From an optimization exercise on the open Yosys and OpenROAD flow, aimed at small area and a short achievable clock period; shortcuts taken in it are not production practice. Some runs may be left out. An edit can pass the tests and still lose a function that they never use. No functional check of the RTL was part of any run shown here.

Run 1, metal 1:
Scale bar: 20 um. Supply wires on this layer in gray.
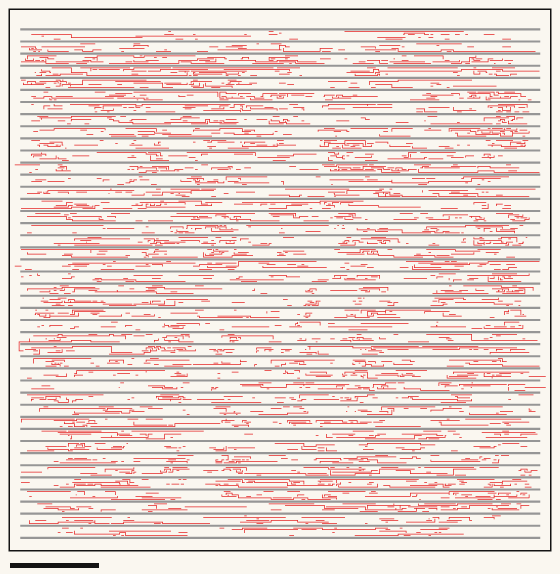
Run 1, the metal 2 layer:
Scale bar: 20 um. Cells faint in the background.
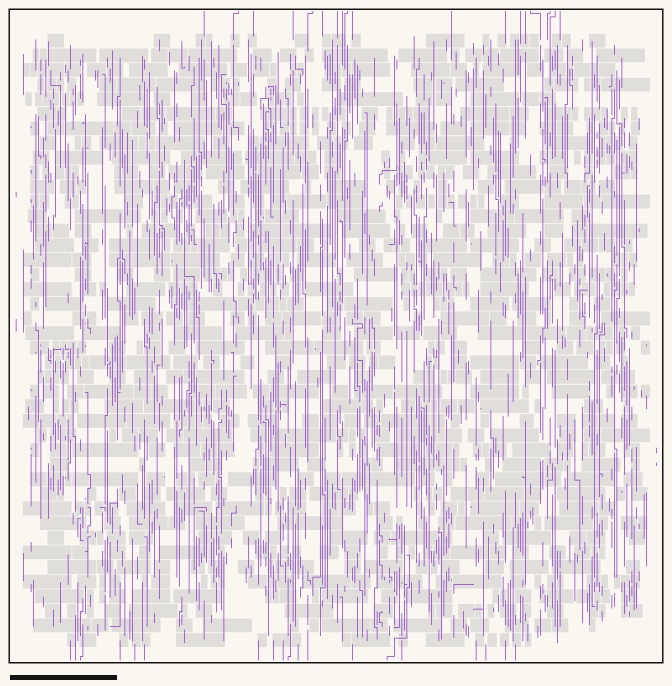
Run 1, M3 wires:
Scale bar: 20 um. Cells faint in the background.
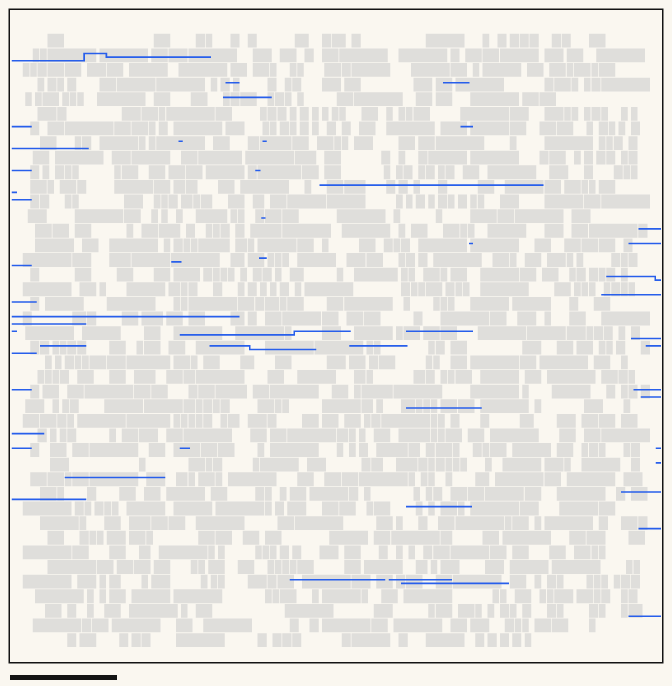
**design/flow/design.v**
```verilog
module iir(
    input clk,
    input rst_n,
    input [31:0] x,
    output reg [31:0] y
    );
reg [31:0] x1, p;
wire inv1 = ~y[0];
wire inv2 = ~y[1];
wire inv3 = ~y[2];
wire inv4 = ~y[3];
wire inv5 = ~y[4];
wire inv6 = ~y[5];
wire inv7 = ~y[6];
wire inv8 = ~y[7];
wire inv9 = ~y[8];
wire inv10 = ~y[9];
wire inv11 = ~y[10];
wire inv12 = ~y[11];
wire inv13 = ~y[12];
wire inv14 = ~y[13];
wire inv15 = ~y[14];
wire inv16 = ~y[15];
wire inv17 = ~y[16];
wire inv18 = ~y[17];
wire inv19 = ~y[18];
wire inv20 = ~y[19];
wire inv21 = ~y[20];
wire inv22 = ~y[21];
wire inv23 = ~y[22];
wire inv24 = ~y[23];
wire inv25 = ~y[24];
wire inv26 = ~y[25];
wire inv27 = ~y[26];
wire inv28 = ~y[27];
wire inv29 = ~y[28];
wire inv30 = ~y[29];
wire xn31 = ~(p[2] ^ inv1);
wire or32 = p[2] | inv1;
wire xe33 = p[3] ^ inv2;
wire xs34 = xe33 ^ x[1];
wire mj35 = (p[3] & inv2) | (p[3] & x[1]) | (inv2 & x[1]);
wire xe36 = p[4] ^ inv3;
wire xs37 = xe36 ^ x[2];
wire mj38 = (p[4] & inv3) | (p[4] & x[2]) | (inv3 & x[2]);
wire xe39 = p[5] ^ inv4;
wire xs40 = xe39 ^ x[3];
wire mj41 = (p[5] & inv4) | (p[5] & x[3]) | (inv4 & x[3]);
wire xe42 = p[6] ^ inv5;
wire xs43 = xe42 ^ x[4];
wire mj44 = (p[6] & inv5) | (p[6] & x[4]) | (inv5 & x[4]);
wire xe45 = p[7] ^ inv6;
wire xs46 = xe45 ^ x[5];
wire mj47 = (p[7] & inv6) | (p[7] & x[5]) | (inv6 & x[5]);
wire xe48 = p[8] ^ inv7;
wire xs49 = xe48 ^ x[6];
wire mj50 = (p[8] & inv7) | (p[8] & x[6]) | (inv7 & x[6]);
wire xe51 = p[9] ^ inv8;
wire xs52 = xe51 ^ x[7];
wire mj53 = (p[9] & inv8) | (p[9] & x[7]) | (inv8 & x[7]);
wire xe54 = p[10] ^ inv9;
wire xs55 = xe54 ^ x[8];
wire mj56 = (p[10] & inv9) | (p[10] & x[8]) | (inv9 & x[8]);
wire xe57 = p[11] ^ inv10;
wire xs58 = xe57 ^ x[9];
wire mj59 = (p[11] & inv10) | (p[11] & x[9]) | (inv10 & x[9]);
wire xe60 = p[12] ^ inv11;
wire xs61 = xe60 ^ x[10];
wire mj62 = (p[12] & inv11) | (p[12] & x[10]) | (inv11 & x[10]);
wire xe63 = p[13] ^ inv12;
wire xs64 = xe63 ^ x[11];
wire mj65 = (p[13] & inv12) | (p[13] & x[11]) | (inv12 & x[11]);
wire xe66 = p[14] ^ inv13;
wire xs67 = xe66 ^ x[12];
wire mj68 = (p[14] & inv13) | (p[14] & x[12]) | (inv13 & x[12]);
wire xe69 = p[15] ^ inv14;
wire xs70 = xe69 ^ x[13];
wire mj71 = (p[15] & inv14) | (p[15] & x[13]) | (inv14 & x[13]);
wire xe72 = p[16] ^ inv15;
wire xs73 = xe72 ^ x[14];
wire mj74 = (p[16] & inv15) | (p[16] & x[14]) | (inv15 & x[14]);
wire xe75 = p[17] ^ inv16;
wire xs76 = xe75 ^ x[15];
wire mj77 = (p[17] & inv16) | (p[17] & x[15]) | (inv16 & x[15]);
wire xe78 = p[18] ^ inv17;
wire xs79 = xe78 ^ x[16];
wire mj80 = (p[18] & inv17) | (p[18] & x[16]) | (inv17 & x[16]);
wire xe81 = p[19] ^ inv18;
wire xs82 = xe81 ^ x[17];
wire mj83 = (p[19] & inv18) | (p[19] & x[17]) | (inv18 & x[17]);
wire xe84 = p[20] ^ inv19;
wire xs85 = xe84 ^ x[18];
wire mj86 = (p[20] & inv19) | (p[20] & x[18]) | (inv19 & x[18]);
wire xe87 = p[21] ^ inv20;
wire xs88 = xe87 ^ x[19];
wire mj89 = (p[21] & inv20) | (p[21] & x[19]) | (inv20 & x[19]);
wire xe90 = p[22] ^ inv21;
wire xs91 = xe90 ^ x[20];
wire mj92 = (p[22] & inv21) | (p[22] & x[20]) | (inv21 & x[20]);
wire xe93 = p[23] ^ inv22;
wire xs94 = xe93 ^ x[21];
wire mj95 = (p[23] & inv22) | (p[23] & x[21]) | (inv22 & x[21]);
wire xe96 = p[24] ^ inv23;
wire xs97 = xe96 ^ x[22];
wire mj98 = (p[24] & inv23) | (p[24] & x[22]) | (inv23 & x[22]);
wire xe99 = p[25] ^ inv24;
wire xs100 = xe99 ^ x[23];
wire mj101 = (p[25] & inv24) | (p[25] & x[23]) | (inv24 & x[23]);
wire xe102 = p[26] ^ inv25;
wire xs103 = xe102 ^ x[24];
wire mj104 = (p[26] & inv25) | (p[26] & x[24]) | (inv25 & x[24]);
wire xe105 = p[27] ^ inv26;
wire xs106 = xe105 ^ x[25];
wire mj107 = (p[27] & inv26) | (p[27] & x[25]) | (inv26 & x[25]);
wire xe108 = p[28] ^ inv27;
wire xs109 = xe108 ^ x[26];
wire mj110 = (p[28] & inv27) | (p[28] & x[26]) | (inv27 & x[26]);
wire xe111 = p[29] ^ inv28;
wire xs112 = xe111 ^ x[27];
wire mj113 = (p[29] & inv28) | (p[29] & x[27]) | (inv28 & x[27]);
wire xe114 = p[30] ^ inv29;
wire xs115 = xe114 ^ x[28];
wire mj116 = (p[30] & inv29) | (p[30] & x[28]) | (inv29 & x[28]);
wire xe117 = p[31] ^ inv30;
wire xs118 = xe117 ^ x[29];
wire mj119 = (p[31] & inv30) | (p[31] & x[29]) | (inv30 & x[29]);
wire fa120 = xn31 ^ x[0] ^ x[1];
wire fa121 = (xn31 & x[0]) | (xn31 & x[1]) | (x[0] & x[1]);
wire fa122 = or32 ^ x[2] ^ xs34;
wire fa123 = (or32 & x[2]) | (or32 & xs34) | (x[2] & xs34);
wire fa124 = x[3] ^ xs37 ^ mj35;
wire fa125 = (x[3] & xs37) | (x[3] & mj35) | (xs37 & mj35);
wire fa126 = x[4] ^ xs40 ^ mj38;
wire fa127 = (x[4] & xs40) | (x[4] & mj38) | (xs40 & mj38);
wire fa128 = x[5] ^ xs43 ^ mj41;
wire fa129 = (x[5] & xs43) | (x[5] & mj41) | (xs43 & mj41);
wire fa130 = x[6] ^ xs46 ^ mj44;
wire fa131 = (x[6] & xs46) | (x[6] & mj44) | (xs46 & mj44);
wire fa132 = x[7] ^ xs49 ^ mj47;
wire fa133 = (x[7] & xs49) | (x[7] & mj47) | (xs49 & mj47);
wire fa134 = x[8] ^ xs52 ^ mj50;
wire fa135 = (x[8] & xs52) | (x[8] & mj50) | (xs52 & mj50);
wire fa136 = x[9] ^ xs55 ^ mj53;
wire fa137 = (x[9] & xs55) | (x[9] & mj53) | (xs55 & mj53);
wire fa138 = x[10] ^ xs58 ^ mj56;
wire fa139 = (x[10] & xs58) | (x[10] & mj56) | (xs58 & mj56);
wire fa140 = x[11] ^ xs61 ^ mj59;
wire fa141 = (x[11] & xs61) | (x[11] & mj59) | (xs61 & mj59);
wire fa142 = x[12] ^ xs64 ^ mj62;
wire fa143 = (x[12] & xs64) | (x[12] & mj62) | (xs64 & mj62);
wire fa144 = x[13] ^ xs67 ^ mj65;
wire fa145 = (x[13] & xs67) | (x[13] & mj65) | (xs67 & mj65);
wire fa146 = x[14] ^ xs70 ^ mj68;
wire fa147 = (x[14] & xs70) | (x[14] & mj68) | (xs70 & mj68);
wire fa148 = x[15] ^ xs73 ^ mj71;
wire fa149 = (x[15] & xs73) | (x[15] & mj71) | (xs73 & mj71);
wire fa150 = x[16] ^ xs76 ^ mj74;
wire fa151 = (x[16] & xs76) | (x[16] & mj74) | (xs76 & mj74);
wire fa152 = x[17] ^ xs79 ^ mj77;
wire fa153 = (x[17] & xs79) | (x[17] & mj77) | (xs79 & mj77);
wire fa154 = x[18] ^ xs82 ^ mj80;
wire fa155 = (x[18] & xs82) | (x[18] & mj80) | (xs82 & mj80);
wire fa156 = x[19] ^ xs85 ^ mj83;
wire fa157 = (x[19] & xs85) | (x[19] & mj83) | (xs85 & mj83);
wire fa158 = x[20] ^ xs88 ^ mj86;
wire fa159 = (x[20] & xs88) | (x[20] & mj86) | (xs88 & mj86);
wire fa160 = x[21] ^ xs91 ^ mj89;
wire fa161 = (x[21] & xs91) | (x[21] & mj89) | (xs91 & mj89);
wire fa162 = x[22] ^ xs94 ^ mj92;
wire fa163 = (x[22] & xs94) | (x[22] & mj92) | (xs94 & mj92);
wire fa164 = x[23] ^ xs97 ^ mj95;
wire fa165 = (x[23] & xs97) | (x[23] & mj95) | (xs97 & mj95);
wire fa166 = x[24] ^ xs100 ^ mj98;
wire fa167 = (x[24] & xs100) | (x[24] & mj98) | (xs100 & mj98);
wire fa168 = x[25] ^ xs103 ^ mj101;
wire fa169 = (x[25] & xs103) | (x[25] & mj101) | (xs103 & mj101);
wire fa170 = x[26] ^ xs106 ^ mj104;
wire fa171 = (x[26] & xs106) | (x[26] & mj104) | (xs106 & mj104);
wire fa172 = x[27] ^ xs109 ^ mj107;
wire fa173 = (x[27] & xs109) | (x[27] & mj107) | (xs109 & mj107);
wire fa174 = x[28] ^ xs112 ^ mj110;
wire fa175 = (x[28] & xs112) | (x[28] & mj110) | (xs112 & mj110);
wire fa176 = x[29] ^ xs115 ^ mj113;
wire fa177 = (x[29] & xs115) | (x[29] & mj113) | (xs115 & mj113);
wire fa178 = x[30] ^ xs118 ^ mj116;
wire fa179 = (x[30] & xs118) | (x[30] & mj116) | (xs118 & mj116);
wire xe180 = x1[0] ^ y[1];
wire xs181 = xe180 ^ x[1];
wire mj182 = (x1[0] & y[1]) | (x1[0] & x[1]) | (y[1] & x[1]);
wire xn183 = ~(x1[1] ^ y[2]);
wire or184 = x1[1] | y[2];
wire fa185 = x1[2] ^ y[3] ^ inv2;
wire fa186 = (x1[2] & y[3]) | (x1[2] & inv2) | (y[3] & inv2);
wire fa187 = x1[3] ^ y[4] ^ inv3;
wire fa188 = (x1[3] & y[4]) | (x1[3] & inv3) | (y[4] & inv3);
wire fa189 = x1[4] ^ y[5] ^ inv4;
wire fa190 = (x1[4] & y[5]) | (x1[4] & inv4) | (y[5] & inv4);
wire fa191 = x1[5] ^ y[6] ^ inv5;
wire fa192 = (x1[5] & y[6]) | (x1[5] & inv5) | (y[6] & inv5);
wire fa193 = x1[6] ^ y[7] ^ inv6;
wire fa194 = (x1[6] & y[7]) | (x1[6] & inv6) | (y[7] & inv6);
wire fa195 = x1[7] ^ y[8] ^ inv7;
wire fa196 = (x1[7] & y[8]) | (x1[7] & inv7) | (y[8] & inv7);
wire fa197 = x1[8] ^ y[9] ^ inv8;
wire fa198 = (x1[8] & y[9]) | (x1[8] & inv8) | (y[9] & inv8);
wire fa199 = x1[9] ^ y[10] ^ inv9;
wire fa200 = (x1[9] & y[10]) | (x1[9] & inv9) | (y[10] & inv9);
wire fa201 = x1[10] ^ y[11] ^ inv10;
wire fa202 = (x1[10] & y[11]) | (x1[10] & inv10) | (y[11] & inv10);
wire fa203 = x1[11] ^ y[12] ^ inv11;
wire fa204 = (x1[11] & y[12]) | (x1[11] & inv11) | (y[12] & inv11);
wire fa205 = x1[12] ^ y[13] ^ inv12;
wire fa206 = (x1[12] & y[13]) | (x1[12] & inv12) | (y[13] & inv12);
wire fa207 = x1[13] ^ y[14] ^ inv13;
wire fa208 = (x1[13] & y[14]) | (x1[13] & inv13) | (y[14] & inv13);
wire fa209 = x1[14] ^ y[15] ^ inv14;
wire fa210 = (x1[14] & y[15]) | (x1[14] & inv14) | (y[15] & inv14);
wire fa211 = x1[15] ^ y[16] ^ inv15;
wire fa212 = (x1[15] & y[16]) | (x1[15] & inv15) | (y[16] & inv15);
wire fa213 = x1[16] ^ y[17] ^ inv16;
wire fa214 = (x1[16] & y[17]) | (x1[16] & inv16) | (y[17] & inv16);
wire fa215 = x1[17] ^ y[18] ^ inv17;
wire fa216 = (x1[17] & y[18]) | (x1[17] & inv17) | (y[18] & inv17);
wire fa217 = x1[18] ^ y[19] ^ inv18;
wire fa218 = (x1[18] & y[19]) | (x1[18] & inv18) | (y[19] & inv18);
wire fa219 = x1[19] ^ y[20] ^ inv19;
wire fa220 = (x1[19] & y[20]) | (x1[19] & inv19) | (y[20] & inv19);
wire fa221 = x1[20] ^ y[21] ^ inv20;
wire fa222 = (x1[20] & y[21]) | (x1[20] & inv20) | (y[21] & inv20);
wire fa223 = x1[21] ^ y[22] ^ inv21;
wire fa224 = (x1[21] & y[22]) | (x1[21] & inv21) | (y[22] & inv21);
wire fa225 = x1[22] ^ y[23] ^ inv22;
wire fa226 = (x1[22] & y[23]) | (x1[22] & inv22) | (y[23] & inv22);
wire fa227 = x1[23] ^ y[24] ^ inv23;
wire fa228 = (x1[23] & y[24]) | (x1[23] & inv23) | (y[24] & inv23);
wire fa229 = x1[24] ^ y[25] ^ inv24;
wire fa230 = (x1[24] & y[25]) | (x1[24] & inv24) | (y[25] & inv24);
wire fa231 = x1[25] ^ y[26] ^ inv25;
wire fa232 = (x1[25] & y[26]) | (x1[25] & inv25) | (y[26] & inv25);
wire fa233 = x1[26] ^ y[27] ^ inv26;
wire fa234 = (x1[26] & y[27]) | (x1[26] & inv26) | (y[27] & inv26);
wire fa235 = x1[27] ^ y[28] ^ inv27;
wire fa236 = (x1[27] & y[28]) | (x1[27] & inv27) | (y[28] & inv27);
wire fa237 = x1[28] ^ y[29] ^ inv28;
wire fa238 = (x1[28] & y[29]) | (x1[28] & inv28) | (y[29] & inv28);
wire fa239 = x1[29] ^ y[30] ^ inv29;
wire fa240 = (x1[29] & y[30]) | (x1[29] & inv29) | (y[30] & inv29);
wire fa241 = x1[30] ^ y[31] ^ inv30;
wire fa242 = (x1[30] & y[31]) | (x1[30] & inv30) | (y[31] & inv30);
wire xe243 = inv1 ^ xn183;
wire xs244 = xe243 ^ x[2];
wire mj245 = (inv1 & xn183) | (inv1 & x[2]) | (xn183 & x[2]);
wire xe246 = or184 ^ fa185;
wire xs247 = xe246 ^ x[3];
wire mj248 = (or184 & fa185) | (or184 & x[3]) | (fa185 & x[3]);
wire xe249 = fa186 ^ fa187;
wire xs250 = xe249 ^ x[4];
wire mj251 = (fa186 & fa187) | (fa186 & x[4]) | (fa187 & x[4]);
wire xe252 = fa188 ^ fa189;
wire xs253 = xe252 ^ x[5];
wire mj254 = (fa188 & fa189) | (fa188 & x[5]) | (fa189 & x[5]);
wire xe255 = fa190 ^ fa191;
wire xs256 = xe255 ^ x[6];
wire mj257 = (fa190 & fa191) | (fa190 & x[6]) | (fa191 & x[6]);
wire xe258 = fa192 ^ fa193;
wire xs259 = xe258 ^ x[7];
wire mj260 = (fa192 & fa193) | (fa192 & x[7]) | (fa193 & x[7]);
wire xe261 = fa194 ^ fa195;
wire xs262 = xe261 ^ x[8];
wire mj263 = (fa194 & fa195) | (fa194 & x[8]) | (fa195 & x[8]);
wire xe264 = fa196 ^ fa197;
wire xs265 = xe264 ^ x[9];
wire mj266 = (fa196 & fa197) | (fa196 & x[9]) | (fa197 & x[9]);
wire xe267 = fa198 ^ fa199;
wire xs268 = xe267 ^ x[10];
wire mj269 = (fa198 & fa199) | (fa198 & x[10]) | (fa199 & x[10]);
wire xe270 = fa200 ^ fa201;
wire xs271 = xe270 ^ x[11];
wire mj272 = (fa200 & fa201) | (fa200 & x[11]) | (fa201 & x[11]);
wire xe273 = fa202 ^ fa203;
wire xs274 = xe273 ^ x[12];
wire mj275 = (fa202 & fa203) | (fa202 & x[12]) | (fa203 & x[12]);
wire xe276 = fa204 ^ fa205;
wire xs277 = xe276 ^ x[13];
wire mj278 = (fa204 & fa205) | (fa204 & x[13]) | (fa205 & x[13]);
wire xe279 = fa206 ^ fa207;
wire xs280 = xe279 ^ x[14];
wire mj281 = (fa206 & fa207) | (fa206 & x[14]) | (fa207 & x[14]);
wire xe282 = fa208 ^ fa209;
wire xs283 = xe282 ^ x[15];
wire mj284 = (fa208 & fa209) | (fa208 & x[15]) | (fa209 & x[15]);
wire xe285 = fa210 ^ fa211;
wire xs286 = xe285 ^ x[16];
wire mj287 = (fa210 & fa211) | (fa210 & x[16]) | (fa211 & x[16]);
wire xe288 = fa212 ^ fa213;
wire xs289 = xe288 ^ x[17];
wire mj290 = (fa212 & fa213) | (fa212 & x[17]) | (fa213 & x[17]);
wire xe291 = fa214 ^ fa215;
wire xs292 = xe291 ^ x[18];
wire mj293 = (fa214 & fa215) | (fa214 & x[18]) | (fa215 & x[18]);
wire xe294 = fa216 ^ fa217;
wire xs295 = xe294 ^ x[19];
wire mj296 = (fa216 & fa217) | (fa216 & x[19]) | (fa217 & x[19]);
wire xe297 = fa218 ^ fa219;
wire xs298 = xe297 ^ x[20];
wire mj299 = (fa218 & fa219) | (fa218 & x[20]) | (fa219 & x[20]);
wire xe300 = fa220 ^ fa221;
wire xs301 = xe300 ^ x[21];
wire mj302 = (fa220 & fa221) | (fa220 & x[21]) | (fa221 & x[21]);
wire xe303 = fa222 ^ fa223;
wire xs304 = xe303 ^ x[22];
wire mj305 = (fa222 & fa223) | (fa222 & x[22]) | (fa223 & x[22]);
wire xe306 = fa224 ^ fa225;
wire xs307 = xe306 ^ x[23];
wire mj308 = (fa224 & fa225) | (fa224 & x[23]) | (fa225 & x[23]);
wire xe309 = fa226 ^ fa227;
wire xs310 = xe309 ^ x[24];
wire mj311 = (fa226 & fa227) | (fa226 & x[24]) | (fa227 & x[24]);
wire xe312 = fa228 ^ fa229;
wire xs313 = xe312 ^ x[25];
wire mj314 = (fa228 & fa229) | (fa228 & x[25]) | (fa229 & x[25]);
wire xe315 = fa230 ^ fa231;
wire xs316 = xe315 ^ x[26];
wire mj317 = (fa230 & fa231) | (fa230 & x[26]) | (fa231 & x[26]);
wire xe318 = fa232 ^ fa233;
wire xs319 = xe318 ^ x[27];
wire mj320 = (fa232 & fa233) | (fa232 & x[27]) | (fa233 & x[27]);
wire xe321 = fa234 ^ fa235;
wire xs322 = xe321 ^ x[28];
wire mj323 = (fa234 & fa235) | (fa234 & x[28]) | (fa235 & x[28]);
wire xe324 = fa236 ^ fa237;
wire xs325 = xe324 ^ x[29];
wire mj326 = (fa236 & fa237) | (fa236 & x[29]) | (fa237 & x[29]);
wire xe327 = fa238 ^ fa239;
wire xs328 = xe327 ^ x[30];
wire mj329 = (fa238 & fa239) | (fa238 & x[30]) | (fa239 & x[30]);
wire xe330 = fa240 ^ fa241;
wire xs331 = xe330 ^ x[31];
wire mj332 = (fa240 & fa241) | (fa240 & x[31]) | (fa241 & x[31]);
wire gn333 = ~(p[1] & x[0]);
wire tn334 = ~(p[1] | x[0]);
wire pp335 = p[1] ^ x[0];
wire gn336 = ~(fa121 & fa122);
wire tn337 = ~(fa121 | fa122);
wire pp338 = fa121 ^ fa122;
wire gn339 = ~(fa123 & fa124);
wire tn340 = ~(fa123 | fa124);
wire pp341 = fa123 ^ fa124;
wire gn342 = ~(fa125 & fa126);
wire tn343 = ~(fa125 | fa126);
wire pp344 = fa125 ^ fa126;
wire gn345 = ~(fa127 & fa128);
wire tn346 = ~(fa127 | fa128);
wire pp347 = fa127 ^ fa128;
wire gn348 = ~(fa129 & fa130);
wire tn349 = ~(fa129 | fa130);
wire pp350 = fa129 ^ fa130;
wire gn351 = ~(fa131 & fa132);
wire tn352 = ~(fa131 | fa132);
wire pp353 = fa131 ^ fa132;
wire gn354 = ~(fa133 & fa134);
wire tn355 = ~(fa133 | fa134);
wire pp356 = fa133 ^ fa134;
wire gn357 = ~(fa135 & fa136);
wire tn358 = ~(fa135 | fa136);
wire pp359 = fa135 ^ fa136;
wire gn360 = ~(fa137 & fa138);
wire tn361 = ~(fa137 | fa138);
wire pp362 = fa137 ^ fa138;
wire gn363 = ~(fa139 & fa140);
wire tn364 = ~(fa139 | fa140);
wire pp365 = fa139 ^ fa140;
wire gn366 = ~(fa141 & fa142);
wire tn367 = ~(fa141 | fa142);
wire pp368 = fa141 ^ fa142;
wire gn369 = ~(fa143 & fa144);
wire tn370 = ~(fa143 | fa144);
wire pp371 = fa143 ^ fa144;
wire gn372 = ~(fa145 & fa146);
wire tn373 = ~(fa145 | fa146);
wire pp374 = fa145 ^ fa146;
wire gn375 = ~(fa147 & fa148);
wire tn376 = ~(fa147 | fa148);
wire pp377 = fa147 ^ fa148;
wire gn378 = ~(fa149 & fa150);
wire tn379 = ~(fa149 | fa150);
wire pp380 = fa149 ^ fa150;
wire gn381 = ~(fa151 & fa152);
wire tn382 = ~(fa151 | fa152);
wire pp383 = fa151 ^ fa152;
wire gn384 = ~(fa153 & fa154);
wire tn385 = ~(fa153 | fa154);
wire pp386 = fa153 ^ fa154;
wire gn387 = ~(fa155 & fa156);
wire tn388 = ~(fa155 | fa156);
wire pp389 = fa155 ^ fa156;
wire gn390 = ~(fa157 & fa158);
wire tn391 = ~(fa157 | fa158);
wire pp392 = fa157 ^ fa158;
wire gn393 = ~(fa159 & fa160);
wire tn394 = ~(fa159 | fa160);
wire pp395 = fa159 ^ fa160;
wire gn396 = ~(fa161 & fa162);
wire tn397 = ~(fa161 | fa162);
wire pp398 = fa161 ^ fa162;
wire gn399 = ~(fa163 & fa164);
wire tn400 = ~(fa163 | fa164);
wire pp401 = fa163 ^ fa164;
wire gn402 = ~(fa165 & fa166);
wire tn403 = ~(fa165 | fa166);
wire pp404 = fa165 ^ fa166;
wire gn405 = ~(fa167 & fa168);
wire tn406 = ~(fa167 | fa168);
wire pp407 = fa167 ^ fa168;
wire gn408 = ~(fa169 & fa170);
wire tn409 = ~(fa169 | fa170);
wire pp410 = fa169 ^ fa170;
wire gn411 = ~(fa171 & fa172);
wire tn412 = ~(fa171 | fa172);
wire pp413 = fa171 ^ fa172;
wire gn414 = ~(fa173 & fa174);
wire tn415 = ~(fa173 | fa174);
wire pp416 = fa173 ^ fa174;
wire gn417 = ~(fa175 & fa176);
wire tn418 = ~(fa175 | fa176);
wire pp419 = fa175 ^ fa176;
wire gn420 = ~(fa177 & fa178);
wire tn421 = ~(fa177 | fa178);
wire pp422 = fa177 ^ fa178;
wire inv423 = ~fa120;
wire pa424 = ~(tn337 | inv423);
wire pa425 = ~(tn343 | tn340);
wire pg426 = ~((tn343 | gn339) & gn342);
wire pa427 = ~(tn349 | tn346);
wire pg428 = ~((tn349 | gn345) & gn348);
wire pa429 = ~(tn355 | tn352);
wire pg430 = ~((tn355 | gn351) & gn354);
wire pa431 = ~(tn361 | tn358);
wire pg432 = ~((tn361 | gn357) & gn360);
wire pa433 = ~(tn367 | tn364);
wire pg434 = ~((tn367 | gn363) & gn366);
wire pa435 = ~(tn373 | tn370);
wire pg436 = ~((tn373 | gn369) & gn372);
wire pa437 = ~(tn379 | tn376);
wire pg438 = ~((tn379 | gn375) & gn378);
wire pa439 = ~(tn385 | tn382);
wire pg440 = ~((tn385 | gn381) & gn384);
wire pa441 = ~(tn391 | tn388);
wire pg442 = ~((tn391 | gn387) & gn390);
wire pa443 = ~(tn397 | tn394);
wire pg444 = ~((tn397 | gn393) & gn396);
wire pa445 = ~(tn403 | tn400);
wire pg446 = ~((tn403 | gn399) & gn402);
wire pa447 = ~(tn409 | tn406);
wire pg448 = ~((tn409 | gn405) & gn408);
wire pa449 = ~(tn415 | tn412);
wire pg450 = ~((tn415 | gn411) & gn414);
wire inv451 = ~gn333;
wire pa452 = ~(fa120 & inv451);
wire inv453 = ~gn336;
wire pg454 = ~((pa424 & inv451) | inv453);
wire inv455 = ~tn346;
wire pa456 = ~(inv455 & pa425);
wire inv457 = ~gn345;
wire pg458 = ~((inv455 & pg426) | inv457);
wire pa459 = ~(pa427 & pa425);
wire pg460 = ~((pa427 & pg426) | pg428);
wire inv461 = ~tn358;
wire pa462 = ~(inv461 & pa429);
wire inv463 = ~gn357;
wire pg464 = ~((inv461 & pg430) | inv463);
wire pa465 = ~(pa431 & pa429);
wire pg466 = ~((pa431 & pg430) | pg432);
wire inv467 = ~tn370;
wire pa468 = ~(inv467 & pa433);
wire inv469 = ~gn369;
wire pg470 = ~((inv467 & pg434) | inv469);
wire pa471 = ~(pa435 & pa433);
wire pg472 = ~((pa435 & pg434) | pg436);
wire inv473 = ~tn382;
wire pa474 = ~(inv473 & pa437);
wire inv475 = ~gn381;
wire pg476 = ~((inv473 & pg438) | inv475);
wire pa477 = ~(pa439 & pa437);
wire pg478 = ~((pa439 & pg438) | pg440);
wire inv479 = ~tn394;
wire pa480 = ~(inv479 & pa441);
wire inv481 = ~gn393;
wire pg482 = ~((inv479 & pg442) | inv481);
wire pa483 = ~(pa443 & pa441);
wire pg484 = ~((pa443 & pg442) | pg444);
wire inv485 = ~tn406;
wire pa486 = ~(inv485 & pa445);
wire inv487 = ~gn405;
wire pg488 = ~((inv485 & pg446) | inv487);
wire pa489 = ~(pa447 & pa445);
wire pg490 = ~((pa447 & pg446) | pg448);
wire inv491 = ~tn418;
wire pa492 = ~(inv491 & pa449);
wire inv493 = ~gn417;
wire pg494 = ~((inv491 & pg450) | inv493);
wire pg495 = ~((tn340 | pg454) & gn339);
wire inv496 = ~pg454;
wire pg497 = ~((pa425 & inv496) | pg426);
wire pg498 = ~((pa456 | pg454) & pg458);
wire pg499 = ~((pa459 | pg454) & pg460);
wire pa500 = ~(tn364 | pa465);
wire pg501 = ~((tn364 | pg466) & gn363);
wire inv502 = ~pa433;
wire pa503 = ~(inv502 | pa465);
wire inv504 = ~pg434;
wire pg505 = ~((inv502 | pg466) & inv504);
wire pa506 = ~(pa468 | pa465);
wire pg507 = ~((pa468 | pg466) & pg470);
wire pa508 = ~(pa471 | pa465);
wire pg509 = ~((pa471 | pg466) & pg472);
wire pa510 = ~(tn388 | pa477);
wire pg511 = ~((tn388 | pg478) & gn387);
wire inv512 = ~pa441;
wire pa513 = ~(inv512 | pa477);
wire inv514 = ~pg442;
wire pg515 = ~((inv512 | pg478) & inv514);
wire pa516 = ~(pa480 | pa477);
wire pg517 = ~((pa480 | pg478) & pg482);
wire pa518 = ~(pa483 | pa477);
wire pg519 = ~((pa483 | pg478) & pg484);
wire pa520 = ~(tn412 | pa489);
wire pg521 = ~((tn412 | pg490) & gn411);
wire inv522 = ~pa449;
wire pa523 = ~(inv522 | pa489);
wire inv524 = ~pg450;
wire pg525 = ~((inv522 | pg490) & inv524);
wire pa526 = ~(pa492 | pa489);
wire pg527 = ~((pa492 | pg490) & pg494);
wire inv528 = ~gn351;
wire inv529 = ~tn352;
wire pg530 = ~((inv529 & pg499) | inv528);
wire pg531 = ~((pa429 & pg499) | pg430);
wire inv532 = ~pg464;
wire inv533 = ~pa462;
wire pg534 = ~((inv533 & pg499) | inv532);
wire inv535 = ~pg466;
wire inv536 = ~pa465;
wire pg537 = ~((inv536 & pg499) | inv535);
wire pg538 = ~((pa500 & pg499) | pg501);
wire pg539 = ~((pa503 & pg499) | pg505);
wire pg540 = ~((pa506 & pg499) | pg507);
wire pg541 = ~((pa508 & pg499) | pg509);
wire inv542 = ~tn400;
wire pa543 = ~(inv542 & pa518);
wire inv544 = ~gn399;
wire pg545 = ~((inv542 & pg519) | inv544);
wire pa546 = ~(pa445 & pa518);
wire pg547 = ~((pa445 & pg519) | pg446);
wire inv548 = ~pa486;
wire pa549 = ~(inv548 & pa518);
wire inv550 = ~pg488;
wire pg551 = ~((inv548 & pg519) | inv550);
wire inv552 = ~pa489;
wire pa553 = ~(inv552 & pa518);
wire inv554 = ~pg490;
wire pg555 = ~((inv552 & pg519) | inv554);
wire pa556 = ~(pa520 & pa518);
wire pg557 = ~((pa520 & pg519) | pg521);
wire pa558 = ~(pa523 & pa518);
wire pg559 = ~((pa523 & pg519) | pg525);
wire pa560 = ~(pa526 & pa518);
wire pg561 = ~((pa526 & pg519) | pg527);
wire pg562 = ~((tn376 | pg541) & gn375);
wire inv563 = ~pg438;
wire inv564 = ~pa437;
wire pg565 = ~((inv564 | pg541) & inv563);
wire pg566 = ~((pa474 | pg541) & pg476);
wire pg567 = ~((pa477 | pg541) & pg478);
wire inv568 = ~pg511;
wire inv569 = ~pa510;
wire pg570 = ~((inv569 | pg541) & inv568);
wire inv571 = ~pg515;
wire inv572 = ~pa513;
wire pg573 = ~((inv572 | pg541) & inv571);
wire inv574 = ~pg517;
wire inv575 = ~pa516;
wire pg576 = ~((inv575 | pg541) & inv574);
wire inv577 = ~pg519;
wire inv578 = ~pa518;
wire pg579 = ~((inv578 | pg541) & inv577);
wire pg580 = ~((pa543 | pg541) & pg545);
wire pg581 = ~((pa546 | pg541) & pg547);
wire pg582 = ~((pa549 | pg541) & pg551);
wire pg583 = ~((pa553 | pg541) & pg555);
wire pg584 = ~((pa556 | pg541) & pg557);
wire pg585 = ~((pa558 | pg541) & pg559);
wire pg586 = ~((pa560 | pg541) & pg561);
wire sn587 = ~(fa120 ^ gn333);
wire sn588 = ~(pp338 ^ pa452);
wire sn589 = ~(pp341 ^ pg454);
wire xo590 = pp344 ^ pg495;
wire sn591 = ~(pp347 ^ pg497);
wire xo592 = pp350 ^ pg498;
wire xo593 = pp353 ^ pg499;
wire sn594 = ~(pp356 ^ pg530);
wire sn595 = ~(pp359 ^ pg531);
wire sn596 = ~(pp362 ^ pg534);
wire sn597 = ~(pp365 ^ pg537);
wire sn598 = ~(pp368 ^ pg538);
wire sn599 = ~(pp371 ^ pg539);
wire sn600 = ~(pp374 ^ pg540);
wire sn601 = ~(pp377 ^ pg541);
wire xo602 = pp380 ^ pg562;
wire xo603 = pp383 ^ pg565;
wire xo604 = pp386 ^ pg566;
wire xo605 = pp389 ^ pg567;
wire xo606 = pp392 ^ pg570;
wire xo607 = pp395 ^ pg573;
wire xo608 = pp398 ^ pg576;
wire xo609 = pp401 ^ pg579;
wire xo610 = pp404 ^ pg580;
wire xo611 = pp407 ^ pg581;
wire xo612 = pp410 ^ pg582;
wire xo613 = pp413 ^ pg583;
wire xo614 = pp416 ^ pg584;
wire xo615 = pp419 ^ pg585;
wire xo616 = pp422 ^ pg586;
wire gn617 = ~(y[0] & x[0]);
wire tn618 = ~(y[0] | x[0]);
wire pp619 = y[0] ^ x[0];
wire gn620 = ~(xs244 & mj182);
wire tn621 = ~(xs244 | mj182);
wire pp622 = xs244 ^ mj182;
wire gn623 = ~(xs247 & mj245);
wire tn624 = ~(xs247 | mj245);
wire pp625 = xs247 ^ mj245;
wire gn626 = ~(xs250 & mj248);
wire tn627 = ~(xs250 | mj248);
wire pp628 = xs250 ^ mj248;
wire gn629 = ~(xs253 & mj251);
wire tn630 = ~(xs253 | mj251);
wire pp631 = xs253 ^ mj251;
wire gn632 = ~(xs256 & mj254);
wire tn633 = ~(xs256 | mj254);
wire pp634 = xs256 ^ mj254;
wire gn635 = ~(xs259 & mj257);
wire tn636 = ~(xs259 | mj257);
wire pp637 = xs259 ^ mj257;
wire gn638 = ~(xs262 & mj260);
wire tn639 = ~(xs262 | mj260);
wire pp640 = xs262 ^ mj260;
wire gn641 = ~(xs265 & mj263);
wire tn642 = ~(xs265 | mj263);
wire pp643 = xs265 ^ mj263;
wire gn644 = ~(xs268 & mj266);
wire tn645 = ~(xs268 | mj266);
wire pp646 = xs268 ^ mj266;
wire gn647 = ~(xs271 & mj269);
wire tn648 = ~(xs271 | mj269);
wire pp649 = xs271 ^ mj269;
wire gn650 = ~(xs274 & mj272);
wire tn651 = ~(xs274 | mj272);
wire pp652 = xs274 ^ mj272;
wire gn653 = ~(xs277 & mj275);
wire tn654 = ~(xs277 | mj275);
wire pp655 = xs277 ^ mj275;
wire gn656 = ~(xs280 & mj278);
wire tn657 = ~(xs280 | mj278);
wire pp658 = xs280 ^ mj278;
wire gn659 = ~(xs283 & mj281);
wire tn660 = ~(xs283 | mj281);
wire pp661 = xs283 ^ mj281;
wire gn662 = ~(xs286 & mj284);
wire tn663 = ~(xs286 | mj284);
wire pp664 = xs286 ^ mj284;
wire gn665 = ~(xs289 & mj287);
wire tn666 = ~(xs289 | mj287);
wire pp667 = xs289 ^ mj287;
wire gn668 = ~(xs292 & mj290);
wire tn669 = ~(xs292 | mj290);
wire pp670 = xs292 ^ mj290;
wire gn671 = ~(xs295 & mj293);
wire tn672 = ~(xs295 | mj293);
wire pp673 = xs295 ^ mj293;
wire gn674 = ~(xs298 & mj296);
wire tn675 = ~(xs298 | mj296);
wire pp676 = xs298 ^ mj296;
wire gn677 = ~(xs301 & mj299);
wire tn678 = ~(xs301 | mj299);
wire pp679 = xs301 ^ mj299;
wire gn680 = ~(xs304 & mj302);
wire tn681 = ~(xs304 | mj302);
wire pp682 = xs304 ^ mj302;
wire gn683 = ~(xs307 & mj305);
wire tn684 = ~(xs307 | mj305);
wire pp685 = xs307 ^ mj305;
wire gn686 = ~(xs310 & mj308);
wire tn687 = ~(xs310 | mj308);
wire pp688 = xs310 ^ mj308;
wire gn689 = ~(xs313 & mj311);
wire tn690 = ~(xs313 | mj311);
wire pp691 = xs313 ^ mj311;
wire gn692 = ~(xs316 & mj314);
wire tn693 = ~(xs316 | mj314);
wire pp694 = xs316 ^ mj314;
wire gn695 = ~(xs319 & mj317);
wire tn696 = ~(xs319 | mj317);
wire pp697 = xs319 ^ mj317;
wire gn698 = ~(xs322 & mj320);
wire tn699 = ~(xs322 | mj320);
wire pp700 = xs322 ^ mj320;
wire gn701 = ~(xs325 & mj323);
wire tn702 = ~(xs325 | mj323);
wire pp703 = xs325 ^ mj323;
wire gn704 = ~(xs328 & mj326);
wire tn705 = ~(xs328 | mj326);
wire pp706 = xs328 ^ mj326;
wire gn707 = ~(xs331 & mj329);
wire tn708 = ~(xs331 | mj329);
wire pp709 = xs331 ^ mj329;
wire inv710 = ~gn617;
wire pa711 = ~(xs181 & inv710);
wire pa712 = ~(tn624 | tn621);
wire pg713 = ~((tn624 | gn620) & gn623);
wire pa714 = ~(tn630 | tn627);
wire pg715 = ~((tn630 | gn626) & gn629);
wire pa716 = ~(tn636 | tn633);
wire pg717 = ~((tn636 | gn632) & gn635);
wire pa718 = ~(tn642 | tn639);
wire pg719 = ~((tn642 | gn638) & gn641);
wire pa720 = ~(tn648 | tn645);
wire pg721 = ~((tn648 | gn644) & gn647);
wire pa722 = ~(tn654 | tn651);
wire pg723 = ~((tn654 | gn650) & gn653);
wire pa724 = ~(tn660 | tn657);
wire pg725 = ~((tn660 | gn656) & gn659);
wire pa726 = ~(tn666 | tn663);
wire pg727 = ~((tn666 | gn662) & gn665);
wire pa728 = ~(tn672 | tn669);
wire pg729 = ~((tn672 | gn668) & gn671);
wire pa730 = ~(tn678 | tn675);
wire pg731 = ~((tn678 | gn674) & gn677);
wire pa732 = ~(tn684 | tn681);
wire pg733 = ~((tn684 | gn680) & gn683);
wire pa734 = ~(tn690 | tn687);
wire pg735 = ~((tn690 | gn686) & gn689);
wire pa736 = ~(tn696 | tn693);
wire pg737 = ~((tn696 | gn692) & gn695);
wire pa738 = ~(tn702 | tn699);
wire pg739 = ~((tn702 | gn698) & gn701);
wire pg740 = ~((tn621 | pa711) & gn620);
wire inv741 = ~pa711;
wire pg742 = ~((pa712 & inv741) | pg713);
wire inv743 = ~tn633;
wire pa744 = ~(inv743 & pa714);
wire inv745 = ~gn632;
wire pg746 = ~((inv743 & pg715) | inv745);
wire pa747 = ~(pa716 & pa714);
wire pg748 = ~((pa716 & pg715) | pg717);
wire inv749 = ~tn645;
wire pa750 = ~(inv749 & pa718);
wire inv751 = ~gn644;
wire pg752 = ~((inv749 & pg719) | inv751);
wire pa753 = ~(pa720 & pa718);
wire pg754 = ~((pa720 & pg719) | pg721);
wire inv755 = ~tn657;
wire pa756 = ~(inv755 & pa722);
wire inv757 = ~gn656;
wire pg758 = ~((inv755 & pg723) | inv757);
wire pa759 = ~(pa724 & pa722);
wire pg760 = ~((pa724 & pg723) | pg725);
wire inv761 = ~tn669;
wire pa762 = ~(inv761 & pa726);
wire inv763 = ~gn668;
wire pg764 = ~((inv761 & pg727) | inv763);
wire pa765 = ~(pa728 & pa726);
wire pg766 = ~((pa728 & pg727) | pg729);
wire inv767 = ~tn681;
wire pa768 = ~(inv767 & pa730);
wire inv769 = ~gn680;
wire pg770 = ~((inv767 & pg731) | inv769);
wire pa771 = ~(pa732 & pa730);
wire pg772 = ~((pa732 & pg731) | pg733);
wire inv773 = ~tn693;
wire pa774 = ~(inv773 & pa734);
wire inv775 = ~gn692;
wire pg776 = ~((inv773 & pg735) | inv775);
wire pa777 = ~(pa736 & pa734);
wire pg778 = ~((pa736 & pg735) | pg737);
wire inv779 = ~tn705;
wire pa780 = ~(inv779 & pa738);
wire inv781 = ~gn704;
wire pg782 = ~((inv779 & pg739) | inv781);
wire pg783 = ~((tn627 | pg742) & gn626);
wire inv784 = ~pg715;
wire inv785 = ~pa714;
wire pg786 = ~((inv785 | pg742) & inv784);
wire pg787 = ~((pa744 | pg742) & pg746);
wire pg788 = ~((pa747 | pg742) & pg748);
wire pa789 = ~(tn651 | pa753);
wire pg790 = ~((tn651 | pg754) & gn650);
wire inv791 = ~pa722;
wire pa792 = ~(inv791 | pa753);
wire inv793 = ~pg723;
wire pg794 = ~((inv791 | pg754) & inv793);
wire pa795 = ~(pa756 | pa753);
wire pg796 = ~((pa756 | pg754) & pg758);
wire pa797 = ~(pa759 | pa753);
wire pg798 = ~((pa759 | pg754) & pg760);
wire pa799 = ~(tn675 | pa765);
wire pg800 = ~((tn675 | pg766) & gn674);
wire inv801 = ~pa730;
wire pa802 = ~(inv801 | pa765);
wire inv803 = ~pg731;
wire pg804 = ~((inv801 | pg766) & inv803);
wire pa805 = ~(pa768 | pa765);
wire pg806 = ~((pa768 | pg766) & pg770);
wire pa807 = ~(pa771 | pa765);
wire pg808 = ~((pa771 | pg766) & pg772);
wire pa809 = ~(tn699 | pa777);
wire pg810 = ~((tn699 | pg778) & gn698);
wire inv811 = ~pa738;
wire pa812 = ~(inv811 | pa777);
wire inv813 = ~pg739;
wire pg814 = ~((inv811 | pg778) & inv813);
wire pa815 = ~(pa780 | pa777);
wire pg816 = ~((pa780 | pg778) & pg782);
wire inv817 = ~gn638;
wire inv818 = ~tn639;
wire pg819 = ~((inv818 & pg788) | inv817);
wire pg820 = ~((pa718 & pg788) | pg719);
wire inv821 = ~pg752;
wire inv822 = ~pa750;
wire pg823 = ~((inv822 & pg788) | inv821);
wire inv824 = ~pg754;
wire inv825 = ~pa753;
wire pg826 = ~((inv825 & pg788) | inv824);
wire pg827 = ~((pa789 & pg788) | pg790);
wire pg828 = ~((pa792 & pg788) | pg794);
wire pg829 = ~((pa795 & pg788) | pg796);
wire pg830 = ~((pa797 & pg788) | pg798);
wire inv831 = ~tn687;
wire pa832 = ~(inv831 & pa807);
wire inv833 = ~gn686;
wire pg834 = ~((inv831 & pg808) | inv833);
wire pa835 = ~(pa734 & pa807);
wire pg836 = ~((pa734 & pg808) | pg735);
wire inv837 = ~pa774;
wire pa838 = ~(inv837 & pa807);
wire inv839 = ~pg776;
wire pg840 = ~((inv837 & pg808) | inv839);
wire inv841 = ~pa777;
wire pa842 = ~(inv841 & pa807);
wire inv843 = ~pg778;
wire pg844 = ~((inv841 & pg808) | inv843);
wire pa845 = ~(pa809 & pa807);
wire pg846 = ~((pa809 & pg808) | pg810);
wire pa847 = ~(pa812 & pa807);
wire pg848 = ~((pa812 & pg808) | pg814);
wire pa849 = ~(pa815 & pa807);
wire pg850 = ~((pa815 & pg808) | pg816);
wire pg851 = ~((tn663 | pg830) & gn662);
wire inv852 = ~pg727;
wire inv853 = ~pa726;
wire pg854 = ~((inv853 | pg830) & inv852);
wire pg855 = ~((pa762 | pg830) & pg764);
wire pg856 = ~((pa765 | pg830) & pg766);
wire inv857 = ~pg800;
wire inv858 = ~pa799;
wire pg859 = ~((inv858 | pg830) & inv857);
wire inv860 = ~pg804;
wire inv861 = ~pa802;
wire pg862 = ~((inv861 | pg830) & inv860);
wire inv863 = ~pg806;
wire inv864 = ~pa805;
wire pg865 = ~((inv864 | pg830) & inv863);
wire inv866 = ~pg808;
wire inv867 = ~pa807;
wire pg868 = ~((inv867 | pg830) & inv866);
wire pg869 = ~((pa832 | pg830) & pg834);
wire pg870 = ~((pa835 | pg830) & pg836);
wire pg871 = ~((pa838 | pg830) & pg840);
wire pg872 = ~((pa842 | pg830) & pg844);
wire pg873 = ~((pa845 | pg830) & pg846);
wire pg874 = ~((pa847 | pg830) & pg848);
wire pg875 = ~((pa849 | pg830) & pg850);
wire sn876 = ~(xs181 ^ gn617);
wire sn877 = ~(pp622 ^ pa711);
wire xo878 = pp625 ^ pg740;
wire sn879 = ~(pp628 ^ pg742);
wire xo880 = pp631 ^ pg783;
wire xo881 = pp634 ^ pg786;
wire xo882 = pp637 ^ pg787;
wire xo883 = pp640 ^ pg788;
wire sn884 = ~(pp643 ^ pg819);
wire sn885 = ~(pp646 ^ pg820);
wire sn886 = ~(pp649 ^ pg823);
wire sn887 = ~(pp652 ^ pg826);
wire sn888 = ~(pp655 ^ pg827);
wire sn889 = ~(pp658 ^ pg828);
wire sn890 = ~(pp661 ^ pg829);
wire sn891 = ~(pp664 ^ pg830);
wire xo892 = pp667 ^ pg851;
wire xo893 = pp670 ^ pg854;
wire xo894 = pp673 ^ pg855;
wire xo895 = pp676 ^ pg856;
wire xo896 = pp679 ^ pg859;
wire xo897 = pp682 ^ pg862;
wire xo898 = pp685 ^ pg865;
wire xo899 = pp688 ^ pg868;
wire xo900 = pp691 ^ pg869;
wire xo901 = pp694 ^ pg870;
wire xo902 = pp697 ^ pg871;
wire xo903 = pp700 ^ pg872;
wire xo904 = pp703 ^ pg873;
wire xo905 = pp706 ^ pg874;
wire xo906 = pp709 ^ pg875;
wire [31:0] y_next = {xo616, xo615, xo614, xo613, xo612, xo611, xo610, xo609, xo608, xo607, xo606, xo605, xo604, xo603, xo602, sn601, sn600, sn599, sn598, sn597, sn596, sn595, sn594, xo593, xo592, sn591, xo590, sn589, sn588, sn587, pp335, p[0]};
wire [31:0] p_next = {xo906, xo905, xo904, xo903, xo902, xo901, xo900, xo899, xo898, xo897, xo896, xo895, xo894, xo893, xo892, sn891, sn890, sn889, sn888, sn887, sn886, sn885, sn884, xo883, xo882, xo881, xo880, sn879, xo878, sn877, sn876, pp619};
always @(posedge clk or negedge rst_n)
begin
    if (!rst_n)
    begin
        x1 <= 32'd0;
        p  <= 32'd0;
        y  <= 32'd0;
    end
    else
    begin
        x1 <= x;
        p  <= p_next;
        y  <= y_next;
    end
end
endmodule
```
**design/flow/flow/run.sh**
```bash
#!/bin/bash
# Layout flow: the standard ORFS flow (standard.sh), with two changes:
#  1. the combinational logic of the standard synthesis is replaced by the
#     gate-level netlist that gen2.py writes from the same description as
#     rtl/iir.v (same registers, same names and cell types; checked by
#     swap_netlist.py, and the standard netlist is kept if they differ);
#  2. the port buffers are buf_2 cells instead of the default.
set -euo pipefail
export BUFFER_PORTS_ARGS="-buffer_cell sky130_fd_sc_hd__buf_2"
R=orfs/results/sky130hd/iir/base
bash standard.sh synth > standard_synth.log 2>&1
python3 flow/gen2.py --fa mix --net custom_netlist.v > gen2.log 2>&1
if python3 flow/swap_netlist.py $R/1_2_yosys.v custom_netlist.v > swap_netlist.log 2>&1; then
  cp $R/1_2_yosys.v standard_1_2_yosys.v
  cp custom_netlist.v $R/1_2_yosys.v
  touch $R/1_2_yosys.v
  rm -f $R/1_synth.odb $R/1_synth.sdc
fi
bash standard.sh finish > standard_finish.log 2>&1
```
**design/flow/flow/gen2.py**
```python
#!/usr/bin/env python3
"""Generate the IIR filter as a bit-level circuit, in two forms that describe
the same gates: a Verilog RTL file (assign statements) and a sky130hd
structural netlist (one standard cell per gate, registers named as Yosys names
them).

Filter: y[n+1] = 6x[n] + x[n-1] + 2x[n-2] - 4y[n] - 3y[n-1]  (mod 2**32).
State: y, x1 = x[n-1] and p = x[n-1] + 2x[n-2] - 3y[n-1], so that
  y' = 4x + 2x + p + 4*(~y) + 4
  p' = x + 2*x1 + y + 4*(~y) + 4          (-3y = y - 4y, -4y = 4*(~y) + 4)
Each sum is a carry-save tree of full adders followed by a Sklansky prefix
carry-propagate adder.

usage: gen2.py --rtl OUT.v [--net OUT_NETLIST.v]
"""
import argparse

W = 32
ap = argparse.ArgumentParser()
ap.add_argument('--rtl')
ap.add_argument('--net')
ap.add_argument('--tx', type=float, default=1.6)
ap.add_argument('--tr', type=float, default=0.4)
# full adders: 'cell' = fa_1 cells; 'xor' = xor2 + xor2 + maj3 (the latest
# input goes through one xor2 only); 'mix' = xor form where two inputs arrive
# well before the third, cells elsewhere
ap.add_argument('--fa', default='cell', choices=['cell', 'xor', 'mix'])
args = ap.parse_args()

# --------------------------------------------------------------------------
# IR: gates with named output nets. A signal is a net name or 0/1 constant.
gates = []          # (kind, inputs(list), outputs(list))
arr = {}            # estimated arrival time per net
cnt = [0]

def new(prefix):
    cnt[0] += 1
    return f'{prefix}{cnt[0]}'

D = {'INV': 0.05, 'NAND2': 0.07, 'NOR2': 0.09, 'XOR2': 0.15, 'XNOR2': 0.15,
     'AOI21': 0.12, 'OAI21': 0.12, 'AND2': 0.15, 'OR2': 0.2,
     'FA': 0.47, 'HA': 0.3, 'MAJ3': 0.3}

def t(s):
    return -1.0 if s in (0, 1) else arr[s]

def gate(kind, ins, nout=1, prefix='n'):
    outs = [new(prefix) for _ in range(nout)]
    gates.append((kind, list(ins), outs))
    ta = max(t(s) for s in ins) + D[kind]
    for o in outs:
        arr[o] = ta
    return outs if nout > 1 else outs[0]

inv_cache = {}
def inv(s):
    if s in (0, 1):
        return 1 - s
    if s not in inv_cache:
        n = gate('INV', [s], prefix='inv')
        inv_cache[s] = n
        inv_cache[n] = s
    return inv_cache[s]

def xor2(a, b):
    if a == 0: return b
    if b == 0: return a
    if a == 1: return inv(b)
    if b == 1: return inv(a)
    return gate('XOR2', [a, b], prefix='xo')

def fa(a, b, c):
    """full adder on three signals (constants folded). Returns (sum, carry)."""
    sig = [s for s in (a, b, c) if s not in (0, 1)]
    ones = sum(1 for s in (a, b, c) if s == 1)
    if len(sig) == 3:
        sig.sort(key=t)     # latest on CIN
        e1, e2, l = sig
        if args.fa == 'xor' or (args.fa == 'mix' and t(e2) + 0.3 <= t(l)):
            s = gate('XOR2', [gate('XOR2', [e1, e2], prefix='xe'), l], prefix='xs')
            co = gate('MAJ3', [e1, e2, l], prefix='mj')
            return s, co
        s, co = gate('FA', sig, 2, prefix='fa')
        return s, co
    if len(sig) == 2 and ones == 0:
        s, co = gate('HA', sig, 2, prefix='ha')
        return s, co
    if len(sig) == 2 and ones == 1:
        x = gate('XNOR2', sig, prefix='xn')
        o = gate('OR2', sig, prefix='or')
        return x, o
    if len(sig) == 1:
        if ones == 0: return sig[0], 0
        if ones == 1: return inv(sig[0]), sig[0]
        return sig[0], 1
    return ones & 1, ones >> 1

def compress(cols):
    """cols: W lists of signals (incl. constants 1). Reduce to two rows with
    levels of full adders (Wallace); in each column the earliest signals are
    combined first, and carries join the next column at the next level."""
    cols = [list(c) for c in cols]
    for i in range(W):
        ones = sum(1 for s in cols[i] if s == 1)
        cols[i] = [s for s in cols[i] if s not in (0, 1)]
        # fold pairs of constant ones into the next column
        if ones >= 2 and i + 1 < W:
            cols[i + 1].extend([1] * (ones // 2))
        if ones & 1:
            cols[i].append(1)
    while any(len(c) > 2 for c in cols):
        nxt = [[] for _ in range(W)]
        for i in range(W):
            col = sorted(cols[i], key=t)
            nfa = len(col) // 3 if len(col) > 2 else 0
            for k in range(nfa):
                a, b, c = col[3 * k:3 * k + 3]
                s, co = fa(a, b, c)
                nxt[i].append(s)
                if i + 1 < W and co != 0:
                    nxt[i + 1].append(co)
            nxt[i].extend(col[3 * nfa:])
        cols = nxt
    A, B = [], []
    for i in range(W):
        col = sorted(cols[i], key=t)
        A.append(col[0] if len(col) > 0 else 0)
        B.append(col[1] if len(col) > 1 else 0)
    return A, B

# prefix signals are (net, polarity) with polarity 1 = inverted
def want(sp, pol):
    s, p = sp
    if s in (0, 1):
        return s ^ pol ^ p
    return s if p == pol else inv(s)

def pand(a, b, pol):
    """a & b for prefix signals; result polarity chosen by pol of the inputs."""
    if a[0] in (0, 1):
        return b if (a[0] ^ a[1]) == 1 else (0, 0)
    if b[0] in (0, 1):
        return a if (b[0] ^ b[1]) == 1 else (0, 0)
    if pol == 0:
        return (gate('NAND2', [want(a, 0), want(b, 0)], prefix='pa'), 1)
    return (gate('NOR2', [want(a, 1), want(b, 1)], prefix='pa'), 0)

def combine(Gi, Ti, Gj, Tj, needT):
    """(G, T) = (Gi | Ti & Gj, Ti & Tj); each argument is (net, pol)."""
    def isc(sp):
        return sp[0] in (0, 1)
    def val(sp):
        return sp[0] ^ sp[1]
    sigs = [sp for sp in (Gi, Ti, Gj) if not isc(sp)]
    best = None
    for pol in (0, 1):
        late = max([t(sp[0]) + (0.05 if sp[1] != pol else 0) for sp in sigs] + [-1])
        extra = sum(1 for sp in sigs if sp[1] != pol and sp[0] not in inv_cache)
        key = (round(late, 3), extra)
        if best is None or key < best[0]:
            best = (key, pol)
    pol = best[1]
    T = pand(Ti, Tj, pol) if needT else None
    if isc(Gj) and val(Gj) == 0:
        return Gi, T
    if isc(Gi) and val(Gi) == 0:
        return pand(Ti, Gj, pol), T
    if isc(Ti) and val(Ti) == 1:
        # Gi | Gj
        if pol == 0:
            return (gate('NOR2', [want(Gi, 0), want(Gj, 0)], prefix='po'), 1), T
        return (gate('NAND2', [want(Gi, 1), want(Gj, 1)], prefix='po'), 0), T
    gi, ti, gj = want(Gi, pol), want(Ti, pol), want(Gj, pol)
    if pol == 0:
        G = (gate('AOI21', [ti, gj, gi], prefix='pg'), 1)
    else:
        G = (gate('OAI21', [ti, gj, gi], prefix='pg'), 0)
    return G, T

def cpa(A, B):
    """A + B mod 2^W with a Sklansky prefix tree. Returns W sum nets."""
    G, T, P = [], [], []
    for i in range(W):
        a, b = A[i], B[i]
        if b == 0 or a == 0:
            s = a if b == 0 else b
            G.append((0, 0)); T.append((s, 0)); P.append(s)
        elif b == 1 or a == 1:
            s = a if b == 1 else b
            G.append((s, 0)); T.append((1, 0)); P.append(inv(s))
        else:
            G.append((gate('NAND2', [a, b], prefix='gn'), 1))
            T.append((gate('NOR2', [a, b], prefix='tn'), 1))
            P.append(gate('XOR2', [a, b], prefix='pp'))
    start = list(range(W))    # group start of each node
    d = 1
    while d < W:
        nG, nT, ns = list(G), list(T), list(start)
        for i in range(W - 1):
            if (i // d) % 2 == 1:
                j = (i // d) * d - 1
                final = start[j] == 0
                if G[i] == (0, 0) and T[i] == (0, 0):
                    continue
                if G[j] == (0, 0) and final:
                    # nothing comes from below: G stays, group is final
                    ns[i] = 0
                    nT[i] = None
                    continue
                g, tt = combine(G[i], T[i], G[j], T[j] if not final else (1, 0), not final)
                nG[i] = g
                nT[i] = tt
                ns[i] = start[j]
        G, T, start = nG, nT, ns
        d *= 2
    S = []
    for i in range(W):
        if i == 0:
            S.append(P[0])
            continue
        c = G[i - 1]
        if c[0] in (0, 1):
            S.append(xor2(P[i], c[0] ^ c[1]))
        elif c[1] == 0:
            S.append(xor2(P[i], c[0]) if P[i] not in (0, 1) else (c[0] if P[i] == 0 else inv(c[0])))
        else:
            if P[i] in (0, 1):
                S.append(inv(c[0]) if P[i] == 0 else c[0])
            else:
                S.append(gate('XNOR2', [P[i], c[0]], prefix='sn'))
    return S

# --------------------------------------------------------------------------
X = [f'x[{i}]' for i in range(W)]
Y = [f'y[{i}]' for i in range(W)]
Pq = [f'p[{i}]' for i in range(W)]
X1 = [f'x1[{i}]' for i in range(W)]
for s in X: arr[s] = args.tx
for s in Y + Pq + X1: arr[s] = args.tr

def col(vec, shift, neg=False):
    c = [[] for _ in range(W)]
    for i in range(W):
        j = i - shift
        if j >= 0:
            c[i].append(inv(vec[j]) if neg else vec[j])
    return c

def merge(*cs):
    out = [[] for _ in range(W)]
    for c in cs:
        for i in range(W):
            out[i] += c[i]
    return out

four = [[] for _ in range(W)]
four[2].append(1)
ycols = merge(col(X, 2), col(X, 1), col(Pq, 0), col(Y, 2, True), four)
pcols = merge(col(X, 0), col(X1, 1), col(Y, 0), col(Y, 2, True), four)
yA, yB = compress(ycols)
pA, pB = compress(pcols)
ynext = cpa(yA, yB)
pnext = cpa(pA, pB)

# --------------------------------------------------------------------------
def lit(s):
    if s in (0, 1):
        return f"1'b{s}"
    return s

EXPR = {
    'INV': lambda i: f'~{i[0]}',
    'NAND2': lambda i: f'~({i[0]} & {i[1]})',
    'NOR2': lambda i: f'~({i[0]} | {i[1]})',
    'AND2': lambda i: f'{i[0]} & {i[1]}',
    'OR2': lambda i: f'{i[0]} | {i[1]}',
    'XOR2': lambda i: f'{i[0]} ^ {i[1]}',
    'XNOR2': lambda i: f'~({i[0]} ^ {i[1]})',
    'AOI21': lambda i: f'~(({i[0]} & {i[1]}) | {i[2]})',
    'OAI21': lambda i: f'~(({i[0]} | {i[1]}) & {i[2]})',
    'MAJ3': lambda i: f'({i[0]} & {i[1]}) | ({i[0]} & {i[2]}) | ({i[1]} & {i[2]})',
}

HEADER = """// Second-order IIR filter, y[n+1] = 6x[n] + x[n-1] + 2x[n-2] - 4y[n] - 3y[n-1]
"""

def rtl():
    o = [HEADER, 'module iir(', '    input clk,', '    input rst_n,',
         '    input [31:0] x,', '    output reg [31:0] y', '    );', '',
         'reg [31:0] x1, p;', '']
    for kind, ins, outs in gates:
        li = [lit(s) for s in ins]
        if kind == 'FA':
            a, b, c = li
            o.append(f'wire {outs[0]} = {a} ^ {b} ^ {c};')
            o.append(f'wire {outs[1]} = ({a} & {b}) | ({a} & {c}) | ({b} & {c});')
        elif kind == 'HA':
            a, b = li
            o.append(f'wire {outs[0]} = {a} ^ {b};')
            o.append(f'wire {outs[1]} = {a} & {b};')
        else:
            o.append(f'wire {outs[0]} = {EXPR[kind](li)};')
    o.append('wire [31:0] y_next = {' + ', '.join(lit(s) for s in reversed(ynext)) + '};')
    o.append('wire [31:0] p_next = {' + ', '.join(lit(s) for s in reversed(pnext)) + '};')
    o.append('''
always @(posedge clk or negedge rst_n)
begin
    if (!rst_n)
    begin
        x1 <= 32'd0;
        p  <= 32'd0;
        y  <= 32'd0;
    end
    else
    begin
        x1 <= x;
        p  <= p_next;
        y  <= y_next;
    end
end

endmodule''')
    return '\n'.join(o) + '\n'

CELL = {
    'INV': ('inv_1', ['A'], ['Y']),
    'NAND2': ('nand2_1', ['A', 'B'], ['Y']),
    'NOR2': ('nor2_1', ['A', 'B'], ['Y']),
    'AND2': ('and2_1', ['A', 'B'], ['X']),
    'OR2': ('or2_1', ['A', 'B'], ['X']),
    'XOR2': ('xor2_1', ['A', 'B'], ['X']),
    'XNOR2': ('xnor2_1', ['A', 'B'], ['Y']),
    'AOI21': ('a21oi_1', ['A1', 'A2', 'B1'], ['Y']),
    'OAI21': ('o21ai_1', ['A1', 'A2', 'B1'], ['Y']),
    'FA': ('fa_1', ['A', 'B', 'CIN'], ['SUM', 'COUT']),
    'HA': ('ha_1', ['A', 'B'], ['SUM', 'COUT']),
    'MAJ3': ('maj3_1', ['A', 'B', 'C'], ['X']),
}

def netname(s):
    if s in (0, 1):
        raise ValueError('constant in netlist')
    if s.startswith('p[') or s.startswith('x1['):
        return 'q_' + s.replace('[', '_').replace(']', '')
    return s

def netlist():
    o = ['module iir(clk, rst_n, x, y);', '  input clk;', '  input rst_n;',
         '  input [31:0] x;', '  output [31:0] y;']
    wires = set()
    for kind, ins, outs in gates:
        wires.update(outs)
    used_x1 = set()
    for kind, ins, outs in gates:
        for s in ins:
            if isinstance(s, str) and s.startswith('x1['):
                used_x1.add(int(s[3:-1]))
    for i in range(W):
        wires.add(f'q_p_{i}')
    for i in sorted(used_x1):
        wires.add(f'q_x1_{i}')
    for w in sorted(wires):
        o.append(f'  wire {w};')
    k = 0
    for kind, ins, outs in gates:
        cell, ip, op = CELL[kind]
        pins = [f'.{p}({netname(s)})' for p, s in zip(ip, ins)]
        pins += [f'.{p}({netname(s)})' for p, s in zip(op, outs)]
        o.append(f'  sky130_fd_sc_hd__{cell} g{k} ({", ".join(pins)});')
        k += 1
    def ff(name, d, q):
        o.append(f'  sky130_fd_sc_hd__dfrtp_1 \\{name}$_DFF_PN0_  (.CLK(clk), .D({d}), .Q({q}), .RESET_B(rst_n));')
    for i in range(W):
        ff(f'y[{i}]', netname(ynext[i]), f'y[{i}]')
        ff(f'p[{i}]', netname(pnext[i]), f'q_p_{i}')
    for i in sorted(used_x1):
        ff(f'x1[{i}]', f'x[{i}]', f'q_x1_{i}')
    o.append('endmodule')
    return '\n'.join(o) + '\n'

if args.rtl:
    open(args.rtl, 'w').write(rtl())
if args.net:
    open(args.net, 'w').write(netlist())
from collections import Counter
import sys
print('gates:', dict(Counter(k for k, _, _ in gates)), file=sys.stderr)
```
**design/flow/flow/swap_netlist.py**
```python
#!/usr/bin/env python3
"""Check that a hand-built netlist keeps the standard synthesis's registers
(same instance names and cell types) and ports; exit 1 if not.
usage: swap_netlist.py STANDARD.v CUSTOM.v"""
import re, sys

def info(path):
    t = open(path).read()
    ffs = {}
    for cell, name in re.findall(r'\b(sky130_fd_sc_hd__df\w+)\s+(\\\S+|\S+)\s*\(', t):
        ffs[name.lstrip('\\')] = cell
    m = re.search(r'module\s+iir\s*\((.*?)\);', t, re.S)
    ports = sorted(p.strip() for p in m.group(1).split(','))
    decl = sorted(re.findall(r'^\s*(input|output)\s+(\[[^\]]*\])?\s*(\w+);', t, re.M))
    return ffs, ports, decl

a = info(sys.argv[1])
b = info(sys.argv[2])
ok = True
if a[0] != b[0]:
    ok = False
    print('registers differ:')
    for k in sorted(set(a[0]) | set(b[0])):
        if a[0].get(k) != b[0].get(k):
            print('  ', k, a[0].get(k), b[0].get(k))
if a[1] != b[1] or a[2] != b[2]:
    ok = False
    print('ports differ:', a[1:], b[1:])
print('registers:', len(a[0]), 'match' if ok else 'MISMATCH')
sys.exit(0 if ok else 1)
```
**design/flow/standard.sh**
```bash
#!/bin/bash
# synth_recipe.tcl (not shown) runs the flow's synth.tcl, then flattens the netlist and writes it again
# the make line also repeats each setting of config.mk as NAME=value (left out here)
make -C /OpenROAD-flow-scripts/flow DESIGN_CONFIG=/design/flow/config.mk WORK_HOME=/design/flow/orfs CLKGATE_MAP_FILE= SYNTH_SCRIPT=/design/flow/synth_recipe.tcl "${@:-finish}"
```
**design/flow/config.mk**
```make
export PLATFORM = sky130hd
export DESIGN_NAME = iir
export DESIGN_NICKNAME = iir
export VERILOG_FILES = /design/flow/design.v
export SDC_FILE = /design/flow/constraint.sdc
export NUM_CORES = 4
export LEC_CHECK = 0
export CAP_MARGIN = 20
export CORE_MARGIN = 2
export CORE_UTILIZATION = 60
export SETUP_SLACK_MARGIN = 4
export SLEW_MARGIN = 20
```
**design/flow/constraint.sdc**
```tcl
create_clock -name core_clock -period 7.5 [get_ports {clk}]
set_input_delay 1.5000 -clock core_clock [delete_from_list [all_inputs] [get_ports {clk}]]
set_output_delay 1.5000 -clock core_clock [all_outputs]
set_load 0.01 [all_outputs]
```
==> notes.md, run 1 <==
Clock network:
- The number of resized instances in the post-cts repair step is 3.
- The number of hold buffers added after cts is 0.
- The clock reaches the later pin of the worst-skew pair after 350 ps.
- The number of buffers added by the clock tree synthesis step is 9.
- The clock slew at the register clock pins of the worst setup and hold paths is 60 ps.
- The total setup buffers inserted after CTS is 4.
- In this run the number of H-tree levels came out at 3.
- The number of sinks handled by clock tree synthesis is 95.
- The clock passes through at most 2 buffers.
- The clock tree root buffer cell is sky130_fd_sc_hd__clkbuf_16.
- The CTS tree is yes.

GRT:
- Summed over all layers, the global routing overflow is 0.
- The number of antenna violations at the first check in global routing is 0.
- The first global-routing pass estimated 27.56 mm of wire.
- The overall routing resource usage is 0.2386.
- The maximum number of pins on one net before global-route repair is 70.
- The number of global-route vias before repair is 5964.

Routing:
- The remaining routing DRC violations is 0.
- The final routed wirelength across all metal layers is 16.22 mm.
- The first detailed-routing pass took 4 iterations.
- The routed length per instance is 13.51 um.
- The number of DRC violations after detailed-routing iteration 0 is 233.
- The number of nets with antenna violations after detailed routing is 0.
- The average via count per standard cell is 5.007.

Synthesis:
- Synthesis produced a netlist with a net count of 1027.
- The synthesized area is 0.008258 sq mm.
- Synthesis produced a netlist whose cell count is 934.
- The number of warnings issued by yosys is 1.
- A synthesized cell averages 8.841 sq um.

Min path:
- The hold path depth is 0.
- The launch instance of the worst min-delay path is p[0]$_DFF_PN0_.
- The path class of the tightest hold or removal check is register to register.
- For hold timing, the worst endpoint is y[0]$_DFF_PN0_.

STA:
- In the finished design, the share of the clock period the worst path needs comes to 0.4618.
- The smallest clock period supported by the final layout is computed as 3463 ps.
- The maximum clock rate is 288.7 MHz.
- The max-slew headroom at the worst pin is 0.3952.
- The worst hold slack across all endpoints is 363.6 ps.
- The number of max-slew violations in the final report is 0.
- Setup repair after global routing could not meet its margin everywhere.
- The worst path setup slack after routing is 4037 ps.
- The number of endpoints with negative hold slack in the final report is 0.
- The final setup violation count is 0.
- Summed over all failing endpoints, the final setup total negative slack is 0 ps.
- The final clock skew is 7.568 ps.
- For the pin with the worst max-slew slack, the measured transition is 907.2 ps.

Critical path:
- The capture point of the worst reg-to-reg path is p[31]$_DFF_PN0_.
- The element type at the critical path start is a primary input.
- The number of buffers and inverters on the critical path is 2.
- The beginning of the worst register-to-register path is y[17]$_DFF_PN0_.
- Walking the worst path, the cells encountered are buf_2 > maj3_1 > fa_2 > nor2_1 > nor2_2 > nand2_1 > o21ai_2 > a21oi_4 > buf_12 > o21ai_1 > xor2_1.
- For this design, the slowest cell found on the critical path is sky130_fd_sc_hd__fa_2.
- The worst path required time is 7770 ps.
- The type of the worst setup path is primary input to register.
- The number of cells traversed by the worst register-to-register path is 11.
- In this design, the stage delay of the slowest critical-path cell is 570 ps.
- The endpoint class of the critical path is a register.
- Broken down by cell family, the worst path's largest delay share belongs to adder cells.
- In this run the register-to-register setup slack is 4270 ps.
- The worst-path maximum fanout is 16.
- For the worst setup path, the data arrival time is 3740 ps.

Placed design:
- The count of buffers from port buffering is 65.
- After detailed placement, the total cell area comes to 0.008889 sq mm.
- The detailed-placement wirelength estimate is 12.48 mm.
- Timing analysis after detailed placement gives a worst setup slack of 3398 ps.
- The congestion estimate from routability-driven global placement came to 0.8255.
- The number of placed instances, taps included, is 1177.

Final layout:
- The count of placed standard cells in the final layout, fillers left out is 1201.
- The library cells used most frequently in the layout, excluding fill and tap cells, are sky130_fd_sc_hd__xor2_1, sky130_fd_sc_hd__inv_1, sky130_fd_sc_hd__nand2_1.
- Of the cells placed in the final design, the portion with a size suffix greater than 1 is 0.1415.
- 0 antenna diodes ended up in the layout.
- The commonest non-fill, non-tap cell in the layout is sky130_fd_sc_hd__xor2_1.
- The area growth from synthesis to layout is 14.26%.
- For this run, the share of the core covered by cells in the final layout is 0.7069.
- The number of nets in the final layout is 1113.
- The summed area of non-filler cells in the final layout is 0.009435 sq mm.

Flow run:
- The reported max-cap violation count is 0.

Outcome:
- The flow ran to the end and the layout has no timing, DRC or antenna violations.

Die:
- The starting density of the core is 0.6187.
- The die covers 0.01472 sq mm.
- The core region area is 0.01335 sq mm.
- The die is 121.3 um tall.
- The number of I/O pins is 66.
- The width of the die is 121.3 um.
- The number of standard-cell rows in the floorplan is 42.
Back to the opening pictures, 'metal 1':
share of all routed wire	45%
wire length on this layer	7340 um
nets with wire on the layer	1036

Back to the opening pictures, 'the metal 2 layer':
longest straight run	45.2 um
share of all routed wire	51%

Back to the opening pictures, 'M3 wires':
nets with wire on the layer	40
longest straight run	42.1 um
vias after detailed routing: 6013
GRT met3 Usage: 0.03008

==> run 1: sequential cells by signal, summed over array words and instances, names as in the netlist <==
register and flops:
p 32, y 32, x1 31
==> run 1: metal layers <==
layer  up-vias  wire length [um]  track usage
li1       3096                 -            -
met1      2840              7341       0.3093
met2        64              8233       0.4206
met3        13               465      0.03008
met4         0               179      0.06825
met5         -                 0            0
==> run 1: worst max path at each step <==
stage | startpoint | to | slack (ps) | depth (start not counted)
after floorplan | x[2] | y[20]$_DFF_PN0_ | 3940 | 9
after global placement | x[1] | y[30]$_DFF_PN0_ | 3460 | 10
after detailed placement | x[1] | y[22]$_DFF_PN0_ | 3400 | 10
after CTS | x[18] | y[31]$_DFF_PN0_ | 4020 | 10
after global routing | x[9] | y[30]$_DFF_PN0_ | 3910 | 11
final | x[9] | y[22]$_DFF_PN0_ | 4040 | 11
==> run 1: final cells by class <==
type / count / area [sq um]
flip-flops and latches: 95 / 2377
clock inverters: 2 / 12.51
repair buffers: 75 / 432.9
well taps: 176 / 220.2
fillers: 1110 / 3913
clock buffers: 14 / 284.0
multi-input cells: 717 / 5650
inverters: 122 / 457.9
## Run 2: files that changed since run 1, shown whole
==> design/flow/design.v <==
module iir(
    input clk,
    input rst_n,
    input [31:0] x,
    output reg [31:0] y
    );
reg [31:0] x1, p;
wire inv1 = ~y[0];
wire inv2 = ~y[1];
wire inv3 = ~y[2];
wire inv4 = ~y[3];
wire inv5 = ~y[4];
wire inv6 = ~y[5];
wire inv7 = ~y[6];
wire inv8 = ~y[7];
wire inv9 = ~y[8];
wire inv10 = ~y[9];
wire inv11 = ~y[10];
wire inv12 = ~y[11];
wire inv13 = ~y[12];
wire inv14 = ~y[13];
wire inv15 = ~y[14];
wire inv16 = ~y[15];
wire inv17 = ~y[16];
wire inv18 = ~y[17];
wire inv19 = ~y[18];
wire inv20 = ~y[19];
wire inv21 = ~y[20];
wire inv22 = ~y[21];
wire inv23 = ~y[22];
wire inv24 = ~y[23];
wire inv25 = ~y[24];
wire inv26 = ~y[25];
wire inv27 = ~y[26];
wire inv28 = ~y[27];
wire inv29 = ~y[28];
wire inv30 = ~y[29];
wire xn31 = ~(p[2] ^ inv1);
wire or32 = p[2] | inv1;
wire xe33 = p[3] ^ inv2;
wire xs34 = xe33 ^ x[1];
wire mj35 = (p[3] & inv2) | (p[3] & x[1]) | (inv2 & x[1]);
wire xe36 = p[4] ^ inv3;
wire xs37 = xe36 ^ x[2];
wire mj38 = (p[4] & inv3) | (p[4] & x[2]) | (inv3 & x[2]);
wire xe39 = p[5] ^ inv4;
wire xs40 = xe39 ^ x[3];
wire mj41 = (p[5] & inv4) | (p[5] & x[3]) | (inv4 & x[3]);
wire xe42 = p[6] ^ inv5;
wire xs43 = xe42 ^ x[4];
wire mj44 = (p[6] & inv5) | (p[6] & x[4]) | (inv5 & x[4]);
wire xe45 = p[7] ^ inv6;
wire xs46 = xe45 ^ x[5];
wire mj47 = (p[7] & inv6) | (p[7] & x[5]) | (inv6 & x[5]);
wire xe48 = p[8] ^ inv7;
wire xs49 = xe48 ^ x[6];
wire mj50 = (p[8] & inv7) | (p[8] & x[6]) | (inv7 & x[6]);
wire xe51 = p[9] ^ inv8;
wire xs52 = xe51 ^ x[7];
wire mj53 = (p[9] & inv8) | (p[9] & x[7]) | (inv8 & x[7]);
wire xe54 = p[10] ^ inv9;
wire xs55 = xe54 ^ x[8];
wire mj56 = (p[10] & inv9) | (p[10] & x[8]) | (inv9 & x[8]);
wire xe57 = p[11] ^ inv10;
wire xs58 = xe57 ^ x[9];
wire mj59 = (p[11] & inv10) | (p[11] & x[9]) | (inv10 & x[9]);
wire xe60 = p[12] ^ inv11;
wire xs61 = xe60 ^ x[10];
wire mj62 = (p[12] & inv11) | (p[12] & x[10]) | (inv11 & x[10]);
wire xe63 = p[13] ^ inv12;
wire xs64 = xe63 ^ x[11];
wire mj65 = (p[13] & inv12) | (p[13] & x[11]) | (inv12 & x[11]);
wire xe66 = p[14] ^ inv13;
wire xs67 = xe66 ^ x[12];
wire mj68 = (p[14] & inv13) | (p[14] & x[12]) | (inv13 & x[12]);
wire xe69 = p[15] ^ inv14;
wire xs70 = xe69 ^ x[13];
wire mj71 = (p[15] & inv14) | (p[15] & x[13]) | (inv14 & x[13]);
wire xe72 = p[16] ^ inv15;
wire xs73 = xe72 ^ x[14];
wire mj74 = (p[16] & inv15) | (p[16] & x[14]) | (inv15 & x[14]);
wire xe75 = p[17] ^ inv16;
wire xs76 = xe75 ^ x[15];
wire mj77 = (p[17] & inv16) | (p[17] & x[15]) | (inv16 & x[15]);
wire xe78 = p[18] ^ inv17;
wire xs79 = xe78 ^ x[16];
wire mj80 = (p[18] & inv17) | (p[18] & x[16]) | (inv17 & x[16]);
wire xe81 = p[19] ^ inv18;
wire xs82 = xe81 ^ x[17];
wire mj83 = (p[19] & inv18) | (p[19] & x[17]) | (inv18 & x[17]);
wire xe84 = p[20] ^ inv19;
wire xs85 = xe84 ^ x[18];
wire mj86 = (p[20] & inv19) | (p[20] & x[18]) | (inv19 & x[18]);
wire xe87 = p[21] ^ inv20;
wire xs88 = xe87 ^ x[19];
wire mj89 = (p[21] & inv20) | (p[21] & x[19]) | (inv20 & x[19]);
wire xe90 = p[22] ^ inv21;
wire xs91 = xe90 ^ x[20];
wire mj92 = (p[22] & inv21) | (p[22] & x[20]) | (inv21 & x[20]);
wire xe93 = p[23] ^ inv22;
wire xs94 = xe93 ^ x[21];
wire mj95 = (p[23] & inv22) | (p[23] & x[21]) | (inv22 & x[21]);
wire xe96 = p[24] ^ inv23;
wire xs97 = xe96 ^ x[22];
wire mj98 = (p[24] & inv23) | (p[24] & x[22]) | (inv23 & x[22]);
wire xe99 = p[25] ^ inv24;
wire xs100 = xe99 ^ x[23];
wire mj101 = (p[25] & inv24) | (p[25] & x[23]) | (inv24 & x[23]);
wire xe102 = p[26] ^ inv25;
wire xs103 = xe102 ^ x[24];
wire mj104 = (p[26] & inv25) | (p[26] & x[24]) | (inv25 & x[24]);
wire xe105 = p[27] ^ inv26;
wire xs106 = xe105 ^ x[25];
wire mj107 = (p[27] & inv26) | (p[27] & x[25]) | (inv26 & x[25]);
wire xe108 = p[28] ^ inv27;
wire xs109 = xe108 ^ x[26];
wire mj110 = (p[28] & inv27) | (p[28] & x[26]) | (inv27 & x[26]);
wire xe111 = p[29] ^ inv28;
wire xs112 = xe111 ^ x[27];
wire mj113 = (p[29] & inv28) | (p[29] & x[27]) | (inv28 & x[27]);
wire xe114 = p[30] ^ inv29;
wire xs115 = xe114 ^ x[28];
wire mj116 = (p[30] & inv29) | (p[30] & x[28]) | (inv29 & x[28]);
wire xe117 = p[31] ^ inv30;
wire xs118 = xe117 ^ x[29];
wire mj119 = (p[31] & inv30) | (p[31] & x[29]) | (inv30 & x[29]);
wire xe120 = xn31 ^ x[0];
wire xs121 = xe120 ^ x[1];
wire mj122 = (xn31 & x[0]) | (xn31 & x[1]) | (x[0] & x[1]);
wire xe123 = or32 ^ x[2];
wire xs124 = xe123 ^ xs34;
wire mj125 = (or32 & x[2]) | (or32 & xs34) | (x[2] & xs34);
wire xe126 = x[3] ^ xs37;
wire xs127 = xe126 ^ mj35;
wire mj128 = (x[3] & xs37) | (x[3] & mj35) | (xs37 & mj35);
wire xe129 = x[4] ^ xs40;
wire xs130 = xe129 ^ mj38;
wire mj131 = (x[4] & xs40) | (x[4] & mj38) | (xs40 & mj38);
wire xe132 = x[5] ^ xs43;
wire xs133 = xe132 ^ mj41;
wire mj134 = (x[5] & xs43) | (x[5] & mj41) | (xs43 & mj41);
wire xe135 = x[6] ^ xs46;
wire xs136 = xe135 ^ mj44;
wire mj137 = (x[6] & xs46) | (x[6] & mj44) | (xs46 & mj44);
wire xe138 = x[7] ^ xs49;
wire xs139 = xe138 ^ mj47;
wire mj140 = (x[7] & xs49) | (x[7] & mj47) | (xs49 & mj47);
wire xe141 = x[8] ^ xs52;
wire xs142 = xe141 ^ mj50;
wire mj143 = (x[8] & xs52) | (x[8] & mj50) | (xs52 & mj50);
wire xe144 = x[9] ^ xs55;
wire xs145 = xe144 ^ mj53;
wire mj146 = (x[9] & xs55) | (x[9] & mj53) | (xs55 & mj53);
wire xe147 = x[10] ^ xs58;
wire xs148 = xe147 ^ mj56;
wire mj149 = (x[10] & xs58) | (x[10] & mj56) | (xs58 & mj56);
wire xe150 = x[11] ^ xs61;
wire xs151 = xe150 ^ mj59;
wire mj152 = (x[11] & xs61) | (x[11] & mj59) | (xs61 & mj59);
wire xe153 = x[12] ^ xs64;
wire xs154 = xe153 ^ mj62;
wire mj155 = (x[12] & xs64) | (x[12] & mj62) | (xs64 & mj62);
wire xe156 = x[13] ^ xs67;
wire xs157 = xe156 ^ mj65;
wire mj158 = (x[13] & xs67) | (x[13] & mj65) | (xs67 & mj65);
wire xe159 = x[14] ^ xs70;
wire xs160 = xe159 ^ mj68;
wire mj161 = (x[14] & xs70) | (x[14] & mj68) | (xs70 & mj68);
wire xe162 = x[15] ^ xs73;
wire xs163 = xe162 ^ mj71;
wire mj164 = (x[15] & xs73) | (x[15] & mj71) | (xs73 & mj71);
wire xe165 = x[16] ^ xs76;
wire xs166 = xe165 ^ mj74;
wire mj167 = (x[16] & xs76) | (x[16] & mj74) | (xs76 & mj74);
wire xe168 = x[17] ^ xs79;
wire xs169 = xe168 ^ mj77;
wire mj170 = (x[17] & xs79) | (x[17] & mj77) | (xs79 & mj77);
wire xe171 = x[18] ^ xs82;
wire xs172 = xe171 ^ mj80;
wire mj173 = (x[18] & xs82) | (x[18] & mj80) | (xs82 & mj80);
wire xe174 = x[19] ^ xs85;
wire xs175 = xe174 ^ mj83;
wire mj176 = (x[19] & xs85) | (x[19] & mj83) | (xs85 & mj83);
wire xe177 = x[20] ^ xs88;
wire xs178 = xe177 ^ mj86;
wire mj179 = (x[20] & xs88) | (x[20] & mj86) | (xs88 & mj86);
wire xe180 = x[21] ^ xs91;
wire xs181 = xe180 ^ mj89;
wire mj182 = (x[21] & xs91) | (x[21] & mj89) | (xs91 & mj89);
wire xe183 = x[22] ^ xs94;
wire xs184 = xe183 ^ mj92;
wire mj185 = (x[22] & xs94) | (x[22] & mj92) | (xs94 & mj92);
wire xe186 = x[23] ^ xs97;
wire xs187 = xe186 ^ mj95;
wire mj188 = (x[23] & xs97) | (x[23] & mj95) | (xs97 & mj95);
wire xe189 = x[24] ^ xs100;
wire xs190 = xe189 ^ mj98;
wire mj191 = (x[24] & xs100) | (x[24] & mj98) | (xs100 & mj98);
wire xe192 = x[25] ^ xs103;
wire xs193 = xe192 ^ mj101;
wire mj194 = (x[25] & xs103) | (x[25] & mj101) | (xs103 & mj101);
wire xe195 = x[26] ^ xs106;
wire xs196 = xe195 ^ mj104;
wire mj197 = (x[26] & xs106) | (x[26] & mj104) | (xs106 & mj104);
wire xe198 = x[27] ^ xs109;
wire xs199 = xe198 ^ mj107;
wire mj200 = (x[27] & xs109) | (x[27] & mj107) | (xs109 & mj107);
wire xe201 = x[28] ^ xs112;
wire xs202 = xe201 ^ mj110;
wire mj203 = (x[28] & xs112) | (x[28] & mj110) | (xs112 & mj110);
wire xe204 = x[29] ^ xs115;
wire xs205 = xe204 ^ mj113;
wire mj206 = (x[29] & xs115) | (x[29] & mj113) | (xs115 & mj113);
wire xe207 = x[30] ^ xs118;
wire xs208 = xe207 ^ mj116;
wire mj209 = (x[30] & xs118) | (x[30] & mj116) | (xs118 & mj116);
wire xe210 = x1[0] ^ y[1];
wire xs211 = xe210 ^ x[1];
wire mj212 = (x1[0] & y[1]) | (x1[0] & x[1]) | (y[1] & x[1]);
wire xn213 = ~(x1[1] ^ y[2]);
wire or214 = x1[1] | y[2];
wire xe215 = x1[2] ^ y[3];
wire xs216 = xe215 ^ inv2;
wire mj217 = (x1[2] & y[3]) | (x1[2] & inv2) | (y[3] & inv2);
wire xe218 = x1[3] ^ y[4];
wire xs219 = xe218 ^ inv3;
wire mj220 = (x1[3] & y[4]) | (x1[3] & inv3) | (y[4] & inv3);
wire xe221 = x1[4] ^ y[5];
wire xs222 = xe221 ^ inv4;
wire mj223 = (x1[4] & y[5]) | (x1[4] & inv4) | (y[5] & inv4);
wire xe224 = x1[5] ^ y[6];
wire xs225 = xe224 ^ inv5;
wire mj226 = (x1[5] & y[6]) | (x1[5] & inv5) | (y[6] & inv5);
wire xe227 = x1[6] ^ y[7];
wire xs228 = xe227 ^ inv6;
wire mj229 = (x1[6] & y[7]) | (x1[6] & inv6) | (y[7] & inv6);
wire xe230 = x1[7] ^ y[8];
wire xs231 = xe230 ^ inv7;
wire mj232 = (x1[7] & y[8]) | (x1[7] & inv7) | (y[8] & inv7);
wire xe233 = x1[8] ^ y[9];
wire xs234 = xe233 ^ inv8;
wire mj235 = (x1[8] & y[9]) | (x1[8] & inv8) | (y[9] & inv8);
wire xe236 = x1[9] ^ y[10];
wire xs237 = xe236 ^ inv9;
wire mj238 = (x1[9] & y[10]) | (x1[9] & inv9) | (y[10] & inv9);
wire xe239 = x1[10] ^ y[11];
wire xs240 = xe239 ^ inv10;
wire mj241 = (x1[10] & y[11]) | (x1[10] & inv10) | (y[11] & inv10);
wire xe242 = x1[11] ^ y[12];
wire xs243 = xe242 ^ inv11;
wire mj244 = (x1[11] & y[12]) | (x1[11] & inv11) | (y[12] & inv11);
wire xe245 = x1[12] ^ y[13];
wire xs246 = xe245 ^ inv12;
wire mj247 = (x1[12] & y[13]) | (x1[12] & inv12) | (y[13] & inv12);
wire xe248 = x1[13] ^ y[14];
wire xs249 = xe248 ^ inv13;
wire mj250 = (x1[13] & y[14]) | (x1[13] & inv13) | (y[14] & inv13);
wire xe251 = x1[14] ^ y[15];
wire xs252 = xe251 ^ inv14;
wire mj253 = (x1[14] & y[15]) | (x1[14] & inv14) | (y[15] & inv14);
wire xe254 = x1[15] ^ y[16];
wire xs255 = xe254 ^ inv15;
wire mj256 = (x1[15] & y[16]) | (x1[15] & inv15) | (y[16] & inv15);
wire xe257 = x1[16] ^ y[17];
wire xs258 = xe257 ^ inv16;
wire mj259 = (x1[16] & y[17]) | (x1[16] & inv16) | (y[17] & inv16);
wire xe260 = x1[17] ^ y[18];
wire xs261 = xe260 ^ inv17;
wire mj262 = (x1[17] & y[18]) | (x1[17] & inv17) | (y[18] & inv17);
wire xe263 = x1[18] ^ y[19];
wire xs264 = xe263 ^ inv18;
wire mj265 = (x1[18] & y[19]) | (x1[18] & inv18) | (y[19] & inv18);
wire xe266 = x1[19] ^ y[20];
wire xs267 = xe266 ^ inv19;
wire mj268 = (x1[19] & y[20]) | (x1[19] & inv19) | (y[20] & inv19);
wire xe269 = x1[20] ^ y[21];
wire xs270 = xe269 ^ inv20;
wire mj271 = (x1[20] & y[21]) | (x1[20] & inv20) | (y[21] & inv20);
wire xe272 = x1[21] ^ y[22];
wire xs273 = xe272 ^ inv21;
wire mj274 = (x1[21] & y[22]) | (x1[21] & inv21) | (y[22] & inv21);
wire xe275 = x1[22] ^ y[23];
wire xs276 = xe275 ^ inv22;
wire mj277 = (x1[22] & y[23]) | (x1[22] & inv22) | (y[23] & inv22);
wire xe278 = x1[23] ^ y[24];
wire xs279 = xe278 ^ inv23;
wire mj280 = (x1[23] & y[24]) | (x1[23] & inv23) | (y[24] & inv23);
wire xe281 = x1[24] ^ y[25];
wire xs282 = xe281 ^ inv24;
wire mj283 = (x1[24] & y[25]) | (x1[24] & inv24) | (y[25] & inv24);
wire xe284 = x1[25] ^ y[26];
wire xs285 = xe284 ^ inv25;
wire mj286 = (x1[25] & y[26]) | (x1[25] & inv25) | (y[26] & inv25);
wire xe287 = x1[26] ^ y[27];
wire xs288 = xe287 ^ inv26;
wire mj289 = (x1[26] & y[27]) | (x1[26] & inv26) | (y[27] & inv26);
wire xe290 = x1[27] ^ y[28];
wire xs291 = xe290 ^ inv27;
wire mj292 = (x1[27] & y[28]) | (x1[27] & inv27) | (y[28] & inv27);
wire xe293 = x1[28] ^ y[29];
wire xs294 = xe293 ^ inv28;
wire mj295 = (x1[28] & y[29]) | (x1[28] & inv28) | (y[29] & inv28);
wire xe296 = x1[29] ^ y[30];
wire xs297 = xe296 ^ inv29;
wire mj298 = (x1[29] & y[30]) | (x1[29] & inv29) | (y[30] & inv29);
wire xe299 = x1[30] ^ y[31];
wire xs300 = xe299 ^ inv30;
wire mj301 = (x1[30] & y[31]) | (x1[30] & inv30) | (y[31] & inv30);
wire xe302 = inv1 ^ xn213;
wire xs303 = xe302 ^ x[2];
wire mj304 = (inv1 & xn213) | (inv1 & x[2]) | (xn213 & x[2]);
wire xe305 = or214 ^ xs216;
wire xs306 = xe305 ^ x[3];
wire mj307 = (or214 & xs216) | (or214 & x[3]) | (xs216 & x[3]);
wire xe308 = xs219 ^ mj217;
wire xs309 = xe308 ^ x[4];
wire mj310 = (xs219 & mj217) | (xs219 & x[4]) | (mj217 & x[4]);
wire xe311 = xs222 ^ mj220;
wire xs312 = xe311 ^ x[5];
wire mj313 = (xs222 & mj220) | (xs222 & x[5]) | (mj220 & x[5]);
wire xe314 = xs225 ^ mj223;
wire xs315 = xe314 ^ x[6];
wire mj316 = (xs225 & mj223) | (xs225 & x[6]) | (mj223 & x[6]);
wire xe317 = xs228 ^ mj226;
wire xs318 = xe317 ^ x[7];
wire mj319 = (xs228 & mj226) | (xs228 & x[7]) | (mj226 & x[7]);
wire xe320 = xs231 ^ mj229;
wire xs321 = xe320 ^ x[8];
wire mj322 = (xs231 & mj229) | (xs231 & x[8]) | (mj229 & x[8]);
wire xe323 = xs234 ^ mj232;
wire xs324 = xe323 ^ x[9];
wire mj325 = (xs234 & mj232) | (xs234 & x[9]) | (mj232 & x[9]);
wire xe326 = xs237 ^ mj235;
wire xs327 = xe326 ^ x[10];
wire mj328 = (xs237 & mj235) | (xs237 & x[10]) | (mj235 & x[10]);
wire xe329 = xs240 ^ mj238;
wire xs330 = xe329 ^ x[11];
wire mj331 = (xs240 & mj238) | (xs240 & x[11]) | (mj238 & x[11]);
wire xe332 = xs243 ^ mj241;
wire xs333 = xe332 ^ x[12];
wire mj334 = (xs243 & mj241) | (xs243 & x[12]) | (mj241 & x[12]);
wire xe335 = xs246 ^ mj244;
wire xs336 = xe335 ^ x[13];
wire mj337 = (xs246 & mj244) | (xs246 & x[13]) | (mj244 & x[13]);
wire xe338 = xs249 ^ mj247;
wire xs339 = xe338 ^ x[14];
wire mj340 = (xs249 & mj247) | (xs249 & x[14]) | (mj247 & x[14]);
wire xe341 = xs252 ^ mj250;
wire xs342 = xe341 ^ x[15];
wire mj343 = (xs252 & mj250) | (xs252 & x[15]) | (mj250 & x[15]);
wire xe344 = xs255 ^ mj253;
wire xs345 = xe344 ^ x[16];
wire mj346 = (xs255 & mj253) | (xs255 & x[16]) | (mj253 & x[16]);
wire xe347 = xs258 ^ mj256;
wire xs348 = xe347 ^ x[17];
wire mj349 = (xs258 & mj256) | (xs258 & x[17]) | (mj256 & x[17]);
wire xe350 = xs261 ^ mj259;
wire xs351 = xe350 ^ x[18];
wire mj352 = (xs261 & mj259) | (xs261 & x[18]) | (mj259 & x[18]);
wire xe353 = xs264 ^ mj262;
wire xs354 = xe353 ^ x[19];
wire mj355 = (xs264 & mj262) | (xs264 & x[19]) | (mj262 & x[19]);
wire xe356 = xs267 ^ mj265;
wire xs357 = xe356 ^ x[20];
wire mj358 = (xs267 & mj265) | (xs267 & x[20]) | (mj265 & x[20]);
wire xe359 = xs270 ^ mj268;
wire xs360 = xe359 ^ x[21];
wire mj361 = (xs270 & mj268) | (xs270 & x[21]) | (mj268 & x[21]);
wire xe362 = xs273 ^ mj271;
wire xs363 = xe362 ^ x[22];
wire mj364 = (xs273 & mj271) | (xs273 & x[22]) | (mj271 & x[22]);
wire xe365 = xs276 ^ mj274;
wire xs366 = xe365 ^ x[23];
wire mj367 = (xs276 & mj274) | (xs276 & x[23]) | (mj274 & x[23]);
wire xe368 = xs279 ^ mj277;
wire xs369 = xe368 ^ x[24];
wire mj370 = (xs279 & mj277) | (xs279 & x[24]) | (mj277 & x[24]);
wire xe371 = xs282 ^ mj280;
wire xs372 = xe371 ^ x[25];
wire mj373 = (xs282 & mj280) | (xs282 & x[25]) | (mj280 & x[25]);
wire xe374 = xs285 ^ mj283;
wire xs375 = xe374 ^ x[26];
wire mj376 = (xs285 & mj283) | (xs285 & x[26]) | (mj283 & x[26]);
wire xe377 = xs288 ^ mj286;
wire xs378 = xe377 ^ x[27];
wire mj379 = (xs288 & mj286) | (xs288 & x[27]) | (mj286 & x[27]);
wire xe380 = xs291 ^ mj289;
wire xs381 = xe380 ^ x[28];
wire mj382 = (xs291 & mj289) | (xs291 & x[28]) | (mj289 & x[28]);
wire xe383 = xs294 ^ mj292;
wire xs384 = xe383 ^ x[29];
wire mj385 = (xs294 & mj292) | (xs294 & x[29]) | (mj292 & x[29]);
wire xe386 = xs297 ^ mj295;
wire xs387 = xe386 ^ x[30];
wire mj388 = (xs297 & mj295) | (xs297 & x[30]) | (mj295 & x[30]);
wire xe389 = xs300 ^ mj298;
wire xs390 = xe389 ^ x[31];
wire mj391 = (xs300 & mj298) | (xs300 & x[31]) | (mj298 & x[31]);
wire gn392 = ~(p[1] & x[0]);
wire tn393 = ~(p[1] | x[0]);
wire pp394 = p[1] ^ x[0];
wire gn395 = ~(xs124 & mj122);
wire tn396 = ~(xs124 | mj122);
wire pp397 = xs124 ^ mj122;
wire gn398 = ~(mj125 & xs127);
wire tn399 = ~(mj125 | xs127);
wire pp400 = mj125 ^ xs127;
wire gn401 = ~(xs130 & mj128);
wire tn402 = ~(xs130 | mj128);
wire pp403 = xs130 ^ mj128;
wire gn404 = ~(xs133 & mj131);
wire tn405 = ~(xs133 | mj131);
wire pp406 = xs133 ^ mj131;
wire gn407 = ~(xs136 & mj134);
wire tn408 = ~(xs136 | mj134);
wire pp409 = xs136 ^ mj134;
wire gn410 = ~(xs139 & mj137);
wire tn411 = ~(xs139 | mj137);
wire pp412 = xs139 ^ mj137;
wire gn413 = ~(xs142 & mj140);
wire tn414 = ~(xs142 | mj140);
wire pp415 = xs142 ^ mj140;
wire gn416 = ~(xs145 & mj143);
wire tn417 = ~(xs145 | mj143);
wire pp418 = xs145 ^ mj143;
wire gn419 = ~(xs148 & mj146);
wire tn420 = ~(xs148 | mj146);
wire pp421 = xs148 ^ mj146;
wire gn422 = ~(xs151 & mj149);
wire tn423 = ~(xs151 | mj149);
wire pp424 = xs151 ^ mj149;
wire gn425 = ~(xs154 & mj152);
wire tn426 = ~(xs154 | mj152);
wire pp427 = xs154 ^ mj152;
wire gn428 = ~(xs157 & mj155);
wire tn429 = ~(xs157 | mj155);
wire pp430 = xs157 ^ mj155;
wire gn431 = ~(xs160 & mj158);
wire tn432 = ~(xs160 | mj158);
wire pp433 = xs160 ^ mj158;
wire gn434 = ~(xs163 & mj161);
wire tn435 = ~(xs163 | mj161);
wire pp436 = xs163 ^ mj161;
wire gn437 = ~(xs166 & mj164);
wire tn438 = ~(xs166 | mj164);
wire pp439 = xs166 ^ mj164;
wire gn440 = ~(xs169 & mj167);
wire tn441 = ~(xs169 | mj167);
wire pp442 = xs169 ^ mj167;
wire gn443 = ~(xs172 & mj170);
wire tn444 = ~(xs172 | mj170);
wire pp445 = xs172 ^ mj170;
wire gn446 = ~(xs175 & mj173);
wire tn447 = ~(xs175 | mj173);
wire pp448 = xs175 ^ mj173;
wire gn449 = ~(xs178 & mj176);
wire tn450 = ~(xs178 | mj176);
wire pp451 = xs178 ^ mj176;
wire gn452 = ~(xs181 & mj179);
wire tn453 = ~(xs181 | mj179);
wire pp454 = xs181 ^ mj179;
wire gn455 = ~(xs184 & mj182);
wire tn456 = ~(xs184 | mj182);
wire pp457 = xs184 ^ mj182;
wire gn458 = ~(xs187 & mj185);
wire tn459 = ~(xs187 | mj185);
wire pp460 = xs187 ^ mj185;
wire gn461 = ~(xs190 & mj188);
wire tn462 = ~(xs190 | mj188);
wire pp463 = xs190 ^ mj188;
wire gn464 = ~(xs193 & mj191);
wire tn465 = ~(xs193 | mj191);
wire pp466 = xs193 ^ mj191;
wire gn467 = ~(xs196 & mj194);
wire tn468 = ~(xs196 | mj194);
wire pp469 = xs196 ^ mj194;
wire gn470 = ~(xs199 & mj197);
wire tn471 = ~(xs199 | mj197);
wire pp472 = xs199 ^ mj197;
wire gn473 = ~(xs202 & mj200);
wire tn474 = ~(xs202 | mj200);
wire pp475 = xs202 ^ mj200;
wire gn476 = ~(xs205 & mj203);
wire tn477 = ~(xs205 | mj203);
wire pp478 = xs205 ^ mj203;
wire gn479 = ~(xs208 & mj206);
wire tn480 = ~(xs208 | mj206);
wire pp481 = xs208 ^ mj206;
wire inv482 = ~xs121;
wire pa483 = ~(tn396 | inv482);
wire pa484 = ~(tn402 | tn399);
wire pg485 = ~((tn402 | gn398) & gn401);
wire pa486 = ~(tn408 | tn405);
wire pg487 = ~((tn408 | gn404) & gn407);
wire pa488 = ~(tn414 | tn411);
wire pg489 = ~((tn414 | gn410) & gn413);
wire pa490 = ~(tn420 | tn417);
wire pg491 = ~((tn420 | gn416) & gn419);
wire pa492 = ~(tn426 | tn423);
wire pg493 = ~((tn426 | gn422) & gn425);
wire pa494 = ~(tn432 | tn429);
wire pg495 = ~((tn432 | gn428) & gn431);
wire pa496 = ~(tn438 | tn435);
wire pg497 = ~((tn438 | gn434) & gn437);
wire pa498 = ~(tn444 | tn441);
wire pg499 = ~((tn444 | gn440) & gn443);
wire pa500 = ~(tn450 | tn447);
wire pg501 = ~((tn450 | gn446) & gn449);
wire pa502 = ~(tn456 | tn453);
wire pg503 = ~((tn456 | gn452) & gn455);
wire pa504 = ~(tn462 | tn459);
wire pg505 = ~((tn462 | gn458) & gn461);
wire pa506 = ~(tn468 | tn465);
wire pg507 = ~((tn468 | gn464) & gn467);
wire pa508 = ~(tn474 | tn471);
wire pg509 = ~((tn474 | gn470) & gn473);
wire inv510 = ~gn392;
wire pa511 = ~(xs121 & inv510);
wire inv512 = ~gn395;
wire pg513 = ~((pa483 & inv510) | inv512);
wire inv514 = ~tn405;
wire pa515 = ~(inv514 & pa484);
wire inv516 = ~gn404;
wire pg517 = ~((inv514 & pg485) | inv516);
wire pa518 = ~(pa486 & pa484);
wire pg519 = ~((pa486 & pg485) | pg487);
wire inv520 = ~tn417;
wire pa521 = ~(inv520 & pa488);
wire inv522 = ~gn416;
wire pg523 = ~((inv520 & pg489) | inv522);
wire pa524 = ~(pa490 & pa488);
wire pg525 = ~((pa490 & pg489) | pg491);
wire inv526 = ~tn429;
wire pa527 = ~(inv526 & pa492);
wire inv528 = ~gn428;
wire pg529 = ~((inv526 & pg493) | inv528);
wire pa530 = ~(pa494 & pa492);
wire pg531 = ~((pa494 & pg493) | pg495);
wire inv532 = ~tn441;
wire pa533 = ~(inv532 & pa496);
wire inv534 = ~gn440;
wire pg535 = ~((inv532 & pg497) | inv534);
wire pa536 = ~(pa498 & pa496);
wire pg537 = ~((pa498 & pg497) | pg499);
wire inv538 = ~tn453;
wire pa539 = ~(inv538 & pa500);
wire inv540 = ~gn452;
wire pg541 = ~((inv538 & pg501) | inv540);
wire pa542 = ~(pa502 & pa500);
wire pg543 = ~((pa502 & pg501) | pg503);
wire inv544 = ~tn465;
wire pa545 = ~(inv544 & pa504);
wire inv546 = ~gn464;
wire pg547 = ~((inv544 & pg505) | inv546);
wire pa548 = ~(pa506 & pa504);
wire pg549 = ~((pa506 & pg505) | pg507);
wire inv550 = ~tn477;
wire pa551 = ~(inv550 & pa508);
wire inv552 = ~gn476;
wire pg553 = ~((inv550 & pg509) | inv552);
wire pg554 = ~((tn399 | pg513) & gn398);
wire inv555 = ~pg513;
wire pg556 = ~((pa484 & inv555) | pg485);
wire pg557 = ~((pa515 | pg513) & pg517);
wire pg558 = ~((pa518 | pg513) & pg519);
wire pa559 = ~(tn423 | pa524);
wire pg560 = ~((tn423 | pg525) & gn422);
wire inv561 = ~pa492;
wire pa562 = ~(inv561 | pa524);
wire inv563 = ~pg493;
wire pg564 = ~((inv561 | pg525) & inv563);
wire pa565 = ~(pa527 | pa524);
wire pg566 = ~((pa527 | pg525) & pg529);
wire pa567 = ~(pa530 | pa524);
wire pg568 = ~((pa530 | pg525) & pg531);
wire pa569 = ~(tn447 | pa536);
wire pg570 = ~((tn447 | pg537) & gn446);
wire inv571 = ~pa500;
wire pa572 = ~(inv571 | pa536);
wire inv573 = ~pg501;
wire pg574 = ~((inv571 | pg537) & inv573);
wire pa575 = ~(pa539 | pa536);
wire pg576 = ~((pa539 | pg537) & pg541);
wire pa577 = ~(pa542 | pa536);
wire pg578 = ~((pa542 | pg537) & pg543);
wire pa579 = ~(tn471 | pa548);
wire pg580 = ~((tn471 | pg549) & gn470);
wire inv581 = ~pa508;
wire pa582 = ~(inv581 | pa548);
wire inv583 = ~pg509;
wire pg584 = ~((inv581 | pg549) & inv583);
wire pa585 = ~(pa551 | pa548);
wire pg586 = ~((pa551 | pg549) & pg553);
wire inv587 = ~gn410;
wire inv588 = ~tn411;
wire pg589 = ~((inv588 & pg558) | inv587);
wire pg590 = ~((pa488 & pg558) | pg489);
wire inv591 = ~pg523;
wire inv592 = ~pa521;
wire pg593 = ~((inv592 & pg558) | inv591);
wire inv594 = ~pg525;
wire inv595 = ~pa524;
wire pg596 = ~((inv595 & pg558) | inv594);
wire pg597 = ~((pa559 & pg558) | pg560);
wire pg598 = ~((pa562 & pg558) | pg564);
wire pg599 = ~((pa565 & pg558) | pg566);
wire pg600 = ~((pa567 & pg558) | pg568);
wire inv601 = ~tn459;
wire pa602 = ~(inv601 & pa577);
wire inv603 = ~gn458;
wire pg604 = ~((inv601 & pg578) | inv603);
wire pa605 = ~(pa504 & pa577);
wire pg606 = ~((pa504 & pg578) | pg505);
wire inv607 = ~pa545;
wire pa608 = ~(inv607 & pa577);
wire inv609 = ~pg547;
wire pg610 = ~((inv607 & pg578) | inv609);
wire inv611 = ~pa548;
wire pa612 = ~(inv611 & pa577);
wire inv613 = ~pg549;
wire pg614 = ~((inv611 & pg578) | inv613);
wire pa615 = ~(pa579 & pa577);
wire pg616 = ~((pa579 & pg578) | pg580);
wire pa617 = ~(pa582 & pa577);
wire pg618 = ~((pa582 & pg578) | pg584);
wire pa619 = ~(pa585 & pa577);
wire pg620 = ~((pa585 & pg578) | pg586);
wire pg621 = ~((tn435 | pg600) & gn434);
wire inv622 = ~pg497;
wire inv623 = ~pa496;
wire pg624 = ~((inv623 | pg600) & inv622);
wire pg625 = ~((pa533 | pg600) & pg535);
wire pg626 = ~((pa536 | pg600) & pg537);
wire inv627 = ~pg570;
wire inv628 = ~pa569;
wire pg629 = ~((inv628 | pg600) & inv627);
wire inv630 = ~pg574;
wire inv631 = ~pa572;
wire pg632 = ~((inv631 | pg600) & inv630);
wire inv633 = ~pg576;
wire inv634 = ~pa575;
wire pg635 = ~((inv634 | pg600) & inv633);
wire inv636 = ~pg578;
wire inv637 = ~pa577;
wire pg638 = ~((inv637 | pg600) & inv636);
wire pg639 = ~((pa602 | pg600) & pg604);
wire pg640 = ~((pa605 | pg600) & pg606);
wire pg641 = ~((pa608 | pg600) & pg610);
wire pg642 = ~((pa612 | pg600) & pg614);
wire pg643 = ~((pa615 | pg600) & pg616);
wire pg644 = ~((pa617 | pg600) & pg618);
wire pg645 = ~((pa619 | pg600) & pg620);
wire sn646 = ~(xs121 ^ gn392);
wire sn647 = ~(pp397 ^ pa511);
wire sn648 = ~(pp400 ^ pg513);
wire xo649 = pp403 ^ pg554;
wire sn650 = ~(pp406 ^ pg556);
wire xo651 = pp409 ^ pg557;
wire xo652 = pp412 ^ pg558;
wire sn653 = ~(pp415 ^ pg589);
wire sn654 = ~(pp418 ^ pg590);
wire sn655 = ~(pp421 ^ pg593);
wire sn656 = ~(pp424 ^ pg596);
wire sn657 = ~(pp427 ^ pg597);
wire sn658 = ~(pp430 ^ pg598);
wire sn659 = ~(pp433 ^ pg599);
wire sn660 = ~(pp436 ^ pg600);
wire xo661 = pp439 ^ pg621;
wire xo662 = pp442 ^ pg624;
wire xo663 = pp445 ^ pg625;
wire xo664 = pp448 ^ pg626;
wire xo665 = pp451 ^ pg629;
wire xo666 = pp454 ^ pg632;
wire xo667 = pp457 ^ pg635;
wire xo668 = pp460 ^ pg638;
wire xo669 = pp463 ^ pg639;
wire xo670 = pp466 ^ pg640;
wire xo671 = pp469 ^ pg641;
wire xo672 = pp472 ^ pg642;
wire xo673 = pp475 ^ pg643;
wire xo674 = pp478 ^ pg644;
wire xo675 = pp481 ^ pg645;
wire gn676 = ~(y[0] & x[0]);
wire tn677 = ~(y[0] | x[0]);
wire pp678 = y[0] ^ x[0];
wire gn679 = ~(xs303 & mj212);
wire tn680 = ~(xs303 | mj212);
wire pp681 = xs303 ^ mj212;
wire gn682 = ~(xs306 & mj304);
wire tn683 = ~(xs306 | mj304);
wire pp684 = xs306 ^ mj304;
wire gn685 = ~(xs309 & mj307);
wire tn686 = ~(xs309 | mj307);
wire pp687 = xs309 ^ mj307;
wire gn688 = ~(xs312 & mj310);
wire tn689 = ~(xs312 | mj310);
wire pp690 = xs312 ^ mj310;
wire gn691 = ~(xs315 & mj313);
wire tn692 = ~(xs315 | mj313);
wire pp693 = xs315 ^ mj313;
wire gn694 = ~(xs318 & mj316);
wire tn695 = ~(xs318 | mj316);
wire pp696 = xs318 ^ mj316;
wire gn697 = ~(xs321 & mj319);
wire tn698 = ~(xs321 | mj319);
wire pp699 = xs321 ^ mj319;
wire gn700 = ~(xs324 & mj322);
wire tn701 = ~(xs324 | mj322);
wire pp702 = xs324 ^ mj322;
wire gn703 = ~(xs327 & mj325);
wire tn704 = ~(xs327 | mj325);
wire pp705 = xs327 ^ mj325;
wire gn706 = ~(xs330 & mj328);
wire tn707 = ~(xs330 | mj328);
wire pp708 = xs330 ^ mj328;
wire gn709 = ~(xs333 & mj331);
wire tn710 = ~(xs333 | mj331);
wire pp711 = xs333 ^ mj331;
wire gn712 = ~(xs336 & mj334);
wire tn713 = ~(xs336 | mj334);
wire pp714 = xs336 ^ mj334;
wire gn715 = ~(xs339 & mj337);
wire tn716 = ~(xs339 | mj337);
wire pp717 = xs339 ^ mj337;
wire gn718 = ~(xs342 & mj340);
wire tn719 = ~(xs342 | mj340);
wire pp720 = xs342 ^ mj340;
wire gn721 = ~(xs345 & mj343);
wire tn722 = ~(xs345 | mj343);
wire pp723 = xs345 ^ mj343;
wire gn724 = ~(xs348 & mj346);
wire tn725 = ~(xs348 | mj346);
wire pp726 = xs348 ^ mj346;
wire gn727 = ~(xs351 & mj349);
wire tn728 = ~(xs351 | mj349);
wire pp729 = xs351 ^ mj349;
wire gn730 = ~(xs354 & mj352);
wire tn731 = ~(xs354 | mj352);
wire pp732 = xs354 ^ mj352;
wire gn733 = ~(xs357 & mj355);
wire tn734 = ~(xs357 | mj355);
wire pp735 = xs357 ^ mj355;
wire gn736 = ~(xs360 & mj358);
wire tn737 = ~(xs360 | mj358);
wire pp738 = xs360 ^ mj358;
wire gn739 = ~(xs363 & mj361);
wire tn740 = ~(xs363 | mj361);
wire pp741 = xs363 ^ mj361;
wire gn742 = ~(xs366 & mj364);
wire tn743 = ~(xs366 | mj364);
wire pp744 = xs366 ^ mj364;
wire gn745 = ~(xs369 & mj367);
wire tn746 = ~(xs369 | mj367);
wire pp747 = xs369 ^ mj367;
wire gn748 = ~(xs372 & mj370);
wire tn749 = ~(xs372 | mj370);
wire pp750 = xs372 ^ mj370;
wire gn751 = ~(xs375 & mj373);
wire tn752 = ~(xs375 | mj373);
wire pp753 = xs375 ^ mj373;
wire gn754 = ~(xs378 & mj376);
wire tn755 = ~(xs378 | mj376);
wire pp756 = xs378 ^ mj376;
wire gn757 = ~(xs381 & mj379);
wire tn758 = ~(xs381 | mj379);
wire pp759 = xs381 ^ mj379;
wire gn760 = ~(xs384 & mj382);
wire tn761 = ~(xs384 | mj382);
wire pp762 = xs384 ^ mj382;
wire gn763 = ~(xs387 & mj385);
wire tn764 = ~(xs387 | mj385);
wire pp765 = xs387 ^ mj385;
wire gn766 = ~(xs390 & mj388);
wire tn767 = ~(xs390 | mj388);
wire pp768 = xs390 ^ mj388;
wire inv769 = ~gn676;
wire pa770 = ~(xs211 & inv769);
wire pa771 = ~(tn683 | tn680);
wire pg772 = ~((tn683 | gn679) & gn682);
wire pa773 = ~(tn689 | tn686);
wire pg774 = ~((tn689 | gn685) & gn688);
wire pa775 = ~(tn695 | tn692);
wire pg776 = ~((tn695 | gn691) & gn694);
wire pa777 = ~(tn701 | tn698);
wire pg778 = ~((tn701 | gn697) & gn700);
wire pa779 = ~(tn707 | tn704);
wire pg780 = ~((tn707 | gn703) & gn706);
wire pa781 = ~(tn713 | tn710);
wire pg782 = ~((tn713 | gn709) & gn712);
wire pa783 = ~(tn719 | tn716);
wire pg784 = ~((tn719 | gn715) & gn718);
wire pa785 = ~(tn725 | tn722);
wire pg786 = ~((tn725 | gn721) & gn724);
wire pa787 = ~(tn731 | tn728);
wire pg788 = ~((tn731 | gn727) & gn730);
wire pa789 = ~(tn737 | tn734);
wire pg790 = ~((tn737 | gn733) & gn736);
wire pa791 = ~(tn743 | tn740);
wire pg792 = ~((tn743 | gn739) & gn742);
wire pa793 = ~(tn749 | tn746);
wire pg794 = ~((tn749 | gn745) & gn748);
wire pa795 = ~(tn755 | tn752);
wire pg796 = ~((tn755 | gn751) & gn754);
wire pa797 = ~(tn761 | tn758);
wire pg798 = ~((tn761 | gn757) & gn760);
wire pg799 = ~((tn680 | pa770) & gn679);
wire inv800 = ~pa770;
wire pg801 = ~((pa771 & inv800) | pg772);
wire inv802 = ~tn692;
wire pa803 = ~(inv802 & pa773);
wire inv804 = ~gn691;
wire pg805 = ~((inv802 & pg774) | inv804);
wire pa806 = ~(pa775 & pa773);
wire pg807 = ~((pa775 & pg774) | pg776);
wire inv808 = ~tn704;
wire pa809 = ~(inv808 & pa777);
wire inv810 = ~gn703;
wire pg811 = ~((inv808 & pg778) | inv810);
wire pa812 = ~(pa779 & pa777);
wire pg813 = ~((pa779 & pg778) | pg780);
wire inv814 = ~tn716;
wire pa815 = ~(inv814 & pa781);
wire inv816 = ~gn715;
wire pg817 = ~((inv814 & pg782) | inv816);
wire pa818 = ~(pa783 & pa781);
wire pg819 = ~((pa783 & pg782) | pg784);
wire inv820 = ~tn728;
wire pa821 = ~(inv820 & pa785);
wire inv822 = ~gn727;
wire pg823 = ~((inv820 & pg786) | inv822);
wire pa824 = ~(pa787 & pa785);
wire pg825 = ~((pa787 & pg786) | pg788);
wire inv826 = ~tn740;
wire pa827 = ~(inv826 & pa789);
wire inv828 = ~gn739;
wire pg829 = ~((inv826 & pg790) | inv828);
wire pa830 = ~(pa791 & pa789);
wire pg831 = ~((pa791 & pg790) | pg792);
wire inv832 = ~tn752;
wire pa833 = ~(inv832 & pa793);
wire inv834 = ~gn751;
wire pg835 = ~((inv832 & pg794) | inv834);
wire pa836 = ~(pa795 & pa793);
wire pg837 = ~((pa795 & pg794) | pg796);
wire inv838 = ~tn764;
wire pa839 = ~(inv838 & pa797);
wire inv840 = ~gn763;
wire pg841 = ~((inv838 & pg798) | inv840);
wire pg842 = ~((tn686 | pg801) & gn685);
wire inv843 = ~pg774;
wire inv844 = ~pa773;
wire pg845 = ~((inv844 | pg801) & inv843);
wire pg846 = ~((pa803 | pg801) & pg805);
wire pg847 = ~((pa806 | pg801) & pg807);
wire pa848 = ~(tn710 | pa812);
wire pg849 = ~((tn710 | pg813) & gn709);
wire inv850 = ~pa781;
wire pa851 = ~(inv850 | pa812);
wire inv852 = ~pg782;
wire pg853 = ~((inv850 | pg813) & inv852);
wire pa854 = ~(pa815 | pa812);
wire pg855 = ~((pa815 | pg813) & pg817);
wire pa856 = ~(pa818 | pa812);
wire pg857 = ~((pa818 | pg813) & pg819);
wire pa858 = ~(tn734 | pa824);
wire pg859 = ~((tn734 | pg825) & gn733);
wire inv860 = ~pa789;
wire pa861 = ~(inv860 | pa824);
wire inv862 = ~pg790;
wire pg863 = ~((inv860 | pg825) & inv862);
wire pa864 = ~(pa827 | pa824);
wire pg865 = ~((pa827 | pg825) & pg829);
wire pa866 = ~(pa830 | pa824);
wire pg867 = ~((pa830 | pg825) & pg831);
wire pa868 = ~(tn758 | pa836);
wire pg869 = ~((tn758 | pg837) & gn757);
wire inv870 = ~pa797;
wire pa871 = ~(inv870 | pa836);
wire inv872 = ~pg798;
wire pg873 = ~((inv870 | pg837) & inv872);
wire pa874 = ~(pa839 | pa836);
wire pg875 = ~((pa839 | pg837) & pg841);
wire inv876 = ~gn697;
wire inv877 = ~tn698;
wire pg878 = ~((inv877 & pg847) | inv876);
wire pg879 = ~((pa777 & pg847) | pg778);
wire inv880 = ~pg811;
wire inv881 = ~pa809;
wire pg882 = ~((inv881 & pg847) | inv880);
wire inv883 = ~pg813;
wire inv884 = ~pa812;
wire pg885 = ~((inv884 & pg847) | inv883);
wire pg886 = ~((pa848 & pg847) | pg849);
wire pg887 = ~((pa851 & pg847) | pg853);
wire pg888 = ~((pa854 & pg847) | pg855);
wire pg889 = ~((pa856 & pg847) | pg857);
wire inv890 = ~tn746;
wire pa891 = ~(inv890 & pa866);
wire inv892 = ~gn745;
wire pg893 = ~((inv890 & pg867) | inv892);
wire pa894 = ~(pa793 & pa866);
wire pg895 = ~((pa793 & pg867) | pg794);
wire inv896 = ~pa833;
wire pa897 = ~(inv896 & pa866);
wire inv898 = ~pg835;
wire pg899 = ~((inv896 & pg867) | inv898);
wire inv900 = ~pa836;
wire pa901 = ~(inv900 & pa866);
wire inv902 = ~pg837;
wire pg903 = ~((inv900 & pg867) | inv902);
wire pa904 = ~(pa868 & pa866);
wire pg905 = ~((pa868 & pg867) | pg869);
wire pa906 = ~(pa871 & pa866);
wire pg907 = ~((pa871 & pg867) | pg873);
wire pa908 = ~(pa874 & pa866);
wire pg909 = ~((pa874 & pg867) | pg875);
wire pg910 = ~((tn722 | pg889) & gn721);
wire inv911 = ~pg786;
wire inv912 = ~pa785;
wire pg913 = ~((inv912 | pg889) & inv911);
wire pg914 = ~((pa821 | pg889) & pg823);
wire pg915 = ~((pa824 | pg889) & pg825);
wire inv916 = ~pg859;
wire inv917 = ~pa858;
wire pg918 = ~((inv917 | pg889) & inv916);
wire inv919 = ~pg863;
wire inv920 = ~pa861;
wire pg921 = ~((inv920 | pg889) & inv919);
wire inv922 = ~pg865;
wire inv923 = ~pa864;
wire pg924 = ~((inv923 | pg889) & inv922);
wire inv925 = ~pg867;
wire inv926 = ~pa866;
wire pg927 = ~((inv926 | pg889) & inv925);
wire pg928 = ~((pa891 | pg889) & pg893);
wire pg929 = ~((pa894 | pg889) & pg895);
wire pg930 = ~((pa897 | pg889) & pg899);
wire pg931 = ~((pa901 | pg889) & pg903);
wire pg932 = ~((pa904 | pg889) & pg905);
wire pg933 = ~((pa906 | pg889) & pg907);
wire pg934 = ~((pa908 | pg889) & pg909);
wire sn935 = ~(xs211 ^ gn676);
wire sn936 = ~(pp681 ^ pa770);
wire xo937 = pp684 ^ pg799;
wire sn938 = ~(pp687 ^ pg801);
wire xo939 = pp690 ^ pg842;
wire xo940 = pp693 ^ pg845;
wire xo941 = pp696 ^ pg846;
wire xo942 = pp699 ^ pg847;
wire sn943 = ~(pp702 ^ pg878);
wire sn944 = ~(pp705 ^ pg879);
wire sn945 = ~(pp708 ^ pg882);
wire sn946 = ~(pp711 ^ pg885);
wire sn947 = ~(pp714 ^ pg886);
wire sn948 = ~(pp717 ^ pg887);
wire sn949 = ~(pp720 ^ pg888);
wire sn950 = ~(pp723 ^ pg889);
wire xo951 = pp726 ^ pg910;
wire xo952 = pp729 ^ pg913;
wire xo953 = pp732 ^ pg914;
wire xo954 = pp735 ^ pg915;
wire xo955 = pp738 ^ pg918;
wire xo956 = pp741 ^ pg921;
wire xo957 = pp744 ^ pg924;
wire xo958 = pp747 ^ pg927;
wire xo959 = pp750 ^ pg928;
wire xo960 = pp753 ^ pg929;
wire xo961 = pp756 ^ pg930;
wire xo962 = pp759 ^ pg931;
wire xo963 = pp762 ^ pg932;
wire xo964 = pp765 ^ pg933;
wire xo965 = pp768 ^ pg934;
wire [31:0] y_next = {xo675, xo674, xo673, xo672, xo671, xo670, xo669, xo668, xo667, xo666, xo665, xo664, xo663, xo662, xo661, sn660, sn659, sn658, sn657, sn656, sn655, sn654, sn653, xo652, xo651, sn650, xo649, sn648, sn647, sn646, pp394, p[0]};
wire [31:0] p_next = {xo965, xo964, xo963, xo962, xo961, xo960, xo959, xo958, xo957, xo956, xo955, xo954, xo953, xo952, xo951, sn950, sn949, sn948, sn947, sn946, sn945, sn944, sn943, xo942, xo941, xo940, xo939, sn938, xo937, sn936, sn935, pp678};
always @(posedge clk or negedge rst_n)
begin
    if (!rst_n)
    begin
        x1 <= 32'd0;
        p  <= 32'd0;
        y  <= 32'd0;
    end
    else
    begin
        x1 <= x;
        p  <= p_next;
        y  <= y_next;
    end
end
endmodule
==> design/flow/flow/run.sh <==
#!/bin/bash
# Layout flow: the standard ORFS flow (standard.sh), with two changes:
#  1. the combinational logic of the standard synthesis is replaced by the
#     gate-level netlist that gen2.py writes from the same description as
#     rtl/iir.v (same registers, same names and cell types; checked by
#     swap_netlist.py, and the standard netlist is kept if they differ);
#  2. the port buffers are buf_2 cells instead of the default.
set -euo pipefail
export BUFFER_PORTS_ARGS="-buffer_cell sky130_fd_sc_hd__buf_2"
R=orfs/results/sky130hd/iir/base
bash standard.sh synth > standard_synth.log 2>&1
python3 flow/gen2.py --fa xor --net custom_netlist.v > gen2.log 2>&1
if python3 flow/swap_netlist.py $R/1_2_yosys.v custom_netlist.v > swap_netlist.log 2>&1; then
  cp $R/1_2_yosys.v standard_1_2_yosys.v
  cp custom_netlist.v $R/1_2_yosys.v
  touch $R/1_2_yosys.v
  rm -f $R/1_synth.odb $R/1_synth.sdc
fi
bash standard.sh finish > standard_finish.log 2>&1
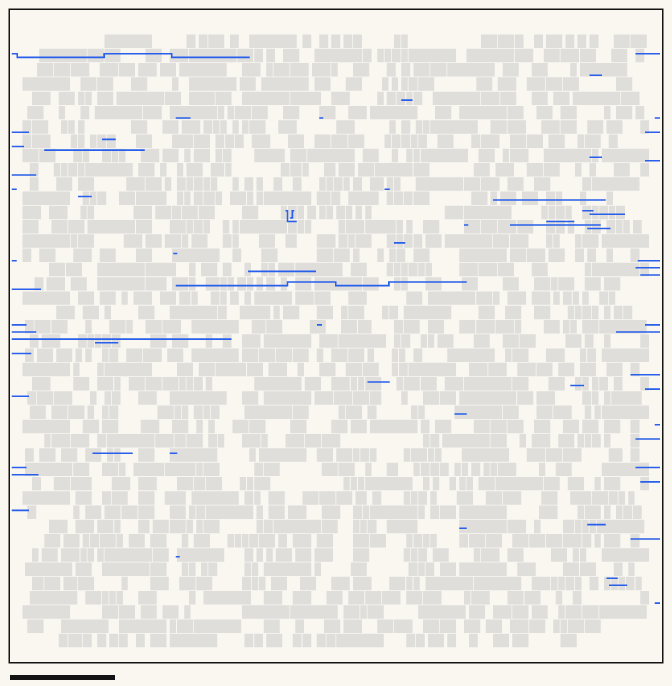
Run 2: M3 wires
Scale bar: 20 um. Cells faint in the background.
wire length on this layer	385 um
nets with wire on the layer	55
share of all routed wire	2.2%
aggregate routed wire length: 17.52 mm
vias after detailed routing: 6806

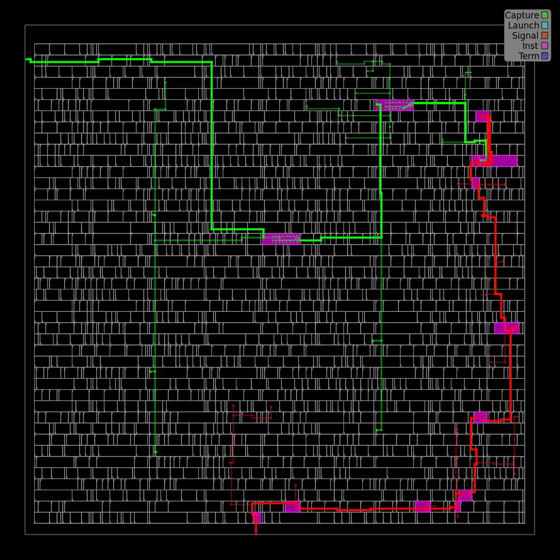
Run 2: worst path highlighted
Total Neg Setup Slack: 0 ps
final core utilization: 0.7039
number of non-filler instances in the completed layout: 1321

==> run 2 against run 1 <==
Area after synthesis grew 5.1%; wire length increased by 8.0%; via count rose by 13%; clock-buffer cell count shrank 4; hold slack got worse by 15 ps; sequential share of layout area shrank 1.1 points; register-to-register slack better by 260 ps; fmax up 1.6%; global-route usage down 0.89 points; critical path depth fell by 1; flip-flop and latch count did not move.
==> notes.md, run 2 <==
Critical path:
- The worst setup path is captured at a register.
- The data arrival time of the critical path was 3640 ps (-100 ps).
- The type of the worst setup path is primary input to register.
- Traced cell by cell, the critical path runs through buf_2 > maj3_1 > maj3_1 > nor2_1 > o21ai_2 > a21oi_2 > o21ai_4 > a21oi_1 > o21ai_1 > xor2_1.
- The worst setup path is launched from a primary input.
- Among cell families on the critical path, the largest total delay comes from adder cells.
- The worst-path maximum fanout is 8 (-8).
- The maximum cell stage delay along the critical path came to 420 ps (-150 ps).
- The cell occurring most often along the worst timing path is sky130_fd_sc_hd__maj3_1.
- The total buffers and inverters traversed by the critical path is 1 (-1).
- The worst path required time is 7730 ps (-40 ps).
- On the critical path, the stage with the largest delay is an instance of sky130_fd_sc_hd__maj3_1.

Synthesis:
- The synthesized area came to 0.008681 sq mm (+5.1%).
- The net count of the mapped netlist was 1084 (+5.6%).
- The number of warnings issued by yosys came to 1 (unchanged).
- The mean instance size in the synthesized netlist is 8.267 sq um (-6.5%).
- The synthesized instance count is 1050 (+12%).

Routing:
- The average via count per standard cell was 5.152 (+2.9%).
- The first-pass detailed-route iteration total is 4 (unchanged).
- The number of DRC violations after detailed-routing iteration 0 was 223 (-4.3%).
- The uppermost signal routing layer after detailed routing is met4.
- The remaining routing DRC violations is 0 (unchanged).
- The post-route met1 wirelength was 7.914 mm (+7.8%).
- The number of nets with antenna violations after detailed routing is 0 (unchanged).
- The length of routed met2 wiring is 8.947 mm (+8.7%).
- The sum of met3 wire segment lengths after detailed routing came to 385 um (-17%).
- The routed length per instance is 13.26 um (-1.8%).

Placed design:
- The number of instances in the placed design is 1296 (+10%).
- The detailed-placement wirelength estimate is 13.28 mm (+6.3%).
- The standard cell area after detailed placement came to 0.009278 sq mm (+4.4%).
- The count of buffers from port buffering is 65 (unchanged).
- The routability congestion estimate is 0.8224 (-0.38%).
- The worst setup timing slack at the placement stage is 3326 ps (-71.46 ps).

GRT:
- The met3 global-route usage is 0.02577 (-0.004302).
- The number of antenna violations at the first check in global routing was 0 (unchanged).
- The fraction of met2 tracks used by global routing is 0.4176 (-0.003095).
- The number of global-route vias before repair is 6510 (+9.2%).
- In this run the most used layer during global routing was met2.
- The overall routing resource usage came to 0.2298 (-0.008853).
- The first-pass GRT wire length is 29.41 mm (+6.7%).
- The met1 capacity usage during global routing is 0.2839 (-0.02545).
- The maximum number of pins on one net before global-route repair came to 70 (unchanged).
- The leftover overflow at the end of global routing is 0 (unchanged).

Clock network:
- TritonCTS built the clock tree.
- The clock network latency to the later pin of the worst-skew pair was 350 ps (about the same).
- The clock slew at the register clock pins of the worst setup and hold paths is 70 ps (about the same).
- The number of sinks handled by clock tree synthesis is 95 (unchanged).
- The number of buffers on the longest clock path is 2 (unchanged).
- The clock tree root buffer cell is sky130_fd_sc_hd__clkbuf_16.
- The H-tree depth is 3 (unchanged).
- The number of hold buffers added after cts is 0 (unchanged).
- The number of buffers added by the clock tree synthesis step is 9 (unchanged).

STA:
- The number of max-slew violations in the final report is 0 (unchanged).
- The worst hold slack across all endpoints is 348.6 ps (-15.00 ps).
- The transition at the pin with the smallest max-transition slack came to 906.7 ps (-0.5776 ps).
- The final clock skew is 4.648 ps (-2.921 ps).
- The worst path setup slack after routing is 4091 ps (+54.55 ps).
- The final critical path time including I/O delays and setup came to 3409 ps (-54.55 ps).
- The final setup violation count is 0 (unchanged).
- The max-slew headroom at the worst pin is 0.3956 (about the same).
- The number of endpoints with negative hold slack in the final report is 0 (unchanged).
- The post-route fraction of the period consumed by the critical path is 0.4545 (-0.007273).
- Setup repair after global routing left no endpoint under its margin.
- The maximum clock rate is 293.3 MHz (+1.6%).

Die:
- The height of the die is 124.3 um (+2.4%).
- The number of standard-cell rows in the floorplan is 43 (+2.4%).
- The die area is 0.01545 sq mm (+5.0%).
- The core region area came to 0.01399 sq mm (+4.8%).
- The width of the die is 124.3 um (+2.4%).
- The starting density of the core was 0.6206 (+0.001900).
- The number of I/O pins is 66 (unchanged).

Final layout:
- The commonest non-fill, non-tap cell in the layout is sky130_fd_sc_hd__xor2_1.
- The largest registers in the layout are p x32, y x32, x1 x31.
- The number of nets in the final layout is 1170 (+5.1%).
- The summed area of non-filler cells in the final layout is 0.009847 sq mm (+4.4%).
- The area added between synthesis and finish is 13.43%.
- The count of antenna diodes in the layout is 0 (unchanged).
- The fraction of layout instances using a drive strength above 1 is 0.1139 (-0.02753).
- In the layout the commonest cells are sky130_fd_sc_hd__xor2_1, sky130_fd_sc_hd__inv_1, sky130_fd_sc_hd__maj3_1.

Flow run:
- The reported max-cap violation count is 0 (unchanged).

Min path:
- In this run the worst hold path is classified as register to register.

Outcome:
- The flow ran to the end and the layout has no timing, DRC or antenna violations.
[run 2: what timing repair did]
item                                   CTS  global route
setup endpoints to repair               32            24
pin swaps                                3            18
buffers inserted                         5             4
resized for setup                        4            32
endpoints found under the hold margin    0             0
[run 2: final timing paths]
check / to / from / slack [ps] / depth (start not counted)
worst max-delay path: y[31]$_DFF_PN0_ / x[17] / 4090 / 10
worst min-delay path: y[0]$_DFF_PN0_ / p[0]$_DFF_PN0_ / 350 / 0
worst max register to register: p[20]$_DFF_PN0_ / y[1]$_DFF_PN0_ / 4530 / 12
worst min register to register: y[0]$_DFF_PN0_ / p[0]$_DFF_PN0_ / 350 / 0
max in group asynchronous: p[28]$_DFF_PN0_ / rst_n / 5220 / 2
min in group asynchronous: p[0]$_DFF_PN0_ / rst_n / 1050 / 1
[run 2: final cells by class]
type,count,area [sq um]
clock buffer,10,239.0
sequential,95,2377
timing repair buffer,75,427.9
fill,1211,4141
tap,180,225.2
clock inverter,6,83.83
inverter,122,457.9
multi-input combinational,833,6036
## Run 3: files that changed since run 2, shown whole
==> design/flow/design.v <==
module iir(
    input clk,
    input rst_n,
    input [31:0] x,
    output reg [31:0] y
    );
reg [31:0] x1, p;
wire inv1 = ~y[0];
wire inv2 = ~y[1];
wire inv3 = ~y[2];
wire inv4 = ~y[3];
wire inv5 = ~y[4];
wire inv6 = ~y[5];
wire inv7 = ~y[6];
wire inv8 = ~y[7];
wire inv9 = ~y[8];
wire inv10 = ~y[9];
wire inv11 = ~y[10];
wire inv12 = ~y[11];
wire inv13 = ~y[12];
wire inv14 = ~y[13];
wire inv15 = ~y[14];
wire inv16 = ~y[15];
wire inv17 = ~y[16];
wire inv18 = ~y[17];
wire inv19 = ~y[18];
wire inv20 = ~y[19];
wire inv21 = ~y[20];
wire inv22 = ~y[21];
wire inv23 = ~y[22];
wire inv24 = ~y[23];
wire inv25 = ~y[24];
wire inv26 = ~y[25];
wire inv27 = ~y[26];
wire inv28 = ~y[27];
wire inv29 = ~y[28];
wire inv30 = ~y[29];
wire xn31 = ~(p[2] ^ inv1);
wire or32 = p[2] | inv1;
wire xe33 = p[3] ^ inv2;
wire xs34 = xe33 ^ x[1];
wire mj35 = (p[3] & inv2) | (p[3] & x[1]) | (inv2 & x[1]);
wire xe36 = p[4] ^ inv3;
wire xs37 = xe36 ^ x[2];
wire mj38 = (p[4] & inv3) | (p[4] & x[2]) | (inv3 & x[2]);
wire xe39 = p[5] ^ inv4;
wire xs40 = xe39 ^ x[3];
wire mj41 = (p[5] & inv4) | (p[5] & x[3]) | (inv4 & x[3]);
wire xe42 = p[6] ^ inv5;
wire xs43 = xe42 ^ x[4];
wire mj44 = (p[6] & inv5) | (p[6] & x[4]) | (inv5 & x[4]);
wire xe45 = p[7] ^ inv6;
wire xs46 = xe45 ^ x[5];
wire mj47 = (p[7] & inv6) | (p[7] & x[5]) | (inv6 & x[5]);
wire xe48 = p[8] ^ inv7;
wire xs49 = xe48 ^ x[6];
wire mj50 = (p[8] & inv7) | (p[8] & x[6]) | (inv7 & x[6]);
wire xe51 = p[9] ^ inv8;
wire xs52 = xe51 ^ x[7];
wire mj53 = (p[9] & inv8) | (p[9] & x[7]) | (inv8 & x[7]);
wire xe54 = p[10] ^ inv9;
wire xs55 = xe54 ^ x[8];
wire mj56 = (p[10] & inv9) | (p[10] & x[8]) | (inv9 & x[8]);
wire xe57 = p[11] ^ inv10;
wire xs58 = xe57 ^ x[9];
wire mj59 = (p[11] & inv10) | (p[11] & x[9]) | (inv10 & x[9]);
wire xe60 = p[12] ^ inv11;
wire xs61 = xe60 ^ x[10];
wire mj62 = (p[12] & inv11) | (p[12] & x[10]) | (inv11 & x[10]);
wire xe63 = p[13] ^ inv12;
wire xs64 = xe63 ^ x[11];
wire mj65 = (p[13] & inv12) | (p[13] & x[11]) | (inv12 & x[11]);
wire xe66 = p[14] ^ inv13;
wire xs67 = xe66 ^ x[12];
wire mj68 = (p[14] & inv13) | (p[14] & x[12]) | (inv13 & x[12]);
wire xe69 = p[15] ^ inv14;
wire xs70 = xe69 ^ x[13];
wire mj71 = (p[15] & inv14) | (p[15] & x[13]) | (inv14 & x[13]);
wire xe72 = p[16] ^ inv15;
wire xs73 = xe72 ^ x[14];
wire mj74 = (p[16] & inv15) | (p[16] & x[14]) | (inv15 & x[14]);
wire xe75 = p[17] ^ inv16;
wire xs76 = xe75 ^ x[15];
wire mj77 = (p[17] & inv16) | (p[17] & x[15]) | (inv16 & x[15]);
wire xe78 = p[18] ^ inv17;
wire xs79 = xe78 ^ x[16];
wire mj80 = (p[18] & inv17) | (p[18] & x[16]) | (inv17 & x[16]);
wire xe81 = p[19] ^ inv18;
wire xs82 = xe81 ^ x[17];
wire mj83 = (p[19] & inv18) | (p[19] & x[17]) | (inv18 & x[17]);
wire xe84 = p[20] ^ inv19;
wire xs85 = xe84 ^ x[18];
wire mj86 = (p[20] & inv19) | (p[20] & x[18]) | (inv19 & x[18]);
wire xe87 = p[21] ^ inv20;
wire xs88 = xe87 ^ x[19];
wire mj89 = (p[21] & inv20) | (p[21] & x[19]) | (inv20 & x[19]);
wire xe90 = p[22] ^ inv21;
wire xs91 = xe90 ^ x[20];
wire mj92 = (p[22] & inv21) | (p[22] & x[20]) | (inv21 & x[20]);
wire xe93 = p[23] ^ inv22;
wire xs94 = xe93 ^ x[21];
wire mj95 = (p[23] & inv22) | (p[23] & x[21]) | (inv22 & x[21]);
wire xe96 = p[24] ^ inv23;
wire xs97 = xe96 ^ x[22];
wire mj98 = (p[24] & inv23) | (p[24] & x[22]) | (inv23 & x[22]);
wire xe99 = p[25] ^ inv24;
wire xs100 = xe99 ^ x[23];
wire mj101 = (p[25] & inv24) | (p[25] & x[23]) | (inv24 & x[23]);
wire xe102 = p[26] ^ inv25;
wire xs103 = xe102 ^ x[24];
wire mj104 = (p[26] & inv25) | (p[26] & x[24]) | (inv25 & x[24]);
wire xe105 = p[27] ^ inv26;
wire xs106 = xe105 ^ x[25];
wire mj107 = (p[27] & inv26) | (p[27] & x[25]) | (inv26 & x[25]);
wire xe108 = p[28] ^ inv27;
wire xs109 = xe108 ^ x[26];
wire mj110 = (p[28] & inv27) | (p[28] & x[26]) | (inv27 & x[26]);
wire xe111 = p[29] ^ inv28;
wire xs112 = xe111 ^ x[27];
wire mj113 = (p[29] & inv28) | (p[29] & x[27]) | (inv28 & x[27]);
wire xe114 = p[30] ^ inv29;
wire xs115 = xe114 ^ x[28];
wire mj116 = (p[30] & inv29) | (p[30] & x[28]) | (inv29 & x[28]);
wire xe117 = p[31] ^ inv30;
wire xs118 = xe117 ^ x[29];
wire mj119 = (p[31] & inv30) | (p[31] & x[29]) | (inv30 & x[29]);
wire fa120 = xn31 ^ x[0] ^ x[1];
wire fa121 = (xn31 & x[0]) | (xn31 & x[1]) | (x[0] & x[1]);
wire fa122 = or32 ^ x[2] ^ xs34;
wire fa123 = (or32 & x[2]) | (or32 & xs34) | (x[2] & xs34);
wire fa124 = x[3] ^ xs37 ^ mj35;
wire fa125 = (x[3] & xs37) | (x[3] & mj35) | (xs37 & mj35);
wire fa126 = x[4] ^ xs40 ^ mj38;
wire fa127 = (x[4] & xs40) | (x[4] & mj38) | (xs40 & mj38);
wire fa128 = x[5] ^ xs43 ^ mj41;
wire fa129 = (x[5] & xs43) | (x[5] & mj41) | (xs43 & mj41);
wire fa130 = x[6] ^ xs46 ^ mj44;
wire fa131 = (x[6] & xs46) | (x[6] & mj44) | (xs46 & mj44);
wire fa132 = x[7] ^ xs49 ^ mj47;
wire fa133 = (x[7] & xs49) | (x[7] & mj47) | (xs49 & mj47);
wire fa134 = x[8] ^ xs52 ^ mj50;
wire fa135 = (x[8] & xs52) | (x[8] & mj50) | (xs52 & mj50);
wire fa136 = x[9] ^ xs55 ^ mj53;
wire fa137 = (x[9] & xs55) | (x[9] & mj53) | (xs55 & mj53);
wire fa138 = x[10] ^ xs58 ^ mj56;
wire fa139 = (x[10] & xs58) | (x[10] & mj56) | (xs58 & mj56);
wire fa140 = x[11] ^ xs61 ^ mj59;
wire fa141 = (x[11] & xs61) | (x[11] & mj59) | (xs61 & mj59);
wire fa142 = x[12] ^ xs64 ^ mj62;
wire fa143 = (x[12] & xs64) | (x[12] & mj62) | (xs64 & mj62);
wire fa144 = x[13] ^ xs67 ^ mj65;
wire fa145 = (x[13] & xs67) | (x[13] & mj65) | (xs67 & mj65);
wire fa146 = x[14] ^ xs70 ^ mj68;
wire fa147 = (x[14] & xs70) | (x[14] & mj68) | (xs70 & mj68);
wire fa148 = x[15] ^ xs73 ^ mj71;
wire fa149 = (x[15] & xs73) | (x[15] & mj71) | (xs73 & mj71);
wire fa150 = x[16] ^ xs76 ^ mj74;
wire fa151 = (x[16] & xs76) | (x[16] & mj74) | (xs76 & mj74);
wire fa152 = x[17] ^ xs79 ^ mj77;
wire fa153 = (x[17] & xs79) | (x[17] & mj77) | (xs79 & mj77);
wire fa154 = x[18] ^ xs82 ^ mj80;
wire fa155 = (x[18] & xs82) | (x[18] & mj80) | (xs82 & mj80);
wire fa156 = x[19] ^ xs85 ^ mj83;
wire fa157 = (x[19] & xs85) | (x[19] & mj83) | (xs85 & mj83);
wire fa158 = x[20] ^ xs88 ^ mj86;
wire fa159 = (x[20] & xs88) | (x[20] & mj86) | (xs88 & mj86);
wire fa160 = x[21] ^ xs91 ^ mj89;
wire fa161 = (x[21] & xs91) | (x[21] & mj89) | (xs91 & mj89);
wire fa162 = x[22] ^ xs94 ^ mj92;
wire fa163 = (x[22] & xs94) | (x[22] & mj92) | (xs94 & mj92);
wire fa164 = x[23] ^ xs97 ^ mj95;
wire fa165 = (x[23] & xs97) | (x[23] & mj95) | (xs97 & mj95);
wire fa166 = x[24] ^ xs100 ^ mj98;
wire fa167 = (x[24] & xs100) | (x[24] & mj98) | (xs100 & mj98);
wire fa168 = x[25] ^ xs103 ^ mj101;
wire fa169 = (x[25] & xs103) | (x[25] & mj101) | (xs103 & mj101);
wire fa170 = x[26] ^ xs106 ^ mj104;
wire fa171 = (x[26] & xs106) | (x[26] & mj104) | (xs106 & mj104);
wire fa172 = x[27] ^ xs109 ^ mj107;
wire fa173 = (x[27] & xs109) | (x[27] & mj107) | (xs109 & mj107);
wire fa174 = x[28] ^ xs112 ^ mj110;
wire fa175 = (x[28] & xs112) | (x[28] & mj110) | (xs112 & mj110);
wire fa176 = x[29] ^ xs115 ^ mj113;
wire fa177 = (x[29] & xs115) | (x[29] & mj113) | (xs115 & mj113);
wire fa178 = x[30] ^ xs118 ^ mj116;
wire fa179 = (x[30] & xs118) | (x[30] & mj116) | (xs118 & mj116);
wire fa180 = x1[0] ^ y[1] ^ x[1];
wire fa181 = (x1[0] & y[1]) | (x1[0] & x[1]) | (y[1] & x[1]);
wire xn182 = ~(x1[1] ^ y[2]);
wire or183 = x1[1] | y[2];
wire fa184 = x1[2] ^ y[3] ^ inv2;
wire fa185 = (x1[2] & y[3]) | (x1[2] & inv2) | (y[3] & inv2);
wire fa186 = x1[3] ^ y[4] ^ inv3;
wire fa187 = (x1[3] & y[4]) | (x1[3] & inv3) | (y[4] & inv3);
wire fa188 = x1[4] ^ y[5] ^ inv4;
wire fa189 = (x1[4] & y[5]) | (x1[4] & inv4) | (y[5] & inv4);
wire fa190 = x1[5] ^ y[6] ^ inv5;
wire fa191 = (x1[5] & y[6]) | (x1[5] & inv5) | (y[6] & inv5);
wire fa192 = x1[6] ^ y[7] ^ inv6;
wire fa193 = (x1[6] & y[7]) | (x1[6] & inv6) | (y[7] & inv6);
wire fa194 = x1[7] ^ y[8] ^ inv7;
wire fa195 = (x1[7] & y[8]) | (x1[7] & inv7) | (y[8] & inv7);
wire fa196 = x1[8] ^ y[9] ^ inv8;
wire fa197 = (x1[8] & y[9]) | (x1[8] & inv8) | (y[9] & inv8);
wire fa198 = x1[9] ^ y[10] ^ inv9;
wire fa199 = (x1[9] & y[10]) | (x1[9] & inv9) | (y[10] & inv9);
wire fa200 = x1[10] ^ y[11] ^ inv10;
wire fa201 = (x1[10] & y[11]) | (x1[10] & inv10) | (y[11] & inv10);
wire fa202 = x1[11] ^ y[12] ^ inv11;
wire fa203 = (x1[11] & y[12]) | (x1[11] & inv11) | (y[12] & inv11);
wire fa204 = x1[12] ^ y[13] ^ inv12;
wire fa205 = (x1[12] & y[13]) | (x1[12] & inv12) | (y[13] & inv12);
wire fa206 = x1[13] ^ y[14] ^ inv13;
wire fa207 = (x1[13] & y[14]) | (x1[13] & inv13) | (y[14] & inv13);
wire fa208 = x1[14] ^ y[15] ^ inv14;
wire fa209 = (x1[14] & y[15]) | (x1[14] & inv14) | (y[15] & inv14);
wire fa210 = x1[15] ^ y[16] ^ inv15;
wire fa211 = (x1[15] & y[16]) | (x1[15] & inv15) | (y[16] & inv15);
wire fa212 = x1[16] ^ y[17] ^ inv16;
wire fa213 = (x1[16] & y[17]) | (x1[16] & inv16) | (y[17] & inv16);
wire fa214 = x1[17] ^ y[18] ^ inv17;
wire fa215 = (x1[17] & y[18]) | (x1[17] & inv17) | (y[18] & inv17);
wire fa216 = x1[18] ^ y[19] ^ inv18;
wire fa217 = (x1[18] & y[19]) | (x1[18] & inv18) | (y[19] & inv18);
wire fa218 = x1[19] ^ y[20] ^ inv19;
wire fa219 = (x1[19] & y[20]) | (x1[19] & inv19) | (y[20] & inv19);
wire fa220 = x1[20] ^ y[21] ^ inv20;
wire fa221 = (x1[20] & y[21]) | (x1[20] & inv20) | (y[21] & inv20);
wire fa222 = x1[21] ^ y[22] ^ inv21;
wire fa223 = (x1[21] & y[22]) | (x1[21] & inv21) | (y[22] & inv21);
wire fa224 = x1[22] ^ y[23] ^ inv22;
wire fa225 = (x1[22] & y[23]) | (x1[22] & inv22) | (y[23] & inv22);
wire fa226 = x1[23] ^ y[24] ^ inv23;
wire fa227 = (x1[23] & y[24]) | (x1[23] & inv23) | (y[24] & inv23);
wire fa228 = x1[24] ^ y[25] ^ inv24;
wire fa229 = (x1[24] & y[25]) | (x1[24] & inv24) | (y[25] & inv24);
wire fa230 = x1[25] ^ y[26] ^ inv25;
wire fa231 = (x1[25] & y[26]) | (x1[25] & inv25) | (y[26] & inv25);
wire fa232 = x1[26] ^ y[27] ^ inv26;
wire fa233 = (x1[26] & y[27]) | (x1[26] & inv26) | (y[27] & inv26);
wire fa234 = x1[27] ^ y[28] ^ inv27;
wire fa235 = (x1[27] & y[28]) | (x1[27] & inv27) | (y[28] & inv27);
wire fa236 = x1[28] ^ y[29] ^ inv28;
wire fa237 = (x1[28] & y[29]) | (x1[28] & inv28) | (y[29] & inv28);
wire fa238 = x1[29] ^ y[30] ^ inv29;
wire fa239 = (x1[29] & y[30]) | (x1[29] & inv29) | (y[30] & inv29);
wire fa240 = x1[30] ^ y[31] ^ inv30;
wire fa241 = (x1[30] & y[31]) | (x1[30] & inv30) | (y[31] & inv30);
wire fa242 = inv1 ^ xn182 ^ x[2];
wire fa243 = (inv1 & xn182) | (inv1 & x[2]) | (xn182 & x[2]);
wire fa244 = or183 ^ fa184 ^ x[3];
wire fa245 = (or183 & fa184) | (or183 & x[3]) | (fa184 & x[3]);
wire fa246 = fa185 ^ fa186 ^ x[4];
wire fa247 = (fa185 & fa186) | (fa185 & x[4]) | (fa186 & x[4]);
wire fa248 = fa187 ^ fa188 ^ x[5];
wire fa249 = (fa187 & fa188) | (fa187 & x[5]) | (fa188 & x[5]);
wire fa250 = fa189 ^ fa190 ^ x[6];
wire fa251 = (fa189 & fa190) | (fa189 & x[6]) | (fa190 & x[6]);
wire fa252 = fa191 ^ fa192 ^ x[7];
wire fa253 = (fa191 & fa192) | (fa191 & x[7]) | (fa192 & x[7]);
wire fa254 = fa193 ^ fa194 ^ x[8];
wire fa255 = (fa193 & fa194) | (fa193 & x[8]) | (fa194 & x[8]);
wire fa256 = fa195 ^ fa196 ^ x[9];
wire fa257 = (fa195 & fa196) | (fa195 & x[9]) | (fa196 & x[9]);
wire fa258 = fa197 ^ fa198 ^ x[10];
wire fa259 = (fa197 & fa198) | (fa197 & x[10]) | (fa198 & x[10]);
wire fa260 = fa199 ^ fa200 ^ x[11];
wire fa261 = (fa199 & fa200) | (fa199 & x[11]) | (fa200 & x[11]);
wire fa262 = fa201 ^ fa202 ^ x[12];
wire fa263 = (fa201 & fa202) | (fa201 & x[12]) | (fa202 & x[12]);
wire fa264 = fa203 ^ fa204 ^ x[13];
wire fa265 = (fa203 & fa204) | (fa203 & x[13]) | (fa204 & x[13]);
wire fa266 = fa205 ^ fa206 ^ x[14];
wire fa267 = (fa205 & fa206) | (fa205 & x[14]) | (fa206 & x[14]);
wire fa268 = fa207 ^ fa208 ^ x[15];
wire fa269 = (fa207 & fa208) | (fa207 & x[15]) | (fa208 & x[15]);
wire fa270 = fa209 ^ fa210 ^ x[16];
wire fa271 = (fa209 & fa210) | (fa209 & x[16]) | (fa210 & x[16]);
wire fa272 = fa211 ^ fa212 ^ x[17];
wire fa273 = (fa211 & fa212) | (fa211 & x[17]) | (fa212 & x[17]);
wire fa274 = fa213 ^ fa214 ^ x[18];
wire fa275 = (fa213 & fa214) | (fa213 & x[18]) | (fa214 & x[18]);
wire fa276 = fa215 ^ fa216 ^ x[19];
wire fa277 = (fa215 & fa216) | (fa215 & x[19]) | (fa216 & x[19]);
wire fa278 = fa217 ^ fa218 ^ x[20];
wire fa279 = (fa217 & fa218) | (fa217 & x[20]) | (fa218 & x[20]);
wire fa280 = fa219 ^ fa220 ^ x[21];
wire fa281 = (fa219 & fa220) | (fa219 & x[21]) | (fa220 & x[21]);
wire fa282 = fa221 ^ fa222 ^ x[22];
wire fa283 = (fa221 & fa222) | (fa221 & x[22]) | (fa222 & x[22]);
wire fa284 = fa223 ^ fa224 ^ x[23];
wire fa285 = (fa223 & fa224) | (fa223 & x[23]) | (fa224 & x[23]);
wire fa286 = fa225 ^ fa226 ^ x[24];
wire fa287 = (fa225 & fa226) | (fa225 & x[24]) | (fa226 & x[24]);
wire fa288 = fa227 ^ fa228 ^ x[25];
wire fa289 = (fa227 & fa228) | (fa227 & x[25]) | (fa228 & x[25]);
wire fa290 = fa229 ^ fa230 ^ x[26];
wire fa291 = (fa229 & fa230) | (fa229 & x[26]) | (fa230 & x[26]);
wire fa292 = fa231 ^ fa232 ^ x[27];
wire fa293 = (fa231 & fa232) | (fa231 & x[27]) | (fa232 & x[27]);
wire fa294 = fa233 ^ fa234 ^ x[28];
wire fa295 = (fa233 & fa234) | (fa233 & x[28]) | (fa234 & x[28]);
wire fa296 = fa235 ^ fa236 ^ x[29];
wire fa297 = (fa235 & fa236) | (fa235 & x[29]) | (fa236 & x[29]);
wire fa298 = fa237 ^ fa238 ^ x[30];
wire fa299 = (fa237 & fa238) | (fa237 & x[30]) | (fa238 & x[30]);
wire fa300 = fa239 ^ fa240 ^ x[31];
wire fa301 = (fa239 & fa240) | (fa239 & x[31]) | (fa240 & x[31]);
wire gn302 = ~(p[1] & x[0]);
wire tn303 = ~(p[1] | x[0]);
wire pp304 = p[1] ^ x[0];
wire gn305 = ~(fa121 & fa122);
wire tn306 = ~(fa121 | fa122);
wire pp307 = fa121 ^ fa122;
wire gn308 = ~(fa123 & fa124);
wire tn309 = ~(fa123 | fa124);
wire pp310 = fa123 ^ fa124;
wire gn311 = ~(fa125 & fa126);
wire tn312 = ~(fa125 | fa126);
wire pp313 = fa125 ^ fa126;
wire gn314 = ~(fa127 & fa128);
wire tn315 = ~(fa127 | fa128);
wire pp316 = fa127 ^ fa128;
wire gn317 = ~(fa129 & fa130);
wire tn318 = ~(fa129 | fa130);
wire pp319 = fa129 ^ fa130;
wire gn320 = ~(fa131 & fa132);
wire tn321 = ~(fa131 | fa132);
wire pp322 = fa131 ^ fa132;
wire gn323 = ~(fa133 & fa134);
wire tn324 = ~(fa133 | fa134);
wire pp325 = fa133 ^ fa134;
wire gn326 = ~(fa135 & fa136);
wire tn327 = ~(fa135 | fa136);
wire pp328 = fa135 ^ fa136;
wire gn329 = ~(fa137 & fa138);
wire tn330 = ~(fa137 | fa138);
wire pp331 = fa137 ^ fa138;
wire gn332 = ~(fa139 & fa140);
wire tn333 = ~(fa139 | fa140);
wire pp334 = fa139 ^ fa140;
wire gn335 = ~(fa141 & fa142);
wire tn336 = ~(fa141 | fa142);
wire pp337 = fa141 ^ fa142;
wire gn338 = ~(fa143 & fa144);
wire tn339 = ~(fa143 | fa144);
wire pp340 = fa143 ^ fa144;
wire gn341 = ~(fa145 & fa146);
wire tn342 = ~(fa145 | fa146);
wire pp343 = fa145 ^ fa146;
wire gn344 = ~(fa147 & fa148);
wire tn345 = ~(fa147 | fa148);
wire pp346 = fa147 ^ fa148;
wire gn347 = ~(fa149 & fa150);
wire tn348 = ~(fa149 | fa150);
wire pp349 = fa149 ^ fa150;
wire gn350 = ~(fa151 & fa152);
wire tn351 = ~(fa151 | fa152);
wire pp352 = fa151 ^ fa152;
wire gn353 = ~(fa153 & fa154);
wire tn354 = ~(fa153 | fa154);
wire pp355 = fa153 ^ fa154;
wire gn356 = ~(fa155 & fa156);
wire tn357 = ~(fa155 | fa156);
wire pp358 = fa155 ^ fa156;
wire gn359 = ~(fa157 & fa158);
wire tn360 = ~(fa157 | fa158);
wire pp361 = fa157 ^ fa158;
wire gn362 = ~(fa159 & fa160);
wire tn363 = ~(fa159 | fa160);
wire pp364 = fa159 ^ fa160;
wire gn365 = ~(fa161 & fa162);
wire tn366 = ~(fa161 | fa162);
wire pp367 = fa161 ^ fa162;
wire gn368 = ~(fa163 & fa164);
wire tn369 = ~(fa163 | fa164);
wire pp370 = fa163 ^ fa164;
wire gn371 = ~(fa165 & fa166);
wire tn372 = ~(fa165 | fa166);
wire pp373 = fa165 ^ fa166;
wire gn374 = ~(fa167 & fa168);
wire tn375 = ~(fa167 | fa168);
wire pp376 = fa167 ^ fa168;
wire gn377 = ~(fa169 & fa170);
wire tn378 = ~(fa169 | fa170);
wire pp379 = fa169 ^ fa170;
wire gn380 = ~(fa171 & fa172);
wire tn381 = ~(fa171 | fa172);
wire pp382 = fa171 ^ fa172;
wire gn383 = ~(fa173 & fa174);
wire tn384 = ~(fa173 | fa174);
wire pp385 = fa173 ^ fa174;
wire gn386 = ~(fa175 & fa176);
wire tn387 = ~(fa175 | fa176);
wire pp388 = fa175 ^ fa176;
wire gn389 = ~(fa177 & fa178);
wire tn390 = ~(fa177 | fa178);
wire pp391 = fa177 ^ fa178;
wire inv392 = ~fa120;
wire pa393 = ~(tn306 | inv392);
wire pa394 = ~(tn312 | tn309);
wire pg395 = ~((tn312 | gn308) & gn311);
wire pa396 = ~(tn318 | tn315);
wire pg397 = ~((tn318 | gn314) & gn317);
wire pa398 = ~(tn324 | tn321);
wire pg399 = ~((tn324 | gn320) & gn323);
wire pa400 = ~(tn330 | tn327);
wire pg401 = ~((tn330 | gn326) & gn329);
wire pa402 = ~(tn336 | tn333);
wire pg403 = ~((tn336 | gn332) & gn335);
wire pa404 = ~(tn342 | tn339);
wire pg405 = ~((tn342 | gn338) & gn341);
wire pa406 = ~(tn348 | tn345);
wire pg407 = ~((tn348 | gn344) & gn347);
wire pa408 = ~(tn354 | tn351);
wire pg409 = ~((tn354 | gn350) & gn353);
wire pa410 = ~(tn360 | tn357);
wire pg411 = ~((tn360 | gn356) & gn359);
wire pa412 = ~(tn366 | tn363);
wire pg413 = ~((tn366 | gn362) & gn365);
wire pa414 = ~(tn372 | tn369);
wire pg415 = ~((tn372 | gn368) & gn371);
wire pa416 = ~(tn378 | tn375);
wire pg417 = ~((tn378 | gn374) & gn377);
wire pa418 = ~(tn384 | tn381);
wire pg419 = ~((tn384 | gn380) & gn383);
wire inv420 = ~gn302;
wire pa421 = ~(fa120 & inv420);
wire inv422 = ~gn305;
wire pg423 = ~((pa393 & inv420) | inv422);
wire inv424 = ~tn315;
wire pa425 = ~(inv424 & pa394);
wire inv426 = ~gn314;
wire pg427 = ~((inv424 & pg395) | inv426);
wire pa428 = ~(pa396 & pa394);
wire pg429 = ~((pa396 & pg395) | pg397);
wire inv430 = ~tn327;
wire pa431 = ~(inv430 & pa398);
wire inv432 = ~gn326;
wire pg433 = ~((inv430 & pg399) | inv432);
wire pa434 = ~(pa400 & pa398);
wire pg435 = ~((pa400 & pg399) | pg401);
wire inv436 = ~tn339;
wire pa437 = ~(inv436 & pa402);
wire inv438 = ~gn338;
wire pg439 = ~((inv436 & pg403) | inv438);
wire pa440 = ~(pa404 & pa402);
wire pg441 = ~((pa404 & pg403) | pg405);
wire inv442 = ~tn351;
wire pa443 = ~(inv442 & pa406);
wire inv444 = ~gn350;
wire pg445 = ~((inv442 & pg407) | inv444);
wire pa446 = ~(pa408 & pa406);
wire pg447 = ~((pa408 & pg407) | pg409);
wire inv448 = ~tn363;
wire pa449 = ~(inv448 & pa410);
wire inv450 = ~gn362;
wire pg451 = ~((inv448 & pg411) | inv450);
wire pa452 = ~(pa412 & pa410);
wire pg453 = ~((pa412 & pg411) | pg413);
wire inv454 = ~tn375;
wire pa455 = ~(inv454 & pa414);
wire inv456 = ~gn374;
wire pg457 = ~((inv454 & pg415) | inv456);
wire pa458 = ~(pa416 & pa414);
wire pg459 = ~((pa416 & pg415) | pg417);
wire inv460 = ~tn387;
wire pa461 = ~(inv460 & pa418);
wire inv462 = ~gn386;
wire pg463 = ~((inv460 & pg419) | inv462);
wire pg464 = ~((tn309 | pg423) & gn308);
wire inv465 = ~pg423;
wire pg466 = ~((pa394 & inv465) | pg395);
wire pg467 = ~((pa425 | pg423) & pg427);
wire pg468 = ~((pa428 | pg423) & pg429);
wire pa469 = ~(tn333 | pa434);
wire pg470 = ~((tn333 | pg435) & gn332);
wire inv471 = ~pa402;
wire pa472 = ~(inv471 | pa434);
wire inv473 = ~pg403;
wire pg474 = ~((inv471 | pg435) & inv473);
wire pa475 = ~(pa437 | pa434);
wire pg476 = ~((pa437 | pg435) & pg439);
wire pa477 = ~(pa440 | pa434);
wire pg478 = ~((pa440 | pg435) & pg441);
wire pa479 = ~(tn357 | pa446);
wire pg480 = ~((tn357 | pg447) & gn356);
wire inv481 = ~pa410;
wire pa482 = ~(inv481 | pa446);
wire inv483 = ~pg411;
wire pg484 = ~((inv481 | pg447) & inv483);
wire pa485 = ~(pa449 | pa446);
wire pg486 = ~((pa449 | pg447) & pg451);
wire pa487 = ~(pa452 | pa446);
wire pg488 = ~((pa452 | pg447) & pg453);
wire pa489 = ~(tn381 | pa458);
wire pg490 = ~((tn381 | pg459) & gn380);
wire inv491 = ~pa418;
wire pa492 = ~(inv491 | pa458);
wire inv493 = ~pg419;
wire pg494 = ~((inv491 | pg459) & inv493);
wire pa495 = ~(pa461 | pa458);
wire pg496 = ~((pa461 | pg459) & pg463);
wire inv497 = ~gn320;
wire inv498 = ~tn321;
wire pg499 = ~((inv498 & pg468) | inv497);
wire pg500 = ~((pa398 & pg468) | pg399);
wire inv501 = ~pg433;
wire inv502 = ~pa431;
wire pg503 = ~((inv502 & pg468) | inv501);
wire inv504 = ~pg435;
wire inv505 = ~pa434;
wire pg506 = ~((inv505 & pg468) | inv504);
wire pg507 = ~((pa469 & pg468) | pg470);
wire pg508 = ~((pa472 & pg468) | pg474);
wire pg509 = ~((pa475 & pg468) | pg476);
wire pg510 = ~((pa477 & pg468) | pg478);
wire inv511 = ~tn369;
wire pa512 = ~(inv511 & pa487);
wire inv513 = ~gn368;
wire pg514 = ~((inv511 & pg488) | inv513);
wire pa515 = ~(pa414 & pa487);
wire pg516 = ~((pa414 & pg488) | pg415);
wire inv517 = ~pa455;
wire pa518 = ~(inv517 & pa487);
wire inv519 = ~pg457;
wire pg520 = ~((inv517 & pg488) | inv519);
wire inv521 = ~pa458;
wire pa522 = ~(inv521 & pa487);
wire inv523 = ~pg459;
wire pg524 = ~((inv521 & pg488) | inv523);
wire pa525 = ~(pa489 & pa487);
wire pg526 = ~((pa489 & pg488) | pg490);
wire pa527 = ~(pa492 & pa487);
wire pg528 = ~((pa492 & pg488) | pg494);
wire pa529 = ~(pa495 & pa487);
wire pg530 = ~((pa495 & pg488) | pg496);
wire pg531 = ~((tn345 | pg510) & gn344);
wire inv532 = ~pg407;
wire inv533 = ~pa406;
wire pg534 = ~((inv533 | pg510) & inv532);
wire pg535 = ~((pa443 | pg510) & pg445);
wire pg536 = ~((pa446 | pg510) & pg447);
wire inv537 = ~pg480;
wire inv538 = ~pa479;
wire pg539 = ~((inv538 | pg510) & inv537);
wire inv540 = ~pg484;
wire inv541 = ~pa482;
wire pg542 = ~((inv541 | pg510) & inv540);
wire inv543 = ~pg486;
wire inv544 = ~pa485;
wire pg545 = ~((inv544 | pg510) & inv543);
wire inv546 = ~pg488;
wire inv547 = ~pa487;
wire pg548 = ~((inv547 | pg510) & inv546);
wire pg549 = ~((pa512 | pg510) & pg514);
wire pg550 = ~((pa515 | pg510) & pg516);
wire pg551 = ~((pa518 | pg510) & pg520);
wire pg552 = ~((pa522 | pg510) & pg524);
wire pg553 = ~((pa525 | pg510) & pg526);
wire pg554 = ~((pa527 | pg510) & pg528);
wire pg555 = ~((pa529 | pg510) & pg530);
wire sn556 = ~(fa120 ^ gn302);
wire sn557 = ~(pp307 ^ pa421);
wire sn558 = ~(pp310 ^ pg423);
wire xo559 = pp313 ^ pg464;
wire sn560 = ~(pp316 ^ pg466);
wire xo561 = pp319 ^ pg467;
wire xo562 = pp322 ^ pg468;
wire sn563 = ~(pp325 ^ pg499);
wire sn564 = ~(pp328 ^ pg500);
wire sn565 = ~(pp331 ^ pg503);
wire sn566 = ~(pp334 ^ pg506);
wire sn567 = ~(pp337 ^ pg507);
wire sn568 = ~(pp340 ^ pg508);
wire sn569 = ~(pp343 ^ pg509);
wire sn570 = ~(pp346 ^ pg510);
wire xo571 = pp349 ^ pg531;
wire xo572 = pp352 ^ pg534;
wire xo573 = pp355 ^ pg535;
wire xo574 = pp358 ^ pg536;
wire xo575 = pp361 ^ pg539;
wire xo576 = pp364 ^ pg542;
wire xo577 = pp367 ^ pg545;
wire xo578 = pp370 ^ pg548;
wire xo579 = pp373 ^ pg549;
wire xo580 = pp376 ^ pg550;
wire xo581 = pp379 ^ pg551;
wire xo582 = pp382 ^ pg552;
wire xo583 = pp385 ^ pg553;
wire xo584 = pp388 ^ pg554;
wire xo585 = pp391 ^ pg555;
wire gn586 = ~(y[0] & x[0]);
wire tn587 = ~(y[0] | x[0]);
wire pp588 = y[0] ^ x[0];
wire gn589 = ~(fa242 & fa181);
wire tn590 = ~(fa242 | fa181);
wire pp591 = fa242 ^ fa181;
wire gn592 = ~(fa243 & fa244);
wire tn593 = ~(fa243 | fa244);
wire pp594 = fa243 ^ fa244;
wire gn595 = ~(fa245 & fa246);
wire tn596 = ~(fa245 | fa246);
wire pp597 = fa245 ^ fa246;
wire gn598 = ~(fa247 & fa248);
wire tn599 = ~(fa247 | fa248);
wire pp600 = fa247 ^ fa248;
wire gn601 = ~(fa249 & fa250);
wire tn602 = ~(fa249 | fa250);
wire pp603 = fa249 ^ fa250;
wire gn604 = ~(fa251 & fa252);
wire tn605 = ~(fa251 | fa252);
wire pp606 = fa251 ^ fa252;
wire gn607 = ~(fa253 & fa254);
wire tn608 = ~(fa253 | fa254);
wire pp609 = fa253 ^ fa254;
wire gn610 = ~(fa255 & fa256);
wire tn611 = ~(fa255 | fa256);
wire pp612 = fa255 ^ fa256;
wire gn613 = ~(fa257 & fa258);
wire tn614 = ~(fa257 | fa258);
wire pp615 = fa257 ^ fa258;
wire gn616 = ~(fa259 & fa260);
wire tn617 = ~(fa259 | fa260);
wire pp618 = fa259 ^ fa260;
wire gn619 = ~(fa261 & fa262);
wire tn620 = ~(fa261 | fa262);
wire pp621 = fa261 ^ fa262;
wire gn622 = ~(fa263 & fa264);
wire tn623 = ~(fa263 | fa264);
wire pp624 = fa263 ^ fa264;
wire gn625 = ~(fa265 & fa266);
wire tn626 = ~(fa265 | fa266);
wire pp627 = fa265 ^ fa266;
wire gn628 = ~(fa267 & fa268);
wire tn629 = ~(fa267 | fa268);
wire pp630 = fa267 ^ fa268;
wire gn631 = ~(fa269 & fa270);
wire tn632 = ~(fa269 | fa270);
wire pp633 = fa269 ^ fa270;
wire gn634 = ~(fa271 & fa272);
wire tn635 = ~(fa271 | fa272);
wire pp636 = fa271 ^ fa272;
wire gn637 = ~(fa273 & fa274);
wire tn638 = ~(fa273 | fa274);
wire pp639 = fa273 ^ fa274;
wire gn640 = ~(fa275 & fa276);
wire tn641 = ~(fa275 | fa276);
wire pp642 = fa275 ^ fa276;
wire gn643 = ~(fa277 & fa278);
wire tn644 = ~(fa277 | fa278);
wire pp645 = fa277 ^ fa278;
wire gn646 = ~(fa279 & fa280);
wire tn647 = ~(fa279 | fa280);
wire pp648 = fa279 ^ fa280;
wire gn649 = ~(fa281 & fa282);
wire tn650 = ~(fa281 | fa282);
wire pp651 = fa281 ^ fa282;
wire gn652 = ~(fa283 & fa284);
wire tn653 = ~(fa283 | fa284);
wire pp654 = fa283 ^ fa284;
wire gn655 = ~(fa285 & fa286);
wire tn656 = ~(fa285 | fa286);
wire pp657 = fa285 ^ fa286;
wire gn658 = ~(fa287 & fa288);
wire tn659 = ~(fa287 | fa288);
wire pp660 = fa287 ^ fa288;
wire gn661 = ~(fa289 & fa290);
wire tn662 = ~(fa289 | fa290);
wire pp663 = fa289 ^ fa290;
wire gn664 = ~(fa291 & fa292);
wire tn665 = ~(fa291 | fa292);
wire pp666 = fa291 ^ fa292;
wire gn667 = ~(fa293 & fa294);
wire tn668 = ~(fa293 | fa294);
wire pp669 = fa293 ^ fa294;
wire gn670 = ~(fa295 & fa296);
wire tn671 = ~(fa295 | fa296);
wire pp672 = fa295 ^ fa296;
wire gn673 = ~(fa297 & fa298);
wire tn674 = ~(fa297 | fa298);
wire pp675 = fa297 ^ fa298;
wire gn676 = ~(fa299 & fa300);
wire tn677 = ~(fa299 | fa300);
wire pp678 = fa299 ^ fa300;
wire inv679 = ~gn586;
wire pa680 = ~(fa180 & inv679);
wire pa681 = ~(tn593 | tn590);
wire pg682 = ~((tn593 | gn589) & gn592);
wire pa683 = ~(tn599 | tn596);
wire pg684 = ~((tn599 | gn595) & gn598);
wire pa685 = ~(tn605 | tn602);
wire pg686 = ~((tn605 | gn601) & gn604);
wire pa687 = ~(tn611 | tn608);
wire pg688 = ~((tn611 | gn607) & gn610);
wire pa689 = ~(tn617 | tn614);
wire pg690 = ~((tn617 | gn613) & gn616);
wire pa691 = ~(tn623 | tn620);
wire pg692 = ~((tn623 | gn619) & gn622);
wire pa693 = ~(tn629 | tn626);
wire pg694 = ~((tn629 | gn625) & gn628);
wire pa695 = ~(tn635 | tn632);
wire pg696 = ~((tn635 | gn631) & gn634);
wire pa697 = ~(tn641 | tn638);
wire pg698 = ~((tn641 | gn637) & gn640);
wire pa699 = ~(tn647 | tn644);
wire pg700 = ~((tn647 | gn643) & gn646);
wire pa701 = ~(tn653 | tn650);
wire pg702 = ~((tn653 | gn649) & gn652);
wire pa703 = ~(tn659 | tn656);
wire pg704 = ~((tn659 | gn655) & gn658);
wire pa705 = ~(tn665 | tn662);
wire pg706 = ~((tn665 | gn661) & gn664);
wire pa707 = ~(tn671 | tn668);
wire pg708 = ~((tn671 | gn667) & gn670);
wire pg709 = ~((tn590 | pa680) & gn589);
wire inv710 = ~pa680;
wire pg711 = ~((pa681 & inv710) | pg682);
wire inv712 = ~tn602;
wire pa713 = ~(inv712 & pa683);
wire inv714 = ~gn601;
wire pg715 = ~((inv712 & pg684) | inv714);
wire pa716 = ~(pa685 & pa683);
wire pg717 = ~((pa685 & pg684) | pg686);
wire inv718 = ~tn614;
wire pa719 = ~(inv718 & pa687);
wire inv720 = ~gn613;
wire pg721 = ~((inv718 & pg688) | inv720);
wire pa722 = ~(pa689 & pa687);
wire pg723 = ~((pa689 & pg688) | pg690);
wire inv724 = ~tn626;
wire pa725 = ~(inv724 & pa691);
wire inv726 = ~gn625;
wire pg727 = ~((inv724 & pg692) | inv726);
wire pa728 = ~(pa693 & pa691);
wire pg729 = ~((pa693 & pg692) | pg694);
wire inv730 = ~tn638;
wire pa731 = ~(inv730 & pa695);
wire inv732 = ~gn637;
wire pg733 = ~((inv730 & pg696) | inv732);
wire pa734 = ~(pa697 & pa695);
wire pg735 = ~((pa697 & pg696) | pg698);
wire inv736 = ~tn650;
wire pa737 = ~(inv736 & pa699);
wire inv738 = ~gn649;
wire pg739 = ~((inv736 & pg700) | inv738);
wire pa740 = ~(pa701 & pa699);
wire pg741 = ~((pa701 & pg700) | pg702);
wire inv742 = ~tn662;
wire pa743 = ~(inv742 & pa703);
wire inv744 = ~gn661;
wire pg745 = ~((inv742 & pg704) | inv744);
wire pa746 = ~(pa705 & pa703);
wire pg747 = ~((pa705 & pg704) | pg706);
wire inv748 = ~tn674;
wire pa749 = ~(inv748 & pa707);
wire inv750 = ~gn673;
wire pg751 = ~((inv748 & pg708) | inv750);
wire pg752 = ~((tn596 | pg711) & gn595);
wire inv753 = ~pg684;
wire inv754 = ~pa683;
wire pg755 = ~((inv754 | pg711) & inv753);
wire pg756 = ~((pa713 | pg711) & pg715);
wire pg757 = ~((pa716 | pg711) & pg717);
wire pa758 = ~(tn620 | pa722);
wire pg759 = ~((tn620 | pg723) & gn619);
wire inv760 = ~pa691;
wire pa761 = ~(inv760 | pa722);
wire inv762 = ~pg692;
wire pg763 = ~((inv760 | pg723) & inv762);
wire pa764 = ~(pa725 | pa722);
wire pg765 = ~((pa725 | pg723) & pg727);
wire pa766 = ~(pa728 | pa722);
wire pg767 = ~((pa728 | pg723) & pg729);
wire pa768 = ~(tn644 | pa734);
wire pg769 = ~((tn644 | pg735) & gn643);
wire inv770 = ~pa699;
wire pa771 = ~(inv770 | pa734);
wire inv772 = ~pg700;
wire pg773 = ~((inv770 | pg735) & inv772);
wire pa774 = ~(pa737 | pa734);
wire pg775 = ~((pa737 | pg735) & pg739);
wire pa776 = ~(pa740 | pa734);
wire pg777 = ~((pa740 | pg735) & pg741);
wire pa778 = ~(tn668 | pa746);
wire pg779 = ~((tn668 | pg747) & gn667);
wire inv780 = ~pa707;
wire pa781 = ~(inv780 | pa746);
wire inv782 = ~pg708;
wire pg783 = ~((inv780 | pg747) & inv782);
wire pa784 = ~(pa749 | pa746);
wire pg785 = ~((pa749 | pg747) & pg751);
wire inv786 = ~gn607;
wire inv787 = ~tn608;
wire pg788 = ~((inv787 & pg757) | inv786);
wire pg789 = ~((pa687 & pg757) | pg688);
wire inv790 = ~pg721;
wire inv791 = ~pa719;
wire pg792 = ~((inv791 & pg757) | inv790);
wire inv793 = ~pg723;
wire inv794 = ~pa722;
wire pg795 = ~((inv794 & pg757) | inv793);
wire pg796 = ~((pa758 & pg757) | pg759);
wire pg797 = ~((pa761 & pg757) | pg763);
wire pg798 = ~((pa764 & pg757) | pg765);
wire pg799 = ~((pa766 & pg757) | pg767);
wire inv800 = ~tn656;
wire pa801 = ~(inv800 & pa776);
wire inv802 = ~gn655;
wire pg803 = ~((inv800 & pg777) | inv802);
wire pa804 = ~(pa703 & pa776);
wire pg805 = ~((pa703 & pg777) | pg704);
wire inv806 = ~pa743;
wire pa807 = ~(inv806 & pa776);
wire inv808 = ~pg745;
wire pg809 = ~((inv806 & pg777) | inv808);
wire inv810 = ~pa746;
wire pa811 = ~(inv810 & pa776);
wire inv812 = ~pg747;
wire pg813 = ~((inv810 & pg777) | inv812);
wire pa814 = ~(pa778 & pa776);
wire pg815 = ~((pa778 & pg777) | pg779);
wire pa816 = ~(pa781 & pa776);
wire pg817 = ~((pa781 & pg777) | pg783);
wire pa818 = ~(pa784 & pa776);
wire pg819 = ~((pa784 & pg777) | pg785);
wire pg820 = ~((tn632 | pg799) & gn631);
wire inv821 = ~pg696;
wire inv822 = ~pa695;
wire pg823 = ~((inv822 | pg799) & inv821);
wire pg824 = ~((pa731 | pg799) & pg733);
wire pg825 = ~((pa734 | pg799) & pg735);
wire inv826 = ~pg769;
wire inv827 = ~pa768;
wire pg828 = ~((inv827 | pg799) & inv826);
wire inv829 = ~pg773;
wire inv830 = ~pa771;
wire pg831 = ~((inv830 | pg799) & inv829);
wire inv832 = ~pg775;
wire inv833 = ~pa774;
wire pg834 = ~((inv833 | pg799) & inv832);
wire inv835 = ~pg777;
wire inv836 = ~pa776;
wire pg837 = ~((inv836 | pg799) & inv835);
wire pg838 = ~((pa801 | pg799) & pg803);
wire pg839 = ~((pa804 | pg799) & pg805);
wire pg840 = ~((pa807 | pg799) & pg809);
wire pg841 = ~((pa811 | pg799) & pg813);
wire pg842 = ~((pa814 | pg799) & pg815);
wire pg843 = ~((pa816 | pg799) & pg817);
wire pg844 = ~((pa818 | pg799) & pg819);
wire sn845 = ~(fa180 ^ gn586);
wire sn846 = ~(pp591 ^ pa680);
wire xo847 = pp594 ^ pg709;
wire sn848 = ~(pp597 ^ pg711);
wire xo849 = pp600 ^ pg752;
wire xo850 = pp603 ^ pg755;
wire xo851 = pp606 ^ pg756;
wire xo852 = pp609 ^ pg757;
wire sn853 = ~(pp612 ^ pg788);
wire sn854 = ~(pp615 ^ pg789);
wire sn855 = ~(pp618 ^ pg792);
wire sn856 = ~(pp621 ^ pg795);
wire sn857 = ~(pp624 ^ pg796);
wire sn858 = ~(pp627 ^ pg797);
wire sn859 = ~(pp630 ^ pg798);
wire sn860 = ~(pp633 ^ pg799);
wire xo861 = pp636 ^ pg820;
wire xo862 = pp639 ^ pg823;
wire xo863 = pp642 ^ pg824;
wire xo864 = pp645 ^ pg825;
wire xo865 = pp648 ^ pg828;
wire xo866 = pp651 ^ pg831;
wire xo867 = pp654 ^ pg834;
wire xo868 = pp657 ^ pg837;
wire xo869 = pp660 ^ pg838;
wire xo870 = pp663 ^ pg839;
wire xo871 = pp666 ^ pg840;
wire xo872 = pp669 ^ pg841;
wire xo873 = pp672 ^ pg842;
wire xo874 = pp675 ^ pg843;
wire xo875 = pp678 ^ pg844;
wire [31:0] y_next = {xo585, xo584, xo583, xo582, xo581, xo580, xo579, xo578, xo577, xo576, xo575, xo574, xo573, xo572, xo571, sn570, sn569, sn568, sn567, sn566, sn565, sn564, sn563, xo562, xo561, sn560, xo559, sn558, sn557, sn556, pp304, p[0]};
wire [31:0] p_next = {xo875, xo874, xo873, xo872, xo871, xo870, xo869, xo868, xo867, xo866, xo865, xo864, xo863, xo862, xo861, sn860, sn859, sn858, sn857, sn856, sn855, sn854, sn853, xo852, xo851, xo850, xo849, sn848, xo847, sn846, sn845, pp588};
always @(posedge clk or negedge rst_n)
begin
    if (!rst_n)
    begin
        x1 <= 32'd0;
        p  <= 32'd0;
        y  <= 32'd0;
    end
    else
    begin
        x1 <= x;
        p  <= p_next;
        y  <= y_next;
    end
end
endmodule
==> design/flow/flow/run.sh <==
#!/bin/bash
# Layout flow: the standard ORFS flow (standard.sh), with two changes:
#  1. the combinational logic of the standard synthesis is replaced by the
#     gate-level netlist that gen2.py writes from the same description as
#     rtl/iir.v (same registers, same names and cell types; checked by
#     swap_netlist.py, and the standard netlist is kept if they differ);
#  2. the port buffers are buf_1 cells instead of the default.
set -euo pipefail
export BUFFER_PORTS_ARGS="-buffer_cell sky130_fd_sc_hd__buf_1"
R=orfs/results/sky130hd/iir/base
bash standard.sh synth > standard_synth.log 2>&1
python3 flow/gen2.py --fay mix --fap cell --net custom_netlist.v > gen2.log 2>&1
if python3 flow/swap_netlist.py $R/1_2_yosys.v custom_netlist.v > swap_netlist.log 2>&1; then
  cp $R/1_2_yosys.v standard_1_2_yosys.v
  cp custom_netlist.v $R/1_2_yosys.v
  touch $R/1_2_yosys.v
  rm -f $R/1_synth.odb $R/1_synth.sdc
fi
bash standard.sh finish > standard_finish.log 2>&1
==> design/flow/flow/gen2.py <==
#!/usr/bin/env python3
"""Generate the IIR filter as a bit-level circuit, in two forms that describe
the same gates: a Verilog RTL file (assign statements) and a sky130hd
structural netlist (one standard cell per gate, registers named as Yosys names
them).

Filter: y[n+1] = 6x[n] + x[n-1] + 2x[n-2] - 4y[n] - 3y[n-1]  (mod 2**32).
State: y, x1 = x[n-1] and p = x[n-1] + 2x[n-2] - 3y[n-1], so that
  y' = 4x + 2x + p + 4*(~y) + 4
  p' = x + 2*x1 + y + 4*(~y) + 4          (-3y = y - 4y, -4y = 4*(~y) + 4)
Each sum is a carry-save tree of full adders followed by a Sklansky prefix
carry-propagate adder.

usage: gen2.py --rtl OUT.v [--net OUT_NETLIST.v]
"""
import argparse

W = 32
ap = argparse.ArgumentParser()
ap.add_argument('--rtl')
ap.add_argument('--net')
ap.add_argument('--tx', type=float, default=1.6)
ap.add_argument('--tr', type=float, default=0.4)
# full adders: 'cell' = fa_1 cells; 'xor' = xor2 + xor2 + maj3 (the latest
# input goes through one xor2 only); 'mix' = xor form where two inputs arrive
# well before the third, cells elsewhere
ap.add_argument('--fay', default='cell', choices=['cell', 'xor', 'mix'])
ap.add_argument('--fap', default='cell', choices=['cell', 'xor', 'mix'])
# p kept as block sums: p' is added in blocks of this many bits with ripple
# carries, and each block's carry-out is kept in register pc (0 = whole adder)
ap.add_argument('--pblock', type=int, default=0)
args = ap.parse_args()

# --------------------------------------------------------------------------
# IR: gates with named output nets. A signal is a net name or 0/1 constant.
gates = []          # (kind, inputs(list), outputs(list))
arr = {}            # estimated arrival time per net
cnt = [0]

def new(prefix):
    cnt[0] += 1
    return f'{prefix}{cnt[0]}'

D = {'INV': 0.05, 'NAND2': 0.07, 'NOR2': 0.09, 'XOR2': 0.15, 'XNOR2': 0.15,
     'AOI21': 0.12, 'OAI21': 0.12, 'AND2': 0.15, 'OR2': 0.2,
     'FA': 0.47, 'HA': 0.3, 'MAJ3': 0.3}

def t(s):
    return -1.0 if s in (0, 1) else arr[s]

def gate(kind, ins, nout=1, prefix='n'):
    outs = [new(prefix) for _ in range(nout)]
    gates.append((kind, list(ins), outs))
    ta = max(t(s) for s in ins) + D[kind]
    for o in outs:
        arr[o] = ta
    return outs if nout > 1 else outs[0]

inv_cache = {}
def inv(s):
    if s in (0, 1):
        return 1 - s
    if s not in inv_cache:
        n = gate('INV', [s], prefix='inv')
        inv_cache[s] = n
        inv_cache[n] = s
    return inv_cache[s]

def xor2(a, b):
    if a == 0: return b
    if b == 0: return a
    if a == 1: return inv(b)
    if b == 1: return inv(a)
    return gate('XOR2', [a, b], prefix='xo')

FA_MODE = ['cell']

def fa(a, b, c):
    """full adder on three signals (constants folded). Returns (sum, carry)."""
    sig = [s for s in (a, b, c) if s not in (0, 1)]
    ones = sum(1 for s in (a, b, c) if s == 1)
    if len(sig) == 3:
        sig.sort(key=t)     # latest on CIN
        e1, e2, l = sig
        if FA_MODE[0] == 'xor' or (FA_MODE[0] == 'mix' and t(e2) + 0.3 <= t(l)):
            s = gate('XOR2', [gate('XOR2', [e1, e2], prefix='xe'), l], prefix='xs')
            co = gate('MAJ3', [e1, e2, l], prefix='mj')
            return s, co
        s, co = gate('FA', sig, 2, prefix='fa')
        return s, co
    if len(sig) == 2 and ones == 0:
        s, co = gate('HA', sig, 2, prefix='ha')
        return s, co
    if len(sig) == 2 and ones == 1:
        x = gate('XNOR2', sig, prefix='xn')
        o = gate('OR2', sig, prefix='or')
        return x, o
    if len(sig) == 1:
        if ones == 0: return sig[0], 0
        if ones == 1: return inv(sig[0]), sig[0]
        return sig[0], 1
    return ones & 1, ones >> 1

def wallace(cols):
    """Reduce columns to at most two signals with levels of full adders; in
    each column the earliest signals are combined first, and carries join the
    next column at the next level."""
    while any(len(c) > 2 for c in cols):
        nxt = [[] for _ in range(W)]
        for i in range(W):
            col = sorted(cols[i], key=t)
            nfa = len(col) // 3 if len(col) > 2 else 0
            for k in range(nfa):
                a, b, c = col[3 * k:3 * k + 3]
                s, co = fa(a, b, c)
                nxt[i].append(s)
                if i + 1 < W and co != 0:
                    nxt[i + 1].append(co)
            nxt[i].extend(col[3 * nfa:])
        cols = nxt
    return cols

def compress(cols):
    """cols: W lists of signals (incl. constants 1). Reduce to two rows with
    levels of full adders (Wallace); in each column the earliest signals are
    combined first, and carries join the next column at the next level."""
    cols = [list(c) for c in cols]
    for i in range(W):
        ones = sum(1 for s in cols[i] if s == 1)
        cols[i] = [s for s in cols[i] if s not in (0, 1)]
        # fold pairs of constant ones into the next column
        if ones >= 2 and i + 1 < W:
            cols[i + 1].extend([1] * (ones // 2))
        if ones & 1:
            cols[i].append(1)
    cols = wallace(cols)
    A, B = [], []
    for i in range(W):
        col = sorted(cols[i], key=t)
        A.append(col[0] if len(col) > 0 else 0)
        B.append(col[1] if len(col) > 1 else 0)
    return A, B

# prefix signals are (net, polarity) with polarity 1 = inverted
def want(sp, pol):
    s, p = sp
    if s in (0, 1):
        return s ^ pol ^ p
    return s if p == pol else inv(s)

def pand(a, b, pol):
    """a & b for prefix signals; result polarity chosen by pol of the inputs."""
    if a[0] in (0, 1):
        return b if (a[0] ^ a[1]) == 1 else (0, 0)
    if b[0] in (0, 1):
        return a if (b[0] ^ b[1]) == 1 else (0, 0)
    if pol == 0:
        return (gate('NAND2', [want(a, 0), want(b, 0)], prefix='pa'), 1)
    return (gate('NOR2', [want(a, 1), want(b, 1)], prefix='pa'), 0)

def combine(Gi, Ti, Gj, Tj, needT):
    """(G, T) = (Gi | Ti & Gj, Ti & Tj); each argument is (net, pol)."""
    def isc(sp):
        return sp[0] in (0, 1)
    def val(sp):
        return sp[0] ^ sp[1]
    sigs = [sp for sp in (Gi, Ti, Gj) if not isc(sp)]
    best = None
    for pol in (0, 1):
        late = max([t(sp[0]) + (0.05 if sp[1] != pol else 0) for sp in sigs] + [-1])
        extra = sum(1 for sp in sigs if sp[1] != pol and sp[0] not in inv_cache)
        key = (round(late, 3), extra)
        if best is None or key < best[0]:
            best = (key, pol)
    pol = best[1]
    T = pand(Ti, Tj, pol) if needT else None
    if isc(Gj) and val(Gj) == 0:
        return Gi, T
    if isc(Gi) and val(Gi) == 0:
        return pand(Ti, Gj, pol), T
    if isc(Ti) and val(Ti) == 1:
        # Gi | Gj
        if pol == 0:
            return (gate('NOR2', [want(Gi, 0), want(Gj, 0)], prefix='po'), 1), T
        return (gate('NAND2', [want(Gi, 1), want(Gj, 1)], prefix='po'), 0), T
    gi, ti, gj = want(Gi, pol), want(Ti, pol), want(Gj, pol)
    if pol == 0:
        G = (gate('AOI21', [ti, gj, gi], prefix='pg'), 1)
    else:
        G = (gate('OAI21', [ti, gj, gi], prefix='pg'), 0)
    return G, T

def cpa(A, B):
    """A + B mod 2^W with a Sklansky prefix tree. Returns W sum nets."""
    G, T, P = [], [], []
    for i in range(W):
        a, b = A[i], B[i]
        if b == 0 or a == 0:
            s = a if b == 0 else b
            G.append((0, 0)); T.append((s, 0)); P.append(s)
        elif b == 1 or a == 1:
            s = a if b == 1 else b
            G.append((s, 0)); T.append((1, 0)); P.append(inv(s))
        else:
            G.append((gate('NAND2', [a, b], prefix='gn'), 1))
            T.append((gate('NOR2', [a, b], prefix='tn'), 1))
            P.append(gate('XOR2', [a, b], prefix='pp'))
    start = list(range(W))    # group start of each node
    d = 1
    while d < W:
        nG, nT, ns = list(G), list(T), list(start)
        for i in range(W - 1):
            if (i // d) % 2 == 1:
                j = (i // d) * d - 1
                final = start[j] == 0
                if G[i] == (0, 0) and T[i] == (0, 0):
                    continue
                if G[j] == (0, 0) and final:
                    # nothing comes from below: G stays, group is final
                    ns[i] = 0
                    nT[i] = None
                    continue
                g, tt = combine(G[i], T[i], G[j], T[j] if not final else (1, 0), not final)
                nG[i] = g
                nT[i] = tt
                ns[i] = start[j]
        G, T, start = nG, nT, ns
        d *= 2
    S = []
    for i in range(W):
        if i == 0:
            S.append(P[0])
            continue
        c = G[i - 1]
        if c[0] in (0, 1):
            S.append(xor2(P[i], c[0] ^ c[1]))
        elif c[1] == 0:
            S.append(xor2(P[i], c[0]) if P[i] not in (0, 1) else (c[0] if P[i] == 0 else inv(c[0])))
        else:
            if P[i] in (0, 1):
                S.append(inv(c[0]) if P[i] == 0 else c[0])
            else:
                S.append(gate('XNOR2', [P[i], c[0]], prefix='sn'))
    return S

# --------------------------------------------------------------------------
X = [f'x[{i}]' for i in range(W)]
Y = [f'y[{i}]' for i in range(W)]
Pq = [f'p[{i}]' for i in range(W)]
X1 = [f'x1[{i}]' for i in range(W)]
K = args.pblock
NPC = (W - 1) // K if K else 0          # carries into bits K, 2K, ...
PC = [f'pc[{j}]' for j in range(NPC)]
for s in X: arr[s] = args.tx
for s in Y + Pq + X1 + PC: arr[s] = args.tr

def col(vec, shift, neg=False):
    c = [[] for _ in range(W)]
    for i in range(W):
        j = i - shift
        if j >= 0:
            c[i].append(inv(vec[j]) if neg else vec[j])
    return c

def merge(*cs):
    out = [[] for _ in range(W)]
    for c in cs:
        for i in range(W):
            out[i] += c[i]
    return out

four = [[] for _ in range(W)]
four[2].append(1)
pccols = [[] for _ in range(W)]
for j in range(NPC):
    pccols[(j + 1) * K].append(PC[j])
ycols = merge(col(X, 2), col(X, 1), col(Pq, 0), pccols, col(Y, 2, True), four)
pcols = merge(col(X, 0), col(X1, 1), col(Y, 0), col(Y, 2, True), four)
FA_MODE[0] = args.fay
yA, yB = compress(ycols)
FA_MODE[0] = args.fap
pA, pB = compress(pcols)
FA_MODE[0] = 'cell'
ynext = cpa(yA, yB)
pcnext = []
if K:
    pnext = []
    for lo in range(0, W, K):
        c = 0
        for i in range(lo, min(lo + K, W)):
            s, c = fa(pA[i], pB[i], c)
            pnext.append(s)
        if lo + K < W:
            pcnext.append(c)
else:
    pnext = cpa(pA, pB)

# --------------------------------------------------------------------------
def lit(s):
    if s in (0, 1):
        return f"1'b{s}"
    return s

EXPR = {
    'INV': lambda i: f'~{i[0]}',
    'NAND2': lambda i: f'~({i[0]} & {i[1]})',
    'NOR2': lambda i: f'~({i[0]} | {i[1]})',
    'AND2': lambda i: f'{i[0]} & {i[1]}',
    'OR2': lambda i: f'{i[0]} | {i[1]}',
    'XOR2': lambda i: f'{i[0]} ^ {i[1]}',
    'XNOR2': lambda i: f'~({i[0]} ^ {i[1]})',
    'AOI21': lambda i: f'~(({i[0]} & {i[1]}) | {i[2]})',
    'OAI21': lambda i: f'~(({i[0]} | {i[1]}) & {i[2]})',
    'MAJ3': lambda i: f'({i[0]} & {i[1]}) | ({i[0]} & {i[2]}) | ({i[1]} & {i[2]})',
}

HEADER = """// Second-order IIR filter, y[n+1] = 6x[n] + x[n-1] + 2x[n-2] - 4y[n] - 3y[n-1]
"""

def rtl():
    o = [HEADER, 'module iir(', '    input clk,', '    input rst_n,',
         '    input [31:0] x,', '    output reg [31:0] y', '    );', '',
         'reg [31:0] x1, p;'] + ([f'reg [{NPC - 1}:0] pc;'] if NPC else []) + ['']
    for kind, ins, outs in gates:
        li = [lit(s) for s in ins]
        if kind == 'FA':
            a, b, c = li
            o.append(f'wire {outs[0]} = {a} ^ {b} ^ {c};')
            o.append(f'wire {outs[1]} = ({a} & {b}) | ({a} & {c}) | ({b} & {c});')
        elif kind == 'HA':
            a, b = li
            o.append(f'wire {outs[0]} = {a} ^ {b};')
            o.append(f'wire {outs[1]} = {a} & {b};')
        else:
            o.append(f'wire {outs[0]} = {EXPR[kind](li)};')
    o.append('wire [31:0] y_next = {' + ', '.join(lit(s) for s in reversed(ynext)) + '};')
    o.append('wire [31:0] p_next = {' + ', '.join(lit(s) for s in reversed(pnext)) + '};')
    if NPC:
        o.append(f'wire [{NPC - 1}:0] pc_next = {{' + ', '.join(lit(s) for s in reversed(pcnext)) + '};')
    body = '''
always @(posedge clk or negedge rst_n)
begin
    if (!rst_n)
    begin
        x1 <= 32'd0;
        p  <= 32'd0;
PCRST        y  <= 32'd0;
    end
    else
    begin
        x1 <= x;
        p  <= p_next;
PCSET        y  <= y_next;
    end
end

endmodule'''
    body = body.replace('PCRST', "        pc <= 0;\n" if NPC else '')
    body = body.replace('PCSET', "        pc <= pc_next;\n" if NPC else '')
    o.append(body)
    return '\n'.join(o) + '\n'

CELL = {
    'INV': ('inv_1', ['A'], ['Y']),
    'NAND2': ('nand2_1', ['A', 'B'], ['Y']),
    'NOR2': ('nor2_1', ['A', 'B'], ['Y']),
    'AND2': ('and2_1', ['A', 'B'], ['X']),
    'OR2': ('or2_1', ['A', 'B'], ['X']),
    'XOR2': ('xor2_1', ['A', 'B'], ['X']),
    'XNOR2': ('xnor2_1', ['A', 'B'], ['Y']),
    'AOI21': ('a21oi_1', ['A1', 'A2', 'B1'], ['Y']),
    'OAI21': ('o21ai_1', ['A1', 'A2', 'B1'], ['Y']),
    'FA': ('fa_1', ['A', 'B', 'CIN'], ['SUM', 'COUT']),
    'HA': ('ha_1', ['A', 'B'], ['SUM', 'COUT']),
    'MAJ3': ('maj3_1', ['A', 'B', 'C'], ['X']),
}

def netname(s):
    if s in (0, 1):
        raise ValueError('constant in netlist')
    if s.startswith('p[') or s.startswith('x1[') or s.startswith('pc['):
        return 'q_' + s.replace('[', '_').replace(']', '')
    return s

def netlist():
    o = ['module iir(clk, rst_n, x, y);', '  input clk;', '  input rst_n;',
         '  input [31:0] x;', '  output [31:0] y;']
    wires = set()
    for kind, ins, outs in gates:
        wires.update(outs)
    used_x1 = set()
    for kind, ins, outs in gates:
        for s in ins:
            if isinstance(s, str) and s.startswith('x1['):
                used_x1.add(int(s[3:-1]))
    for i in range(W):
        wires.add(f'q_p_{i}')
    for j in range(NPC):
        wires.add(f'q_pc_{j}')
    for i in sorted(used_x1):
        wires.add(f'q_x1_{i}')
    for w in sorted(wires):
        o.append(f'  wire {w};')
    k = 0
    for kind, ins, outs in gates:
        cell, ip, op = CELL[kind]
        pins = [f'.{p}({netname(s)})' for p, s in zip(ip, ins)]
        pins += [f'.{p}({netname(s)})' for p, s in zip(op, outs)]
        o.append(f'  sky130_fd_sc_hd__{cell} g{k} ({", ".join(pins)});')
        k += 1
    def ff(name, d, q):
        o.append(f'  sky130_fd_sc_hd__dfrtp_1 \\{name}$_DFF_PN0_  (.CLK(clk), .D({d}), .Q({q}), .RESET_B(rst_n));')
    for i in range(W):
        ff(f'y[{i}]', netname(ynext[i]), f'y[{i}]')
        ff(f'p[{i}]', netname(pnext[i]), f'q_p_{i}')
    for i in sorted(used_x1):
        ff(f'x1[{i}]', f'x[{i}]', f'q_x1_{i}')
    for j in range(NPC):
        ff(f'pc[{j}]', netname(pcnext[j]), f'q_pc_{j}')
    o.append('endmodule')
    return '\n'.join(o) + '\n'

if args.rtl:
    open(args.rtl, 'w').write(rtl())
if args.net:
    open(args.net, 'w').write(netlist())
from collections import Counter
import sys
print('gates:', dict(Counter(k for k, _, _ in gates)), file=sys.stderr)
==> design/flow/config.mk <==
export PLATFORM = sky130hd
export DESIGN_NAME = iir
export DESIGN_NICKNAME = iir
export VERILOG_FILES = /design/flow/design.v
export SDC_FILE = /design/flow/constraint.sdc
export NUM_CORES = 4
export LEC_CHECK = 0
export CAP_MARGIN = 20
export CORE_MARGIN = 2
export CORE_UTILIZATION = 70
export CTS_BUF_LIST = sky130_fd_sc_hd__clkbuf_4 sky130_fd_sc_hd__clkbuf_8
export SETUP_SLACK_MARGIN = 4
export SLEW_MARGIN = 20
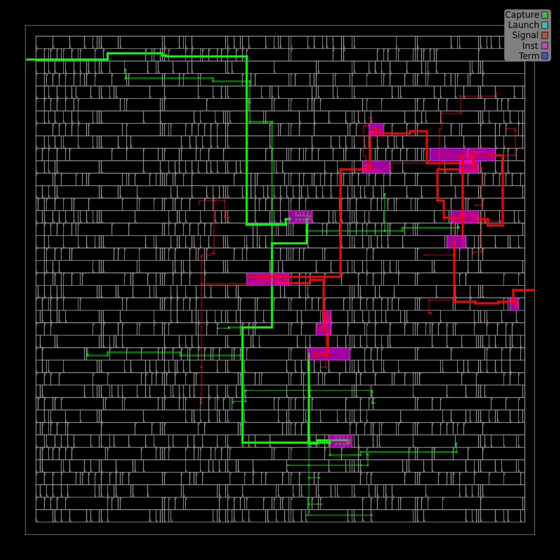
Run 3: worst path highlighted
final critical delay including setup and external delays: 3499 ps
number of non-filler instances in the completed layout: 1113

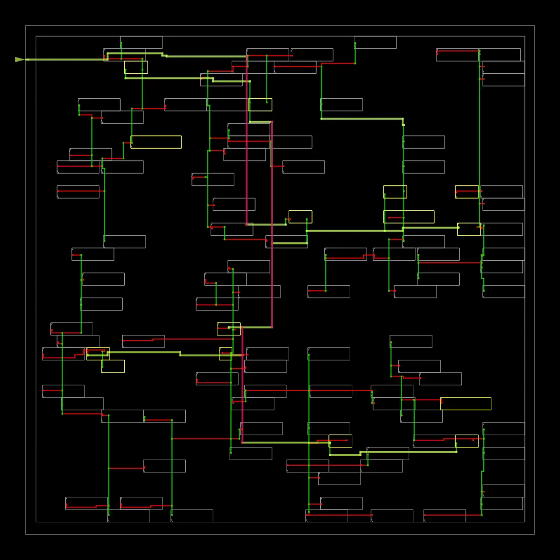
Run 3: the clock network
count of clock-net buffers in the final layout: 12
Fin Clk Skew: 17.33 ps
number of clock buffers inserted by TritonCTS: 9

==> run 3 against run 2 <==
Still clean; synthesized cell count shrank 17%; sequential share of layout area rose by 1.5 points; fmax shrank 2.6%; critical endpoint is now y[17]$_DFF_PN0_.
==> notes.md, run 3 <==
Synthesis:
- The mean instance size in the synthesized netlist is 9.204 sq um (+11%).
- The synthesized area came to 0.008035 sq mm (-7.4%).
- The net count of the mapped netlist came to 997 (-8.0%).
- The number of warnings issued by yosys was 1 (unchanged).
- The synthesized instance count is 873 (-17%).

Clock network:
- The number of buffers on the longest clock path came to 2 (unchanged).
- The clock slew at the register clock pins of the worst setup and hold paths is 90 ps (+20 ps).
- The clock tree root buffer cell is sky130_fd_sc_hd__clkbuf_8.
- The number of resized instances in the post-cts repair step was 19 (+15).
- The H-tree depth is 3 (unchanged).
- The number of sinks handled by clock tree synthesis is 95 (unchanged).
- The CTS tree is yes.
- The number of hold buffers added after cts is 0 (unchanged).
- The total setup buffers inserted after CTS is 5 (unchanged).
- The clock network latency to the later pin of the worst-skew pair is 390 ps (+40 ps).

Min path:
- The launch instance of the worst min-delay path is p[0]$_DFF_PN0_.
- The worst hold path belongs to the class register to register.

GRT:
- The fraction of met2 tracks used by global routing is 0.5403 (+0.1227).
- The first-pass GRT wire length is 30.14 mm (+2.5%).
- The maximum number of pins on one net before global-route repair is 69 (-1.4%).
- The leftover overflow at the end of global routing came to 0 (unchanged).
- The number of global-route vias before repair was 6551 (+0.63%).
- The met1 capacity usage during global routing came to 0.3716 (+0.08770).
- The number of antenna violations at the first check in global routing came to 0 (unchanged).
- The overall routing resource usage was 0.3064 (+0.07660).
- The highest-utilization routing layer at the global route stage is met2.
- The met3 global-route usage came to 0.06233 (+0.03656).

STA:
- Setup repair after global routing could not meet its margin everywhere.
- The max-slew headroom at the worst pin is 0.4170 (+0.02145).
- The post-route fraction of the period consumed by the critical path is 0.4666 (+0.01206).
- The number of max-slew violations in the final report is 0 (unchanged).
- The maximum clock rate is 285.8 MHz (-2.6%).
- The number of endpoints with negative hold slack in the final report is 0 (unchanged).
- The final setup violation count is 0 (unchanged).
- The transition at the pin with the smallest max-transition slack is 874.5 ps (-32.18 ps).
- The final-layout setup total negative slack is 0 ps (unchanged).

Critical path:
- Walking the worst path, the cells encountered are clkbuf_2 > maj3_2 > fa_2 > nor2_4 > o21ai_4 > a21oi_4 > o21ai_2 > a21oi_4 > clkbuf_16 > o21ai_1 > xor2_1.
- The data arrival time of the critical path is 3770 ps (+130 ps).
- In this run the critical register-to-register path is launched from y[3]$_DFF_PN0_.
- The critical path in this run is classified as primary input to register.
- The cell at the slowest stage of the critical path is sky130_fd_sc_hd__fa_2.
- The cell occurring most often along the worst timing path is sky130_fd_sc_hd__a21oi_4.
- The cell class contributing the biggest share of worst-path delay is adder cells.
- The critical path launch point is x[6].
- The worst-path maximum fanout is 8 (unchanged).
- The maximum cell stage delay along the critical path was 510 ps (+90 ps).
- The worst setup path is captured at a register.
- The element type at the critical path start is a primary input.
- The total buffers and inverters traversed by the critical path is 2 (+1).
- The worst path required time is 7770 ps (+40 ps).

Routing:
- The number of nets with antenna violations after detailed routing is 0 (unchanged).
- The average via count per standard cell was 5.535 (+7.4%).
- The length of routed met2 wiring is 9.997 mm (+12%).
- The sum of met3 wire segment lengths after detailed routing is 714 um (+85%).
- The number of DRC violations after detailed-routing iteration 0 is 361 (+62%).
- The routed length per instance is 16.61 um (+25%).
- The remaining routing DRC violations came to 0 (unchanged).
- The first-pass detailed-route iteration total is 5 (+1).
- The post-route met1 wirelength was 7.218 mm (-8.8%).
- The final routed wirelength across all metal layers is 18.49 mm (+5.5%).
- The uppermost signal routing layer after detailed routing is met4.
- The vias after detailed routing is 6160 (-9.5%).

Flow run:
- The reported max-cap violation count came to 0 (unchanged).

Outcome:
- The run finished with no timing, DRC or antenna violations.

Placed design:
- The routability congestion estimate is 0.8846 (+7.6%).
- The detailed-placement wirelength estimate is 13.21 mm (-0.53%).
- The number of instances in the placed design is 1082 (-17%).
- The count of buffers from port buffering is 65 (unchanged).

Final layout:
- The top cell types in the final layout, fill and taps aside, are sky130_fd_sc_hd__xor2_1, sky130_fd_sc_hd__inv_1, sky130_fd_sc_hd__nand2_1, sky130_fd_sc_hd__dfrtp_1, sky130_fd_sc_hd__nor2_1.
- The fraction of layout instances using a drive strength above 1 is 0.1330 (+0.01905).
- The count of antenna diodes in the layout is 0 (unchanged).
- The commonest non-fill, non-tap cell in the layout is sky130_fd_sc_hd__xor2_1.
- The number of nets in the final layout is 1090 (-6.8%).
- The count of filler cells inserted in the layout is 694 (-43%).
- The area added between synthesis and finish is 15.57%.
- The largest registers in the layout are p x32, y x32, x1 x31.

Die:
- The height of the die is 111.1 um (-11%).
- The die area is 0.01235 sq mm (-20%).
- The width of the die is 111.1 um (-11%).
- The core region area is 0.01132 sq mm (-19%).
- The starting density of the core is 0.7098 (+0.08920).
- The number of I/O pins was 66 (unchanged).
- The number of standard-cell rows in the floorplan is 39 (-9.3%).
## run 3: stage by stage
stage               area, sq um  utilization  worst slack [ps]  hold WS (ps)
floorplan                  8103            -              3940         331.2
global placement           8537       0.7541              3320         338.1
detailed placement         8537       0.7541              3189         343.3
CTS                        8911       0.7871              3999         363.3
global route               9286       0.8203              3936         374.9
finish                     9286       0.8203              4001         359.1
## run 3: path summary, 6_finish.rpt
kind                       slack (ps)                to  cells after the start
setup / recovery                 4000   y[17]$_DFF_PN0_                     11
setup reg to reg                 4410   p[30]$_DFF_PN0_                     11
hold reg to reg                   360    y[0]$_DFF_PN0_                      0
hold / removal                    360    y[0]$_DFF_PN0_                      0
max in group asynchronous        5200  x1[30]$_DFF_PN0_                      2
min in group asynchronous        1070   x1[3]$_DFF_PN0_                      1
## run 3: cell type report
type | count | area (sq um) | area share
clock buffers | 12 | 158.9 | 0.01711
clock inverters | 3 | 90.09 | 0.009701
inverters | 122 | 457.9 | 0.04931
multi-input cells | 656 | 5582 | 0.6011
flip-flops and latches | 95 | 2377 | 0.2560
well taps | 143 | 178.9 | 0.01927
repair buffers | 82 | 441.7 | 0.04756
==> run 4: too many edits to list; what changed since run 3 <==
design/flow/design.v: 900 -> 1098 lines; modules unchanged: 0
  iir: edited, 900 -> 1098 lines
--- a/design/flow/flow/run.sh
+++ b/design/flow/flow/run.sh
@@ -5,10 +5,10 @@
 #     rtl/iir.v (same registers, same names and cell types; checked by
 #     swap_netlist.py, and the standard netlist is kept if they differ);
-#  2. the port buffers are buf_1 cells instead of the default.
+#  2. the port buffers are buf_2 cells instead of the default.
 set -euo pipefail
-export BUFFER_PORTS_ARGS="-buffer_cell sky130_fd_sc_hd__buf_1"
+export BUFFER_PORTS_ARGS="-buffer_cell sky130_fd_sc_hd__buf_2"
 R=orfs/results/sky130hd/iir/base
 bash standard.sh synth > standard_synth.log 2>&1
-python3 flow/gen2.py --fay mix --fap cell --net custom_netlist.v > gen2.log 2>&1
+python3 flow/gen2.py --ytree pre --fay xor --fap mix --polmode 1 --net custom_netlist.v > gen2.log 2>&1
 if python3 flow/swap_netlist.py $R/1_2_yosys.v custom_netlist.v > swap_netlist.log 2>&1; then
   cp $R/1_2_yosys.v standard_1_2_yosys.v
--- a/design/flow/flow/gen2.py
+++ b/design/flow/flow/gen2.py
@@ -30,4 +30,11 @@
 # carries, and each block's carry-out is kept in register pc (0 = whole adder)
 ap.add_argument('--pblock', type=int, default=0)
+# carry of a full adder in xor form: maj3 cell, or mux2 selected by the xor of
+# the two earlier inputs
+ap.add_argument('--carry', default='maj', choices=['maj', 'mux'])
+# 'fast42': y' uses 4:2 compressors built from xor2/xnor2 and and-or-invert
+# gates, with the inputs x entering last
+ap.add_argument('--polmode', type=int, default=0)
+ap.add_argument('--ytree', default='wallace', choices=['wallace', 'fast42', 'pre'])
 args = ap.parse_args()
 
@@ -44,5 +51,5 @@
 D = {'INV': 0.05, 'NAND2': 0.07, 'NOR2': 0.09, 'XOR2': 0.15, 'XNOR2': 0.15,
      'AOI21': 0.12, 'OAI21': 0.12, 'AND2': 0.15, 'OR2': 0.2,
-     'FA': 0.47, 'HA': 0.3, 'MAJ3': 0.3}
+     'FA': 0.47, 'HA': 0.3, 'MAJ3': 0.3, 'MUX2': 0.3}
 
 def t(s):
@@ -84,6 +91,10 @@
         e1, e2, l = sig
         if FA_MODE[0] == 'xor' or (FA_MODE[0] == 'mix' and t(e2) + 0.3 <= t(l)):
-            s = gate('XOR2', [gate('XOR2', [e1, e2], prefix='xe'), l], prefix='xs')
-            co = gate('MAJ3', [e1, e2, l], prefix='mj')
+            te = gate('XOR2', [e1, e2], prefix='xe')
+            s = gate('XOR2', [te, l], prefix='xs')
+            if args.carry == 'mux':
+                co = gate('MUX2', [e1, l, te], prefix='mx')
+            else:
+                co = gate('MAJ3', [e1, e2, l], prefix='mj')
             return s, co
         s, co = gate('FA', sig, 2, prefix='fa')
@@ -170,9 +181,18 @@
         late = max([t(sp[0]) + (0.05 if sp[1] != pol else 0) for sp in sigs] + [-1])
         extra = sum(1 for sp in sigs if sp[1] != pol and sp[0] not in inv_cache)
-        key = (round(late, 3), extra)
+        key = (extra, round(late, 3)) if args.polmode == 1 else (round(late, 3), extra)
         if best is None or key < best[0]:
             best = (key, pol)
     pol = best[1]
     T = pand(Ti, Tj, pol) if needT else None
+    if isc(Gi) and val(Gi) == 1:
+        return (1, 0), T
+    if isc(Gj) and val(Gj) == 1:
+        Gj = Ti
+        Ti = (1, 0)
+        if isc(Gj) and val(Gj) == 0:
+            return Gi, T
+        if isc(Gi) and val(Gi) == 0:
+            return Gj, T
     if isc(Gj) and val(Gj) == 0:
         return Gi, T
@@ -191,6 +211,8 @@
     return G, T
 
-def cpa(A, B):
-    """A + B mod 2^W with a Sklansky prefix tree. Returns W sum nets."""
+def cpa(A, B, carry2=False):
+    """A + B mod 2^W with a Sklansky prefix tree. Returns W sum nets. With
+    carry2, A + B + 4, where bits 0 and 1 of B are 0 (the carry into bit 2 is
+    forced to 1)."""
     G, T, P = [], [], []
     for i in range(W):
@@ -206,4 +228,8 @@
             T.append((gate('NOR2', [a, b], prefix='tn'), 1))
             P.append(gate('XOR2', [a, b], prefix='pp'))
+    if carry2:
+        assert B[0] == 0 and B[1] == 0
+        G[1] = (1, 0)
+        T[1] = (0, 0)
     start = list(range(W))    # group start of each node
     d = 1
@@ -275,10 +301,58 @@
 for j in range(NPC):
     pccols[(j + 1) * K].append(PC[j])
-ycols = merge(col(X, 2), col(X, 1), col(Pq, 0), pccols, col(Y, 2, True), four)
-pcols = merge(col(X, 0), col(X1, 1), col(Y, 0), col(Y, 2, True), four)
-FA_MODE[0] = args.fay
-yA, yB = compress(ycols)
-FA_MODE[0] = args.fap
-pA, pB = compress(pcols)
+OFF = 0     # p is stored as p + OFF
+pconst = [[] for _ in range(W)]
+pconst[2].append(1)                        # -3y = y + 4*(~y) + 4
+if OFF:
+    pconst[2].append(1)                    # + the offset of the stored p
+pcols = merge(col(X, 0), col(X1, 1), col(Y, 0), col(Y, 2, True), pconst)
+if args.ytree == 'pre':
+    # r = p - 4y = p + 4*(~y) + 4 from the registers alone, with its own
+    # prefix adder; then y' = 4x + 2x + r
+    FA_MODE[0] = 'cell'
+    R = cpa(Pq, [0, 0] + [inv(Y[i]) for i in range(W - 2)], carry2=True)
+    rcols = [[R[i]] for i in range(W)]
+    ycols = merge(col(X, 2), col(X, 1), rcols)
+    FA_MODE[0] = args.fay
+    yA, yB = compress(ycols)
+    FA_MODE[0] = args.fap
+    pA, pB = compress(pcols)
+elif args.ytree == 'fast42':
+    # y' = 4x + 2x + p + 4*(~y) + 4: per column i two early inputs p[i],
+    # ~y[i-2] and two late ones x[i-2], x[i-1]; the constant enters column 2
+    # as its carry in
+    yA = [0] * W
+    yB = [0] * W
+    yA[0] = Pq[0]
+    yA[1], yB[1] = Pq[1], X[0]
+    c1n = None                           # inverted level-1 carry into column i
+    for i in range(2, W):
+        e1, e2, a, b = Pq[i], inv(Y[i - 2]), X[i - 2], X[i - 1]
+        te = gate('XOR2', [e1, e2], prefix='xe')
+        s1 = gate('XOR2', [te, a], prefix='xs')
+        if i + 1 < W:
+            g = gate('AND2', [e1, e2], prefix='ag')
+            o = gate('OR2', [e1, e2], prefix='og')
+            nc1n = gate('AOI21', [a, o, g], prefix='c1')
+        if c1n is None:
+            # column 2: the constant 4 takes the place of the carry in
+            yA[i] = gate('XNOR2', [s1, b], prefix='sm')
+            yB[i + 1] = gate('OR2', [s1, b], prefix='c2')
+        else:
+            u = gate('XOR2', [s1, b], prefix='xu')
+            yA[i] = gate('XNOR2', [u, c1n], prefix='sm')
+            if i + 1 < W:
+                na = gate('NAND2', [s1, b], prefix='na')
+                no = gate('NOR2', [s1, b], prefix='no')
+                yB[i + 1] = gate('AOI21', [c1n, na, no], prefix='c2')
+        c1n = nc1n if i + 1 < W else None
+    FA_MODE[0] = args.fap
+    pA, pB = compress(pcols)
+else:
+    ycols = merge(col(X, 2), col(X, 1), col(Pq, 0), pccols, col(Y, 2, True), four)
+    FA_MODE[0] = args.fay
+    yA, yB = compress(ycols)
+    FA_MODE[0] = args.fap
+    pA, pB = compress(pcols)
 FA_MODE[0] = 'cell'
 ynext = cpa(yA, yB)
@@ -313,4 +387,5 @@
     'OAI21': lambda i: f'~(({i[0]} | {i[1]}) & {i[2]})',
     'MAJ3': lambda i: f'({i[0]} & {i[1]}) | ({i[0]} & {i[2]}) | ({i[1]} & {i[2]})',
+    'MUX2': lambda i: f'{i[2]} ? {i[1]} : {i[0]}',
 }
 
@@ -344,5 +419,5 @@
     begin
         x1 <= 32'd0;
-        p  <= 32'd0;
+        p  <= 32'dOFFV;
 PCRST        y  <= 32'd0;
     end
@@ -356,4 +431,5 @@
 
 endmodule'''
+    body = body.replace('OFFV', str(OFF))
     body = body.replace('PCRST', "        pc <= 0;\n" if NPC else '')
     body = body.replace('PCSET', "        pc <= pc_next;\n" if NPC else '')
@@ -374,4 +450,5 @@
     'HA': ('ha_1', ['A', 'B'], ['SUM', 'COUT']),
     'MAJ3': ('maj3_1', ['A', 'B', 'C'], ['X']),
+    'MUX2': ('mux2_1', ['A0', 'A1', 'S'], ['X']),
 }
 
@@ -409,9 +486,12 @@
         o.append(f'  sky130_fd_sc_hd__{cell} g{k} ({", ".join(pins)});')
         k += 1
-    def ff(name, d, q):
-        o.append(f'  sky130_fd_sc_hd__dfrtp_1 \\{name}$_DFF_PN0_  (.CLK(clk), .D({d}), .Q({q}), .RESET_B(rst_n));')
+    def ff(name, d, q, one=False):
+        if one:
+            o.append(f'  sky130_fd_sc_hd__dfstp_1 \\{name}$_DFF_PN1_  (.CLK(clk), .D({d}), .Q({q}), .SET_B(rst_n));')
+        else:
+            o.append(f'  sky130_fd_sc_hd__dfrtp_1 \\{name}$_DFF_PN0_  (.CLK(clk), .D({d}), .Q({q}), .RESET_B(rst_n));')
     for i in range(W):
         ff(f'y[{i}]', netname(ynext[i]), f'y[{i}]')
-        ff(f'p[{i}]', netname(pnext[i]), f'q_p_{i}')
+        ff(f'p[{i}]', netname(pnext[i]), f'q_p_{i}', (OFF >> i) & 1)
     for i in sorted(used_x1):
         ff(f'x1[{i}]', f'x[{i}]', f'q_x1_{i}')
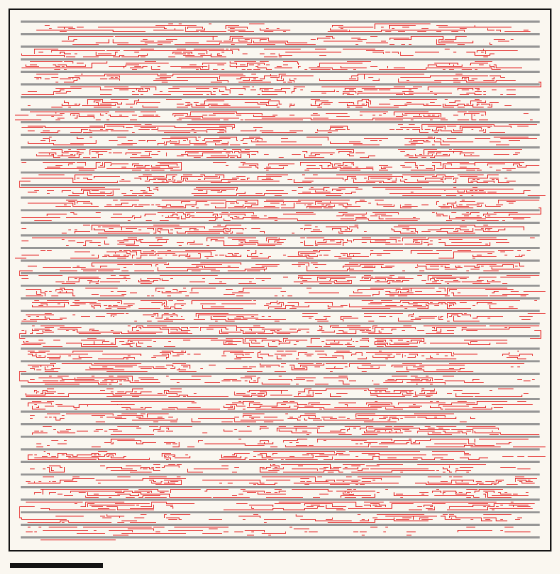
Run 4: metal 1
Scale bar: 20 um. Supply wires on this layer in gray.
share of all routed wire	39%
wire length on this layer	9530 um
longest straight run	36.8 um
vias after detailed routing: 8216
met1 track demand over resource in global routing: 0.3806

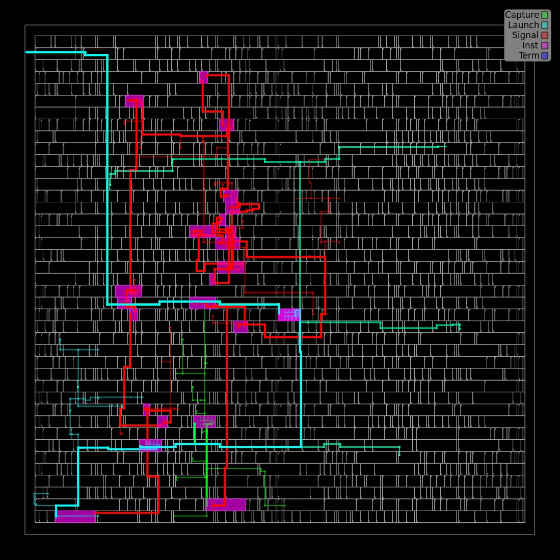
Run 4: worst path highlighted
Final WS setup: 3905 ps
final critical delay including setup and external delays: 3595 ps
final core utilization: 0.8617

==> run 4 against run 3 <==
Sequential share of layout area shrank 3.5 points; still clean; cell count grew 30%.
==> notes.md, run 4 <==
Die:
- The number of I/O pins is 66 (unchanged).
- The core region area is 0.01252 sq mm (+11%).
- The starting density of the core is 0.7107 (+0.0009456).
- The width of the die is 116.7 um (+5.0%).
- The number of standard-cell rows in the floorplan is 41 (+5.1%).
- The height of the die is 116.7 um (+5.0%).
- The die area is 0.01363 sq mm (+10%).

Routing:
- The routed length per instance is 16.75 um (+0.83%).
- The first-pass detailed-route iteration total is 5 (unchanged).
- The length of routed met2 wiring came to 12.48 mm (+25%).
- Routed signal wires occupy layers up through met4.
- The remaining routing DRC violations is 0 (unchanged).
- The number of DRC violations after detailed-routing iteration 0 was 613 (+70%).
- The post-route met1 wirelength came to 9.528 mm (+32%).
- The sum of met3 wire segment lengths after detailed routing is 1.266 mm (+77%).
- The number of nets with antenna violations after detailed routing was 0 (unchanged).
- The average via count per standard cell is 5.658 (+2.2%).
- The final routed wirelength across all metal layers is 24.32 mm (+32%).

Min path:
- In this run the most critical hold path is launched from p[0]$_DFF_PN0_.
- The hold-critical path endpoint is y[0]$_DFF_PN0_.
- The hold path depth came to 0 (unchanged).
- In this run the worst hold path is classified as register to register.

Critical path:
- The worst-path maximum fanout was 11 (+3).
- The type of the worst setup path is register to register.
- STA classifies the critical path startpoint as a register.
- The worst path required time came to 7810 ps (+40 ps).
- The worst setup path is captured at a register.
- The critical path ends at y[17]$_DFF_PN0_.
- The data arrival time of the critical path is 3900 ps (+130 ps).
- In this run the worst setup path begins at y[3]$_DFF_PN0_.
- The beginning of the worst register-to-register path is y[3]$_DFF_PN0_.
- The number of cells traversed by the worst register-to-register path is 18 (+7).
- The capture point of the worst reg-to-reg path is y[17]$_DFF_PN0_.
- The setup slack on the worst flop-to-flop path came to 3900 ps (-510 ps).

Final layout:
- The count of placed standard cells in the final layout, fillers left out came to 1452 (+30%).
- Leaving out fill and tap cells, the most frequent cells in the layout are sky130_fd_sc_hd__xor2_1, sky130_fd_sc_hd__nor2_1, sky130_fd_sc_hd__nand2_1.
- In the final layout, the registers with the most flip-flops are p x32, y x32, x1 x31.
- The count of antenna diodes in the layout is 0 (unchanged).
- Compared with the post-synthesis result, the final layout area differs by 21.24%.
- The commonest non-fill, non-tap cell in the layout is sky130_fd_sc_hd__xor2_1.
- The area occupied by multi-input gates is 0.006636 sq mm (+19%).
- The fraction of layout instances using a drive strength above 1 came to 0.2250 (+0.09201).
- The area used by sequential logic in the layout came to 0.002380 sq mm (+0.11%).
- The summed area of non-filler cells in the final layout is 0.01079 sq mm (+16%).
- The number of nets in the final layout came to 1338 (+23%).
- The count of filler cells inserted in the layout is 706 (+1.7%).

STA:
- The final clock skew came to 11.67 ps (-5.661 ps).
- The maximum clock rate is 278.2 MHz (-2.7%).
- The final setup violation count came to 0 (unchanged).
- The final-layout setup total negative slack is 0 ps (unchanged).
- The worst hold slack across all endpoints is 381.8 ps (+22.62 ps).
- The transition at the pin with the smallest max-transition slack is 696.6 ps (-177.8 ps).
- The max-slew headroom at the worst pin is 0.5356 (+0.1186).
- The number of endpoints with negative hold slack in the final report came to 0 (unchanged).
- The number of max-slew violations in the final report is 0 (unchanged).
- The post-route fraction of the period consumed by the critical path is 0.4793 (+0.01276).
- Setup repair after global routing could not meet its margin everywhere.

Placed design:
- The worst setup timing slack at the placement stage was 3296 ps (+107.4 ps).
- The standard cell area after detailed placement is 0.009492 sq mm (+11%).
- The number of instances in the placed design is 1368 (+26%).
- The routability congestion estimate was 0.9442 (+6.7%).
- The count of buffers from port buffering is 65 (unchanged).
- The detailed-placement wirelength estimate was 15.50 mm (+17%).

GRT:
- The number of antenna violations at the first check in global routing was 0 (unchanged).
- The fraction of met2 tracks used by global routing is 0.5792 (+0.03890).
- The leftover overflow at the end of global routing is 0 (unchanged).
- The met3 global-route usage came to 0.05812 (-0.004208).
- The overall routing resource usage was 0.3223 (+0.01588).
- The first-pass GRT wire length is 34.22 mm (+14%).
- met2 is the most crowded layer.
- The maximum number of pins on one net before global-route repair is 51 (-26%).
- The number of global-route vias before repair is 7464 (+14%).

Clock network:
- The number of buffers added by the clock tree synthesis step was 9 (unchanged).
- The clock slew at the register clock pins of the worst setup and hold paths is 90 ps (about the same).
- The number of sinks handled by clock tree synthesis is 95 (unchanged).
- The total setup buffers inserted after CTS is 27 (+22).
- The number of resized instances in the post-cts repair step is 37 (+18).
- The CTS tree is yes.
- The clock network latency to the later pin of the worst-skew pair is 390 ps (about the same).
- The number of buffers on the longest clock path is 2 (unchanged).
- The H-tree depth came to 3 (unchanged).
- The number of hold buffers added after cts was 0 (unchanged).
- The root buffer cell chosen for the clock tree is sky130_fd_sc_hd__clkbuf_8.

Synthesis:
- The synthesized instance count was 1129 (+29%).
- The synthesized area came to 0.008896 sq mm (+11%).
- The number of warnings issued by yosys came to 1 (unchanged).
- The mean instance size in the synthesized netlist was 7.880 sq um (-14%).
- The net count of the mapped netlist is 1192 (+20%).

Outcome:
- The run finished with no timing, DRC or antenna violations.

Flow run:
- The reported max-cap violation count was 0 (unchanged).
run 4: critical path, cell delays in order, from the launching register on:
cell,delay (ps)
sky130_fd_sc_hd__dfrtp_1,430
sky130_fd_sc_hd__inv_2,80
sky130_fd_sc_hd__nor2_2,190
sky130_fd_sc_hd__o21ai_1,140
sky130_fd_sc_hd__a21oi_2,190
sky130_fd_sc_hd__o21ai_4,120
sky130_fd_sc_hd__buf_6,150
sky130_fd_sc_hd__a21oi_1,200
sky130_fd_sc_hd__xnor2_1,210
sky130_fd_sc_hd__xor2_1,210
sky130_fd_sc_hd__xor2_1,330
sky130_fd_sc_hd__nor2_1,150
sky130_fd_sc_hd__nor2_1,180
sky130_fd_sc_hd__nand2_2,130
sky130_fd_sc_hd__o21ai_4,180
sky130_fd_sc_hd__a21oi_4,70
sky130_fd_sc_hd__buf_8,160
sky130_fd_sc_hd__o21ai_2,160
sky130_fd_sc_hd__xor2_2,200
run 4: cell type report:
type / count / share of cell area
well taps: 172 / 0.01995
repair buffers: 135 / 0.08237
flip-flops and latches: 95 / 0.2207
multi-input cells: 924 / 0.6153
clock inverters: 5 / 0.009745
inverters: 110 / 0.03852
clock buffers: 11 / 0.01346
## Run 5: large edit since run 4, in outline
design/flow/design.v: 1098 -> 1037 lines; modules unchanged: 0
  iir: edited, 1098 -> 1037 lines
--- a/design/flow/flow/run.sh
+++ b/design/flow/flow/run.sh
@@ -10,5 +10,5 @@
 R=orfs/results/sky130hd/iir/base
 bash standard.sh synth > standard_synth.log 2>&1
-python3 flow/gen2.py --ytree pre --fay xor --fap mix --polmode 1 --net custom_netlist.v > gen2.log 2>&1
+python3 flow/gen2.py --ytree pre --fay cell --fap cell --polmode 1 --net custom_netlist.v > gen2.log 2>&1
 if python3 flow/swap_netlist.py $R/1_2_yosys.v custom_netlist.v > swap_netlist.log 2>&1; then
   cp $R/1_2_yosys.v standard_1_2_yosys.v
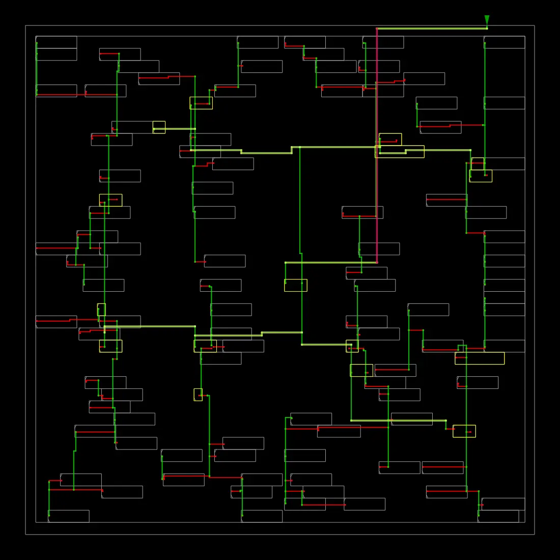
Run 5: the clock network
Fin Clk Skew: 9.600 ps
clock latency at the later pin of the worst-skew pair: 380 ps
CTS Sinks: 95
Seq cells: 95

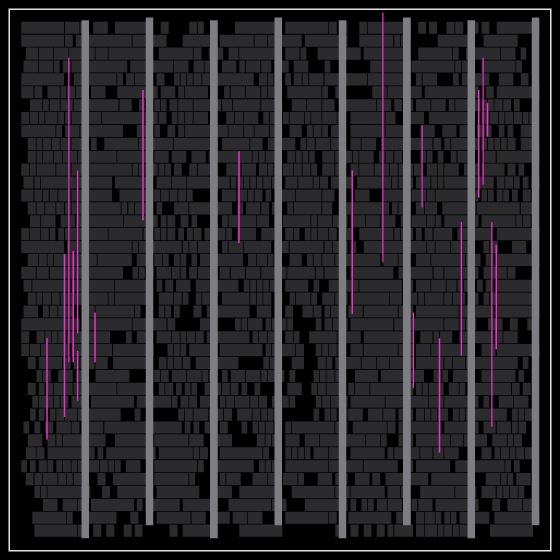
Run 5: M4 wires
Supply wires on this layer in gray. Cells faint in the background.
main direction	vertical
share of all routed wire	2.5%
longest straight run	63.9 um
wire length on this layer	530 um

==> run 5 against run 4 <==
Still clean; clock skew shrank 2.1 ps; via count decreased by 12%; core utilization down 1.3 points; setup slack got worse by 66 ps; register-to-register slack worse by 70 ps; cell count shrank 11%; cell area down 6.2%; hold slack worse by 17 ps; largest cell class unchanged; highest routed layer unchanged.
==> notes.md, run 5 <==
GRT:
- The maximum number of pins on one net before global-route repair was 54 (+5.9%).
- The leftover overflow at the end of global routing is 0 (unchanged).
- The number of global-route vias before repair is 6694 (-10%).
- The number of antenna violations at the first check in global routing is 0 (unchanged).
- The first-pass GRT wire length came to 30.95 mm (-9.6%).
- The overall routing resource usage is 0.3066 (-0.01567).

Critical path:
- The critical path launch point is y[0]$_DFF_PN0_.
- The element type at the critical path start is a register.
- The setup slack on the worst flop-to-flop path came to 3840 ps (-70 ps).
- The type of the worst setup path is register to register.
- Walking the worst path, the cells encountered are inv_2 > nor2_1 > nor2_2 > nor2_4 > o21ai_4 > a21oi_4 > o21ai_1 > xor2_1 > fa_1 > nor2_2 > o21ai_2 > a21oi_2 > o21ai_4 > inv_1 > o21ai_1 > a21oi_2 > xnor2_1.
- STA classifies the critical path endpoint as a register.
- Among cell families on the critical path, the largest total delay comes from compound AO/OA/AOI/OAI gates.
- The critical path depth in cells came to 17 (-1).
- The number of cells traversed by the worst register-to-register path is 17 (-1).
- The cell at the slowest stage of the critical path is sky130_fd_sc_hd__fa_1.
- The beginning of the worst register-to-register path is y[0]$_DFF_PN0_.
- The data arrival time of the critical path is 3920 ps (+20 ps).
- The worst path required time is 7760 ps (-50 ps).
- The maximum cell stage delay along the critical path is 630 ps (+200 ps).
- The worst-path maximum fanout came to 6 (-5).
- The most critical setup path has its endpoint at y[31]$_DFF_PN0_.
- The total buffers and inverters traversed by the critical path was 2 (-1).
- The endpoint identified for the worst register-to-register timing path is y[31]$_DFF_PN0_.

Flow run:
- The reported max-cap violation count is 0 (unchanged).

Placed design:
- The detailed-placement wirelength estimate is 14.51 mm (-6.4%).
- The standard cell area after detailed placement is 0.009025 sq mm (-4.9%).
- The routability congestion estimate is 0.8797 (-6.8%).
- The count of buffers from port buffering is 65 (unchanged).
- The number of instances in the placed design is 1222 (-11%).
- The worst setup timing slack at the placement stage is 3348 ps (+52.31 ps).

STA:
- The maximum clock rate is 273.1 MHz (-1.8%).
- The worst path setup slack after routing is 3839 ps (-66.29 ps).
- The number of endpoints with negative hold slack in the final report is 0 (unchanged).
- Setup repair after global routing could not meet its margin everywhere.
- The final critical path time including I/O delays and setup was 3661 ps (+66.29 ps).
- The worst hold slack across all endpoints came to 364.5 ps (-17.24 ps).
- The final setup violation count is 0 (unchanged).
- The number of max-slew violations in the final report is 0 (unchanged).
- The final-layout setup total negative slack is 0 ps (unchanged).
- The transition at the pin with the smallest max-transition slack is 684.9 ps (-11.71 ps).
- The post-route fraction of the period consumed by the critical path is 0.4882 (+0.008839).
- The max-slew headroom at the worst pin is 0.5434 (+0.007805).

Die:
- The number of standard-cell rows in the floorplan is 40 (-2.4%).
- The number of I/O pins is 66 (unchanged).
- The starting density of the core is 0.7101 (about the same).
- The die area came to 0.01298 sq mm (-4.8%).
- The height of the die is 113.9 um (-2.4%).
- The width of the die came to 113.9 um (-2.4%).
- The core region area was 0.01191 sq mm (-4.8%).

Routing:
- The final routed wirelength across all metal layers is 21.19 mm (-13%).
- The routed length per instance came to 16.41 um (-2.0%).
- The vias after detailed routing is 7218 (-12%).
- The remaining routing DRC violations is 0 (unchanged).
- The number of nets with antenna violations after detailed routing is 0 (unchanged).
- The average via count per standard cell is 5.591 (-1.2%).
- The first-pass detailed-route iteration total is 5 (unchanged).
- The number of DRC violations after detailed-routing iteration 0 is 576 (-6.0%).

Synthesis:
- The mean instance size in the synthesized netlist is 8.383 sq um (+6.4%).
- The synthesized instance count is 1009 (-11%).
- The net count of the mapped netlist is 1133 (-4.9%).
- The synthesized area is 0.008458 sq mm (-4.9%).
- The number of warnings issued by yosys is 1 (unchanged).

Clock network:
- The number of buffers on the longest clock path is 2 (unchanged).
- TritonCTS built the clock tree.
- The clock slew at the register clock pins of the worst setup and hold paths is 90 ps (about the same).
- The H-tree depth is 3 (unchanged).
- The number of buffers added by the clock tree synthesis step is 9 (unchanged).
- The number of hold buffers added after cts is 0 (unchanged).
- The root buffer cell chosen for the clock tree is sky130_fd_sc_hd__clkbuf_8.
- The number of resized instances in the post-cts repair step is 42 (+14%).
- The total setup buffers inserted after CTS was 19 (-30%).

Final layout:
- The count of antenna diodes in the layout is 0 (unchanged).
- In the layout the commonest cells are sky130_fd_sc_hd__xor2_1, sky130_fd_sc_hd__nor2_1, sky130_fd_sc_hd__nand2_1.
- The fraction of layout instances using a drive strength above 1 was 0.2281 (+0.003147).
- The area added between synthesis and finish is 19.56%.
- The largest registers in the layout are p x32, y x32, x1 x31.
- The number of nets in the final layout is 1263 (-5.6%).
- The core utilization of the finished layout is 0.8490 (-0.01270).
- The summed area of non-filler cells in the final layout is 0.01011 sq mm (-6.2%).
- Leaving out fill and tap cells, the most frequent cell in the layout is sky130_fd_sc_hd__xor2_1.
- The count of placed standard cells in the final layout, fillers left out is 1291 (-11%).

Min path:
- The type of the most critical hold path is register to register.
- The hold path depth is 0 (unchanged).

Outcome:
- The flow ran to the end and the layout has no timing, DRC or antenna violations.
[run 5: worst min path at each step]
stage                           to  slack (ps)            from
detailed placement  y[0]$_DFF_PN0_         360  p[0]$_DFF_PN0_
global route        y[0]$_DFF_PN0_         370  p[0]$_DFF_PN0_
global placement    y[0]$_DFF_PN0_         330  p[0]$_DFF_PN0_
CTS                 y[0]$_DFF_PN0_         370  p[0]$_DFF_PN0_
floorplan           y[0]$_DFF_PN0_         330  p[0]$_DFF_PN0_
finish              y[0]$_DFF_PN0_         360  p[0]$_DFF_PN0_
[run 5: cell type report]
class / instances / area [sq um]
Fill cell: 691 / 1799
Inverter: 110 / 420.4
Tap cell: 147 / 183.9
Multi-Input combinational cell: 804 / 6133
Timing Repair Buffer: 119 / 778.2
Clock buffer: 10 / 131.4
Sequential cell: 95 / 2380
Clock inverter: 6 / 85.08
[run 5: layer usage]
| layer | wire, um | vias up | GRT usage |
|---|---|---|---|
| met5 | 0 | - | 0 |
| met4 | 529 | 0 | 0.09187 |
| met3 | 1049 | 43 | 0.04729 |
| met1 | 8801 | 3515 | 0.4133 |
| met2 | 10800 | 231 | 0.5194 |
| li1 | - | 3429 | - |

## Gallery

The metal 2 layer.
Scale bar: 20 um. Cells faint in the background.
Plate I
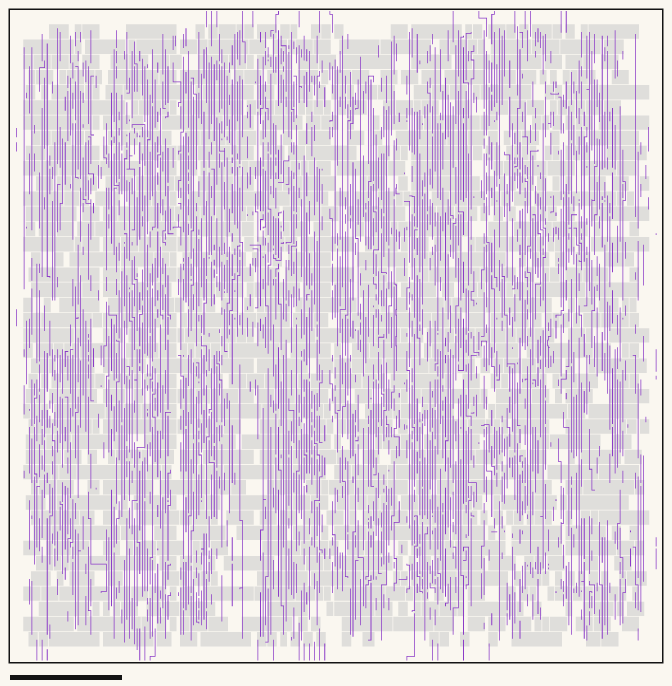
Plate II
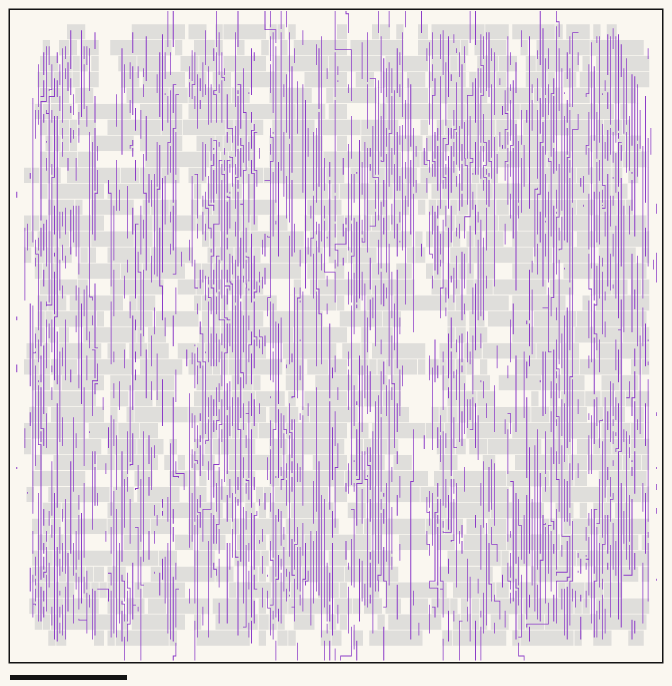
Plate III
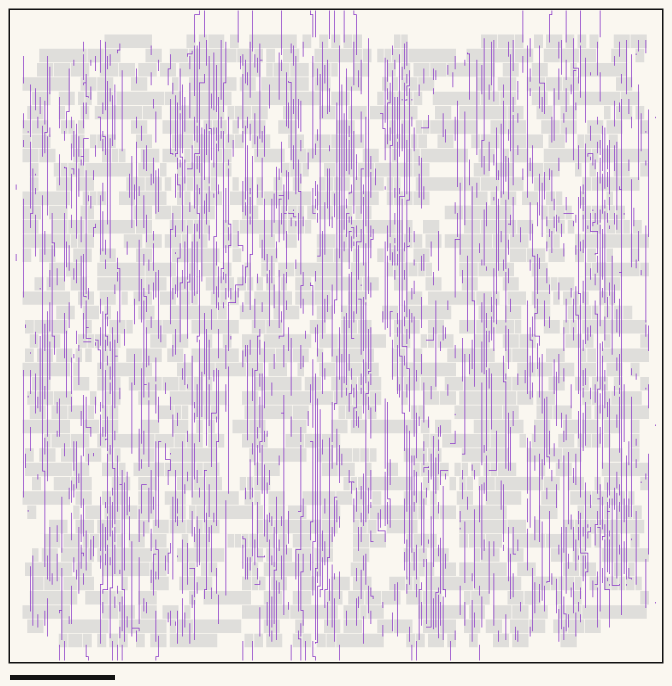
Plate IV
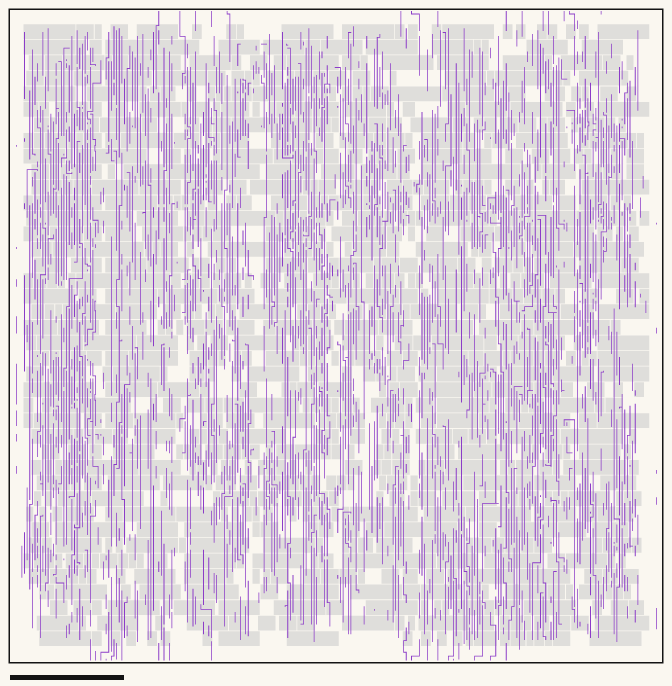
- Plate IV = run 5
- Plate II = run 3
- Plate I = run 4
- Plate III = run 2

Key to Plate IV:
longest straight run	51.3 um
wire length on this layer	10800 um
share of all routed wire	51%


## Gallery

Metal 1.
Scale bar: 20 um. Supply wires on this layer in gray.
(a)
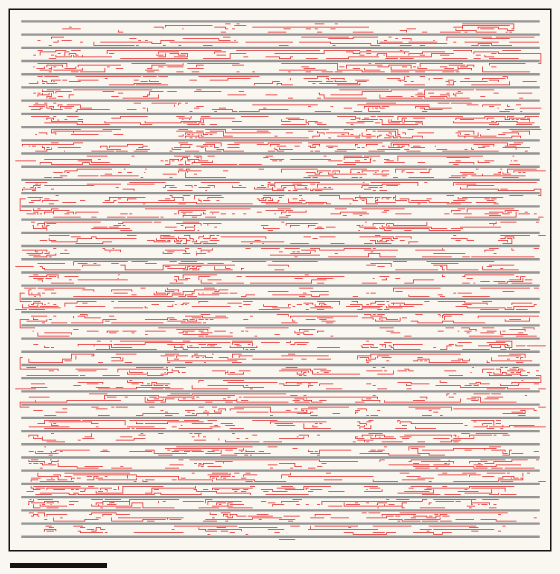
(b)
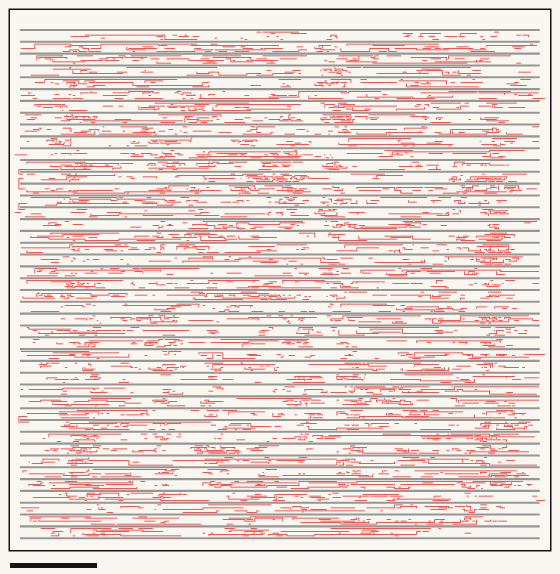
(c)
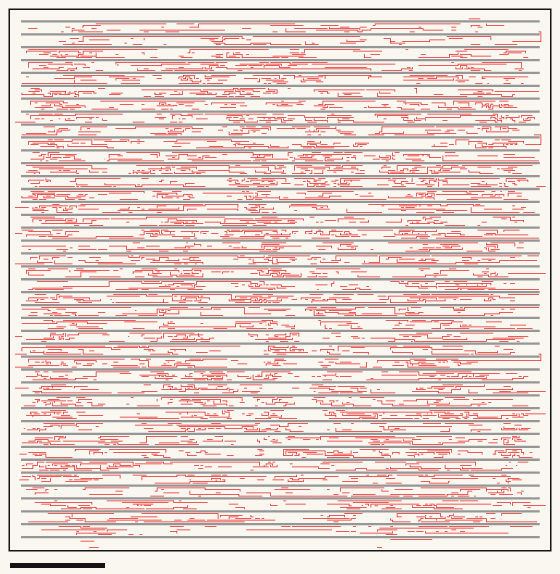
(b): run 2
(c): run 5
(a): run 3

Key to (c):
main direction	horizontal
share of all routed wire	42%

static timing again, ports no longer ideal:
How much do the figures lean on ideal ports? The routed layouts below were timed once more, with nothing changed but the port constraints.
Step 1 assumes that a clkbuf_16 drives the clock port and a buf_2 every other input.
Step 2 moves the port delays by t, midway between the first and last clock arrival at a register: inputs arrive t later, outputs are due t later. That takes back most of the time a late clock gives input paths.
a / b / c = no drivers / after step 1 / after step 2; a / b = the first two.
run	shift t [ns]	setup WS [ns]	hold slack, ns	worst setup path at the end	clock arrival spread, ns
run 1	0.389	4.037 / 4.061 / 3.672	0.364 / 0.364 / 0.364	input to register	0.007 / 0.008
run 2	0.390	4.091 / 4.114 / 3.725	0.349 / 0.349 / 0.349	input to register	0.004 / 0.005
run 3	0.419	4.001 / 4.013 / 3.594	0.359 / 0.359 / 0.359	input to register	0.017 / 0.018
run 4	0.428	3.905 / 3.905 / 3.683	0.382 / 0.382 / 0.382	input to register	0.012 / 0.011
run 5	0.413	3.839 / 3.839 / 3.634	0.365 / 0.365 / 0.365	input to register	0.010 / 0.010
After both steps setup and hold are still met in every run listed. For run 3, which loses most, drivers alone change the setup slack by +0.012 ns; drivers and shift together by -0.407 ns.
